This design comes from an exercise in tuning for small area on the open sky130 flow, not from production work.
Where RTL was checked, it was by simulation tests only, not by an equivalence proof against the original.
Some runs may be left out. An edit can pass the tests and still lose a function that they never use.
Function not checked in run 5: the RTL went through the layout flow alone.

`design.v`:
```
module ff25(data_in, data_out, clk, reset);
    input clk;
    input reset;
    input [24:0] data_in;
    output reg signed [24:0] data_out;
    always @ ( posedge clk ) begin
        if(reset) begin
        	data_out <= 0;
        end
        else begin
        	data_out <= data_in;
    	end
    end
endmodule
module delay2(data_in, data_out, clk, reset);
	input clk;
	input reset;
	input signed [24:0] data_in;
	output reg signed [24:0] data_out;
	reg signed [24:0] data_temp1;
	always @ ( posedge clk ) begin
		if(reset) data_temp1 <= 0;
		else data_temp1 <= data_in;
	end
	always @ ( posedge clk ) begin
		if(reset) data_out <= 0;
		else data_out <= data_temp1;
	end
endmodule
module delay3(data_in, data_out, clk, reset);
	input clk;
	input reset;
	input signed [24:0] data_in;
	output reg signed [24:0] data_out;
	reg signed [24:0] data_temp1;
	reg signed [24:0] data_temp2;
	always @ ( posedge clk ) begin
		if(reset) data_temp1 <= 0;
		else data_temp1 <= data_in;
	end
	always @ ( posedge clk ) begin
		if(reset) data_temp2 <= 0;
		else data_temp2 <= data_temp1;
	end
	always @ ( posedge clk ) begin
		if(reset) data_out <= 0;
		else data_out <= data_temp2;
	end
endmodule
module delay4(data_in, data_out, clk, reset);
	input clk;
	input reset;
	input signed [24:0] data_in;
	output reg signed [24:0] data_out;
	reg signed [24:0] data_temp1;
	reg signed [24:0] data_temp2;
	reg signed [24:0] data_temp3;
	always @ ( posedge clk ) begin
		if(reset) data_temp1 <= 0;
		else data_temp1 <= data_in;
	end
	always @ ( posedge clk ) begin
		if(reset) data_temp2 <= 0;
		else data_temp2 <= data_temp1;
	end
	always @ ( posedge clk ) begin
		if(reset) data_temp3 <= 0;
		else data_temp3 <= data_temp2;
	end
	always @ ( posedge clk ) begin
		if(reset) data_out <= 0;
		else data_out <= data_temp3;
	end
endmodule
module delay5(data_in, data_out, clk, reset);
	input clk;
	input reset;
	input signed [24:0] data_in;
	output reg signed [24:0] data_out;
	reg signed [24:0] data_temp1;
	reg signed [24:0] data_temp2;
	reg signed [24:0] data_temp3;
	reg signed [24:0] data_temp4;
	always @ ( posedge clk ) begin
		if(reset) data_temp1 <= 0;
		else data_temp1 <= data_in;
	end
	always @ ( posedge clk ) begin
		if(reset) data_temp2 <= 0;
		else data_temp2 <= data_temp1;
	end
	always @ ( posedge clk ) begin
		if(reset) data_temp3 <= 0;
		else data_temp3 <= data_temp2;
	end
	always @ ( posedge clk ) begin
		if(reset) data_temp4 <= 0;
		else data_temp4 <= data_temp3;
	end
	always @ ( posedge clk ) begin
		if(reset) data_out <= 0;
		else data_out <= data_temp4;
	end
endmodule
module delay6(data_in, data_out, clk, reset);
	input clk;
	input reset;
	input signed [24:0] data_in;
	output reg signed [24:0] data_out;
	reg signed [24:0] data_temp1;
	reg signed [24:0] data_temp2;
	reg signed [24:0] data_temp3;
	reg signed [24:0] data_temp4;
	reg signed [24:0] data_temp5;
	always @ ( posedge clk ) begin
		if(reset) data_temp1 <= 0;
		else data_temp1 <= data_in;
	end
	always @ ( posedge clk ) begin
		if(reset) data_temp2 <= 0;
		else data_temp2 <= data_temp1;
	end
	always @ ( posedge clk ) begin
		if(reset) data_temp3 <= 0;
		else data_temp3 <= data_temp2;
	end
	always @ ( posedge clk ) begin
		if(reset) data_temp4 <= 0;
		else data_temp4 <= data_temp3;
	end
	always @ ( posedge clk ) begin
		if(reset) data_temp5 <= 0;
		else data_temp5 <= data_temp4;
	end
	always @ ( posedge clk ) begin
		if(reset) data_out <= 0;
		else data_out <= data_temp5;
	end
endmodule
module delay7(data_in, data_out, clk, reset);
	input clk;
	input reset;
	input signed [24:0] data_in;
	output reg signed [24:0] data_out;
	reg signed [24:0] data_temp1;
	reg signed [24:0] data_temp2;
	reg signed [24:0] data_temp3;
	reg signed [24:0] data_temp4;
	reg signed [24:0] data_temp5;
	reg signed [24:0] data_temp6;
	always @ ( posedge clk ) begin
		if(reset) data_temp1 <= 0;
		else data_temp1 <= data_in;
	end
	always @ ( posedge clk ) begin
		if(reset) data_temp2 <= 0;
		else data_temp2 <= data_temp1;
	end
	always @ ( posedge clk ) begin
		if(reset) data_temp3 <= 0;
		else data_temp3 <= data_temp2;
	end
	always @ ( posedge clk ) begin
		if(reset) data_temp4 <= 0;
		else data_temp4 <= data_temp3;
	end
	always @ ( posedge clk ) begin
		if(reset) data_temp5 <= 0;
		else data_temp5 <= data_temp4;
	end
	always @ ( posedge clk ) begin
		if(reset) data_temp6 <= 0;
		else data_temp6 <= data_temp5;
	end
	always @ ( posedge clk ) begin
		if(reset) data_out <= 0;
		else data_out <= data_temp6;
	end
endmodule
module IDCT_test1 ( d_in_1, d_in_2, d_in_3, d_in_4,
                    reset, clk,
                    d_out, d_out_1, d_out_2, d_out_3, d_out_4);
      input reset;
      input clk;
      input signed [24:0] d_in_1;
      input signed [24:0] d_in_2;
      input signed [24:0] d_in_3;
      input signed [24:0] d_in_4;
      parameter unsigned shift = 7;
      parameter signed add = 64;
      output reg signed [24:0] d_out;
      wire signed [24:0] d_out_temp;
      output signed [24:0] d_out_1;
      output signed [24:0] d_out_2;
      output signed [24:0] d_out_3;
      output signed [24:0] d_out_4;
      wire signed [24:0] multi_out_1;
      wire signed [24:0] multi_out_2;
      wire signed [24:0] multi_out_3;
      wire signed [24:0] multi_out_4;
      wire signed [24:0] ff_out_1;
      wire signed [24:0] ff_out_2;
      wire signed [24:0] ff_out_3;
      wire signed [24:0] adder_out_1;
      wire signed [24:0] adder_out_2;
      ff25 ff4(d_in_1, d_out_1, clk,reset);
      ff25 ff6(d_in_2, d_out_2, clk, reset);
      ff25 ff9(d_in_3, d_out_3, clk, reset);
      ff25 ff13(d_in_4, d_out_4, clk, reset);
      assign multi_out_1 = d_in_1 * 64;
      assign multi_out_2 = d_in_2 * 83;
      assign multi_out_3 = d_in_3 * 64;
      assign multi_out_4 = d_in_4 * 36;
      ff25 ff1(multi_out_1, ff_out_1, clk, reset);
      ff25 ff2(adder_out_1, ff_out_2, clk, reset);
      ff25 ff3(adder_out_2, ff_out_3, clk, reset);
      assign adder_out_1 = multi_out_2 + ff_out_1; 
      assign adder_out_2 = multi_out_3 + ff_out_2; 
      assign d_out_temp = multi_out_4 + ff_out_3; 
      always @ ( posedge clk ) begin
          if(reset) d_out <= 25'd0;
          else begin
              d_out <= (d_out_temp + add ) >>> shift;
          end
      end
endmodule
module IDCT_test2 ( d_in_1, d_in_2, d_in_3, d_in_4,
                    reset, clk,
                    d_out, d_out_1, d_out_2, d_out_3, d_out_4);
      input reset;
      input clk;
      input signed [24:0] d_in_1;
      input signed [24:0] d_in_2;
      input signed [24:0] d_in_3;
      input signed [24:0] d_in_4;
      parameter unsigned shift = 7;
      parameter signed add = 64;
      output reg signed [24:0] d_out;
      output signed [24:0] d_out_1;
      output signed [24:0] d_out_2;
      output signed [24:0] d_out_3;
      output signed [24:0] d_out_4;
      wire signed [24:0] d_out_temp;
      wire signed [24:0] multi_out_1;
      wire signed [24:0] multi_out_2;
      wire signed [24:0] multi_out_3;
      wire signed [24:0] multi_out_4;
      wire signed [24:0] ff_out_1;
      wire signed [24:0] ff_out_2;
      wire signed [24:0] ff_out_3;
      wire signed [24:0] adder_out_1;
      wire signed [24:0] adder_out_2;
      ff25 ff4(d_in_1, d_out_1, clk,reset);
      ff25 ff6(d_in_2, d_out_2, clk, reset);
      ff25 ff9(d_in_3, d_out_3, clk, reset);
      ff25 ff13(d_in_4, d_out_4, clk, reset);
      assign multi_out_1 = d_in_1 * 64;
      assign multi_out_2 = d_in_2 * 36;
      assign multi_out_3 = d_in_3 * -64;
      assign multi_out_4 = d_in_4 * -83;
      ff25 ff1(multi_out_1, ff_out_1, clk, reset);
      ff25 ff2(adder_out_1, ff_out_2, clk, reset);
      ff25 ff3(adder_out_2, ff_out_3, clk, reset);
      assign adder_out_1 = multi_out_2 + ff_out_1; 
      assign adder_out_2 = multi_out_3 + ff_out_2; 
      assign d_out_temp = multi_out_4 + ff_out_3; 
      always @ ( posedge clk ) begin
          if(reset) d_out <= 25'd0;
          else d_out <= (d_out_temp + add ) >>> shift;
      end
endmodule
module IDCT_test3 ( d_in_1, d_in_2, d_in_3, d_in_4,
                    reset, clk,
                    d_out, d_out_1, d_out_2, d_out_3, d_out_4);
      input reset;
      input clk;
      input signed [24:0] d_in_1;
      input signed [24:0] d_in_2;
      input signed [24:0] d_in_3;
      input signed [24:0] d_in_4;
      parameter unsigned shift = 7;
      parameter signed add = 64;
      output reg signed [24:0] d_out;
      output signed [24:0] d_out_1;
      output signed [24:0] d_out_2;
      output signed [24:0] d_out_3;
      output signed [24:0] d_out_4;
      wire signed [24:0] d_out_temp;
      wire signed [24:0] multi_out_1;
      wire signed [24:0] multi_out_2;
      wire signed [24:0] multi_out_3;
      wire signed [24:0] multi_out_4;
      wire signed [24:0] ff_out_1;
      wire signed [24:0] ff_out_2;
      wire signed [24:0] ff_out_3;
      wire signed [24:0] adder_out_1;
      wire signed [24:0] adder_out_2;
     ff25 ff4(d_in_1, d_out_1, clk,reset);
      ff25 ff6(d_in_2, d_out_2, clk, reset);
      ff25 ff9(d_in_3, d_out_3, clk, reset);
      ff25 ff13(d_in_4, d_out_4, clk, reset);
      assign multi_out_1 = d_in_1 * 64;
      assign multi_out_2 = d_in_2 * -36;
      assign multi_out_3 = d_in_3 * -64;
      assign multi_out_4 = d_in_4 * 83;
      ff25 ff1(multi_out_1, ff_out_1, clk, reset);
      ff25 ff2(adder_out_1, ff_out_2, clk, reset);
      ff25 ff3(adder_out_2, ff_out_3, clk, reset);
      assign adder_out_1 = multi_out_2 + ff_out_1; 
      assign adder_out_2 = multi_out_3 + ff_out_2; 
      assign d_out_temp = multi_out_4 + ff_out_3; 
      always @ ( posedge clk ) begin
          if(reset) d_out <= 25'd0;
          else d_out <= (d_out_temp + add ) >>> shift;
      end
endmodule
module IDCT_test4 ( d_in_1, d_in_2, d_in_3, d_in_4,
                    reset, clk,
                    d_out);
      input reset;
      input clk;
      input signed [24:0] d_in_1;
      input signed [24:0] d_in_2;
      input signed [24:0] d_in_3;
      input signed [24:0] d_in_4;
      parameter unsigned shift = 7;
      parameter signed add = 64;
      output reg signed [24:0] d_out;
      wire signed [24:0] d_out_temp;
      wire signed [24:0] multi_out_1;
      wire signed [24:0] multi_out_2;
      wire signed [24:0] multi_out_3;
      wire signed [24:0] multi_out_4;
      wire signed [24:0] ff_out_1;
      wire signed [24:0] ff_out_2;
      wire signed [24:0] ff_out_3;
      wire signed [24:0] adder_out_1;
      wire signed [24:0] adder_out_2;
      assign multi_out_1 = d_in_1 * 64;
      assign multi_out_2 = d_in_2 * -83;
      assign multi_out_3 = d_in_3 * 64;
      assign multi_out_4 = d_in_4 * -36;
      ff25 ff1(multi_out_1, ff_out_1, clk, reset);
      ff25 ff2(adder_out_1, ff_out_2, clk, reset);
      ff25 ff3(adder_out_2, ff_out_3, clk, reset);
      assign adder_out_1 = multi_out_2 + ff_out_1; 
      assign adder_out_2 = multi_out_3 + ff_out_2; 
      assign d_out_temp = multi_out_4 + ff_out_3; 
      always @ ( posedge clk ) begin
          if(reset) d_out <= 25'd0;
          else d_out <= (d_out_temp + add ) >>> shift;
      end
endmodule
module IDCT_test5 ( d_in_1, d_in_2, d_in_3, d_in_4,
                    reset, clk,
                    d_out, d_out_1, d_out_2, d_out_3, d_out_4);
      input reset;
      input clk;
      input signed [24:0] d_in_1;
      input signed [24:0] d_in_2;
      input signed [24:0] d_in_3;
      input signed [24:0] d_in_4;
      parameter unsigned shift = 12;
      parameter signed add = 2048;
      output reg signed [24:0] d_out;
      wire signed [24:0] d_out_temp;
      output signed [24:0] d_out_1;
      output signed [24:0] d_out_2;
      output signed [24:0] d_out_3;
      output signed [24:0] d_out_4;
      wire signed [24:0] multi_out_1;
      wire signed [24:0] multi_out_2;
      wire signed [24:0] multi_out_3;
      wire signed [24:0] multi_out_4;
      wire signed [24:0] ff_out_1;
      wire signed [24:0] ff_out_2;
      wire signed [24:0] ff_out_3;
      wire signed [24:0] adder_out_1;
      wire signed [24:0] adder_out_2;
      ff25 ff4(d_in_1, d_out_1, clk,reset);
      ff25 ff6(d_in_2, d_out_2, clk, reset);
      ff25 ff9(d_in_3, d_out_3, clk, reset);
      ff25 ff13(d_in_4, d_out_4, clk, reset);
      assign multi_out_1 = d_in_1 * 64;
      assign multi_out_2 = d_in_2 * 83;
      assign multi_out_3 = d_in_3 * 64;
      assign multi_out_4 = d_in_4 * 36;
      ff25 ff1(multi_out_1, ff_out_1, clk, reset);
      ff25 ff2(adder_out_1, ff_out_2, clk, reset);
      ff25 ff3(adder_out_2, ff_out_3, clk, reset);
      assign adder_out_1 = multi_out_2 + ff_out_1; 
      assign adder_out_2 = multi_out_3 + ff_out_2; 
      assign d_out_temp = multi_out_4 + ff_out_3; 
      always @ ( posedge clk ) begin
          if(reset) d_out <= 25'd0;
          else begin
              d_out <= (d_out_temp + add ) >>> shift;
          end
      end
endmodule
module IDCT_test6 ( d_in_1, d_in_2, d_in_3, d_in_4,
                    reset, clk,
                    d_out, d_out_1, d_out_2, d_out_3, d_out_4);
      input reset;
      input clk;
      input signed [24:0] d_in_1;
      input signed [24:0] d_in_2;
      input signed [24:0] d_in_3;
      input signed [24:0] d_in_4;
      parameter unsigned shift = 12;
      parameter signed add = 2048;
      output reg signed [24:0] d_out;
      output signed [24:0] d_out_1;
      output signed [24:0] d_out_2;
      output signed [24:0] d_out_3;
      output signed [24:0] d_out_4;
      wire signed [24:0] d_out_temp;
      wire signed [24:0] multi_out_1;
      wire signed [24:0] multi_out_2;
      wire signed [24:0] multi_out_3;
      wire signed [24:0] multi_out_4;
      wire signed [24:0] ff_out_1;
      wire signed [24:0] ff_out_2;
      wire signed [24:0] ff_out_3;
      wire signed [24:0] adder_out_1;
      wire signed [24:0] adder_out_2;
      ff25 ff4(d_in_1, d_out_1, clk,reset);
      ff25 ff6(d_in_2, d_out_2, clk, reset);
      ff25 ff9(d_in_3, d_out_3, clk, reset);
      ff25 ff13(d_in_4, d_out_4, clk, reset);
      assign multi_out_1 = d_in_1 * 64;
      assign multi_out_2 = d_in_2 * 36;
      assign multi_out_3 = d_in_3 * -64;
      assign multi_out_4 = d_in_4 * -83;
      ff25 ff1(multi_out_1, ff_out_1, clk, reset);
      ff25 ff2(adder_out_1, ff_out_2, clk, reset);
      ff25 ff3(adder_out_2, ff_out_3, clk, reset);
      assign adder_out_1 = multi_out_2 + ff_out_1; 
      assign adder_out_2 = multi_out_3 + ff_out_2; 
      assign d_out_temp = multi_out_4 + ff_out_3; 
      always @ ( posedge clk ) begin
          if(reset) d_out <= 25'd0;
          else d_out <= (d_out_temp + add ) >>> shift;
      end
endmodule
module IDCT_test7 ( d_in_1, d_in_2, d_in_3, d_in_4,
                    reset, clk,
                    d_out, d_out_1, d_out_2, d_out_3, d_out_4);
      input reset;
      input clk;
      input signed [24:0] d_in_1;
      input signed [24:0] d_in_2;
      input signed [24:0] d_in_3;
      input signed [24:0] d_in_4;
      parameter unsigned shift = 12;
      parameter signed add = 2048;
      output reg signed [24:0] d_out;
      output signed [24:0] d_out_1;
      output signed [24:0] d_out_2;
      output signed [24:0] d_out_3;
      output signed [24:0] d_out_4;
      wire signed [24:0] d_out_temp;
      wire signed [24:0] multi_out_1;
      wire signed [24:0] multi_out_2;
      wire signed [24:0] multi_out_3;
      wire signed [24:0] multi_out_4;
      wire signed [24:0] ff_out_1;
      wire signed [24:0] ff_out_2;
      wire signed [24:0] ff_out_3;
      wire signed [24:0] adder_out_1;
      wire signed [24:0] adder_out_2;
     ff25 ff4(d_in_1, d_out_1, clk,reset);
      ff25 ff6(d_in_2, d_out_2, clk, reset);
      ff25 ff9(d_in_3, d_out_3, clk, reset);
      ff25 ff13(d_in_4, d_out_4, clk, reset);
      assign multi_out_1 = d_in_1 * 64;
      assign multi_out_2 = d_in_2 * -36;
      assign multi_out_3 = d_in_3 * -64;
      assign multi_out_4 = d_in_4 * 83;
      ff25 ff1(multi_out_1, ff_out_1, clk, reset);
      ff25 ff2(adder_out_1, ff_out_2, clk, reset);
      ff25 ff3(adder_out_2, ff_out_3, clk, reset);
      assign adder_out_1 = multi_out_2 + ff_out_1; 
      assign adder_out_2 = multi_out_3 + ff_out_2; 
      assign d_out_temp = multi_out_4 + ff_out_3; 
      always @ ( posedge clk ) begin
          if(reset) d_out <= 25'd0;
          else d_out <= (d_out_temp + add ) >>> shift;
      end
endmodule
module IDCT_test8 ( d_in_1, d_in_2, d_in_3, d_in_4,
                    reset, clk,
                    d_out);
      input reset;
      input clk;
      input signed [24:0] d_in_1;
      input signed [24:0] d_in_2;
      input signed [24:0] d_in_3;
      input signed [24:0] d_in_4;
      parameter unsigned shift = 12;
      parameter signed add = 2048;
      output reg signed [24:0] d_out;
      wire signed [24:0] d_out_temp;
      wire signed [24:0] multi_out_1;
      wire signed [24:0] multi_out_2;
      wire signed [24:0] multi_out_3;
      wire signed [24:0] multi_out_4;
      wire signed [24:0] ff_out_1;
      wire signed [24:0] ff_out_2;
      wire signed [24:0] ff_out_3;
      wire signed [24:0] adder_out_1;
      wire signed [24:0] adder_out_2;
      assign multi_out_1 = d_in_1 * 64;
      assign multi_out_2 = d_in_2 * -83;
      assign multi_out_3 = d_in_3 * 64;
      assign multi_out_4 = d_in_4 * -36;
      ff25 ff1(multi_out_1, ff_out_1, clk, reset);
      ff25 ff2(adder_out_1, ff_out_2, clk, reset);
      ff25 ff3(adder_out_2, ff_out_3, clk, reset);
      assign adder_out_1 = multi_out_2 + ff_out_1; 
      assign adder_out_2 = multi_out_3 + ff_out_2; 
      assign d_out_temp = multi_out_4 + ff_out_3; 
      always @ ( posedge clk ) begin
          if(reset) d_out <= 25'd0;
          else d_out <= (d_out_temp + add ) >>> shift;
      end
endmodule
module IDCT_whole ( d_in_1_ori, d_in_2_ori, d_in_3_ori, d_in_4_ori,
                    reset, clk,
                    d_out_5_fin, d_out_6_fin, d_out_7_fin, d_out_8_fin);
      input reset;
      input clk;
      input signed [24:0] d_in_1_ori;
      input signed [24:0] d_in_2_ori;
      input signed [24:0] d_in_3_ori;
      input signed [24:0] d_in_4_ori;
      output wire signed [24:0] d_out_5_fin;
      output wire signed [24:0] d_out_6_fin;
      output wire signed [24:0] d_out_7_fin;
      output wire signed [24:0] d_out_8_fin;
      wire signed [24:0] d_in_1;
      wire signed [24:0] d_in_2;
      wire signed [24:0] d_in_3;
      wire signed [24:0] d_in_4;
      wire signed [24:0] d_out_1;
      wire signed [24:0] d_out_2;
      wire signed [24:0] d_out_3;
      wire signed [24:0] d_out_4;
      wire signed [24:0] d_in_5;
      wire signed [24:0] d_in_6;
      wire signed [24:0] d_in_7;
      wire signed [24:0] d_in_8;
      wire signed [24:0] d_out_5;
      wire signed [24:0] d_out_6;
      wire signed [24:0] d_out_7;
      wire signed [24:0] d_out_8;
      wire signed [24:0] int1_2_1;
      wire signed [24:0] int1_2_2;
      wire signed [24:0] int1_2_3;
      wire signed [24:0] int1_2_4;
      wire signed [24:0] int2_3_1;
      wire signed [24:0] int2_3_2;
      wire signed [24:0] int2_3_3;
      wire signed [24:0] int2_3_4;
      wire signed [24:0] int3_4_1;
      wire signed [24:0] int3_4_2;
      wire signed [24:0] int3_4_3;
      wire signed [24:0] int3_4_4;
      wire signed [24:0] int5_6_1;
      wire signed [24:0] int5_6_2;
      wire signed [24:0] int5_6_3;
      wire signed [24:0] int5_6_4;
      wire signed [24:0] int6_7_1;
      wire signed [24:0] int6_7_2;
      wire signed [24:0] int6_7_3;
      wire signed [24:0] int6_7_4;
      wire signed [24:0] int7_8_1;
      wire signed [24:0] int7_8_2;
      wire signed [24:0] int7_8_3;
      wire signed [24:0] int7_8_4;
      reg unsigned [1:0] counter;
      assign d_in_1 = d_in_1_ori;
      ff25 module9(.data_in(d_in_2_ori), .data_out(d_in_2), .clk(clk), .reset(reset));
      delay2 module10(.data_in(d_in_3_ori), .data_out(d_in_3), .clk(clk), .reset(reset));
      delay3 module11(.data_in(d_in_4_ori), .data_out(d_in_4), .clk(clk), .reset(reset));
      assign d_out_8_fin = d_out_8;
      ff25 module12(.data_in(d_out_7), .data_out(d_out_7_fin), .clk(clk), .reset(reset));
      delay2 module13(.data_in(d_out_6), .data_out(d_out_6_fin), .clk(clk), .reset(reset));
      delay3 module14(.data_in(d_out_5), .data_out(d_out_5_fin), .clk(clk), .reset(reset));
      always @ ( posedge clk ) begin
          if(reset) counter <= 0;
          else if(counter == 4'd3) begin
              counter <= 4'd0;
          end
          else begin
              counter <= counter + 1;
          end
      end
      assign d_in_5 = (counter == 1) ? d_out_1:
                      (counter == 2) ? d_out_2:
                      (counter == 3) ? d_out_3:d_out_4;
      assign d_in_6 = (counter == 2) ? d_out_1:
                      (counter == 3) ? d_out_2:
                      (counter == 0) ? d_out_3:d_out_4;
      assign d_in_7 = (counter == 3) ? d_out_1:
                      (counter == 0) ? d_out_2:
                      (counter == 1) ? d_out_3:d_out_4;
      assign d_in_8 = (counter == 0) ? d_out_1:
                      (counter == 1) ? d_out_2:
                      (counter == 2) ? d_out_3:d_out_4;
      IDCT_test1 module1( .d_in_1(d_in_1), .d_in_2(d_in_2), .d_in_3(d_in_3), .d_in_4(d_in_4),
                    .reset(reset), .clk(clk),
                    .d_out(d_out_1), .d_out_1(int1_2_1), .d_out_2(int1_2_2), .d_out_3(int1_2_3), .d_out_4(int1_2_4));
      IDCT_test2 module2( .d_in_1(int1_2_1), .d_in_2(int1_2_2), .d_in_3(int1_2_3), .d_in_4(int1_2_4),
                    .reset(reset), .clk(clk),
                    .d_out(d_out_2), .d_out_1(int2_3_1), .d_out_2(int2_3_2), .d_out_3(int2_3_3), .d_out_4(int2_3_4));
      IDCT_test3 module3( .d_in_1(int2_3_1), .d_in_2(int2_3_2), .d_in_3(int2_3_3), .d_in_4(int2_3_4),
                    .reset(reset), .clk(clk),
                    .d_out(d_out_3), .d_out_1(int3_4_1), .d_out_2(int3_4_2), .d_out_3(int3_4_3), .d_out_4(int3_4_4));
      IDCT_test4 module4( .d_in_1(int3_4_1), .d_in_2(int3_4_2), .d_in_3(int3_4_3), .d_in_4(int3_4_4),
                    .reset(reset), .clk(clk),
                    .d_out(d_out_4));
      IDCT_test5 module5( .d_in_1(d_in_5), .d_in_2(d_in_6), .d_in_3(d_in_7), .d_in_4(d_in_8),
                    .reset(reset), .clk(clk),
                    .d_out(d_out_5), .d_out_1(int5_6_1), .d_out_2(int5_6_2), .d_out_3(int5_6_3), .d_out_4(int5_6_4));
      IDCT_test6 module6( .d_in_1(int5_6_1), .d_in_2(int5_6_2), .d_in_3(int5_6_3), .d_in_4(int5_6_4),
                    .reset(reset), .clk(clk),
                    .d_out(d_out_6), .d_out_1(int6_7_1), .d_out_2(int6_7_2), .d_out_3(int6_7_3), .d_out_4(int6_7_4));
      IDCT_test7 module7( .d_in_1(int6_7_1), .d_in_2(int6_7_2), .d_in_3(int6_7_3), .d_in_4(int6_7_4),
                    .reset(reset), .clk(clk),
                    .d_out(d_out_7), .d_out_1(int7_8_1), .d_out_2(int7_8_2), .d_out_3(int7_8_3), .d_out_4(int7_8_4));
      IDCT_test8 module8( .d_in_1(int7_8_1), .d_in_2(int7_8_2), .d_in_3(int7_8_3), .d_in_4(int7_8_4),
                    .reset(reset), .clk(clk),
                    .d_out(d_out_8));
endmodule
module IDCT_test8_1( d_in_1, d_in_2, d_in_3, d_in_4,
                     d_in_5, d_in_6, d_in_7, d_in_8,
                     reset, clk,
                     d_out,
                     d_prop_1, d_prop_2, d_prop_3, d_prop_4,
                     d_prop_5, d_prop_6, d_prop_7, d_prop_8,
                     shift, add);
    input reset;
    input clk;
    input signed [24:0] d_in_1;
    input signed [24:0] d_in_2;
    input signed [24:0] d_in_3;
    input signed [24:0] d_in_4;
    input signed [24:0] d_in_5;
    input signed [24:0] d_in_6;
    input signed [24:0] d_in_7;
    input signed [24:0] d_in_8;
    input signed [24:0] add;
    input signed [3:0] shift;
    output reg signed [24:0] d_out;
    output reg signed [24:0] d_prop_1;
    output reg signed [24:0] d_prop_2;
    output reg signed [24:0] d_prop_3;
    output reg signed [24:0] d_prop_4;
    output reg signed [24:0] d_prop_5;
    output reg signed [24:0] d_prop_6;
    output reg signed [24:0] d_prop_7;
    output reg signed [24:0] d_prop_8;
	reg signed [24:0] adder1_in;
	reg signed [24:0] adder2_in;
	reg signed [24:0] adder3_in;
	reg signed [24:0] adder4_in;
	reg signed [24:0] adder5_in;
	reg signed [24:0] adder6_in;
	reg signed [24:0] adder7_in;
    always @ ( posedge clk ) begin
        if(reset) adder1_in <= 0;
		else adder1_in <= d_in_1 * 64;
    end
	always @ ( posedge clk ) begin
		if(reset) adder2_in <= 0;
		else adder2_in <= adder1_in + d_in_2 * 89;
	end
	always @ ( posedge clk ) begin
		if(reset) adder3_in <= 0;
		else adder3_in <= adder2_in + d_in_3 * 83;
	end
	always @ ( posedge clk ) begin
		if(reset) adder4_in <= 0;
		else adder4_in <= adder3_in + d_in_4 * 75;
	end
	always @ ( posedge clk ) begin
		if(reset) adder5_in <= 0;
		else adder5_in <= adder4_in + d_in_5 * 64;
	end
	always @ ( posedge clk ) begin
		if(reset) adder6_in <= 0;
		else adder6_in <= adder5_in + d_in_6 * 50;
	end
	always @ ( posedge clk ) begin
		if(reset) adder7_in <= 0;
		else adder7_in <= adder6_in + d_in_7 * 36;
	end
	always @ ( posedge clk ) begin
		if(reset) d_out <= 0;
		else d_out <= (adder7_in + d_in_8 * 18 + add) >>> shift;
	end
	always @ ( posedge clk ) begin
		if(reset) d_prop_1 <= 0;
		else d_prop_1 <= d_in_1;
	end
	always @ ( posedge clk ) begin
		if(reset) d_prop_2 <= 0;
		else d_prop_2 <= d_in_2;
	end
	always @ ( posedge clk ) begin
		if(reset) d_prop_3 <= 0;
		else d_prop_3 <= d_in_3;
	end
	always @ ( posedge clk ) begin
		if(reset) d_prop_4 <= 0;
		else d_prop_4 <= d_in_4;
	end
	always @ ( posedge clk ) begin
		if(reset) d_prop_5 <= 0;
		else d_prop_5 <= d_in_5;
	end
	always @ ( posedge clk ) begin
		if(reset) d_prop_6 <= 0;
		else d_prop_6 <= d_in_6;
	end
	always @ ( posedge clk ) begin
		if(reset) d_prop_7 <= 0;
		else d_prop_7 <= d_in_7;
	end
	always @ ( posedge clk ) begin
		if(reset) d_prop_8 <= 0;
		else d_prop_8 <= d_in_8;
	end
endmodule
module IDCT_test8_2( d_in_1, d_in_2, d_in_3, d_in_4,
                     d_in_5, d_in_6, d_in_7, d_in_8,
                     reset, clk,
                     d_out,
                     d_prop_1, d_prop_2, d_prop_3, d_prop_4,
                     d_prop_5, d_prop_6, d_prop_7, d_prop_8,
                     shift, add);
    input reset;
    input clk;
    input signed [24:0] d_in_1;
    input signed [24:0] d_in_2;
    input signed [24:0] d_in_3;
    input signed [24:0] d_in_4;
    input signed [24:0] d_in_5;
    input signed [24:0] d_in_6;
    input signed [24:0] d_in_7;
    input signed [24:0] d_in_8;
    input signed [24:0] add;
    input signed [3:0] shift;
    output reg signed [24:0] d_out;
    output reg signed [24:0] d_prop_1;
    output reg signed [24:0] d_prop_2;
    output reg signed [24:0] d_prop_3;
    output reg signed [24:0] d_prop_4;
    output reg signed [24:0] d_prop_5;
    output reg signed [24:0] d_prop_6;
    output reg signed [24:0] d_prop_7;
    output reg signed [24:0] d_prop_8;
	reg signed [24:0] adder1_in;
	reg signed [24:0] adder2_in;
	reg signed [24:0] adder3_in;
	reg signed [24:0] adder4_in;
	reg signed [24:0] adder5_in;
	reg signed [24:0] adder6_in;
	reg signed [24:0] adder7_in;
    always @ ( posedge clk ) begin
        if(reset) adder1_in <= 0;
		else adder1_in <= d_in_1 * 64;
    end
	always @ ( posedge clk ) begin
		if(reset) adder2_in <= 0;
		else adder2_in <= adder1_in + d_in_2 * 75;
	end
	always @ ( posedge clk ) begin
		if(reset) adder3_in <= 0;
		else adder3_in <= adder2_in + d_in_3 * 36;
	end
	always @ ( posedge clk ) begin
		if(reset) adder4_in <= 0;
		else adder4_in <= adder3_in + d_in_4 * -18;
	end
	always @ ( posedge clk ) begin
		if(reset) adder5_in <= 0;
		else adder5_in <= adder4_in + d_in_5 * -64;
	end
	always @ ( posedge clk ) begin
		if(reset) adder6_in <= 0;
		else adder6_in <= adder5_in + d_in_6 * -89;
	end
	always @ ( posedge clk ) begin
		if(reset) adder7_in <= 0;
		else adder7_in <= adder6_in + d_in_7 * -83;
	end
	always @ ( posedge clk ) begin
		if(reset) d_out <= 0;
		else d_out <= (adder7_in + d_in_8 * -50 + add) >>> shift;
	end
	always @ ( posedge clk ) begin
		if(reset) d_prop_1 <= 0;
		else d_prop_1 <= d_in_1;
	end
	always @ ( posedge clk ) begin
		if(reset) d_prop_2 <= 0;
		else d_prop_2 <= d_in_2;
	end
	always @ ( posedge clk ) begin
		if(reset) d_prop_3 <= 0;
		else d_prop_3 <= d_in_3;
	end
	always @ ( posedge clk ) begin
		if(reset) d_prop_4 <= 0;
		else d_prop_4 <= d_in_4;
	end
	always @ ( posedge clk ) begin
		if(reset) d_prop_5 <= 0;
		else d_prop_5 <= d_in_5;
	end
	always @ ( posedge clk ) begin
		if(reset) d_prop_6 <= 0;
		else d_prop_6 <= d_in_6;
	end
	always @ ( posedge clk ) begin
		if(reset) d_prop_7 <= 0;
		else d_prop_7 <= d_in_7;
	end
	always @ ( posedge clk ) begin
		if(reset) d_prop_8 <= 0;
		else d_prop_8 <= d_in_8;
	end
endmodule
module IDCT_test8_3( d_in_1, d_in_2, d_in_3, d_in_4,
                     d_in_5, d_in_6, d_in_7, d_in_8,
                     reset, clk,
                     d_out,
                     d_prop_1, d_prop_2, d_prop_3, d_prop_4,
                     d_prop_5, d_prop_6, d_prop_7, d_prop_8,
                     shift, add);
    input reset;
    input clk;
    input signed [24:0] d_in_1;
    input signed [24:0] d_in_2;
    input signed [24:0] d_in_3;
    input signed [24:0] d_in_4;
    input signed [24:0] d_in_5;
    input signed [24:0] d_in_6;
    input signed [24:0] d_in_7;
    input signed [24:0] d_in_8;
    input signed [24:0] add;
    input signed [3:0] shift;
    output reg signed [24:0] d_out;
    output reg signed [24:0] d_prop_1;
    output reg signed [24:0] d_prop_2;
    output reg signed [24:0] d_prop_3;
    output reg signed [24:0] d_prop_4;
    output reg signed [24:0] d_prop_5;
    output reg signed [24:0] d_prop_6;
    output reg signed [24:0] d_prop_7;
    output reg signed [24:0] d_prop_8;
	reg signed [24:0] adder1_in;
	reg signed [24:0] adder2_in;
	reg signed [24:0] adder3_in;
	reg signed [24:0] adder4_in;
	reg signed [24:0] adder5_in;
	reg signed [24:0] adder6_in;
	reg signed [24:0] adder7_in;
    always @ ( posedge clk ) begin
        if(reset) adder1_in <= 0;
		else adder1_in <= d_in_1 * 64;
    end
	always @ ( posedge clk ) begin
		if(reset) adder2_in <= 0;
		else adder2_in <= adder1_in + d_in_2 * 50;
	end
	always @ ( posedge clk ) begin
		if(reset) adder3_in <= 0;
		else adder3_in <= adder2_in + d_in_3 * -36;
	end
	always @ ( posedge clk ) begin
		if(reset) adder4_in <= 0;
		else adder4_in <= adder3_in + d_in_4 * -89;
	end
	always @ ( posedge clk ) begin
		if(reset) adder5_in <= 0;
		else adder5_in <= adder4_in + d_in_5 * -64;
	end
	always @ ( posedge clk ) begin
		if(reset) adder6_in <= 0;
		else adder6_in <= adder5_in + d_in_6 * 18;
	end
	always @ ( posedge clk ) begin
		if(reset) adder7_in <= 0;
		else adder7_in <= adder6_in + d_in_7 * 83;
	end
	always @ ( posedge clk ) begin
		if(reset) d_out <= 0;
		else d_out <= (adder7_in + d_in_8 * 75 + add) >>> shift;
	end
	always @ ( posedge clk ) begin
		if(reset) d_prop_1 <= 0;
		else d_prop_1 <= d_in_1;
	end
	always @ ( posedge clk ) begin
		if(reset) d_prop_2 <= 0;
		else d_prop_2 <= d_in_2;
	end
	always @ ( posedge clk ) begin
		if(reset) d_prop_3 <= 0;
		else d_prop_3 <= d_in_3;
	end
	always @ ( posedge clk ) begin
		if(reset) d_prop_4 <= 0;
		else d_prop_4 <= d_in_4;
	end
	always @ ( posedge clk ) begin
		if(reset) d_prop_5 <= 0;
		else d_prop_5 <= d_in_5;
	end
	always @ ( posedge clk ) begin
		if(reset) d_prop_6 <= 0;
		else d_prop_6 <= d_in_6;
	end
	always @ ( posedge clk ) begin
		if(reset) d_prop_7 <= 0;
		else d_prop_7 <= d_in_7;
	end
	always @ ( posedge clk ) begin
		if(reset) d_prop_8 <= 0;
		else d_prop_8 <= d_in_8;
	end
endmodule
module IDCT_test8_4( d_in_1, d_in_2, d_in_3, d_in_4,
                     d_in_5, d_in_6, d_in_7, d_in_8,
                     reset, clk,
                     d_out,
                     d_prop_1, d_prop_2, d_prop_3, d_prop_4,
                     d_prop_5, d_prop_6, d_prop_7, d_prop_8,
                     shift, add);
    input reset;
    input clk;
    input signed [24:0] d_in_1;
    input signed [24:0] d_in_2;
    input signed [24:0] d_in_3;
    input signed [24:0] d_in_4;
    input signed [24:0] d_in_5;
    input signed [24:0] d_in_6;
    input signed [24:0] d_in_7;
    input signed [24:0] d_in_8;
    input signed [24:0] add;
    input signed [3:0] shift;
    output reg signed [24:0] d_out;
    output reg signed [24:0] d_prop_1;
    output reg signed [24:0] d_prop_2;
    output reg signed [24:0] d_prop_3;
    output reg signed [24:0] d_prop_4;
    output reg signed [24:0] d_prop_5;
    output reg signed [24:0] d_prop_6;
    output reg signed [24:0] d_prop_7;
    output reg signed [24:0] d_prop_8;
	reg signed [24:0] adder1_in;
	reg signed [24:0] adder2_in;
	reg signed [24:0] adder3_in;
	reg signed [24:0] adder4_in;
	reg signed [24:0] adder5_in;
	reg signed [24:0] adder6_in;
	reg signed [24:0] adder7_in;
    always @ ( posedge clk ) begin
        if(reset) adder1_in <= 0;
		else adder1_in <= d_in_1 * 64;
    end
	always @ ( posedge clk ) begin
		if(reset) adder2_in <= 0;
		else adder2_in <= adder1_in + d_in_2 * 18;
	end
	always @ ( posedge clk ) begin
		if(reset) adder3_in <= 0;
		else adder3_in <= adder2_in + d_in_3 * -83;
	end
	always @ ( posedge clk ) begin
		if(reset) adder4_in <= 0;
		else adder4_in <= adder3_in + d_in_4 * -50;
	end
	always @ ( posedge clk ) begin
		if(reset) adder5_in <= 0;
		else adder5_in <= adder4_in + d_in_5 * 64;
	end
	always @ ( posedge clk ) begin
		if(reset) adder6_in <= 0;
		else adder6_in <= adder5_in + d_in_6 * 75;
	end
	always @ ( posedge clk ) begin
		if(reset) adder7_in <= 0;
		else adder7_in <= adder6_in + d_in_7 * -36;
	end
	always @ ( posedge clk ) begin
		if(reset) d_out <= 0;
		else d_out <= (adder7_in + d_in_8 * -89 + add) >>> shift;
	end
	always @ ( posedge clk ) begin
		if(reset) d_prop_1 <= 0;
		else d_prop_1 <= d_in_1;
	end
	always @ ( posedge clk ) begin
		if(reset) d_prop_2 <= 0;
		else d_prop_2 <= d_in_2;
	end
	always @ ( posedge clk ) begin
		if(reset) d_prop_3 <= 0;
		else d_prop_3 <= d_in_3;
	end
	always @ ( posedge clk ) begin
		if(reset) d_prop_4 <= 0;
		else d_prop_4 <= d_in_4;
	end
	always @ ( posedge clk ) begin
		if(reset) d_prop_5 <= 0;
		else d_prop_5 <= d_in_5;
	end
	always @ ( posedge clk ) begin
		if(reset) d_prop_6 <= 0;
		else d_prop_6 <= d_in_6;
	end
	always @ ( posedge clk ) begin
		if(reset) d_prop_7 <= 0;
		else d_prop_7 <= d_in_7;
	end
	always @ ( posedge clk ) begin
		if(reset) d_prop_8 <= 0;
		else d_prop_8 <= d_in_8;
	end
endmodule
module IDCT_test8_5( d_in_1, d_in_2, d_in_3, d_in_4,
                     d_in_5, d_in_6, d_in_7, d_in_8,
                     reset, clk,
                     d_out,
                     d_prop_1, d_prop_2, d_prop_3, d_prop_4,
                     d_prop_5, d_prop_6, d_prop_7, d_prop_8,
                     shift, add);
    input reset;
    input clk;
    input signed [24:0] d_in_1;
    input signed [24:0] d_in_2;
    input signed [24:0] d_in_3;
    input signed [24:0] d_in_4;
    input signed [24:0] d_in_5;
    input signed [24:0] d_in_6;
    input signed [24:0] d_in_7;
    input signed [24:0] d_in_8;
    input signed [24:0] add;
    input signed [3:0] shift;
    output reg signed [24:0] d_out;
    output reg signed [24:0] d_prop_1;
    output reg signed [24:0] d_prop_2;
    output reg signed [24:0] d_prop_3;
    output reg signed [24:0] d_prop_4;
    output reg signed [24:0] d_prop_5;
    output reg signed [24:0] d_prop_6;
    output reg signed [24:0] d_prop_7;
    output reg signed [24:0] d_prop_8;
	reg signed [24:0] adder1_in;
	reg signed [24:0] adder2_in;
	reg signed [24:0] adder3_in;
	reg signed [24:0] adder4_in;
	reg signed [24:0] adder5_in;
	reg signed [24:0] adder6_in;
	reg signed [24:0] adder7_in;
    always @ ( posedge clk ) begin
        if(reset) adder1_in <= 0;
		else adder1_in <= d_in_1 * 64;
    end
	always @ ( posedge clk ) begin
		if(reset) adder2_in <= 0;
		else adder2_in <= adder1_in + d_in_2 * -18;
	end
	always @ ( posedge clk ) begin
		if(reset) adder3_in <= 0;
		else adder3_in <= adder2_in + d_in_3 * -83;
	end
	always @ ( posedge clk ) begin
		if(reset) adder4_in <= 0;
		else adder4_in <= adder3_in + d_in_4 * 50;
	end
	always @ ( posedge clk ) begin
		if(reset) adder5_in <= 0;
		else adder5_in <= adder4_in + d_in_5 * 64;
	end
	always @ ( posedge clk ) begin
		if(reset) adder6_in <= 0;
		else adder6_in <= adder5_in + d_in_6 * -75;
	end
	always @ ( posedge clk ) begin
		if(reset) adder7_in <= 0;
		else adder7_in <= adder6_in + d_in_7 * -36;
	end
	always @ ( posedge clk ) begin
		if(reset) d_out <= 0;
		else d_out <= (adder7_in + d_in_8 * 89 + add) >>> shift;
	end
	always @ ( posedge clk ) begin
		if(reset) d_prop_1 <= 0;
		else d_prop_1 <= d_in_1;
	end
	always @ ( posedge clk ) begin
		if(reset) d_prop_2 <= 0;
		else d_prop_2 <= d_in_2;
	end
	always @ ( posedge clk ) begin
		if(reset) d_prop_3 <= 0;
		else d_prop_3 <= d_in_3;
	end
	always @ ( posedge clk ) begin
		if(reset) d_prop_4 <= 0;
		else d_prop_4 <= d_in_4;
	end
	always @ ( posedge clk ) begin
		if(reset) d_prop_5 <= 0;
		else d_prop_5 <= d_in_5;
	end
	always @ ( posedge clk ) begin
		if(reset) d_prop_6 <= 0;
		else d_prop_6 <= d_in_6;
	end
	always @ ( posedge clk ) begin
		if(reset) d_prop_7 <= 0;
		else d_prop_7 <= d_in_7;
	end
	always @ ( posedge clk ) begin
		if(reset) d_prop_8 <= 0;
		else d_prop_8 <= d_in_8;
	end
endmodule
module IDCT_test8_6( d_in_1, d_in_2, d_in_3, d_in_4,
                     d_in_5, d_in_6, d_in_7, d_in_8,
                     reset, clk,
                     d_out,
                     d_prop_1, d_prop_2, d_prop_3, d_prop_4,
                     d_prop_5, d_prop_6, d_prop_7, d_prop_8,
                     shift, add);
    input reset;
    input clk;
    input signed [24:0] d_in_1;
    input signed [24:0] d_in_2;
    input signed [24:0] d_in_3;
    input signed [24:0] d_in_4;
    input signed [24:0] d_in_5;
    input signed [24:0] d_in_6;
    input signed [24:0] d_in_7;
    input signed [24:0] d_in_8;
    input signed [24:0] add;
    input signed [3:0] shift;
    output reg signed [24:0] d_out;
    output reg signed [24:0] d_prop_1;
    output reg signed [24:0] d_prop_2;
    output reg signed [24:0] d_prop_3;
    output reg signed [24:0] d_prop_4;
    output reg signed [24:0] d_prop_5;
    output reg signed [24:0] d_prop_6;
    output reg signed [24:0] d_prop_7;
    output reg signed [24:0] d_prop_8;
	reg signed [24:0] adder1_in;
	reg signed [24:0] adder2_in;
	reg signed [24:0] adder3_in;
	reg signed [24:0] adder4_in;
	reg signed [24:0] adder5_in;
	reg signed [24:0] adder6_in;
	reg signed [24:0] adder7_in;
    always @ ( posedge clk ) begin
        if(reset) adder1_in <= 0;
		else adder1_in <= d_in_1 * 64;
    end
	always @ ( posedge clk ) begin
		if(reset) adder2_in <= 0;
		else adder2_in <= adder1_in + d_in_2 * -50;
	end
	always @ ( posedge clk ) begin
		if(reset) adder3_in <= 0;
		else adder3_in <= adder2_in + d_in_3 * -36;
	end
	always @ ( posedge clk ) begin
		if(reset) adder4_in <= 0;
		else adder4_in <= adder3_in + d_in_4 * 89;
	end
	always @ ( posedge clk ) begin
		if(reset) adder5_in <= 0;
		else adder5_in <= adder4_in + d_in_5 * -64;
	end
	always @ ( posedge clk ) begin
		if(reset) adder6_in <= 0;
		else adder6_in <= adder5_in + d_in_6 * -18;
	end
	always @ ( posedge clk ) begin
		if(reset) adder7_in <= 0;
		else adder7_in <= adder6_in + d_in_7 * 83;
	end
	always @ ( posedge clk ) begin
		if(reset) d_out <= 0;
		else d_out <= (adder7_in + d_in_8 * -75 +add) >>> shift;
	end
	always @ ( posedge clk ) begin
		if(reset) d_prop_1 <= 0;
		else d_prop_1 <= d_in_1;
	end
	always @ ( posedge clk ) begin
		if(reset) d_prop_2 <= 0;
		else d_prop_2 <= d_in_2;
	end
	always @ ( posedge clk ) begin
		if(reset) d_prop_3 <= 0;
		else d_prop_3 <= d_in_3;
	end
	always @ ( posedge clk ) begin
		if(reset) d_prop_4 <= 0;
		else d_prop_4 <= d_in_4;
	end
	always @ ( posedge clk ) begin
		if(reset) d_prop_5 <= 0;
		else d_prop_5 <= d_in_5;
	end
	always @ ( posedge clk ) begin
		if(reset) d_prop_6 <= 0;
		else d_prop_6 <= d_in_6;
	end
	always @ ( posedge clk ) begin
		if(reset) d_prop_7 <= 0;
		else d_prop_7 <= d_in_7;
	end
	always @ ( posedge clk ) begin
		if(reset) d_prop_8 <= 0;
		else d_prop_8 <= d_in_8;
	end
endmodule
module IDCT_test8_7( d_in_1, d_in_2, d_in_3, d_in_4,
                     d_in_5, d_in_6, d_in_7, d_in_8,
                     reset, clk,
                     d_out,
                     d_prop_1, d_prop_2, d_prop_3, d_prop_4,
                     d_prop_5, d_prop_6, d_prop_7, d_prop_8,
                     shift, add);
    input reset;
    input clk;
    input signed [24:0] d_in_1;
    input signed [24:0] d_in_2;
    input signed [24:0] d_in_3;
    input signed [24:0] d_in_4;
    input signed [24:0] d_in_5;
    input signed [24:0] d_in_6;
    input signed [24:0] d_in_7;
    input signed [24:0] d_in_8;
    input signed [24:0] add;
    input signed [3:0] shift;
    output reg signed [24:0] d_out;
    output reg signed [24:0] d_prop_1;
    output reg signed [24:0] d_prop_2;
    output reg signed [24:0] d_prop_3;
    output reg signed [24:0] d_prop_4;
    output reg signed [24:0] d_prop_5;
    output reg signed [24:0] d_prop_6;
    output reg signed [24:0] d_prop_7;
    output reg signed [24:0] d_prop_8;
	reg signed [24:0] adder1_in;
	reg signed [24:0] adder2_in;
	reg signed [24:0] adder3_in;
	reg signed [24:0] adder4_in;
	reg signed [24:0] adder5_in;
	reg signed [24:0] adder6_in;
	reg signed [24:0] adder7_in;
    always @ ( posedge clk ) begin
        if(reset) adder1_in <= 0;
		else adder1_in <= d_in_1 * 64;
    end
	always @ ( posedge clk ) begin
		if(reset) adder2_in <= 0;
		else adder2_in <= adder1_in + d_in_2 * -75;
	end
	always @ ( posedge clk ) begin
		if(reset) adder3_in <= 0;
		else adder3_in <= adder2_in + d_in_3 * 36;
	end
	always @ ( posedge clk ) begin
		if(reset) adder4_in <= 0;
		else adder4_in <= adder3_in + d_in_4 * 18;
	end
	always @ ( posedge clk ) begin
		if(reset) adder5_in <= 0;
		else adder5_in <= adder4_in + d_in_5 * -64;
	end
	always @ ( posedge clk ) begin
		if(reset) adder6_in <= 0;
		else adder6_in <= adder5_in + d_in_6 * 89;
	end
	always @ ( posedge clk ) begin
		if(reset) adder7_in <= 0;
		else adder7_in <= adder6_in + d_in_7 * -83;
	end
	always @ ( posedge clk ) begin
		if(reset) d_out <= 0;
		else d_out <= (adder7_in + d_in_8 * 50 + add) >>> shift;
	end
	always @ ( posedge clk ) begin
		if(reset) d_prop_1 <= 0;
		else d_prop_1 <= d_in_1;
	end
	always @ ( posedge clk ) begin
		if(reset) d_prop_2 <= 0;
		else d_prop_2 <= d_in_2;
	end
	always @ ( posedge clk ) begin
		if(reset) d_prop_3 <= 0;
		else d_prop_3 <= d_in_3;
	end
	always @ ( posedge clk ) begin
		if(reset) d_prop_4 <= 0;
		else d_prop_4 <= d_in_4;
	end
	always @ ( posedge clk ) begin
		if(reset) d_prop_5 <= 0;
		else d_prop_5 <= d_in_5;
	end
	always @ ( posedge clk ) begin
		if(reset) d_prop_6 <= 0;
		else d_prop_6 <= d_in_6;
	end
	always @ ( posedge clk ) begin
		if(reset) d_prop_7 <= 0;
		else d_prop_7 <= d_in_7;
	end
	always @ ( posedge clk ) begin
		if(reset) d_prop_8 <= 0;
		else d_prop_8 <= d_in_8;
	end
endmodule
module IDCT_test8_8( d_in_1, d_in_2, d_in_3, d_in_4,
                     d_in_5, d_in_6, d_in_7, d_in_8,
                     reset, clk,
                     d_out,
                     shift, add);
    input reset;
    input clk;
    input signed [24:0] d_in_1;
    input signed [24:0] d_in_2;
    input signed [24:0] d_in_3;
    input signed [24:0] d_in_4;
    input signed [24:0] d_in_5;
    input signed [24:0] d_in_6;
    input signed [24:0] d_in_7;
    input signed [24:0] d_in_8;
    input signed [24:0] add;
    input signed [3:0] shift;
    output reg signed [24:0] d_out;
	reg signed [24:0] adder1_in;
	reg signed [24:0] adder2_in;
	reg signed [24:0] adder3_in;
	reg signed [24:0] adder4_in;
	reg signed [24:0] adder5_in;
	reg signed [24:0] adder6_in;
	reg signed [24:0] adder7_in;
    always @ ( posedge clk ) begin
        if(reset) adder1_in <= 0;
		else adder1_in <= d_in_1 * 64;
    end
	always @ ( posedge clk ) begin
		if(reset) adder2_in <= 0;
		else adder2_in <= adder1_in + d_in_2 * -89;
	end
	always @ ( posedge clk ) begin
		if(reset) adder3_in <= 0;
		else adder3_in <= adder2_in + d_in_3 * 83;
	end
	always @ ( posedge clk ) begin
		if(reset) adder4_in <= 0;
		else adder4_in <= adder3_in + d_in_4 * -75;
	end
	always @ ( posedge clk ) begin
		if(reset) adder5_in <= 0;
		else adder5_in <= adder4_in + d_in_5 * 64;
	end
	always @ ( posedge clk ) begin
		if(reset) adder6_in <= 0;
		else adder6_in <= adder5_in + d_in_6 * -50;
	end
	always @ ( posedge clk ) begin
		if(reset) adder7_in <= 0;
		else adder7_in <= adder6_in + d_in_7 * 36;
	end
	always @ ( posedge clk ) begin
		if(reset) d_out <= 0;
		else d_out <= (adder7_in + d_in_8 * -18 + add) >>> shift;
	end
endmodule
module IDCT8_whole( data_in_1_ori, data_in_2_ori, data_in_3_ori, data_in_4_ori,
                    data_in_5_ori, data_in_6_ori, data_in_7_ori, data_in_8_ori,
                    reset, clk,
                    data_out_1_fin, data_out_2_fin, data_out_3_fin, data_out_4_fin,
					          data_out_5_fin, data_out_6_fin, data_out_7_fin, data_out_8_fin);
        input reset;
        input clk;
        input signed [24:0] data_in_1_ori;
        input signed [24:0] data_in_2_ori;
        input signed [24:0] data_in_3_ori;
        input signed [24:0] data_in_4_ori;
        input signed [24:0] data_in_5_ori;
        input signed [24:0] data_in_6_ori;
        input signed [24:0] data_in_7_ori;
        input signed [24:0] data_in_8_ori;
        output wire signed [24:0] data_out_1_fin;
        output wire signed [24:0] data_out_2_fin;
        output wire signed [24:0] data_out_3_fin;
        output wire signed [24:0] data_out_4_fin;
        output wire signed [24:0] data_out_5_fin;
        output wire signed [24:0] data_out_6_fin;
        output wire signed [24:0] data_out_7_fin;
        output wire signed [24:0] data_out_8_fin;
        wire signed [24:0] data_in_1;
        wire signed [24:0] data_in_2;
        wire signed [24:0] data_in_3;
        wire signed [24:0] data_in_4;
        wire signed [24:0] data_in_5;
        wire signed [24:0] data_in_6;
        wire signed [24:0] data_in_7;
        wire signed [24:0] data_in_8;
       wire signed [24:0] data_out_1;
       wire signed [24:0] data_out_2;
       wire signed [24:0] data_out_3;
       wire signed [24:0] data_out_4;
       wire signed [24:0] data_out_5;
       wire signed [24:0] data_out_6;
       wire signed [24:0] data_out_7;
       wire signed [24:0] data_out_8;
    wire unsigned [3:0]  shift_col;
		wire signed   [24:0] add_col;
		wire unsigned [3:0]  shift_row;
		wire signed   [24:0] add_row;
        wire signed [24:0] prop_11_2 [8:1];
        wire signed [24:0] prop_12_3 [8:1];
        wire signed [24:0] prop_13_4 [8:1];
        wire signed [24:0] prop_14_5 [8:1];
        wire signed [24:0] prop_15_6 [8:1];
        wire signed [24:0] prop_16_7 [8:1];
        wire signed [24:0] prop_17_8 [8:1];
		wire signed [24:0] prop_21_2 [8:1];
        wire signed [24:0] prop_22_3 [8:1];
        wire signed [24:0] prop_23_4 [8:1];
        wire signed [24:0] prop_24_5 [8:1];
        wire signed [24:0] prop_25_6 [8:1];
        wire signed [24:0] prop_26_7 [8:1];
        wire signed [24:0] prop_27_8 [8:1];
        reg unsigned [4:0] counter;
		    wire signed [24:0] data_out_temp1;
        wire signed [24:0] data_out_temp2;
        wire signed [24:0] data_out_temp3;
        wire signed [24:0] data_out_temp4;
        wire signed [24:0] data_out_temp5;
        wire signed [24:0] data_out_temp6;
        wire signed [24:0] data_out_temp7;
        wire signed [24:0] data_out_temp8;
        wire signed [24:0] data_in_temp1;
        wire signed [24:0] data_in_temp2;
        wire signed [24:0] data_in_temp3;
        wire signed [24:0] data_in_temp4;
        wire signed [24:0] data_in_temp5;
        wire signed [24:0] data_in_temp6;
        wire signed [24:0] data_in_temp7;
        wire signed [24:0] data_in_temp8;
      assign data_in_1 = data_in_1_ori;
      ff25 module29(.data_in(data_in_2_ori), .data_out(data_in_2), .clk(clk), .reset(reset));
      delay2 module30(.data_in(data_in_3_ori), .data_out(data_in_3), .clk(clk), .reset(reset));
      delay3 module31(.data_in(data_in_4_ori), .data_out(data_in_4), .clk(clk), .reset(reset));
      delay4 module32(.data_in(data_in_5_ori), .data_out(data_in_5), .clk(clk), .reset(reset));
      delay5 module33(.data_in(data_in_6_ori), .data_out(data_in_6), .clk(clk), .reset(reset));
      delay6 module34(.data_in(data_in_7_ori), .data_out(data_in_7), .clk(clk), .reset(reset));
      delay7 module35(.data_in(data_in_8_ori), .data_out(data_in_8), .clk(clk), .reset(reset));
      assign data_out_8_fin = data_out_8;
      ff25 module36(.data_in(data_out_7), .data_out(data_out_7_fin), .clk(clk), .reset(reset));
      delay2 module37(.data_in(data_out_6), .data_out(data_out_6_fin), .clk(clk), .reset(reset));
      delay3 module38(.data_in(data_out_5), .data_out(data_out_5_fin), .clk(clk), .reset(reset));
      delay4 module39(.data_in(data_out_4), .data_out(data_out_4_fin), .clk(clk), .reset(reset));
      delay5 module40(.data_in(data_out_3), .data_out(data_out_3_fin), .clk(clk), .reset(reset));
      delay6 module41(.data_in(data_out_2), .data_out(data_out_2_fin), .clk(clk), .reset(reset));
      delay7 module42(.data_in(data_out_1), .data_out(data_out_1_fin), .clk(clk), .reset(reset));
		assign data_in_temp1 = (counter==1) ? data_out_temp1 :
							   (counter==2) ? data_out_temp2 :
							   (counter==3) ? data_out_temp3 : 
							   (counter==4) ? data_out_temp4 :
							   (counter==5) ? data_out_temp5 :
							   (counter==6) ? data_out_temp6 :
							   (counter==7) ? data_out_temp7 : data_out_temp8;
		assign data_in_temp2 = (counter==2) ? data_out_temp1 :
							   (counter==3) ? data_out_temp2 :
							   (counter==4) ? data_out_temp3 :
							   (counter==5) ? data_out_temp4 :
							   (counter==6) ? data_out_temp5 :
							   (counter==7) ? data_out_temp6 :
							   (counter==8) ? data_out_temp7 : data_out_temp8;
		assign data_in_temp3 = (counter==3) ? data_out_temp1 :
							   (counter==4) ? data_out_temp2 :
							   (counter==5) ? data_out_temp3 :
							   (counter==6) ? data_out_temp4 :
							   (counter==7) ? data_out_temp5 :
							   (counter==8) ? data_out_temp6 :
							   (counter==1) ? data_out_temp7 : data_out_temp8;
		assign data_in_temp4 = (counter==4) ? data_out_temp1 :
							   (counter==5) ? data_out_temp2 :
							   (counter==6) ? data_out_temp3 :
							   (counter==7) ? data_out_temp4 :
							   (counter==8) ? data_out_temp5 :
							   (counter==1) ? data_out_temp6 :
							   (counter==2) ? data_out_temp7 : data_out_temp8;					   
		assign data_in_temp5 = (counter==5) ? data_out_temp1 :
							   (counter==6) ? data_out_temp2 :
							   (counter==7) ? data_out_temp3 :
							   (counter==8) ? data_out_temp4 :
							   (counter==1) ? data_out_temp5 :
							   (counter==2) ? data_out_temp6 :
							   (counter==3) ? data_out_temp7 : data_out_temp8;
		assign data_in_temp6 = (counter==6) ? data_out_temp1 :
							   (counter==7) ? data_out_temp2 :
							   (counter==8) ? data_out_temp3 :
							   (counter==1) ? data_out_temp4 :
							   (counter==2) ? data_out_temp5 :
							   (counter==3) ? data_out_temp6 :
							   (counter==4) ? data_out_temp7 : data_out_temp8;
		assign data_in_temp7 = (counter==7) ? data_out_temp1 :
							   (counter==8) ? data_out_temp2 :
							   (counter==1) ? data_out_temp3 :
							   (counter==2) ? data_out_temp4 :
							   (counter==3) ? data_out_temp5 :
							   (counter==4) ? data_out_temp6 :
							   (counter==5) ? data_out_temp7 : data_out_temp8;
		assign data_in_temp8 = (counter==8) ? data_out_temp1 :
							   (counter==1) ? data_out_temp2 :
							   (counter==2) ? data_out_temp3 :
							   (counter==3) ? data_out_temp4 :
							   (counter==4) ? data_out_temp5 :
							   (counter==5) ? data_out_temp6 :
							   (counter==6) ? data_out_temp7 : data_out_temp8;
		assign shift_col = 4'd7;
		assign add_col = 25'd64;
		assign shift_row = 4'd12;
		assign add_row = 25'd2048;
        always @ ( posedge clk ) begin
            if(reset) counter <= 0;
            else if(counter == 8) counter <= 1;
            else begin
              counter <= counter + 1;
            end
        end
        IDCT_test8_1  module11( .d_in_1( data_in_1 ), .d_in_2( data_in_2 ), .d_in_3( data_in_3 ), .d_in_4( data_in_4 ),
							                 .d_in_5( data_in_5 ), .d_in_6( data_in_6 ), .d_in_7( data_in_7 ), .d_in_8( data_in_8 ),
							                 .reset(reset), .clk(clk),
							                 .d_out(data_out_temp1),
							                 .d_prop_1( prop_11_2[1] ), .d_prop_2( prop_11_2[2] ), .d_prop_3( prop_11_2[3] ), .d_prop_4( prop_11_2[4] ),
							                 .d_prop_5( prop_11_2[5] ), .d_prop_6( prop_11_2[6] ), .d_prop_7( prop_11_2[7] ), .d_prop_8( prop_11_2[8] ),
							                 .shift( shift_col ), .add( add_col )
							               );
        IDCT_test8_2  module12( .d_in_1( prop_11_2[1] ), .d_in_2( prop_11_2[2] ), .d_in_3( prop_11_2[3] ), .d_in_4( prop_11_2[4] ),
                     				   .d_in_5( prop_11_2[5] ), .d_in_6( prop_11_2[6] ), .d_in_7( prop_11_2[7] ), .d_in_8( prop_11_2[8] ),
                     					 .reset(reset), .clk(clk),
                     					 .d_out(data_out_temp2),
                     					 .d_prop_1( prop_12_3[1] ), .d_prop_2( prop_12_3[2] ), .d_prop_3( prop_12_3[3] ), .d_prop_4( prop_12_3[4] ),
                     					 .d_prop_5( prop_12_3[5] ), .d_prop_6( prop_12_3[6] ), .d_prop_7( prop_12_3[7] ), .d_prop_8( prop_12_3[8] ),
                     					 .shift( shift_col ), .add( add_col )
                     				 );
        IDCT_test8_3  module13( .d_in_1( prop_12_3[1] ), .d_in_2( prop_12_3[2] ), .d_in_3( prop_12_3[3] ), .d_in_4( prop_12_3[4] ),
                               .d_in_5( prop_12_3[5] ), .d_in_6( prop_12_3[6] ), .d_in_7( prop_12_3[7] ), .d_in_8( prop_12_3[8] ),
                               .reset(reset), .clk(clk),
                               .d_out(data_out_temp3),
                               .d_prop_1( prop_13_4[1] ), .d_prop_2( prop_13_4[2] ), .d_prop_3( prop_13_4[3] ), .d_prop_4( prop_13_4[4] ),
                               .d_prop_5( prop_13_4[5] ), .d_prop_6( prop_13_4[6] ), .d_prop_7( prop_13_4[7] ), .d_prop_8( prop_13_4[8] ),
                               .shift( shift_col ), .add( add_col )
                              );
        IDCT_test8_4  module14( .d_in_1( prop_13_4[1] ), .d_in_2( prop_13_4[2] ), .d_in_3( prop_13_4[3] ), .d_in_4( prop_13_4[4] ),
                               .d_in_5( prop_13_4[5] ), .d_in_6( prop_13_4[6] ), .d_in_7( prop_13_4[7] ), .d_in_8( prop_13_4[8] ),
                               .reset(reset), .clk(clk),
                               .d_out(data_out_temp4),
                               .d_prop_1( prop_14_5[1] ), .d_prop_2( prop_14_5[2] ), .d_prop_3( prop_14_5[3] ), .d_prop_4( prop_14_5[4] ),
                               .d_prop_5( prop_14_5[5] ), .d_prop_6( prop_14_5[6] ), .d_prop_7( prop_14_5[7] ), .d_prop_8( prop_14_5[8] ),
                               .shift( shift_col ), .add( add_col )
                            );
        IDCT_test8_5  module15( .d_in_1( prop_14_5[1] ), .d_in_2( prop_14_5[2] ), .d_in_3( prop_14_5[3] ), .d_in_4( prop_14_5[4] ),
  						                 .d_in_5( prop_14_5[5] ), .d_in_6( prop_14_5[6] ), .d_in_7( prop_14_5[7] ), .d_in_8( prop_14_5[8] ),
  						                 .reset(reset), .clk(clk),
  						                 .d_out(data_out_temp5),
  						                 .d_prop_1( prop_15_6[1] ), .d_prop_2( prop_15_6[2] ), .d_prop_3( prop_15_6[3] ), .d_prop_4( prop_15_6[4] ),
  						                 .d_prop_5( prop_15_6[5] ), .d_prop_6( prop_15_6[6] ), .d_prop_7( prop_15_6[7] ), .d_prop_8( prop_15_6[8] ),
  						                 .shift( shift_col ), .add( add_col )
  						               );
        IDCT_test8_6  module16( .d_in_1( prop_15_6[1] ), .d_in_2( prop_15_6[2] ), .d_in_3( prop_15_6[3] ), .d_in_4( prop_15_6[4] ),
                     				   .d_in_5( prop_15_6[5] ), .d_in_6( prop_15_6[6] ), .d_in_7( prop_15_6[7] ), .d_in_8( prop_15_6[8] ),
                     					 .reset(reset), .clk(clk),
                     					 .d_out(data_out_temp6),
                     					 .d_prop_1( prop_16_7[1] ), .d_prop_2( prop_16_7[2] ), .d_prop_3( prop_16_7[3] ), .d_prop_4( prop_16_7[4] ),
                     					 .d_prop_5( prop_16_7[5] ), .d_prop_6( prop_16_7[6] ), .d_prop_7( prop_16_7[7] ), .d_prop_8( prop_16_7[8] ),
                     					 .shift( shift_col ), .add( add_col )
                     				 );
        IDCT_test8_7  module17( .d_in_1( prop_16_7[1] ), .d_in_2( prop_16_7[2] ), .d_in_3( prop_16_7[3] ), .d_in_4( prop_16_7[4] ),
                               .d_in_5( prop_16_7[5] ), .d_in_6( prop_16_7[6] ), .d_in_7( prop_16_7[7] ), .d_in_8( prop_16_7[8] ),
                               .reset(reset), .clk(clk),
                               .d_out(data_out_temp7),
                               .d_prop_1( prop_17_8[1] ), .d_prop_2( prop_17_8[2] ), .d_prop_3( prop_17_8[3] ), .d_prop_4( prop_17_8[4] ),
                               .d_prop_5( prop_17_8[5] ), .d_prop_6( prop_17_8[6] ), .d_prop_7( prop_17_8[7] ), .d_prop_8( prop_17_8[8] ),
                               .shift( shift_col ), .add( add_col )
                              );
        IDCT_test8_8  module18( .d_in_1( prop_17_8[1] ), .d_in_2( prop_17_8[2] ), .d_in_3( prop_17_8[3] ), .d_in_4( prop_17_8[4] ),
                               .d_in_5( prop_17_8[5] ), .d_in_6( prop_17_8[6] ), .d_in_7( prop_17_8[7] ), .d_in_8( prop_17_8[8] ),
                               .reset(reset), .clk(clk),
                               .d_out(data_out_temp8),
                               .shift( shift_col ), .add( add_col )
                            );
        IDCT_test8_1  module21( .d_in_1( data_in_temp1 ), .d_in_2( data_in_temp2 ), .d_in_3( data_in_temp3 ), .d_in_4( data_in_temp4 ),
							                 .d_in_5( data_in_temp5 ), .d_in_6( data_in_temp6 ), .d_in_7( data_in_temp7 ), .d_in_8( data_in_temp8 ),
							                 .reset(reset), .clk(clk),
							                 .d_out(data_out_1),
							                 .d_prop_1( prop_21_2[1] ), .d_prop_2( prop_21_2[2] ), .d_prop_3( prop_21_2[3] ), .d_prop_4( prop_21_2[4] ),
							                 .d_prop_5( prop_21_2[5] ), .d_prop_6( prop_21_2[6] ), .d_prop_7( prop_21_2[7] ), .d_prop_8( prop_21_2[8] ),
							                 .shift( shift_row ), .add( add_row )
							               );
        IDCT_test8_2  module22( .d_in_1( prop_21_2[1] ), .d_in_2( prop_21_2[2] ), .d_in_3( prop_21_2[3] ), .d_in_4( prop_21_2[4] ),
                     				   .d_in_5( prop_21_2[5] ), .d_in_6( prop_21_2[6] ), .d_in_7( prop_21_2[7] ), .d_in_8( prop_21_2[8] ),
                     					 .reset(reset), .clk(clk),
                     					 .d_out(data_out_2),
                     					 .d_prop_1( prop_22_3[1] ), .d_prop_2( prop_22_3[2] ), .d_prop_3( prop_22_3[3] ), .d_prop_4( prop_22_3[4] ),
                     					 .d_prop_5( prop_22_3[5] ), .d_prop_6( prop_22_3[6] ), .d_prop_7( prop_22_3[7] ), .d_prop_8( prop_22_3[8] ),
                     					 .shift( shift_row ), .add( add_row )
                     				 );
        IDCT_test8_3  module23( .d_in_1( prop_22_3[1] ), .d_in_2( prop_22_3[2] ), .d_in_3( prop_22_3[3] ), .d_in_4( prop_22_3[4] ),
                               .d_in_5( prop_22_3[5] ), .d_in_6( prop_22_3[6] ), .d_in_7( prop_22_3[7] ), .d_in_8( prop_22_3[8] ),
                               .reset(reset), .clk(clk),
                               .d_out(data_out_3),
                               .d_prop_1( prop_23_4[1] ), .d_prop_2( prop_23_4[2] ), .d_prop_3( prop_23_4[3] ), .d_prop_4( prop_23_4[4] ),
                               .d_prop_5( prop_23_4[5] ), .d_prop_6( prop_23_4[6] ), .d_prop_7( prop_23_4[7] ), .d_prop_8( prop_23_4[8] ),
                               .shift( shift_row ), .add( add_row )
                              );
        IDCT_test8_4  module24( .d_in_1( prop_23_4[1] ), .d_in_2( prop_23_4[2] ), .d_in_3( prop_23_4[3] ), .d_in_4( prop_23_4[4] ),
                               .d_in_5( prop_23_4[5] ), .d_in_6( prop_23_4[6] ), .d_in_7( prop_23_4[7] ), .d_in_8( prop_23_4[8] ),
                               .reset(reset), .clk(clk),
                               .d_out(data_out_4),
                               .d_prop_1( prop_24_5[1] ), .d_prop_2( prop_24_5[2] ), .d_prop_3( prop_24_5[3] ), .d_prop_4( prop_24_5[4] ),
                               .d_prop_5( prop_24_5[5] ), .d_prop_6( prop_24_5[6] ), .d_prop_7( prop_24_5[7] ), .d_prop_8( prop_24_5[8] ),
                               .shift( shift_row ), .add( add_row )
                            );
        IDCT_test8_5  module25( .d_in_1( prop_24_5[1] ), .d_in_2( prop_24_5[2] ), .d_in_3( prop_24_5[3] ), .d_in_4( prop_24_5[4] ),
  						                 .d_in_5( prop_24_5[5] ), .d_in_6( prop_24_5[6] ), .d_in_7( prop_24_5[7] ), .d_in_8( prop_24_5[8] ),
  						                 .reset(reset), .clk(clk),
  						                 .d_out(data_out_5),
  						                 .d_prop_1( prop_25_6[1] ), .d_prop_2( prop_25_6[2] ), .d_prop_3( prop_25_6[3] ), .d_prop_4( prop_25_6[4] ),
  						                 .d_prop_5( prop_25_6[5] ), .d_prop_6( prop_25_6[6] ), .d_prop_7( prop_25_6[7] ), .d_prop_8( prop_25_6[8] ),
  						                 .shift( shift_row ), .add( add_row )
  						               );
        IDCT_test8_6  module26( .d_in_1( prop_25_6[1] ), .d_in_2( prop_25_6[2] ), .d_in_3( prop_25_6[3] ), .d_in_4( prop_25_6[4] ),
                     				   .d_in_5( prop_25_6[5] ), .d_in_6( prop_25_6[6] ), .d_in_7( prop_25_6[7] ), .d_in_8( prop_25_6[8] ),
                     					 .reset(reset), .clk(clk),
                     					 .d_out(data_out_6),
                     					 .d_prop_1( prop_26_7[1] ), .d_prop_2( prop_26_7[2] ), .d_prop_3( prop_26_7[3] ), .d_prop_4( prop_26_7[4] ),
                     					 .d_prop_5( prop_26_7[5] ), .d_prop_6( prop_26_7[6] ), .d_prop_7( prop_26_7[7] ), .d_prop_8( prop_26_7[8] ),
                     					 .shift( shift_row ), .add( add_row )
                     				 );
        IDCT_test8_7  module27( .d_in_1( prop_26_7[1] ), .d_in_2( prop_26_7[2] ), .d_in_3( prop_26_7[3] ), .d_in_4( prop_26_7[4] ),
                               .d_in_5( prop_26_7[5] ), .d_in_6( prop_26_7[6] ), .d_in_7( prop_26_7[7] ), .d_in_8( prop_26_7[8] ),
                               .reset(reset), .clk(clk),
                               .d_out(data_out_7),
                               .d_prop_1( prop_27_8[1] ), .d_prop_2( prop_27_8[2] ), .d_prop_3( prop_27_8[3] ), .d_prop_4( prop_27_8[4] ),
                               .d_prop_5( prop_27_8[5] ), .d_prop_6( prop_27_8[6] ), .d_prop_7( prop_27_8[7] ), .d_prop_8( prop_27_8[8] ),
                               .shift( shift_row ), .add( add_row )
                              );
        IDCT_test8_8  module28( .d_in_1( prop_27_8[1] ), .d_in_2( prop_27_8[2] ), .d_in_3( prop_27_8[3] ), .d_in_4( prop_27_8[4] ),
                               .d_in_5( prop_27_8[5] ), .d_in_6( prop_27_8[6] ), .d_in_7( prop_27_8[7] ), .d_in_8( prop_27_8[8] ),
                               .reset(reset), .clk(clk),
                               .d_out(data_out_8),
                               .shift( shift_row ), .add( add_row )
                            );
endmodule
module IDCT_all( seq_in, mode, clk, reset,
                    seq_out_4,seq_out_8);
input signed [24:0] seq_in;
input mode;
input clk;
input reset;
output signed  [24:0] seq_out_4;
output signed  [24:0] seq_out_8;
wire rst4;
wire rst8;
wire r4;
wire r8;
reg signed [24:0] buffer_in_8 [63:0];
reg signed [24:0] buffer_out_8 [63:0];
reg signed [24:0] buffer_in_4 [15:0];
reg signed [24:0] buffer_out_4 [15:0];
reg signed [24:0] out_tmp_4;
reg signed [24:0] out_tmp_8;
reg signed [9:0]  count_in_4_sql;
reg signed [9:0]  count_in_8_sql;
reg signed [9:0]  count_in_4_pal;
reg signed [9:0]  count_in_8_pal;
reg signed [1:0] count_in;
reg signed [9:0] count_out_4_sql;
reg signed [9:0] count_out_8_sql;
reg signed [9:0] count_out_8_pal;
reg signed [9:0] count_out_4_pal;
wire signed [24:0] out8[7:0];
wire signed [24:0] out4[3:0];
always @ ( posedge clk ) begin
	if(!reset) begin
		if( count_in_8_sql >= 0 && count_in_8_sql < 64 ) begin
			buffer_in_8[ count_in_8_sql ] <= seq_in;
		end
	end
end
always @ ( posedge clk ) begin
	if(!reset) begin
		if( count_in_4_sql >= 0 && count_in_4_sql < 16 ) begin
			buffer_in_4[ count_in_4_sql ] <= seq_in;
		end
	end
end
always @ ( posedge clk ) begin
	if(!reset) begin
		if(count_out_8_pal >= 0 && count_out_8_pal < 8) begin
			buffer_out_8[count_out_8_pal*8+0] <= out8[0];
			buffer_out_8[count_out_8_pal*8+1] <= out8[1];
			buffer_out_8[count_out_8_pal*8+2] <= out8[2];
			buffer_out_8[count_out_8_pal*8+3] <= out8[3];
			buffer_out_8[count_out_8_pal*8+4] <= out8[4];
			buffer_out_8[count_out_8_pal*8+5] <= out8[5];
			buffer_out_8[count_out_8_pal*8+6] <= out8[6];
			buffer_out_8[count_out_8_pal*8+7] <= out8[7];
		end
	end
end
always @ ( posedge clk ) begin
	if(!reset) begin
		if(count_out_4_pal >=0 && count_out_4_pal < 4) begin
			buffer_out_4[count_out_4_pal*4+0] <= out4[0];
			buffer_out_4[count_out_4_pal*4+1] <= out4[1];
			buffer_out_4[count_out_4_pal*4+2] <= out4[2];
			buffer_out_4[count_out_4_pal*4+3] <= out4[3];
		end
	end
end
always @ ( posedge clk ) begin
	if(reset) begin
        count_in_4_pal  <= -1;
	end
	else if(count_in_4_sql == 15) begin
		count_in_4_pal <= 0;
	end
	else if(count_in_4_pal == 3) begin
		count_in_4_pal <= -1;
	end
	else if(count_in_4_pal == -1) begin
		count_in_4_pal <= count_in_4_pal + 0;
	end
	else begin
		count_in_4_pal <= count_in_4_pal + 1;
	end
end
always @ ( posedge clk ) begin
	if(reset) begin
        count_in_8_pal  <= -1;
	end
	else if(count_in_8_sql == 63) begin
		count_in_8_pal <= 0;
	end
	else if(count_in_8_pal == 7) begin
		count_in_8_pal <= -1;
	end
	else if(count_in_8_pal == -1) begin 
		count_in_8_pal <= count_in_8_pal + 0;
	end
	else begin
		count_in_8_pal <= count_in_8_pal + 1;
	end
end
always @ ( posedge clk ) begin
	if(reset) begin
        count_in_8_sql  <= -1;
	end
	else if(count_in == 0 && mode == 1) begin
		count_in_8_sql <= 0;
	end
	else if(count_in_8_sql == 63) begin
		count_in_8_sql <= -1;
	end
	else if(count_in_8_sql == -1) begin 
		count_in_8_sql <= count_in_8_sql + 0;
	end
	else begin
		count_in_8_sql <= count_in_8_sql + 1;
	end
end
always @ ( posedge clk ) begin
	if(reset) begin
		count_in_4_sql  <= -1;
	end
	else if(count_in == 2'b00 && mode==0 ) begin
		count_in_4_sql <= 10'd0;
	end
	else if(count_in_4_sql == 15) begin
		count_in_4_sql <= -1;
	end
	else if(count_in_4_sql == -1) begin
		count_in_4_sql <= count_in_4_sql + 0;
	end
	else begin
		count_in_4_sql <= count_in_4_sql + 1;
	end
end
always @ ( posedge clk ) begin
	if(reset) begin
        count_out_8_sql <= -1;
	end
	else if(count_out_8_sql == 63) begin
		count_out_8_sql <= -1;
	end
	else if(count_out_8_pal == 0) begin
		count_out_8_sql <= 0;
	end
	else if(count_out_8_sql == -1) begin
		count_out_8_sql <= count_out_8_sql + 0;
	end
	else begin
		count_out_8_sql <= count_out_8_sql + 1;
	end
end
always @ ( posedge clk ) begin
	if(reset) begin
        count_out_4_sql <= -1;
	end
	else if(count_out_4_sql == 15) begin
		count_out_4_sql <= -1;
	end
	else if(count_out_4_pal == 0) begin
		count_out_4_sql <= 0;
	end
	else if(count_out_4_sql == -1) begin
		count_out_4_sql <= count_out_4_sql + 0;
	end	
	else begin
		count_out_4_sql <= count_out_4_sql + 1;
	end
end
always @ ( posedge clk ) begin
	if(reset) begin
        count_out_8_pal <= -24;
	end
	else if(count_out_8_pal == 7) begin
		count_out_8_pal <= -24;
	end
	else if(count_in_8_sql == 63) begin
		count_out_8_pal <= -23;
	end
	else if(count_out_8_pal == -24) begin
		count_out_8_pal <= count_out_8_pal + 0;
	end
	else begin
		count_out_8_pal <= count_out_8_pal + 1;
	end
end
always @ ( posedge clk ) begin
	if(reset) begin
        count_out_4_pal <= -12;
	end
	else if(count_out_4_pal == 3) begin
		count_out_4_pal <= -12;
	end
	else if(count_in_4_sql == 15) begin
		count_out_4_pal <= -11;
	end
	else if(count_out_4_pal == -12) begin
		count_out_4_pal <= count_out_4_pal + 0;
	end
	else begin
		count_out_4_pal <= count_out_4_pal + 1;
	end
end
always @ ( posedge clk ) begin
	if(reset) begin
        count_in <= 2'b00;
	end
	else if(count_in==2'b00) begin
		count_in <= 2'b01;
	end
	else if(count_in == 2'b11) begin
		count_in <= 2'b00;
	end
	else if(count_in_8_sql==62 || count_in_4_sql==14) begin
		count_in <= 2'b11;
	end
	else if(count_in == 2'b01) begin
		count_in <= count_in + 0;
	end
end
always @ ( posedge clk ) begin
	if(count_out_8_sql >= 0 && count_out_8_sql < 64) begin
		out_tmp_8 <= buffer_out_8[count_out_8_sql] ;
	end
end
always @ ( posedge clk ) begin
	if(count_out_4_sql >= 0 && count_out_4_sql < 16) begin
		out_tmp_4 <= buffer_out_4[count_out_4_sql] ;
	end
end
assign  r8 = (reset || (count_in_8_sql==62))?1:0;
assign rst8 = r8 | reset;
assign r4 = (reset || (count_in_4_sql==14))?1:0;
assign rst4 = r4 | reset;
assign seq_out_8 = out_tmp_8;
assign seq_out_4 = out_tmp_4;
	IDCT8_whole module1(.data_in_1_ori(buffer_in_8[count_in_8_pal*8+0]),
       .data_in_2_ori(buffer_in_8[count_in_8_pal*8+1]),
       .data_in_3_ori(buffer_in_8[count_in_8_pal*8+2]),
       .data_in_4_ori(buffer_in_8[count_in_8_pal*8+3]),
       .data_in_5_ori(buffer_in_8[count_in_8_pal*8+4]),
       .data_in_6_ori(buffer_in_8[count_in_8_pal*8+5]),
       .data_in_7_ori(buffer_in_8[count_in_8_pal*8+6]),
       .data_in_8_ori(buffer_in_8[count_in_8_pal*8+7]),
       .reset(rst8),
       .clk(clk),
       .data_out_1_fin(out8[0]),
       .data_out_2_fin(out8[1]),
       .data_out_3_fin(out8[2]),
       .data_out_4_fin(out8[3]),
       .data_out_5_fin(out8[4]),
       .data_out_6_fin(out8[5]),
       .data_out_7_fin(out8[6]),
       .data_out_8_fin(out8[7]));
	IDCT_whole module2(.d_in_1_ori(buffer_in_4[count_in_4_pal*4]),
       .d_in_2_ori(buffer_in_4[count_in_4_pal*4+1]),
       .d_in_3_ori(buffer_in_4[count_in_4_pal*4+2]),
       .d_in_4_ori(buffer_in_4[count_in_4_pal*4+3]),
       .reset(rst4),
       .clk(clk),
       .d_out_5_fin(out4[0]),
       .d_out_6_fin(out4[1]),
       .d_out_7_fin(out4[2]),
       .d_out_8_fin(out4[3]));
endmodule
```
`run.sh`:
```
#!/bin/bash
# synth_recipe.tcl (not shown) runs the flow's synth.tcl, then flattens the netlist and writes it again
# the make line also repeats each setting of config.mk as NAME=value (left out here)
make -C /OpenROAD-flow-scripts/flow DESIGN_CONFIG=/design/flow/config.mk WORK_HOME=/design/flow/orfs CLKGATE_MAP_FILE= SYNTH_SCRIPT=/design/flow/synth_recipe.tcl finish
```
`config.mk`:
```
export PLATFORM = sky130hd
export DESIGN_NAME = IDCT_all
export DESIGN_NICKNAME = IDCT_all
export VERILOG_FILES = /design/flow/design.v
export SDC_FILE = /design/flow/constraint.sdc
export NUM_CORES = 8
export LEC_CHECK = 0
export CAP_MARGIN = 20
export CORE_MARGIN = 2
export CORE_UTILIZATION = 45
export SLEW_MARGIN = 20
```
`constraint.sdc`:
```
create_clock -name core_clock -period 10.0 [get_ports {clk}]
set_input_delay 2.0000 -clock core_clock [delete_from_list [all_inputs] [get_ports {clk}]]
set_output_delay 2.0000 -clock core_clock [all_outputs]
set_load 0.01 [all_outputs]
```
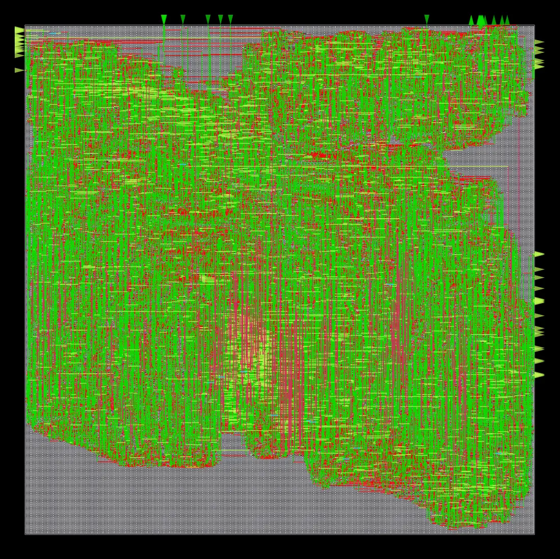
Figure 1: run 1, routing view.
total length of routed met3 wires: 62.5 mm
routed wire length: 1820 mm

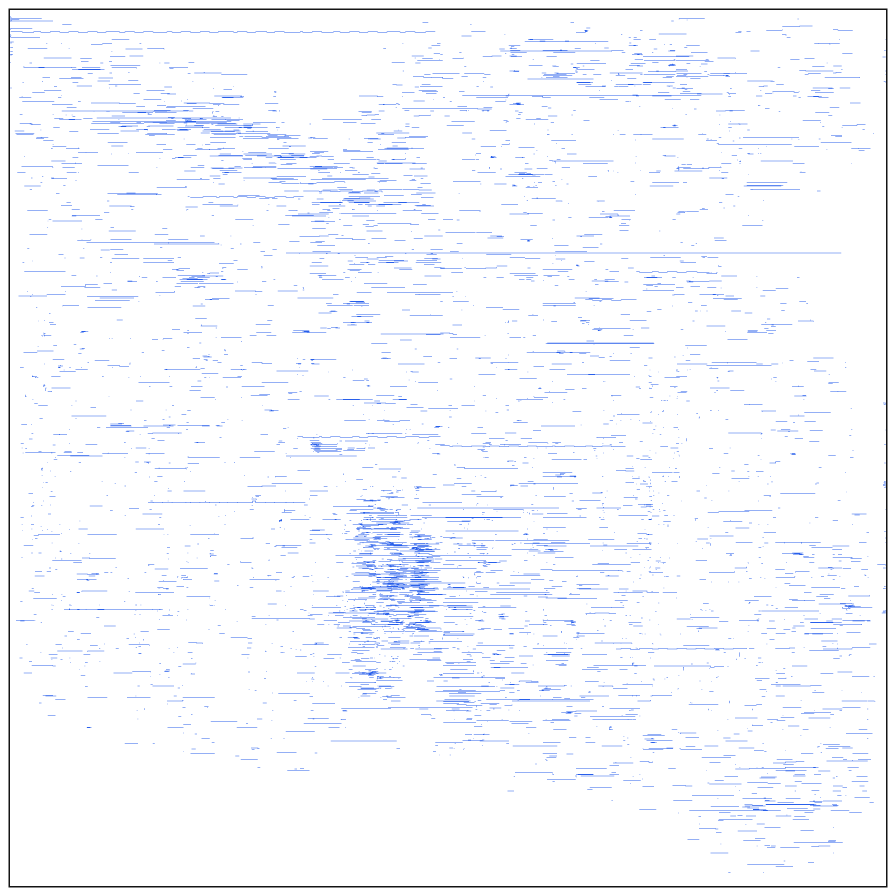
Figure 2: run 1, M3 wires.
The wires run mostly horizontal. 2311 nets have wire on it. The layer carries 62.5 mm of wire.
via count: 456000
fraction of met3 tracks used by global routing: 0.0217

==> results.txt, run 1 <==
Timing:
- The transition time at the pin with the least slew margin is 1.37 ns.
- The max-slew violation total from the final report is 0.
- Setup repair after global routing left no endpoint under its margin.
- The clock period could shrink to 8.69 ns.
- The post-layout worst setup margin is 1.31 ns.
- The minimum hold slack is 0.320 ns.
- The number of endpoints with negative hold slack in the final report is 0.
- The maximum clock skew at final layout is 0.141 ns.
- The normalized max-slew margin is 0.0819.

Run status:
- The flow ran to the end and the layout has no timing, DRC or antenna violations.

Synthesis:
- The most used flip-flop cell after synthesis is dfxtp_1.
- Yosys mapped the design onto 103 distinct sky130hd cell types.
- For this run, the register share of the synthesized area comes to 0.360.
- Counting flops with an async set or reset pin after synthesis yields a share of 0.
- The synthesized design contains 11300 register bits.
- Synthesis produced a netlist whose cell count is 66000.

Critical path:
- The worst setup path is of the reg -> reg kind.
- Setup slack on the worst reg-to-reg path comes out at 1.31 ns.
- The reg-to-reg endpoint is module1.module21.d_out[17].
- The number of buffers and inverters on the critical path is 5.
- The largest single stage delay on the critical path is 0.80 ns.
- On the critical path the largest part of the delay comes from compound AO/OA/AOI/OAI gates.
- The logic depth of the worst setup path including buffers is 29.
- The top fanout value on the critical path is 72.
- The largest individual stage delay along the critical path comes from the cell and2_4.
- The end of the critical path is module1.module21.d_out[17].
- Data arrives at the worst endpoint at 9.79 ns.
- STA classifies the critical path endpoint as a flop.
- In this run the worst setup path begins at module1.counter[2].
- The worst register-to-register path begins at module1.counter[2].
- The length in cells of the worst reg-to-reg path is 29.
- The worst path required time is 11.10 ns.

Final layout:
- The count of cells in the finished layout, fillers not included, comes to 88600.
- The final design utilization is 0.495.
- The final layout contains 81600 nets.
- The final non-filler cell area is 0.792 mm2.
- The fraction of layout cells with a size suffix above 1 is 0.0583.

Placed design:
- The routability-driven placement congestion ratio is 0.925.
- The total cell area at the placement stage is 0.748 mm2.
- The cell count after placement is 86100.
- The worst setup timing slack at the placement stage is 1.43 ns.
- After legalization and detailed placement, the total HPWL measured 1430 mm.
- Port buffering added 77 buffers.

Flow run:
- Across the run, the number of max-cap violations was 0.

Clock tree:
- The clock transition at the registers of the reported paths is 0.07 ns.
- The maximum level of the CTS H-tree is 7.
- The tree is rooted in a clkbuf_16.
- The number of clock sinks is 11300.
- Post-CTS timing repair inserted 0 buffers for setup.
- The total clock buffers created by CTS is 1310.
- The TritonCTS clock tree is built.
- The clock reaches the later pin of the worst-skew pair after 1.37 ns.

Floorplan:
- The region available for standard cell placement spans 1.60 mm2.
- The floorplan step set the die height to 1.27 mm.
- The floorplan has 465 rows.
- The area enclosed by the die boundary is 1.61 mm2.
- The number of top-level design ports is 78.
- The chip width is 1.27 mm.

Drt:
- The length of the first detailed-routing pass in iterations is 6.
- The post-detailed-route DRC marker count is 0.
- After the first detailed-routing iteration, the DRC count stood at 25000.

Worst hold path:
- Counting instances, the worst hold path has a depth of 1.
- The critical hold path startpoint is module1.module41.data_temp3[10].

GRT:
- The final global-route overflow total is 0.
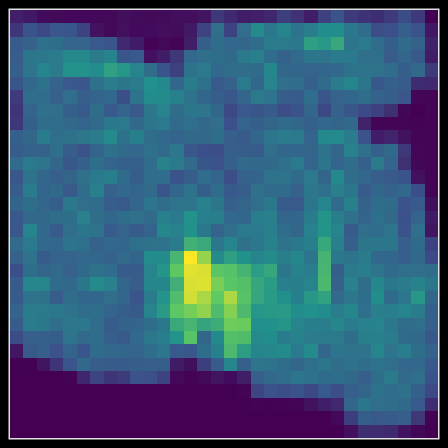
Figure 3: run 1, wiring heat map.
32 x 32 tiles, from dark purple (low) to yellow (high), scaled to the fullest tile. Values are wire area over tile area, all layers added.
The emptiest ninth of the die: south-west. 7.2% of the tiles are over half the peak. 12% of the tiles are nearly empty. The densest ninth of the die: center. The fullest tile reaches 0.57.
WL per Instance: 20.6 um
all-layer global routing usage: 0.222

## run 1: sequential cells by signal, indices dropped and copies added (netlist names), 224 cells and up
signal / cells
buffer_in_4: 352
buffer_in_8: 1504
buffer_out_4: 224
buffer_out_8: 1280
## run 1: cell usage after synthesis (1356+ instances only)
master,count,share of area
a21oi_1,2507,0.017
and2_1,3887,0.034
clkbuf_1,1386,0.0072
dfxtp_1,7891,0.22
edfxtp_1,3394,0.14
fa_1,5264,0.15
ha_1,10200,0.18
inv_1,7365,0.038
nand2_1,2106,0.011
nor2_1,5814,0.030
nor3_1,1356,0.0094
o21ai_0,1512,0.010
xnor2_1,2850,0.035
## run 1: placed cells by master (no fill, tap or decap), types with 155 or more instances in the layout
master / synthesis / routed
a211oi_1: 599 / 598
a21o_1: 819 / 819
a21oi_1: 2507 / 2506
a31oi_1: 257 / 254
and2_1: 3887 / 3882
and3_1: 401 / 401
buf_4: 16 / 417
clkbuf_1: 1386 / 205
clkbuf_16: 0 / 1348
clkbuf_8: 0 / 161
clkinv_2: 0 / 211
dfxtp_1: 7891 / 7877
diode_2: 0 / 219
edfxtp_1: 3394 / 3394
fa_1: 5264 / 5264
ha_1: 10200 / 10200
inv_1: 7365 / 7365
mux2i_1: 389 / 389
mux4_2: 954 / 954
nand2_1: 2106 / 2103
nand2b_1: 375 / 374
nand3_1: 1033 / 1033
nor2_1: 5814 / 5737
nor2b_1: 664 / 663
nor3_1: 1356 / 1346
o211ai_1: 309 / 309
o21a_1: 296 / 296
o21ai_0: 1512 / 1494
o21bai_1: 388 / 388
or2_2: 156 / 155
or3_1: 415 / 414
xnor2_1: 2850 / 2850
xor2_1: 1326 / 1326
## run 1: metal layers
metal,wire (um),global-route usage,vias to the layer above
li1,-,-,224000
met1,785000,0.284,222000
met2,896000,0.390,7484
met3,62500,0.0217,2728
met4,79500,0.0839,26
met5,172,0,-
## run 1: final cells by class
type / count / area [um2]
antenna: 219 / 548
timing repair buffer: 551 / 5180
clock buffer: 1719 / 36700
multi-input combinational: 45700 / 429000
fill: 145000 / 810000
tap: 21200 / 26600
clock inverter: 579 / 6620
sequential: 11300 / 260000
inverter: 7365 / 27600
## run 1: cell families after synthesis
family,share of synthesized area
adders and majority gates,0.322
AOI/OAI and AO/OA,0.0710
muxes,0.0353
xor gates and xnor gates,0.0507
and+or+nand+nor,0.114
buffers and inverters,0.0471
DFF,0.360
--- run 2 (changed files replaced; the others as in run 1) ---
==> design.v <==
module IDCT_all(seq_in, mode, clk, reset, seq_out_4, seq_out_8);
input  signed [24:0] seq_in;
input                mode;
input                clk;
input                reset;
output signed [24:0] seq_out_4;
output signed [24:0] seq_out_8;
reg       act;         
reg       m8;          
reg [5:0] cnt;         
always @(posedge clk) begin
    if (reset)
        act <= 1'b0;
    else if (!act)
        act <= 1'b1;
    else if (cnt == (m8 ? 6'd63 : 6'd15))
        act <= 1'b0;
    if (!act) begin
        m8  <= mode;
        cnt <= 6'd0;
    end else
        cnt <= cnt + 6'd1;
end
reg signed [15:0] xr;
reg               xv;
reg               xm;
reg [5:0]         xi;
always @(posedge clk) begin
    xr <= seq_in[15:0];
    xi <= cnt;
    xm <= m8;
    xv <= act & ~reset;
end
wire [2:0] c1     = xm ? xi[2:0] : {xi[1:0], 1'b0};
wire       first1 = xm ? (xi[2:0] == 3'd0) : (xi[1:0] == 2'd0);
wire [8*23-1:0] acc1;
idct_mac #(.AW(23), .N(8), .RND(64)) pass1 (
    .clk(clk), .x(xr), .c(c1), .first(first1), .acc(acc1));
wire [15:0] y0 = acc1[0*23+7 +: 16];
wire [15:0] y1 = acc1[1*23+7 +: 16];
wire [15:0] y2 = acc1[2*23+7 +: 16];
wire [15:0] y3 = acc1[3*23+7 +: 16];
wire [15:0] y4 = acc1[4*23+7 +: 16];
wire [15:0] y5 = acc1[5*23+7 +: 16];
wire [15:0] y6 = acc1[6*23+7 +: 16];
wire [15:0] y7 = acc1[7*23+7 +: 16];
reg rd;      
reg rdm;     
always @(posedge clk) begin
    rd  <= xv & (xm ? (xi[2:0] == 3'd7) : (xi[1:0] == 2'd3));
    rdm <= xm;
end
reg [15:0] ys1, ys2, ys3, ys4, ys5, ys6, ys7;
wire ld8 = rd &  rdm;
wire ld4 = rd & ~rdm;
always @(posedge clk) begin
    ys1 <= ld8 ? y1 : ys2;
    ys2 <= ld8 ? y2 : ys3;
    ys3 <= ld8 ? y3 : ld4 ? y0 : ys4;
    ys4 <= ld8 ? y4 : ld4 ? y1 : ys5;
    ys5 <= ld8 ? y5 : ld4 ? y2 : ys6;
    ys6 <= ld8 ? y6 : ld4 ? y3 : ys7;
    ys7 <= y7;
end
wire [15:0] ystr = ld8 ? y0 : ys1;
reg       s8v;
reg [5:0] s8p;
reg       s4v;
reg [3:0] s4p;
always @(posedge clk) begin
    if (reset)
        s8v <= 1'b0;
    else if (xv & xm & (xi == 6'd7))
        s8v <= 1'b1;
    else if (s8p == 6'd63)
        s8v <= 1'b0;
    if (xv & xm & (xi == 6'd7))
        s8p <= 6'd0;
    else
        s8p <= s8p + 6'd1;
    if (reset)
        s4v <= 1'b0;
    else if (xv & ~xm & (xi == 6'd6))
        s4v <= 1'b1;
    else if (s4p == 4'd15)
        s4v <= 1'b0;
    if (xv & ~xm & (xi == 6'd6))
        s4p <= 4'd0;
    else
        s4p <= s4p + 4'd1;
end
wire [15:0] ta, tb, tc;
wire        pav, pbv, pcv;
wire [5:0]  pa, pb, pc;
idct_swap #(.W(16), .PW(6), .D(7),  .I(0), .J(3)) sw8a (
    .clk(clk), .reset(reset), .din(ystr), .piv(s8v), .pin(s8p), .dout(ta), .pov(pav), .pout(pa));
idct_swap #(.W(16), .PW(6), .D(14), .I(1), .J(4)) sw8b (
    .clk(clk), .reset(reset), .din(ta), .piv(pav), .pin(pa), .dout(tb), .pov(pbv), .pout(pb));
idct_swap #(.W(16), .PW(6), .D(28), .I(2), .J(5)) sw8c (
    .clk(clk), .reset(reset), .din(tb), .piv(pbv), .pin(pb), .dout(tc), .pov(pcv), .pout(pc));
wire [8*25-1:0] acc2;
idct_mac #(.AW(25), .N(8), .RND(2048)) pass2 (
    .clk(clk), .x(tc), .c(pc[2:0]), .first(pc[2:0] == 3'd0), .acc(acc2));
reg cd8;
always @(posedge clk) cd8 <= pcv & (pc[2:0] == 3'd7);
reg [12:0] z8 [0:29];
integer n8;
always @(posedge clk) begin
    for (n8 = 0; n8 < 22; n8 = n8 + 1)
        z8[n8] <= z8[n8+1];
    for (n8 = 22; n8 < 29; n8 = n8 + 1)
        z8[n8] <= cd8 ? acc2[(n8-22)*25+12 +: 13] : z8[n8+1];
    z8[29] <= acc2[7*25+12 +: 13];
end
assign seq_out_8 = {{12{z8[0][12]}}, z8[0]};
wire [15:0] ua, ub;
wire        qav, qbv;
wire [3:0]  qa, qb;
idct_swap #(.W(16), .PW(4), .D(3), .I(0), .J(2)) sw4a (
    .clk(clk), .reset(reset), .din(ys1), .piv(s4v), .pin(s4p), .dout(ua), .pov(qav), .pout(qa));
idct_swap #(.W(16), .PW(4), .D(6), .I(1), .J(3)) sw4b (
    .clk(clk), .reset(reset), .din(ua), .piv(qav), .pin(qa), .dout(ub), .pov(qbv), .pout(qb));
wire [4*24-1:0] acc4;
idct_mac #(.AW(24), .N(4), .RND(2048)) pass4 (
    .clk(clk), .x(ub), .c({qb[1:0], 1'b0}), .first(qb[1:0] == 2'd0), .acc(acc4));
reg cd4;
always @(posedge clk) cd4 <= qbv & (qb[1:0] == 2'd3);
reg [11:0] z4 [0:10];
integer n4;
always @(posedge clk) begin
    for (n4 = 0; n4 < 7; n4 = n4 + 1)
        z4[n4] <= z4[n4+1];
    for (n4 = 7; n4 < 10; n4 = n4 + 1)
        z4[n4] <= cd4 ? acc4[(n4-7)*24+12 +: 12] : z4[n4+1];
    z4[10] <= acc4[3*24+12 +: 12];
end
assign seq_out_4 = {{13{z4[0][11]}}, z4[0]};
endmodule
module idct_mac #(parameter AW = 23, parameter N = 8, parameter RND = 64) (
    input                  clk,
    input  signed [15:0]   x,
    input         [2:0]    c,
    input                  first,
    output     [N*AW-1:0]  acc);
wire signed [AW-1:0] X   = x;
wire signed [AW-1:0] m64 = X <<< 6;
wire signed [AW-1:0] m9  = (X <<< 3) + X;
wire signed [AW-1:0] m5  = (X <<< 2) + X;
wire signed [AW-1:0] m89 = (m5 <<< 4) + m9;
wire signed [AW-1:0] m75 = (m5 <<< 4) - m5;
wire signed [AW-1:0] m25 = (X <<< 4) + m9;
wire signed [AW-1:0] m50 = m25 <<< 1;
wire signed [AW-1:0] m83 = m75 + (X <<< 3);
wire signed [AW-1:0] m36 = m9 <<< 2;
wire signed [AW-1:0] m18 = m9 <<< 1;
reg  [AW-1:0] mag [0:3];
reg  [3:0]    neg;
always @* begin
    case (c)
    3'd0: begin mag[0] = m64; mag[1] = m64; mag[2] = m64; mag[3] = m64; neg = 4'b0000; end
    3'd1: begin mag[0] = m89; mag[1] = m75; mag[2] = m50; mag[3] = m18; neg = 4'b0000; end
    3'd2: begin mag[0] = m83; mag[1] = m36; mag[2] = m36; mag[3] = m83; neg = 4'b1100; end
    3'd3: begin mag[0] = m75; mag[1] = m18; mag[2] = m89; mag[3] = m50; neg = 4'b1110; end
    3'd4: begin mag[0] = m64; mag[1] = m64; mag[2] = m64; mag[3] = m64; neg = 4'b0110; end
    3'd5: begin mag[0] = m50; mag[1] = m89; mag[2] = m18; mag[3] = m75; neg = 4'b0010; end
    3'd6: begin mag[0] = m36; mag[1] = m83; mag[2] = m83; mag[3] = m36; neg = 4'b1010; end
    default: begin mag[0] = m18; mag[1] = m50; mag[2] = m75; mag[3] = m89; neg = 4'b1010; end
    endcase
end
reg [AW-1:0] a [0:N-1];
genvar k;
generate
    for (k = 0; k < 4; k = k + 1) begin : lo
        wire [AW-1:0] base = first ? RND[AW-1:0] : a[k];
        always @(posedge clk)
            a[k] <= base + (mag[k] ^ {AW{neg[k]}}) + {{(AW-1){1'b0}}, neg[k]};
        assign acc[k*AW +: AW] = a[k];
    end
    if (N == 8) begin : hi
        for (k = 0; k < 4; k = k + 1) begin : h
            wire          ng   = neg[k] ^ c[0];
            wire [AW-1:0] base = first ? RND[AW-1:0] : a[7-k];
            always @(posedge clk)
                a[7-k] <= base + (mag[k] ^ {AW{ng}}) + {{(AW-1){1'b0}}, ng};
            assign acc[(7-k)*AW +: AW] = a[7-k];
        end
    end
endgenerate
endmodule
module idct_swap #(parameter W = 16, parameter PW = 6, parameter D = 7,
                   parameter I = 0, parameter J = 3) (
    input               clk,
    input               reset,
    input  [W-1:0]      din,
    input               piv,
    input  [PW-1:0]     pin,
    output [W-1:0]      dout,
    output reg          pov,
    output reg [PW-1:0] pout);
reg  [W-1:0] line [0:D-1];
wire         sel = piv & ~pin[I] & pin[J];
integer n;
always @(posedge clk) begin
    line[0] <= sel ? line[D-1] : din;
    for (n = 1; n < D; n = n + 1)
        line[n] <= line[n-1];
end
assign dout = sel ? din : line[D-1];
always @(posedge clk) begin
    if (reset)
        pov <= 1'b0;
    else if (piv & (pin == D - 1))
        pov <= 1'b1;
    else if (pout == {PW{1'b1}})
        pov <= 1'b0;
    if (piv & (pin == D - 1))
        pout <= {PW{1'b0}};
    else
        pout <= pout + 1'b1;
end
endmodule
==> results.txt, run 2 <==
Placed design:
- After detailed placement, the design holds a cell count of 12900.
- The routability-driven placement congestion ratio is 0.928.
- After legalization and detailed placement, the total HPWL measured 184 mm.
- The worst setup timing slack at the placement stage is 0.110 ns.
- The total cell area at the placement stage is 0.102 mm2.
- Buffers placed on the I/O ports in this run total 68.

Synthesis:
- The area fraction in compound gates after synthesis is 0.164.
- In the synthesized netlist the async set-or-reset flop fraction comes to 0.
- The post-synthesis share of cell area spent on xor and xnor gates is 0.0989.
- The synthesized area divided by synthesized cell count is 9.60 um2.
- The main combinational cell family by area after synthesis is compound AO/OA/AOI/OAI gates.
- Of the synthesized area, sequential elements account for 0.437.
- The mux share of post-synthesis cell area is 0.0333.
- Of the total synthesized cell area, the portion taken by full adders, half adders and majority gates is 0.104.
- The largest total area in the synthesized netlist belongs to dfxtp_1.
- Synthesis inferred 2121 register bits.
- Ranked by instance count, the synthesized netlist is headed by dfxtp_1, xnor2_1, nor2_1.
- The number of unique standard cell types used by synthesis is 124.
- Synthesis produced a netlist with a net count of 10900.
- The Yosys step of the flow raised 22 warnings.
- Ranked by total cell area, the synthesized netlist is headed by dfxtp_1, ha_1, xnor2_1.
- The synthesized netlist occupies a cell area of 0.0972 mm2.
- The number of synthesized flops with an enable pin is 1.
- Of the total synthesized cell area, the portion taken by AND, OR, NAND and NOR gates is 0.133.
- The most instantiated library cell after synthesis is dfxtp_1.
- The top-area cell type share of the netlist area is 0.437.
- Counting every instance in the synthesized netlist gives 10100.
- The most used flip-flop cell after synthesis is dfxtp_1.

Timing:
- The setup TNS is 0 ns.
- The post-layout worst setup margin is 0.508 ns.
- The number of endpoints with negative hold slack in the final report is 0.
- The tightest hold path in the finished design has a slack of 0.265 ns.
- For the pin with the worst max-slew slack, the measured transition is 1.15 ns.
- The final critical path time including I/O delays and setup is 9.49 ns.
- Setup violations remaining at the end of the flow were counted as 0.
- The final worst-path cycle share is 0.949.
- The max-slew violation total from the final report is 0.
- Measured against its own limit, the worst slew margin works out to 0.228.
- The maximum clock skew at final layout is 0.0793 ns.
- The maximum achievable frequency is 105 MHz.

Clock tree:
- The clock tree synthesis step divided the H-tree into 4 levels.
- Counting the buffers created by CTS gives 211.
- Clock latency on the worst-skew pair, taken at its later pin, is 0.88 ns.
- After clock tree synthesis, the clock-pin slew on the worst setup and hold paths is 0.07 ns.
- The number of clock sinks is 2121.
- The number of buffers on the longest clock path is 3.
- TritonCTS built the clock tree.
- The cell chosen for the clock root is clkbuf_16.

Final layout:
- The final-stage net count is 11100.
- At the end of the flow the core is filled with cells to 0.513.
- The final non-filler cell area is 0.110 mm2.
- The most common cell after layout, fill and taps aside is dfxtp_1.
- In the final layout, the share of cells above drive strength 1 is 0.0995.
- The final instance count without filler cells is 13300.
- Ranked by flip-flop count, first place goes to sw8c.line.
- In the final layout, the registers with the most flip-flops are sw8c.line: 448 flops, z8: 390 flops, sw8b.line: 224 flops.
- The flip-flop count of the largest register, all copies and words added is 448.
- The top cell types in the final layout, fill and taps aside, are dfxtp_1, xnor2_1, nor2_1.
- The area growth from synthesis to layout is 13.3%.

Critical path:
- In this run the worst path has a maximum fanout of 12.
- The dominant cell type by count on the critical path is ha_1.
- The length in cells of the worst reg-to-reg path is 39.
- The worst path required time is 10.76 ns.
- The category of the worst setup path capture point is a flop.
- The setup path with the least slack is of type reg -> reg.
- For the worst setup path, the data arrival time is 10.25 ns.
- The type of origin of the critical path is a flop.
- The slowest stage of the critical path is the a21oi_1 cell.
- The highest cell delay on the worst timing path is 0.59 ns.

GRT:
- The final global-route overflow total is 0.
- The maximum number of pins on one net before global-route repair is 91.
- The number of antenna violations at the first check in global routing is 4.
- The via count of the first global-routing pass was 70300.
- The first global-routing pass estimated 386 mm of wire.

Drt:
- The post-detailed-route via-to-cell ratio is 5.42.
- The count of nets left with antenna violations once routing finished came out at 0.
- The initial detailed-routing violation count is 5429.
- For this run, design rule violations remaining after detail routing come to 0.
- The length of the first detailed-routing pass in iterations is 6.

Floorplan:
- In this run the count of I/O pins placed on the die edge is 78.
- The area enclosed by the die boundary is 0.220 mm2.
- The floorplan step set the die width to 469 um.
- The placeable core area is 0.215 mm2.
- The floorplan has 170 rows.
- The y dimension of the die is 469 um.
- The initial utilization of the core area, before any placement, comes to 0.453.

Worst hold path:
- In this run the worst hold path is classified as reg -> reg.
- Counting instances, the worst hold path has a depth of 0.

Run status:
- The flow ran to the end and the layout has no timing, DRC or antenna violations.

Flow run:
- The number of max-capacitance violations reported is 0.
-- run 2: final timing paths --
check / from / slack [ns] / endpoint
worst min-delay path: sw8c.line[26][1] / 0.26 / sw8c.line[27][1]
worst min register to register: sw8c.line[26][1] / 0.26 / sw8c.line[27][1]
worst max register to register: s8p[3] / 0.51 / pass2.a[0][24]
worst max-delay path: s8p[3] / 0.51 / pass2.a[0][24]
-- run 2: final cells by class --
type / count / area [um2]
Antenna cell: 2 / 5.00
Clock buffer: 286 / 6030
Clock inverter: 110 / 1650
Fill cell: 19200 / 105000
Inverter: 342 / 1290
Multi-Input combinational cell: 7289 / 52200
Sequential cell: 2121 / 42500
Tap cell: 2838 / 3550
Timing Repair Buffer: 353 / 2850
-- run 2: metal layers --
layer / GRT usage / share of wire / vias to the layer above
met4: 0.0614 / 0.025 / 0
li1: - / - / 35800
met1: 0.315 / 0.49 / 34200
met2: 0.343 / 0.43 / 1866
met3: 0.0334 / 0.056 / 353
met5: 0 / 0 / -
-- run 2: critical path, delay by kind of cell, from the launching register on --
kind	cells	cell delay [ns]
AOI/OAI and AO/OA	22	5.17
adders and majority gates	6	2.02
and+or+nand+nor	5	0.79
buffers and inverters	3	0.42
DFF	1	0.41
xor gates and xnor gates	3	0.53
-- run 2: cells by family (layout without fill, tap and decap cells) --
| group | Yosys count | after routing |
|---|---|---|
| DFF | 2121 | 2121 |
| muxes | 298 | 298 |
| other | 0 | 2 |
| buffers and inverters | 715 | 1091 |
| adders and majority gates | 789 | 789 |
| AOI/OAI and AO/OA | 2438 | 2438 |
| and+or+nand+nor | 2670 | 2670 |
| xor gates and xnor gates | 1094 | 1094 |
-- run 2: repair_timing --
action                     CTS  global route
setup endpoints to repair    0            38
setup buffers                0            11
resized for setup            0            41
hold buffers                 0             0
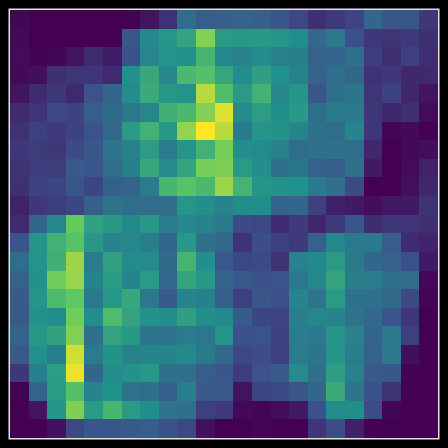
Figure 4: run 2, wiring heat map.
23 x 23 tiles, from dark purple (low) to yellow (high), scaled to the fullest tile. Values are wire area over tile area, all layers added.
22% of the tiles are over half the peak. 8.5% of the tiles are nearly empty. The densest ninth of the die: north. The emptiest ninth of the die: north-west.
via count: 72300
all-layer global routing usage: 0.220
routed wire length: 246 mm
WL per Instance: 18.5 um

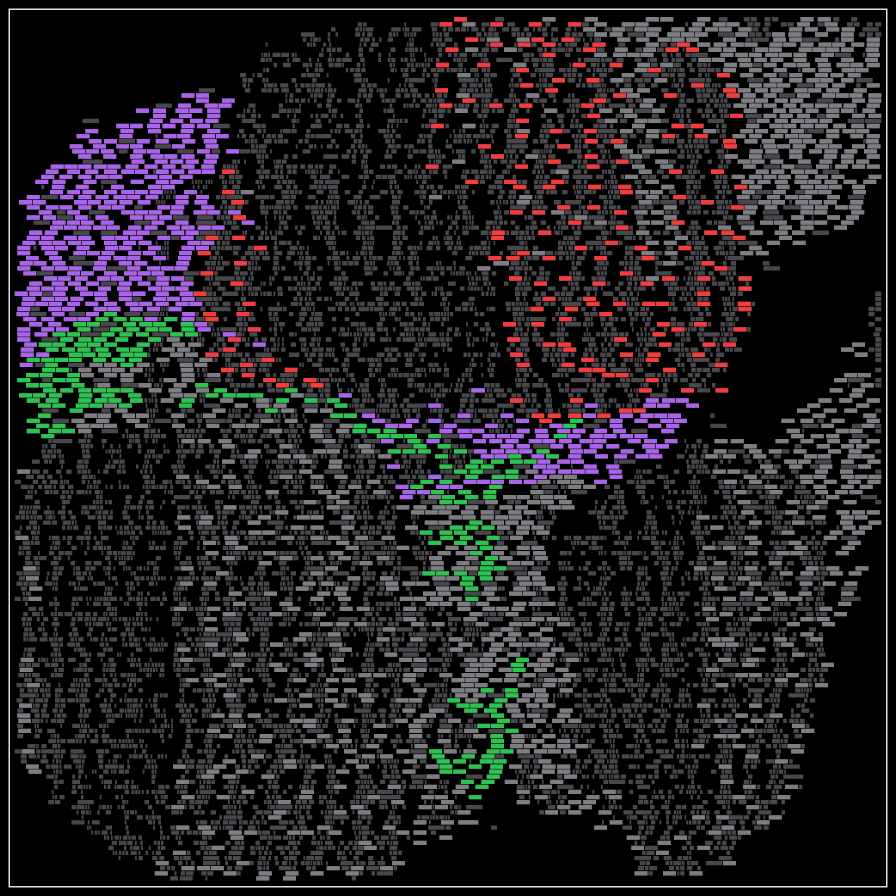
Figure 5: run 2, flops by top-level scope.
Purple shows sw8c, flops 455. Green shows sw8b, flops 231. Red shows pass2, flops 200.

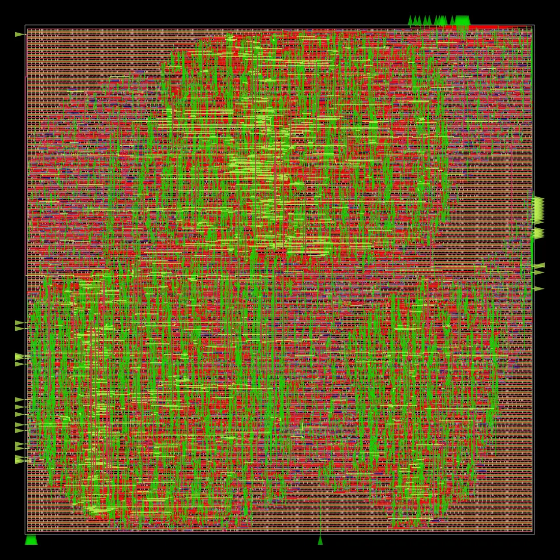
Figure 6: run 2, routing view.
total met2 wirelength after detailed routing: 106 mm
total length of routed met3 wires: 13.8 mm
Metal-1 WL: 120 mm
Top Metal Used: met4

==> run 3: too many edits to list; what changed since run 2 <==
design.v: 221 -> 2847 lines; modules unchanged: 1
  idct_mac1: new, 1020 lines
  idct_mac2: new, 1052 lines
  idct_mac4: new, 564 lines
  IDCT_all: edited, 138 -> 179 lines
  removed: idct_mac
==> module IDCT_all as of run 3 <==
module IDCT_all(seq_in, mode, clk, reset, seq_out_4, seq_out_8);
input  signed [24:0] seq_in;
input                mode;
input                clk;
input                reset;
output signed [24:0] seq_out_4;
output signed [24:0] seq_out_8;
reg       act;         
reg       m8;          
reg [5:0] cnt;         
always @(posedge clk) begin
    if (reset)
        act <= 1'b0;
    else if (!act)
        act <= 1'b1;
    else if (cnt == (m8 ? 6'd63 : 6'd15))
        act <= 1'b0;
    if (!act) begin
        m8  <= mode;
        cnt <= 6'd0;
    end else
        cnt <= cnt + 6'd1;
end
reg [15:0] xr;
reg        xv;
reg        xm;
reg [5:0]  xi;
always @(posedge clk) begin
    xr <= seq_in[15:0];
    xi <= cnt;
    xm <= m8;
    xv <= act & ~reset;
end
wire [2:0]  c1     = xm ? xi[2:0] : {xi[1:0], 1'b0};
wire        first1 = xm ? (xi[2:0] == 3'd0) : (xi[1:0] == 2'd0);
localparam S1 = 13;              
localparam YA = S1 - 7;          
localparam YB = 23 - S1;         
wire [8*S1-1:0] a1;              
wire [8*YB-1:0] b1;              
idct_mac1 pass1 (.clk(clk), .x(xr), .c(c1), .first(first1), .acca(a1), .accb(b1));
reg rd, rdm;         
reg rd2, rdm2;       
always @(posedge clk) begin
    rd   <= xv & (xm ? (xi[2:0] == 3'd7) : (xi[1:0] == 2'd3));
    rdm  <= xm;
    rd2  <= rd;
    rdm2 <= rdm;
end
wire [YA-1:0] ya0 = a1[0*S1+7 +: YA];
wire [YA-1:0] ya1 = a1[1*S1+7 +: YA];
wire [YA-1:0] ya2 = a1[2*S1+7 +: YA];
wire [YA-1:0] ya3 = a1[3*S1+7 +: YA];
wire [YA-1:0] ya4 = a1[4*S1+7 +: YA];
wire [YA-1:0] ya5 = a1[5*S1+7 +: YA];
wire [YA-1:0] ya6 = a1[6*S1+7 +: YA];
wire [YA-1:0] ya7 = a1[7*S1+7 +: YA];
wire [YB-1:0] yb0 = b1[0*YB +: YB];
wire [YB-1:0] yb1 = b1[1*YB +: YB];
wire [YB-1:0] yb2 = b1[2*YB +: YB];
wire [YB-1:0] yb3 = b1[3*YB +: YB];
wire [YB-1:0] yb4 = b1[4*YB +: YB];
wire [YB-1:0] yb5 = b1[5*YB +: YB];
wire [YB-1:0] yb6 = b1[6*YB +: YB];
wire [YB-1:0] yb7 = b1[7*YB +: YB];
reg [YA-1:0] sa1, sa2, sa3, sa4, sa5, sa6, sa7, sa8;
reg [YB-1:0] sb1, sb2, sb3, sb4, sb5, sb6, sb7;
wire ld8a = rd  &  rdm;
wire ld4a = rd  & ~rdm;
wire ld8b = rd2 &  rdm2;
wire ld4b = rd2 & ~rdm2;
always @(posedge clk) begin
    sa1 <= ld8a ? ya0 : sa2;
    sa2 <= ld8a ? ya1 : sa3;
    sa3 <= ld8a ? ya2 : sa4;
    sa4 <= ld8a ? ya3 : ld4a ? ya0 : sa5;
    sa5 <= ld8a ? ya4 : ld4a ? ya1 : sa6;
    sa6 <= ld8a ? ya5 : ld4a ? ya2 : sa7;
    sa7 <= ld8a ? ya6 : ld4a ? ya3 : sa8;
    sa8 <= ya7;
    sb1 <= ld8b ? yb1 : sb2;
    sb2 <= ld8b ? yb2 : sb3;
    sb3 <= ld8b ? yb3 : ld4b ? yb0 : sb4;
    sb4 <= ld8b ? yb4 : ld4b ? yb1 : sb5;
    sb5 <= ld8b ? yb5 : ld4b ? yb2 : sb6;
    sb6 <= ld8b ? yb6 : ld4b ? yb3 : sb7;
    sb7 <= yb7;
end
wire [15:0] ystr = {ld8b ? yb0 : sb1, sa1};    
wire [15:0] ys1  = {sb1, sa1};                 
reg       s8v;
reg [5:0] s8p;
reg       s4v;
reg [3:0] s4p;
always @(posedge clk) begin
    if (reset)
        s8v <= 1'b0;
    else if (xv & xm & (xi == 6'd8))
        s8v <= 1'b1;
    else if (s8p == 6'd63)
        s8v <= 1'b0;
    if (xv & xm & (xi == 6'd8))
        s8p <= 6'd0;
    else
        s8p <= s8p + 6'd1;
    if (reset)
        s4v <= 1'b0;
    else if (xv & ~xm & (xi == 6'd7))
        s4v <= 1'b1;
    else if (s4p == 4'd15)
        s4v <= 1'b0;
    if (xv & ~xm & (xi == 6'd7))
        s4p <= 4'd0;
    else
        s4p <= s4p + 4'd1;
end
wire [15:0] ta, tb, tc;
wire        pav, pbv, pcv;
wire [5:0]  pa, pb, pc;
idct_swap #(.W(16), .PW(6), .D(7),  .I(0), .J(3)) sw8a (
    .clk(clk), .reset(reset), .din(ystr), .piv(s8v), .pin(s8p), .dout(ta), .pov(pav), .pout(pa));
idct_swap #(.W(16), .PW(6), .D(14), .I(1), .J(4)) sw8b (
    .clk(clk), .reset(reset), .din(ta), .piv(pav), .pin(pa), .dout(tb), .pov(pbv), .pout(pb));
idct_swap #(.W(16), .PW(6), .D(28), .I(2), .J(5)) sw8c (
    .clk(clk), .reset(reset), .din(tb), .piv(pbv), .pin(pb), .dout(tc), .pov(pcv), .pout(pc));
localparam S2 = 13;              
localparam ZA = S2 - 12;         
localparam ZB = 25 - S2;         
wire [8*S2-1:0] a2;
wire [8*ZB-1:0] b2;
idct_mac2 pass2 (.clk(clk), .x(tc), .c(pc[2:0]), .first(pc[2:0] == 3'd0), .acca(a2), .accb(b2));
reg cd8a, cd8;       
always @(posedge clk) begin
    cd8a <= pcv & (pc[2:0] == 3'd7);
    cd8  <= cd8a;
end
reg [ZB-1:0] z8b [0:27];
reg [ZA-1:0] z8a [0:28];
integer n8;
always @(posedge clk) begin
    for (n8 = 0; n8 < 20; n8 = n8 + 1)
        z8b[n8] <= z8b[n8+1];
    for (n8 = 20; n8 < 27; n8 = n8 + 1)
        z8b[n8] <= cd8 ? b2[(n8-20)*ZB +: ZB] : z8b[n8+1];
    z8b[27] <= b2[7*ZB +: ZB];
    for (n8 = 0; n8 < 21; n8 = n8 + 1)
        z8a[n8] <= z8a[n8+1];
    for (n8 = 21; n8 < 28; n8 = n8 + 1)
        z8a[n8] <= cd8a ? a2[(n8-21)*S2+12 +: ZA] : z8a[n8+1];
    z8a[28] <= a2[7*S2+12 +: ZA];
end
wire [12:0] z8o = {z8b[0], z8a[0]};
assign seq_out_8 = {{12{z8o[12]}}, z8o};
wire [15:0] ua, ub;
wire        qav, qbv;
wire [3:0]  qa, qb;
idct_swap #(.W(16), .PW(4), .D(3), .I(0), .J(2)) sw4a (
    .clk(clk), .reset(reset), .din(ys1), .piv(s4v), .pin(s4p), .dout(ua), .pov(qav), .pout(qa));
idct_swap #(.W(16), .PW(4), .D(6), .I(1), .J(3)) sw4b (
    .clk(clk), .reset(reset), .din(ua), .piv(qav), .pin(qa), .dout(ub), .pov(qbv), .pout(qb));
wire [47:0] a4;      
wire [47:0] b4;      
idct_mac4 pass4 (.clk(clk), .x(ub), .c(qb[1:0]), .first(qb[1:0] == 2'd0), .acca(a4), .accb(b4));
reg cd4a, cd4;
always @(posedge clk) begin
    cd4a <= qbv & (qb[1:0] == 2'd3);
    cd4  <= cd4a;
end
reg [11:0] z4 [0:8];
integer n4;
always @(posedge clk) begin
    for (n4 = 0; n4 < 5; n4 = n4 + 1)
        z4[n4] <= z4[n4+1];
    for (n4 = 5; n4 < 8; n4 = n4 + 1)
        z4[n4] <= cd4 ? b4[(n4-5)*12 +: 12] : z4[n4+1];
    z4[8] <= b4[3*12 +: 12];
end
assign seq_out_4 = {{13{z4[0][11]}}, z4[0]};
endmodule
--- a/config.mk
+++ b/config.mk
@@ -9,3 +9,4 @@
 export CORE_MARGIN = 2
 export CORE_UTILIZATION = 45
+export CTS_BUF_LIST = sky130_fd_sc_hd__clkbuf_2 sky130_fd_sc_hd__clkbuf_4 sky130_fd_sc_hd__clkbuf_8
 export SLEW_MARGIN = 20
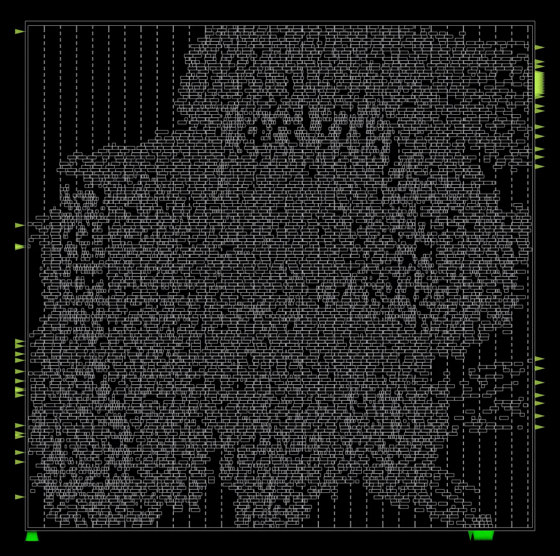
Figure 7: run 3, placement view.
flip-flop and latch share of the layout cell area: 0.462
Final Non-Filler Cells: 10300
core occupancy in the finished layout: 0.509
Std-Cell Core Area: 0.186 mm2

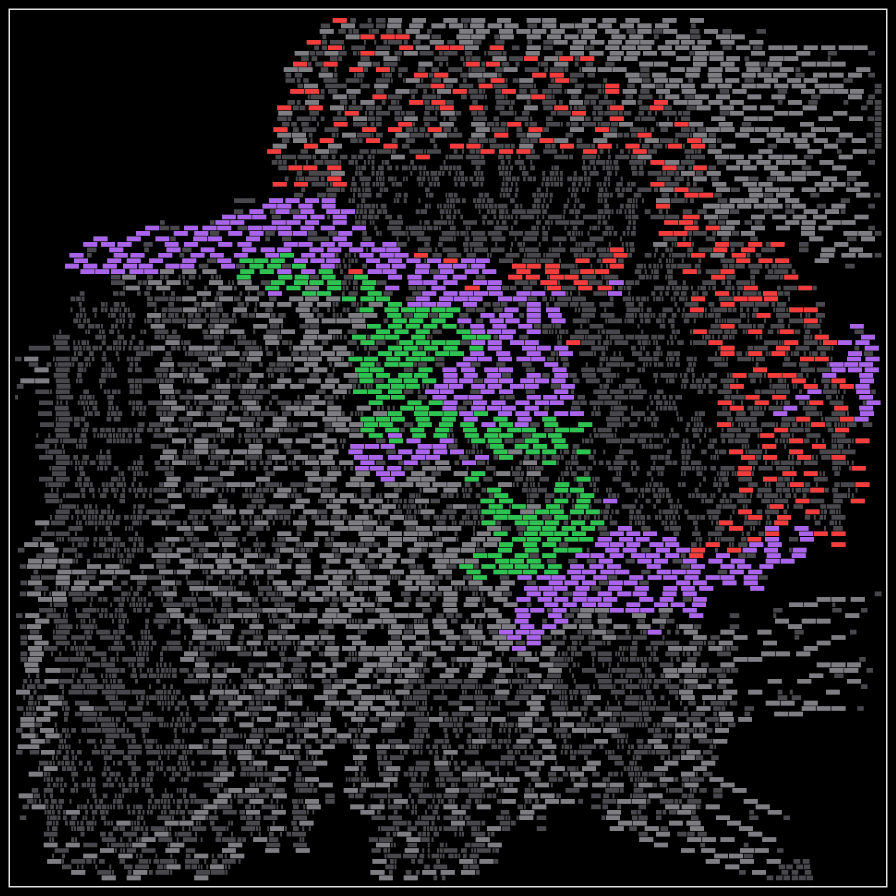
Figure 8: run 3, flops by top-level scope.
die area: 0.190 mm2

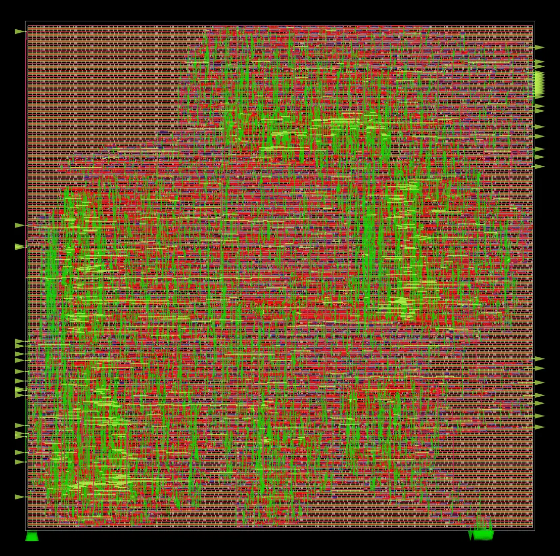
Figure 9: run 3, routing view.
all-layer global routing usage: 0.174
routed wire length: 164 mm
via count: 49600
total length of routed met3 wires: 8.32 mm

==> results.txt, run 3 <==
Synthesis:
- The post-synthesis share of cell area spent on xor and xnor gates is 0.0368.
- The top-area cell type share of the netlist area is 0.518.
- The number of storage elements in the synthesis netlist is 2179.
- The number of unique standard cell types used by synthesis is 91.
- Among all flip-flop cells after synthesis, the most frequent one is dfxtp_1.
- The mux share of post-synthesis cell area is 0.0498.
- By area the synthesized netlist is led by dfxtp_1, fa_1, inv_1.
- The combined area of all synthesized cells is 0.0841 mm2.
- The area fraction in compound gates after synthesis is 0.0850.
- The synthesized area divided by synthesized cell count is 11.4 um2.
- The share of flip-flops with an asynchronous set or reset is 0.
- The number of nets produced by synthesis is 8163.
- The cell count after synthesis came out at 7376.
- The synthesized-area fraction occupied by adder cells is 0.177.
- Yosys mapped a number of flops with a built-in enable equal to 1.

Clock tree:
- The count of hold buffers inserted by post-cts repair is 0.
- The maximum level of the CTS H-tree is 5.
- The total clock buffers created by CTS is 354.
- TritonCTS built the clock tree.
- The number of clock sinks is 2179.
- The number of buffers on the longest clock path is 4.
- The clock transition at the registers of the reported paths is 0.06 ns.
- Once the clock tree was built, the setup fixing pass inserted 0 buffers.

Placed design:
- Summed over all nets, the half-perimeter wirelength after detailed placement is 112 mm.
- The total cell area at the placement stage is 0.0870 mm2.
- Prior to clock tree synthesis, the placed netlist has a worst setup slack of 1.13 ns.

Timing:
- The max-slew violation total from the final report is 0.
- Setup violations remaining at the end of the flow were counted as 0.
- The minimum hold slack is 0.269 ns.

Worst hold path:
- The path class of the tightest hold or removal check is reg -> reg.
- In this run the most critical hold path is launched from sw8c.line[16][3].
- The number of cells on the worst hold path is 0.
- The worst hold path terminates at sw8c.line[17][3].

Run status:
- The flow ran to the end and the layout has no timing, DRC or antenna violations.

Final layout:
- The final non-filler cell area is 0.0946 mm2.
- The library cell used most frequently in the layout, excluding fill and tap cells, is dfxtp_1.
- The fraction of layout cells with a size suffix above 1 is 0.128.
- The register with the highest flop count is sw8c.line.

Drt:
- For this block, the initial DRC count from the detailed router was 3431.
- In the final routed layout, each cell accounts on average for 15.9 um.
- The post-detailed-route DRC marker count is 0.
- The detail route stage leaves a number of antenna-violating nets equal to 0.

Critical path:
- The arrival time of the worst setup path is 9.70 ns.
- The reg-to-reg setup timing slack is 1.18 ns.
- At the worst endpoint, the required time is 10.88 ns.
- The category of the worst setup path capture point is a flop.
- On the worst path, the slowest cell contributes a delay of 0.54 ns.
- The worst setup path is of the reg -> reg kind.
- The origin of the critical flop-to-flop path is s8p[0].
- The worst register-to-register path has a depth of 25.
- On the critical path, the stage with the largest delay is an instance of fa_1.
- The worst setup path is launched from a flop.

GRT:
- The wire length of the first global-routing pass is 270 mm.
- The final global-route overflow total is 0.
- The number of antenna violations at the first check in global routing is 3.

Floorplan:
- The number of top-level design ports is 78.
- The initialized floorplan defines 158 standard-cell rows.
- The initial cell density of the core is 0.453.
run 3: cell count changes after synthesis, sizes merged, moves of 157 or more:
cell    delta
ha       -706
fa       +682
xnor2    -574
nor2     -418
a21oi    -406
inv      +379
and2     -348
o21ai    -194
xor2     -166
nand2b   +159
nor3     -157
run 3: cell type report:
type                            instances  area, um2
Fill cell                           16300      91100
Tap cell                             2480       3100
Multi-Input combinational cell       4102      36200
Clock buffer                          540       6870
Inverter                              721       2710
Sequential cell                      2179      43700
Antenna cell                            7       17.5
Clock inverter                         71        684
Timing Repair Buffer                  157       1350
run 3: worst max-delay path: cells and delay by family, from the launching register on:
kind / cells / cell delay [ns]
XOR/XNOR: 1 / 0.11
flip-flops: 1 / 0.52
adder cells (fa/ha/maj): 14 / 5.68
AND/OR/NAND/NOR: 4 / 1.01
buffers and inverters: 1 / 0.05
AO/OA/AOI/OAI: 5 / 1.37
run 3: worst max path at each step:
stage	start	end	slack [ns]	cells past startpoint
2_1_floorplan	s8p[0]	pass2.a6[12]	1.91	26
3_3_place_gp	s8p[0]	pass2.a1[12]	1.26	25
3_5_place_dp	s8p[0]	pass2.a1[12]	1.13	25
4_1_cts	s8p[0]	pass2.a1[12]	1.17	25
5_1_grt	s8p[0]	pass2.a1[12]	0.78	25
6_report	s8p[0]	pass2.a1[12]	1.18	25
run 3: metal layers:
metal / wire length (um) / GRT usage
met5: 0 / 0
met4: 4260 / 0.0603
met3: 8320 / 0.0326
met2: 72800 / 0.264
met1: 78200 / 0.249
run 3: logic make-up (layout without fill, tap and decap cells):
| family | Yosys count | count (layout) |
|---|---|---|
| flip-flops | 2179 | 2179 |
| AND/OR/NAND/NOR | 1461 | 1461 |
| AO/OA/AOI/OAI | 1137 | 1137 |
| buffers and inverters | 1095 | 1489 |
| adder cells (fa/ha/maj) | 759 | 759 |
| multiplexers | 392 | 392 |
| XOR/XNOR | 353 | 353 |
| other | 0 | 7 |
==> run 4: changes to the inputs <==
--- a/config.mk
+++ b/config.mk
@@ -8,5 +8,4 @@
 export CAP_MARGIN = 20
 export CORE_MARGIN = 2
 export CORE_UTILIZATION = 45
-export CTS_BUF_LIST = sky130_fd_sc_hd__clkbuf_2 sky130_fd_sc_hd__clkbuf_4 sky130_fd_sc_hd__clkbuf_8
 export SLEW_MARGIN = 20
==> results.txt, run 4 <==
Run status:
- The run finished with no timing, DRC or antenna violations.

Final layout:
- The finished layout holds 10000 standard cells, fillers aside.
- The final non-filler cell area is 0.0946 mm2.
- In the layout the commonest cells are dfxtp_1, fa_1, inv_1.
- The most common cell after layout, fill and taps aside is dfxtp_1.
- The fraction of layout cells with a size suffix above 1 is 0.0985.
- The growth of design area from synthesis to finish is 12.4%.
- The register with the most flip-flops in the layout has 448 of them.
- The register with the highest flop count is sw8c.line.
- For this run, the post-layout net count is 8160.
- The largest registers in the layout are sw8c.line: 448 flops, z8b: 336 flops, sw8b.line: 224 flops.

Floorplan:
- The initial utilization of the core area, before any placement, comes to 0.453.
- The floorplan step set the die width to 436 um.
- Measured along the y axis, the die boundary spans 436 um.
- The core region is 0.186 mm2.
- 78 I/O pins were placed.
- The area enclosed by the die boundary is 0.190 mm2.

Timing:
- The max-slew violation total from the final report is 0.
- Setup repair after global routing left no endpoint under its margin.
- In this run the tightest slew margin relative to its limit is 0.254.
- Setup total negative slack on the finished layout was measured at 0 ns.
- The final critical path time including I/O delays and setup is 8.84 ns.
- Across all setup checks in the final design, the least slack found is 1.16 ns.
- Setup violations remaining at the end of the flow were counted as 0.
- The final worst-path cycle share is 0.884.
- Timing would allow up to 113 MHz.
- The maximum clock skew at final layout is 0.0573 ns.
- The transition time at the pin with the least slew margin is 1.12 ns.
- The minimum hold slack is 0.279 ns.
- The number of endpoints with negative hold slack in the final report is 0.

Synthesis:
- The number of unique standard cell types used by synthesis is 91.
- The sequential share of the synthesized area is 0.519.
- The share of synthesized area in the top cell type comes to 0.518.
- By area the synthesized netlist is led by dfxtp_1, fa_1, inv_1.
- The combined area of all synthesized cells is 0.0841 mm2.
- dfxtp_1 takes more of the synthesized area than any other cell.
- The count of synthesis-stage warnings from yosys is 17.
- After synthesis, the most frequently instantiated cells are dfxtp_1, fa_1, inv_1.
- The number of synthesized flops with an enable pin is 1.
- After synthesis the netlist holds a flip-flop and latch count of 2179.
- Counting every instance in the synthesized netlist gives 7376.
- The most common cell in the synthesized netlist is dfxtp_1.
- The number of nets in the synthesized netlist is 8163.
- The most used flip-flop cell after synthesis is dfxtp_1.
- Dividing the synthesized area by the synthesized cell count gives 11.4 um2.
- After synthesis, the share of flip-flops with an asynchronous set or reset is 0.

Drt:
- The length of the first detailed-routing pass in iterations is 6.
- In the routed layout, each cell is associated on average with a via count of 4.87.
- After detailed routing, the number of remaining DRC violations is 0.
- The number of routed nets with antenna violations is 0.
- The detailed router finished its first iteration with 3426 violations.
- The detail-routed net length per standard cell is 16.1 um.

Clock tree:
- No sink is reached through more buffers than the 3 on the longest clock path.
- The clock tree synthesis step divided the H-tree into 4 levels.
- Buffers added to address setup during post-CTS repair amount to 0.
- The root buffer cell chosen for the clock tree is clkbuf_16.
- The count of hold buffers inserted by post-cts repair is 0.
- Clock-pin slew was measured on the worst setup and hold paths at 0.06 ns.
- The number of clock sinks is 2179.
- The TritonCTS clock tree is built.
- At the later pin of the worst-skew pair, clock insertion delay measures 0.84 ns.
- The number of instances resized during post-cts repair is 0.
- The total clock buffers created by CTS is 212.

Critical path:
- In this run the worst path has a maximum fanout of 12.
- Together, buffers and inverters on the worst path number 1.
- Across all register-to-register paths, the minimum setup slack is 1.16 ns.
- The type of the worst setup path is reg -> reg.
- The type of origin of the critical path is a flop.
- The gate family responsible for the most delay along the worst path is adder cells.
- For this design, the slowest cell found on the critical path is fa_1.
- Data on the critical path is required at its endpoint by 10.71 ns.
- The dominant cell type by count on the critical path is fa_1.
- The worst setup path is captured at a flop.
- The highest cell delay on the worst timing path is 0.54 ns.
- The worst register-to-register path begins at s8p[0].
- The worst register-to-register path has a depth of 25.
- The endpoint identified for the worst register-to-register timing path is pass2.a1[12].
- The arrival time of the worst setup path is 9.55 ns.

Placed design:
- Summed over all nets, the half-perimeter wirelength after detailed placement is 112 mm.
- At the placement stage, the worst setup path has a slack of 1.13 ns.
- The count of buffers from port buffering is 68.
- Once placement finished, the instance area stood at 0.0870 mm2.
- After detailed placement, the design holds a cell count of 9639.
- The routability-driven placement congestion ratio is 0.861.

Worst hold path:
- The startpoint identified for the worst hold timing path is sw8b.line[3][14].
- The number of cells on the worst hold path is 0.
- The path with the worst hold slack has its endpoint at sw8b.line[4][14].
- The worst hold path belongs to the class reg -> reg.

GRT:
- The number of antenna violations at the first check in global routing is 2.
- The wire length of the first global-routing pass is 267 mm.
- The total routing resource utilization after global routing is 0.172.
- The via count of the first global-routing pass is 49000.
- Entering global routing, the biggest net connects 97 pins.
- The final global-route overflow total is 0.

Flow run:
- The number of max-capacitance violations reported is 0.
[run 4: changes by cell type in the layout (fill, tap and decap cells not counted)]
cell        before  now
clkbuf_1         0   32
clkbuf_16        0  213
diode_2          7    1
inv_8            2    1
inv_16           0    5
clkbuf_8       450   40
inv_6            5   11
clkinvlp_4      10   20
clkinv_4         3    6
clkbuf_4        90    0
clkinv_16        0    6
clkinv_2        40   33
bufinv_16       10   27
[run 4: routing by layer]
metal	up-vias	global-route usage	wire (um)	share of wire
li1	23600	-	-	-
met1	23700	0.250	78000	0.48
met2	1216	0.263	71700	0.44
met3	297	0.0296	8210	0.051
met4	0	0.0495	3840	0.024
met5	-	0	0	0
[run 4: cells by family (layout without fill, tap and decap cells)]
kind of cell | after synthesis | after routing | share of synthesized area
fa+ha+maj | 759 | 759 | 0.177
compound gates | 1137 | 1137 | 0.0850
simple gates | 1461 | 1461 | 0.0815
flops | 2179 | 2179 | 0.519
other cells | 0 | 1 | 0
mux | 392 | 392 | 0.0498
buf+inv | 1095 | 1273 | 0.0517
xor+xnor | 353 | 353 | 0.0368
[run 4: worst max-delay path by stage]
stage / startpoint / end / slack (ns) / cells after the start
after detailed placement: s8p[0] / pass2.a1[12] / 1.13 / 25
after global routing: s8p[3] / pass2.a1[12] / 0.73 / 24
after CTS: s8p[3] / pass2.a1[12] / 1.14 / 24
final: s8p[0] / pass2.a1[12] / 1.16 / 25
after floorplan: s8p[0] / pass2.a6[12] / 1.91 / 26
after global placement: s8p[0] / pass2.a1[12] / 1.26 / 25
[run 4: cell type report]
type | instances | area [um2] | area share
diodes | 1 | 2.50 | 0.0000265
multi-input cells | 4102 | 36200 | 0.382
flip-flops and latches | 2179 | 43700 | 0.462
clock buffers | 285 | 6000 | 0.0635
repair buffers | 157 | 1350 | 0.0142
inverters | 721 | 2710 | 0.0286
well taps | 2480 | 3100 | 0.0328
clock inverters | 110 | 1580 | 0.0167
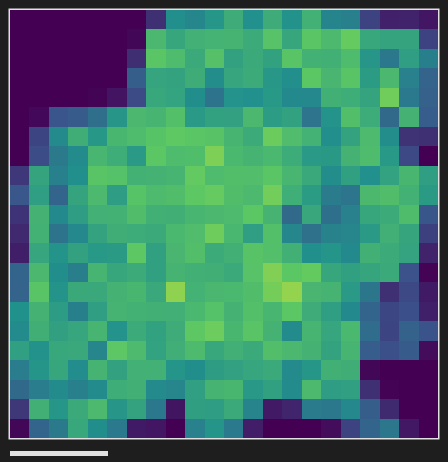
Figure 10: run 4, placement density heat map.
Bar = 100 um. 22 x 22 tiles, from dark purple (low) to yellow (high), 0 to 100% covered.
2.9% of the tiles are over 75% full. 10% of the tiles are nearly empty. The emptiest ninth of the die: north-west. The densest ninth of the die: center. The mean over all tiles is 48%. The fullest tile reaches 83%.

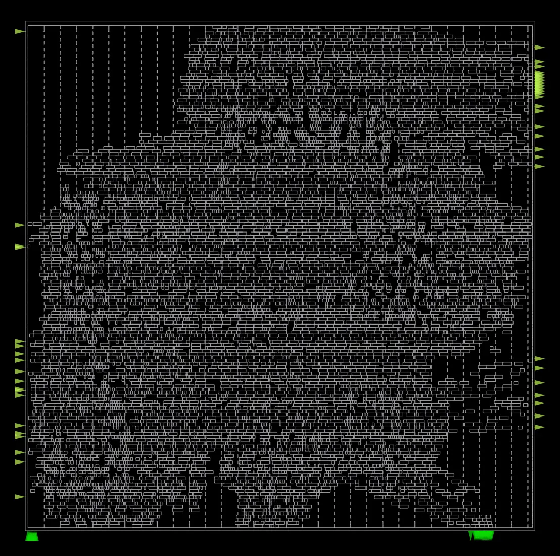
Figure 11: run 4, placement view.
fill count: 16300
number of core rows: 158
core occupancy in the finished layout: 0.509
flip-flop and latch share of the layout cell area: 0.462

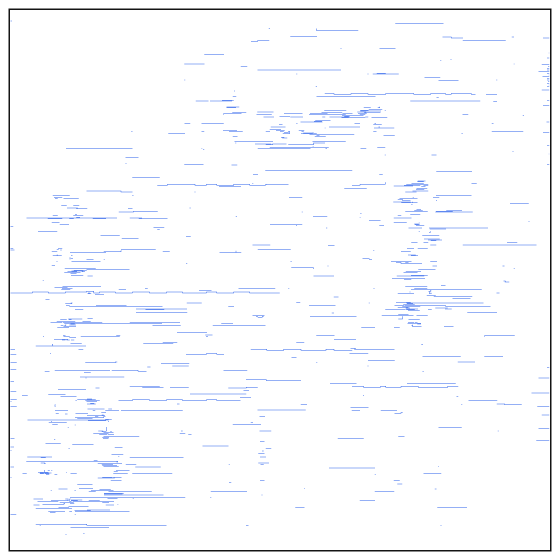
Figure 12: run 4, M3 wires.
The layer carries 8210 um of wire. 373 nets have wire on it. The longest straight run is 92.9 um. The wires run mostly horizontal.
fraction of met3 tracks used by global routing: 0.0296
via count: 48900
routed wire length: 162 mm

--- run 5: outline of the changes from run 4 ---
design.v: 2847 -> 2693 lines; modules unchanged: 1
  idct_mac1: edited, 1020 -> 928 lines
  idct_mac2: edited, 1052 -> 960 lines
  idct_mac4: edited, 564 -> 578 lines
  IDCT_all: edited, 179 -> 195 lines
==> module IDCT_all as of run 5 <==
module IDCT_all(seq_in, mode, clk, reset, seq_out_4, seq_out_8);
input  signed [24:0] seq_in;
input                mode;
input                clk;
input                reset;
output signed [24:0] seq_out_4;
output signed [24:0] seq_out_8;
reg       act;         
reg       m8;          
reg [5:0] cnt;         
always @(posedge clk) begin
    if (reset)
        act <= 1'b0;
    else if (!act)
        act <= 1'b1;
    else if (cnt == (m8 ? 6'd63 : 6'd15))
        act <= 1'b0;
    if (!act) begin
        m8  <= mode;
        cnt <= 6'd0;
    end else
        cnt <= cnt + 6'd1;
end
reg [15:0] xr;
reg        xv;
reg        xm;
reg [5:0]  xi;
always @(posedge clk) begin
    xr <= seq_in[15:0];
    xi <= cnt;
    xm <= m8;
    xv <= act & ~reset;
end
wire [2:0]  c1     = xm ? xi[2:0] : {xi[1:0], 1'b0};
wire        first1 = xm ? (xi[2:0] == 3'd0) : (xi[1:0] == 2'd0);
localparam S1 = 13;              
localparam YA = S1 - 7;          
localparam YB = 23 - S1;         
wire [8*S1-1:0] a1;              
wire [8*YB-1:0] b1;              
idct_mac1 pass1 (.clk(clk), .x(xr), .c(c1), .first(first1), .acca(a1), .accb(b1));
reg rd, rdm;         
reg rd2, rdm2;       
always @(posedge clk) begin
    rd   <= xv & (xm ? (xi[2:0] == 3'd7) : (xi[1:0] == 2'd3));
    rdm  <= xm;
    rd2  <= rd;
    rdm2 <= rdm;
end
wire [YA-1:0] ya0 = a1[0*S1+7 +: YA];
wire [YA-1:0] ya1 = a1[1*S1+7 +: YA];
wire [YA-1:0] ya2 = a1[2*S1+7 +: YA];
wire [YA-1:0] ya3 = a1[3*S1+7 +: YA];
wire [YA-1:0] ya4 = a1[4*S1+7 +: YA];
wire [YA-1:0] ya5 = a1[5*S1+7 +: YA];
wire [YA-1:0] ya6 = a1[6*S1+7 +: YA];
wire [YA-1:0] ya7 = a1[7*S1+7 +: YA];
wire [YB-1:0] yb0 = b1[0*YB +: YB];
wire [YB-1:0] yb1 = b1[1*YB +: YB];
wire [YB-1:0] yb2 = b1[2*YB +: YB];
wire [YB-1:0] yb3 = b1[3*YB +: YB];
wire [YB-1:0] yb4 = b1[4*YB +: YB];
wire [YB-1:0] yb5 = b1[5*YB +: YB];
wire [YB-1:0] yb6 = b1[6*YB +: YB];
wire [YB-1:0] yb7 = b1[7*YB +: YB];
reg [YA-1:0] sa1, sa2, sa3, sa4, sa5, sa6, sa7, sa8;
reg [YB-1:0] sb1, sb2, sb3, sb4, sb5, sb6, sb7;
wire ld8a = rd  &  rdm;
wire ld4a = rd  & ~rdm;
wire ld8b = rd2 &  rdm2;
wire ld4b = rd2 & ~rdm2;
always @(posedge clk) begin
    sa1 <= ld8a ? ya0 : sa2;
    sa2 <= ld8a ? ya1 : sa3;
    sa3 <= ld8a ? ya2 : sa4;
    sa4 <= ld8a ? ya3 : ld4a ? ya0 : sa5;
    sa5 <= ld8a ? ya4 : ld4a ? ya1 : sa6;
    sa6 <= ld8a ? ya5 : ld4a ? ya2 : sa7;
    sa7 <= ld8a ? ya6 : ld4a ? ya3 : sa8;
    sa8 <= ya7;
    sb1 <= ld8b ? yb1 : sb2;
    sb2 <= ld8b ? yb2 : sb3;
    sb3 <= ld8b ? yb3 : ld4b ? yb0 : sb4;
    sb4 <= ld8b ? yb4 : ld4b ? yb1 : sb5;
    sb5 <= ld8b ? yb5 : ld4b ? yb2 : sb6;
    sb6 <= ld8b ? yb6 : ld4b ? yb3 : sb7;
    sb7 <= yb7;
end
wire [15:0] ystr = {ld8b ? yb0 : sb1, sa1};    
wire [15:0] ys1  = {sb1, sa1};                 
reg       s8v;
reg [5:0] s8p;
reg       s4v;
reg [3:0] s4p;
always @(posedge clk) begin
    if (reset)
        s8v <= 1'b0;
    else if (xv & xm & (xi == 6'd8))
        s8v <= 1'b1;
    else if (s8p == 6'd63)
        s8v <= 1'b0;
    if (xv & xm & (xi == 6'd8))
        s8p <= 6'd0;
    else
        s8p <= s8p + 6'd1;
    if (reset)
        s4v <= 1'b0;
    else if (xv & ~xm & (xi == 6'd7))
        s4v <= 1'b1;
    else if (s4p == 4'd15)
        s4v <= 1'b0;
    if (xv & ~xm & (xi == 6'd7))
        s4p <= 4'd0;
    else
        s4p <= s4p + 4'd1;
end
wire [15:0] ta, tb, tc;
wire        pav, pbv, pcv;
wire [5:0]  pa, pb, pc;
idct_swap #(.W(16), .PW(6), .D(7),  .I(0), .J(3)) sw8a (
    .clk(clk), .reset(reset), .din(ystr), .piv(s8v), .pin(s8p), .dout(ta), .pov(pav), .pout(pa));
idct_swap #(.W(16), .PW(6), .D(14), .I(1), .J(4)) sw8b (
    .clk(clk), .reset(reset), .din(ta), .piv(pav), .pin(pa), .dout(tb), .pov(pbv), .pout(pb));
idct_swap #(.W(16), .PW(6), .D(28), .I(2), .J(5)) sw8c (
    .clk(clk), .reset(reset), .din(tb), .piv(pbv), .pin(pb), .dout(tc), .pov(pcv), .pout(pc));
localparam S2 = 13;              
localparam ZA = S2 - 12;         
localparam ZB = 25 - S2;         
wire [8*S2-1:0] a2;
wire [8*ZB-1:0] b2;
reg [15:0] tr;
reg [2:0]  pr;
reg        prv;
always @(posedge clk) begin
    tr  <= tc;
    pr  <= pc[2:0];
    prv <= pcv;
end
idct_mac2 pass2 (.clk(clk), .x(tr), .c(pr), .first(pr == 3'd0), .acca(a2), .accb(b2));
reg cd8a, cd8;       
always @(posedge clk) begin
    cd8a <= prv & (pr == 3'd7);
    cd8  <= cd8a;
end
reg [ZB-1:0] z8b [0:26];
reg [ZA-1:0] z8a [0:27];
integer n8;
always @(posedge clk) begin
    for (n8 = 0; n8 < 19; n8 = n8 + 1)
        z8b[n8] <= z8b[n8+1];
    for (n8 = 19; n8 < 26; n8 = n8 + 1)
        z8b[n8] <= cd8 ? b2[(n8-19)*ZB +: ZB] : z8b[n8+1];
    z8b[26] <= b2[7*ZB +: ZB];
    for (n8 = 0; n8 < 20; n8 = n8 + 1)
        z8a[n8] <= z8a[n8+1];
    for (n8 = 20; n8 < 27; n8 = n8 + 1)
        z8a[n8] <= cd8a ? a2[(n8-20)*S2+12 +: ZA] : z8a[n8+1];
    z8a[27] <= a2[7*S2+12 +: ZA];
end
wire [12:0] z8o = {z8b[0], z8a[0]};
assign seq_out_8 = {{12{z8o[12]}}, z8o};
wire [15:0] ua, ub;
wire        qav, qbv;
wire [3:0]  qa, qb;
idct_swap #(.W(16), .PW(4), .D(3), .I(0), .J(2)) sw4a (
    .clk(clk), .reset(reset), .din(ys1), .piv(s4v), .pin(s4p), .dout(ua), .pov(qav), .pout(qa));
idct_swap #(.W(16), .PW(4), .D(6), .I(1), .J(3)) sw4b (
    .clk(clk), .reset(reset), .din(ua), .piv(qav), .pin(qa), .dout(ub), .pov(qbv), .pout(qb));
reg [15:0] ur;
reg [1:0]  qr;
reg        qrv;
always @(posedge clk) begin
    ur  <= ub;
    qr  <= qb[1:0];
    qrv <= qbv;
end
wire [47:0] a4;      
wire [47:0] b4;      
idct_mac4 pass4 (.clk(clk), .x(ur), .c(qr), .first(qr == 2'd0), .acca(a4), .accb(b4));
reg cd4a, cd4;
always @(posedge clk) begin
    cd4a <= qrv & (qr == 2'd3);
    cd4  <= cd4a;
end
reg [11:0] z4 [0:7];
integer n4;
always @(posedge clk) begin
    for (n4 = 0; n4 < 4; n4 = n4 + 1)
        z4[n4] <= z4[n4+1];
    for (n4 = 4; n4 < 7; n4 = n4 + 1)
        z4[n4] <= cd4 ? b4[(n4-4)*12 +: 12] : z4[n4+1];
    z4[7] <= b4[3*12 +: 12];
end
assign seq_out_4 = {{13{z4[0][11]}}, z4[0]};
endmodule
==> flow/run.sh (new file) <==
#!/bin/bash
set -uo pipefail

RES=orfs/results/${FLOW_PLATFORM}/IDCT_all/base
LOGS=orfs/logs/${FLOW_PLATFORM}/IDCT_all/base

flops() {
    grep -oE 'sky130_fd_sc_hd__[a-z0-9_]+ +[^ (]+ *\(' "$1" \
        | grep -E 'sky130_fd_sc_hd__(s?e?df|dl)' | sed 's/ *($//' | sort
}

# 1. reference: the standard synthesis
bash standard.sh synth > synth_standard.log 2>&1 || exit 1
cp "$RES/1_2_yosys.v" synth_standard.v
cp "$LOGS/1_2_yosys.log" synth_standard_yosys.log 2>/dev/null

# 2. synthesis without the generic abc pass
rm -f "$RES/1_2_yosys.v" "$RES/1_2_yosys.sdc" "$RES/1_synth.odb" "$RES/1_synth.sdc"
if SYNTH_OPERATIONS_ARGS=-noabc bash standard.sh synth > synth_noabc.log 2>&1 \
    && [[ -s "$RES/1_2_yosys.v" ]] \
    && flops synth_standard.v > flops_standard.txt \
    && flops "$RES/1_2_yosys.v" > flops_noabc.txt \
    && [[ -s flops_standard.txt ]] \
    && cmp -s flops_standard.txt flops_noabc.txt; then
    echo "using the -noabc synthesis" > synth_choice.txt
else
    echo "registers differ or synthesis failed: using the standard synthesis" > synth_choice.txt
    rm -f "$RES/1_2_yosys.v" "$RES/1_2_yosys.sdc" "$RES/1_synth.odb" "$RES/1_synth.sdc"
    cp synth_standard.v "$RES/1_2_yosys.v"
    cp "$FLOW_SDC" "$RES/1_2_yosys.sdc"
    bash standard.sh synth > synth_restore.log 2>&1 || exit 1
fi

# 3. the rest of the standard flow, with the clock tree settings
CTS_ARGS="-sink_clustering_enable -repair_clock_nets -dont_use_dummy_load -sink_clustering_size 16 -sink_clustering_max_diameter 60 -buf_list sky130_fd_sc_hd__clkbuf_8" \
    bash standard.sh finish > finish.log 2>&1 || exit 1

[[ -s out/final.def ]]
==> standard.sh (new file) <==
#!/bin/bash
# synth_recipe.tcl (not shown) runs the flow's synth.tcl, then flattens the netlist and writes it again
# the make line also repeats each setting of config.mk as NAME=value (left out here)
make -C /OpenROAD-flow-scripts/flow DESIGN_CONFIG=/design/flow/config.mk WORK_HOME=/design/flow/orfs CLKGATE_MAP_FILE= SYNTH_SCRIPT=/design/flow/synth_recipe.tcl "${@:-finish}"
removed: run.sh
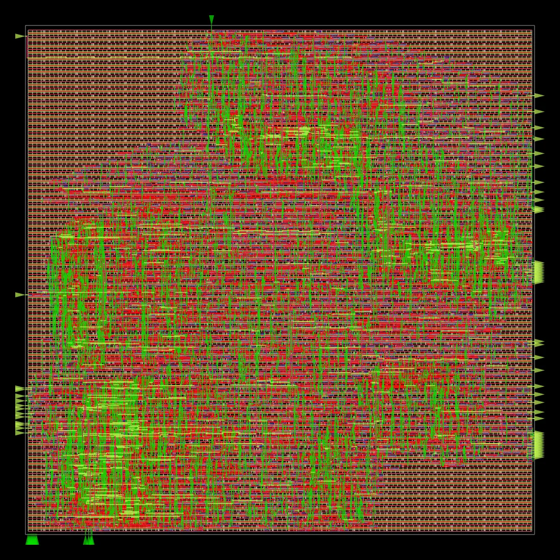
Figure 13: run 5, routing view.
Metal-1 WL: 75.9 mm
all-layer global routing usage: 0.168
via count: 45100
total length of routed met3 wires: 7.26 mm
routed wire length: 154 mm

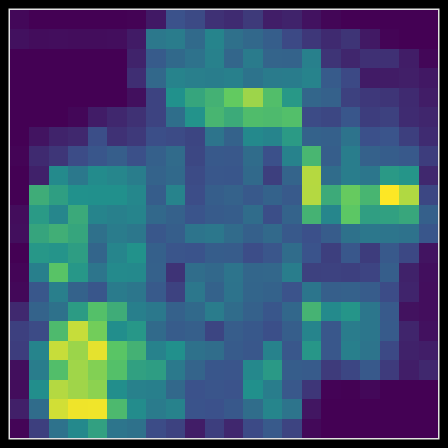
Figure 14: run 5, wiring heat map.
22 x 22 tiles, from dark purple (low) to yellow (high), scaled to the fullest tile. Values are wire area over tile area, all layers added.
The emptiest ninth of the die: north-west. 13% of the tiles are nearly empty. The mean over all tiles is 0.13. 15% of the tiles are over half the peak.
WL per Instance: 17.1 um

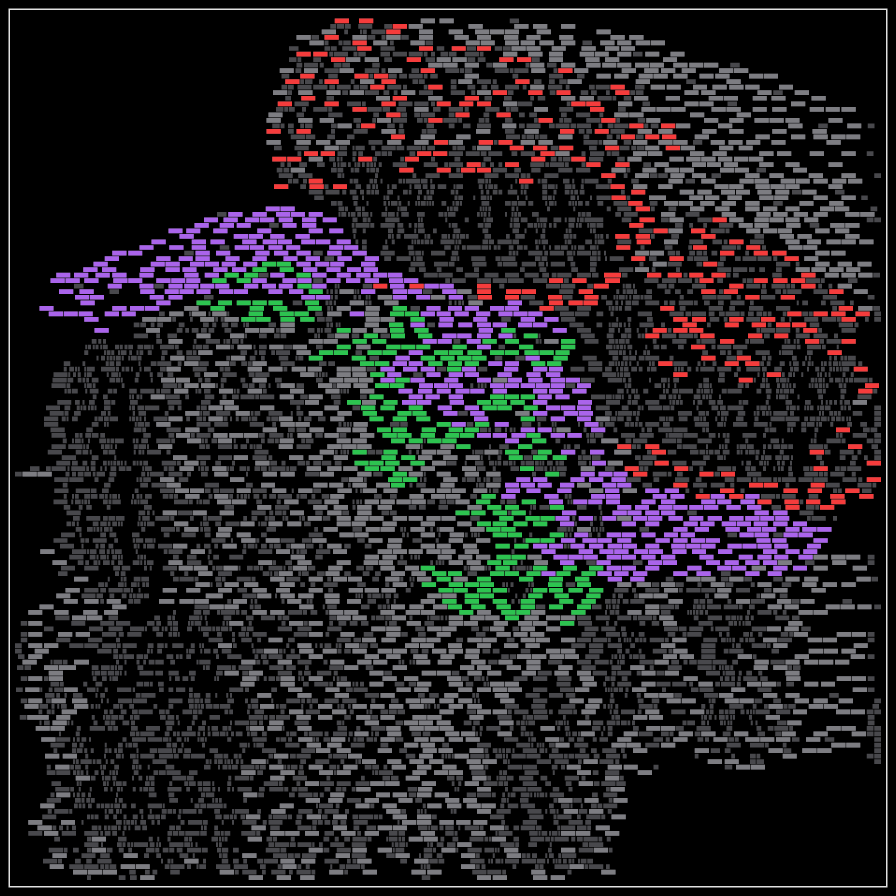
Figure 15: run 5, flops by top-level scope.
Green shows sw8b, flops 231, where center. Red shows pass2, flops 229. Purple shows sw8c, flops 455.
Another 1263 sequential cells are not colored.

==> results.txt, run 5 <==
Run status:
- The flow ran to the end and the layout has no timing, DRC or antenna violations.

Critical path:
- The worst path required time is 10.77 ns.
- For the worst setup path, the data arrival time is 10.31 ns.
- The length in cells of the worst reg-to-reg path is 22.
- The top fanout value on the critical path is 6.
- The worst setup path is launched from a flop.
- The category of the worst setup path capture point is a flop.
- The type of the worst setup path is reg -> reg.

Placed design:
- The total cell area at the placement stage is 0.0847 mm2.
- Including well taps, the total number of placed cells is 8814.
- The half-perimeter wire length after detailed placement is 107 mm.
- The count of buffers added on input and output ports is 68.
- The routability-driven placement congestion ratio is 0.866.
- At the placement stage, the worst setup path has a slack of 0.220 ns.

Synthesis:
- Yosys mapped a number of flops with a built-in enable equal to 1.
- The sequential share of the synthesized area is 0.531.
- The number of storage elements in the synthesis netlist is 2178.
- The top-area cell type share of the netlist area is 0.531.
- By area the synthesized netlist is led by dfxtp_1, fa_1, nor2b_1.
- The most instantiated library cell after synthesis is dfxtp_1.
- Yosys printed 17 warnings.
- The combined area of all synthesized cells is 0.0821 mm2.
- The commonest cells after synthesis are dfxtp_1, fa_1, nor2b_1.
- The share of flip-flops with an asynchronous set or reset is 0.
- Counting distinct cell types in the post-synthesis netlist gives 101.
- The largest total area in the synthesized netlist belongs to dfxtp_1.
- Synthesis produced a netlist with a net count of 7427.
- The number of cells produced by synthesis is 6661.
- Dividing the synthesized area by the synthesized cell count gives 12.3 um2.
- The most used flip-flop cell after synthesis is dfxtp_1.

Worst hold path:
- The path class of the tightest hold or removal check is reg -> reg.
- Along the worst hold path, the cell count comes to 0.

Drt:
- Before antenna repair, the detailed router went through 5 iterations.
- The count of nets left with antenna violations once routing finished came out at 0.
- The detailed router finished its first iteration with 3269 violations.
- The post-detailed-route DRC marker count is 0.
- The post-detailed-route via-to-cell ratio is 5.01.

Clock tree:
- The number of clock sinks is 2178.
- The clock latency of the later-clocked register in the worst-skew pair is 0.93 ns.
- Hold repair after CTS inserted 0 buffers.
- The number of buffers on the longest clock path is 3.
- The TritonCTS clock tree is built.
- The total clock buffers created by CTS is 174.
- The cell chosen for the clock root is clkbuf_8.
- The H-tree generated during clock tree synthesis spans 4 levels.
- The clock transition at the registers of the reported paths is 0.10 ns.

Final layout:
- After routing the design area is 0.0872 mm2.
- sw8c.line holds more flip-flops than any other register.
- The final design utilization is 0.482.
- The final-stage net count is 7386.
- In the layout the commonest cells are dfxtp_1, fa_1, nor2b_1.
- The final instance count without filler cells is 8993.
- Of the cells placed in the final design, the portion with a size suffix greater than 1 is 0.0920.
- The layout filler cell count is 15900.
- The register with the most flip-flops in the layout has 448 of them.
- Relative to the synthesized area, the layout overhead comes to 6.22%.
- The most common cell after layout, fill and taps aside is dfxtp_1.
- The largest registers in the layout are sw8c.line: 448 flops, z8b: 324 flops, sw8b.line: 224 flops.

Timing:
- The maximum achievable frequency is 105 MHz.
- Setup repair after global routing left no endpoint under its margin.
- Of the available clock period, the critical path in the final layout requires 0.954.
- At the pin with the least slew margin, the transition time is 1.12 ns.
- Setup slack on the critical path of the routed design comes to 0.455 ns.
- Headroom to the max-slew limit came out at 0.249.
- The setup TNS is 0 ns.
- The clock arrives with 0.0931 ns of skew.
- The number of endpoints with negative hold slack in the final report is 0.
- The max-slew violation total from the final report was 0.
- The smallest clock period supported by the final layout is computed as 9.54 ns.
- The final-report setup violation count is 0.
- Hold is met by 0.250 ns.

Floorplan:
- During I/O placement, the number of pins put on the boundary was 78.
- From bottom edge to top edge, the die measures 431 um.
- Row generation in the floorplan step produced 156 rows.
- The area enclosed by the die boundary is 0.186 mm2.
- The chip width is 431 um.
- The total area inside the core boundary comes to 0.181 mm2.
- The initial cell density of the core is 0.454.

GRT:
- The number of antenna violations at the first check in global routing was 4.
- The via count of the first global-routing pass is 45700.
- The final global-route overflow total is 0.
- The maximum number of pins on one net before global-route repair is 88.
- The first global-routing pass estimated 252 mm of wire.

Flow run:
- The number of max-capacitance violations reported is 0.
[run 5: timing repair]
| action | CTS | global route |
|---|---|---|
| buffers inserted | 0 | 0 |
| resized for setup | 0 | 3 |
| endpoints found under the setup margin | 0 | 3 |
[run 5: final cells by class]
type,count,area (um2),area share
inverter,60,225,0.00258
antenna,5,12.5,0.000144
multi-input combinational,4038,36500,0.418
sequential,2178,43700,0.501
timing repair buffer,168,1460,0.0167
tap,2370,2970,0.0340
clock buffer,174,2390,0.0275
[run 5: cell families (layout without fill, tap and decap cells)]
family                   after synthesis  count (layout)  synth area share
AO/OA/AOI/OAI                       1025            1025            0.0810
XOR/XNOR                             298             298            0.0318
adder cells (fa/ha/maj)              738             738             0.175
buffers and inverters                445             402            0.0251
flip-flops                          2178            2178             0.531
multiplexers                         476             476            0.0619
other                                  0               5                 0
AND/OR/NAND/NOR                     1501            1501            0.0940
[run 5: final timing paths]
| path | start | endpoint | slack [ns] |
|---|---|---|---|
| worst max-delay path | pass2.xd[10] | pass2.b6[11] | 0.46 |
| worst min-delay path | sw8c.line[11][8] | sw8c.line[12][8] | 0.25 |
| worst max register to register | pass2.xd[10] | pass2.b6[11] | 0.46 |
| worst min register to register | sw8c.line[11][8] | sw8c.line[12][8] | 0.25 |
[run 5: worst max-delay path, stage by stage, from the launching register on]
cell and delay [ns]:
dfxtp_2 0.44, fa_2 0.54, fa_1 0.53, fa_1 0.66
fa_1 0.48, o211a_1 0.23, a211o_1 0.31, a311oi_4 0.39
o21ai_0 0.16, and3_1 0.23, fa_1 0.45, fa_1 0.47
fa_1 0.48, fa_1 0.46, fa_1 0.46, fa_1 0.46
fa_1 0.46, fa_1 0.50, fa_1 0.47, fa_1 0.46
fa_1 0.44, xnor2_1 0.20, xnor2_1 0.09
[run 5: per-layer routing]
metal / GRT usage / vias to the layer above / wire [um]
li1: - / 21800 / -
met1: 0.249 / 22000 / 75900
met2: 0.252 / 985 / 66800
met3: 0.0285 / 243 / 7260
met4: 0.0477 / 0 / 3570
met5: 0 / - / 0

==> notes/layouts.md <==
Pictures saved along the way, in no particular order.

Placement density heat map.
panel A
Bar = 100 um. 22 x 22 tiles, from dark purple (low) to yellow (high), 0 to 100% covered.
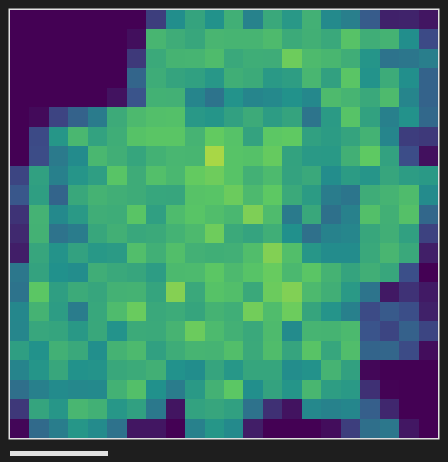
panel B
Bar = 500 um. 32 x 32 tiles, from dark purple (low) to yellow (high), 0 to 100% covered.
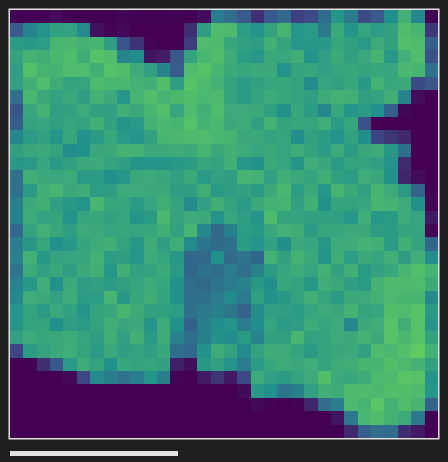
panel C
Bar = 100 um. 23 x 23 tiles, from dark purple (low) to yellow (high), 0 to 100% covered.
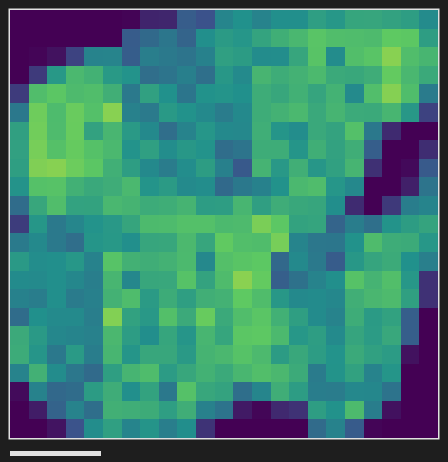
Panel A comes from run 3.
Panel B comes from run 1.
Panel C comes from run 2.

Key to panel A:
The mean over all tiles is 48%. The densest ninth of the die: center. The fullest tile reaches 87%. 10% of the tiles are nearly empty. The emptiest ninth of the die: north-west. 3.9% of the tiles are over 75% full.


==> gallery <==
Placement view.
picture 1
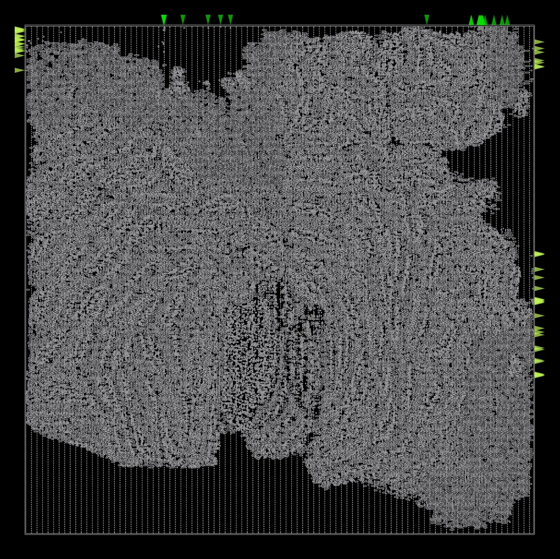
picture 2
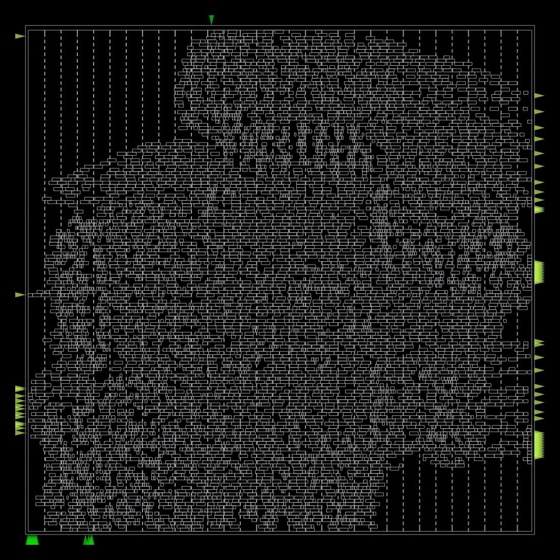
picture 3
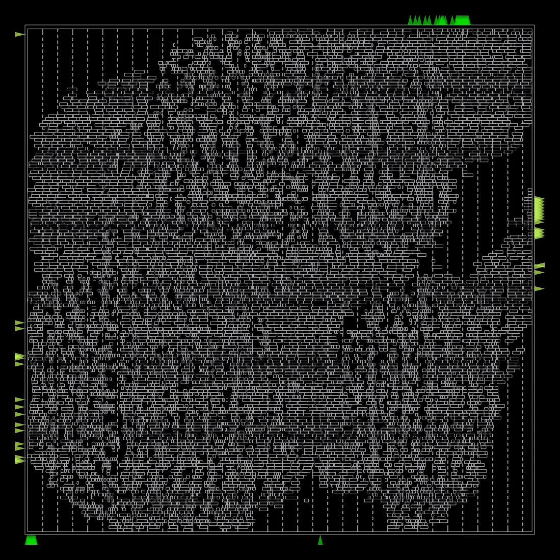
Picture 1 comes from run 1.
Picture 2 comes from run 5.
Picture 3 comes from run 2.

## static timing again, ports no longer ideal
The results above use ideal ports. As a check the final layouts listed here were re-extracted and re-timed, cells and wires unchanged. Step 1: set_driving_cell puts a clkbuf_16 on clk and a buf_2 on each other input, an assumption about the parent block. Step 2 also shifts input and output timing later by t, the mid clock arrival at the registers, as if the neighbouring blocks saw the same clock. Slacks: ideal ports / drivers / drivers and shift; pairs: ideal ports / drivers.
run | t, ns | setup WS [ns] | pins driven straight from the clock port
run 1 | 1.482 | 1.311 / 1.311 / 1.311 | 1
run 2 | 0.924 | 0.508 / 0.508 / 0.508 | 1
run 3 | 1.051 | 1.178 / 1.178 / 1.178 | 1
run 4 | 0.892 | 1.159 / 1.159 / 1.159 | 1
run 5 | 0.964 | 0.455 / 0.455 / 0.455 | 1
After both steps setup and hold are still met in every run listed.
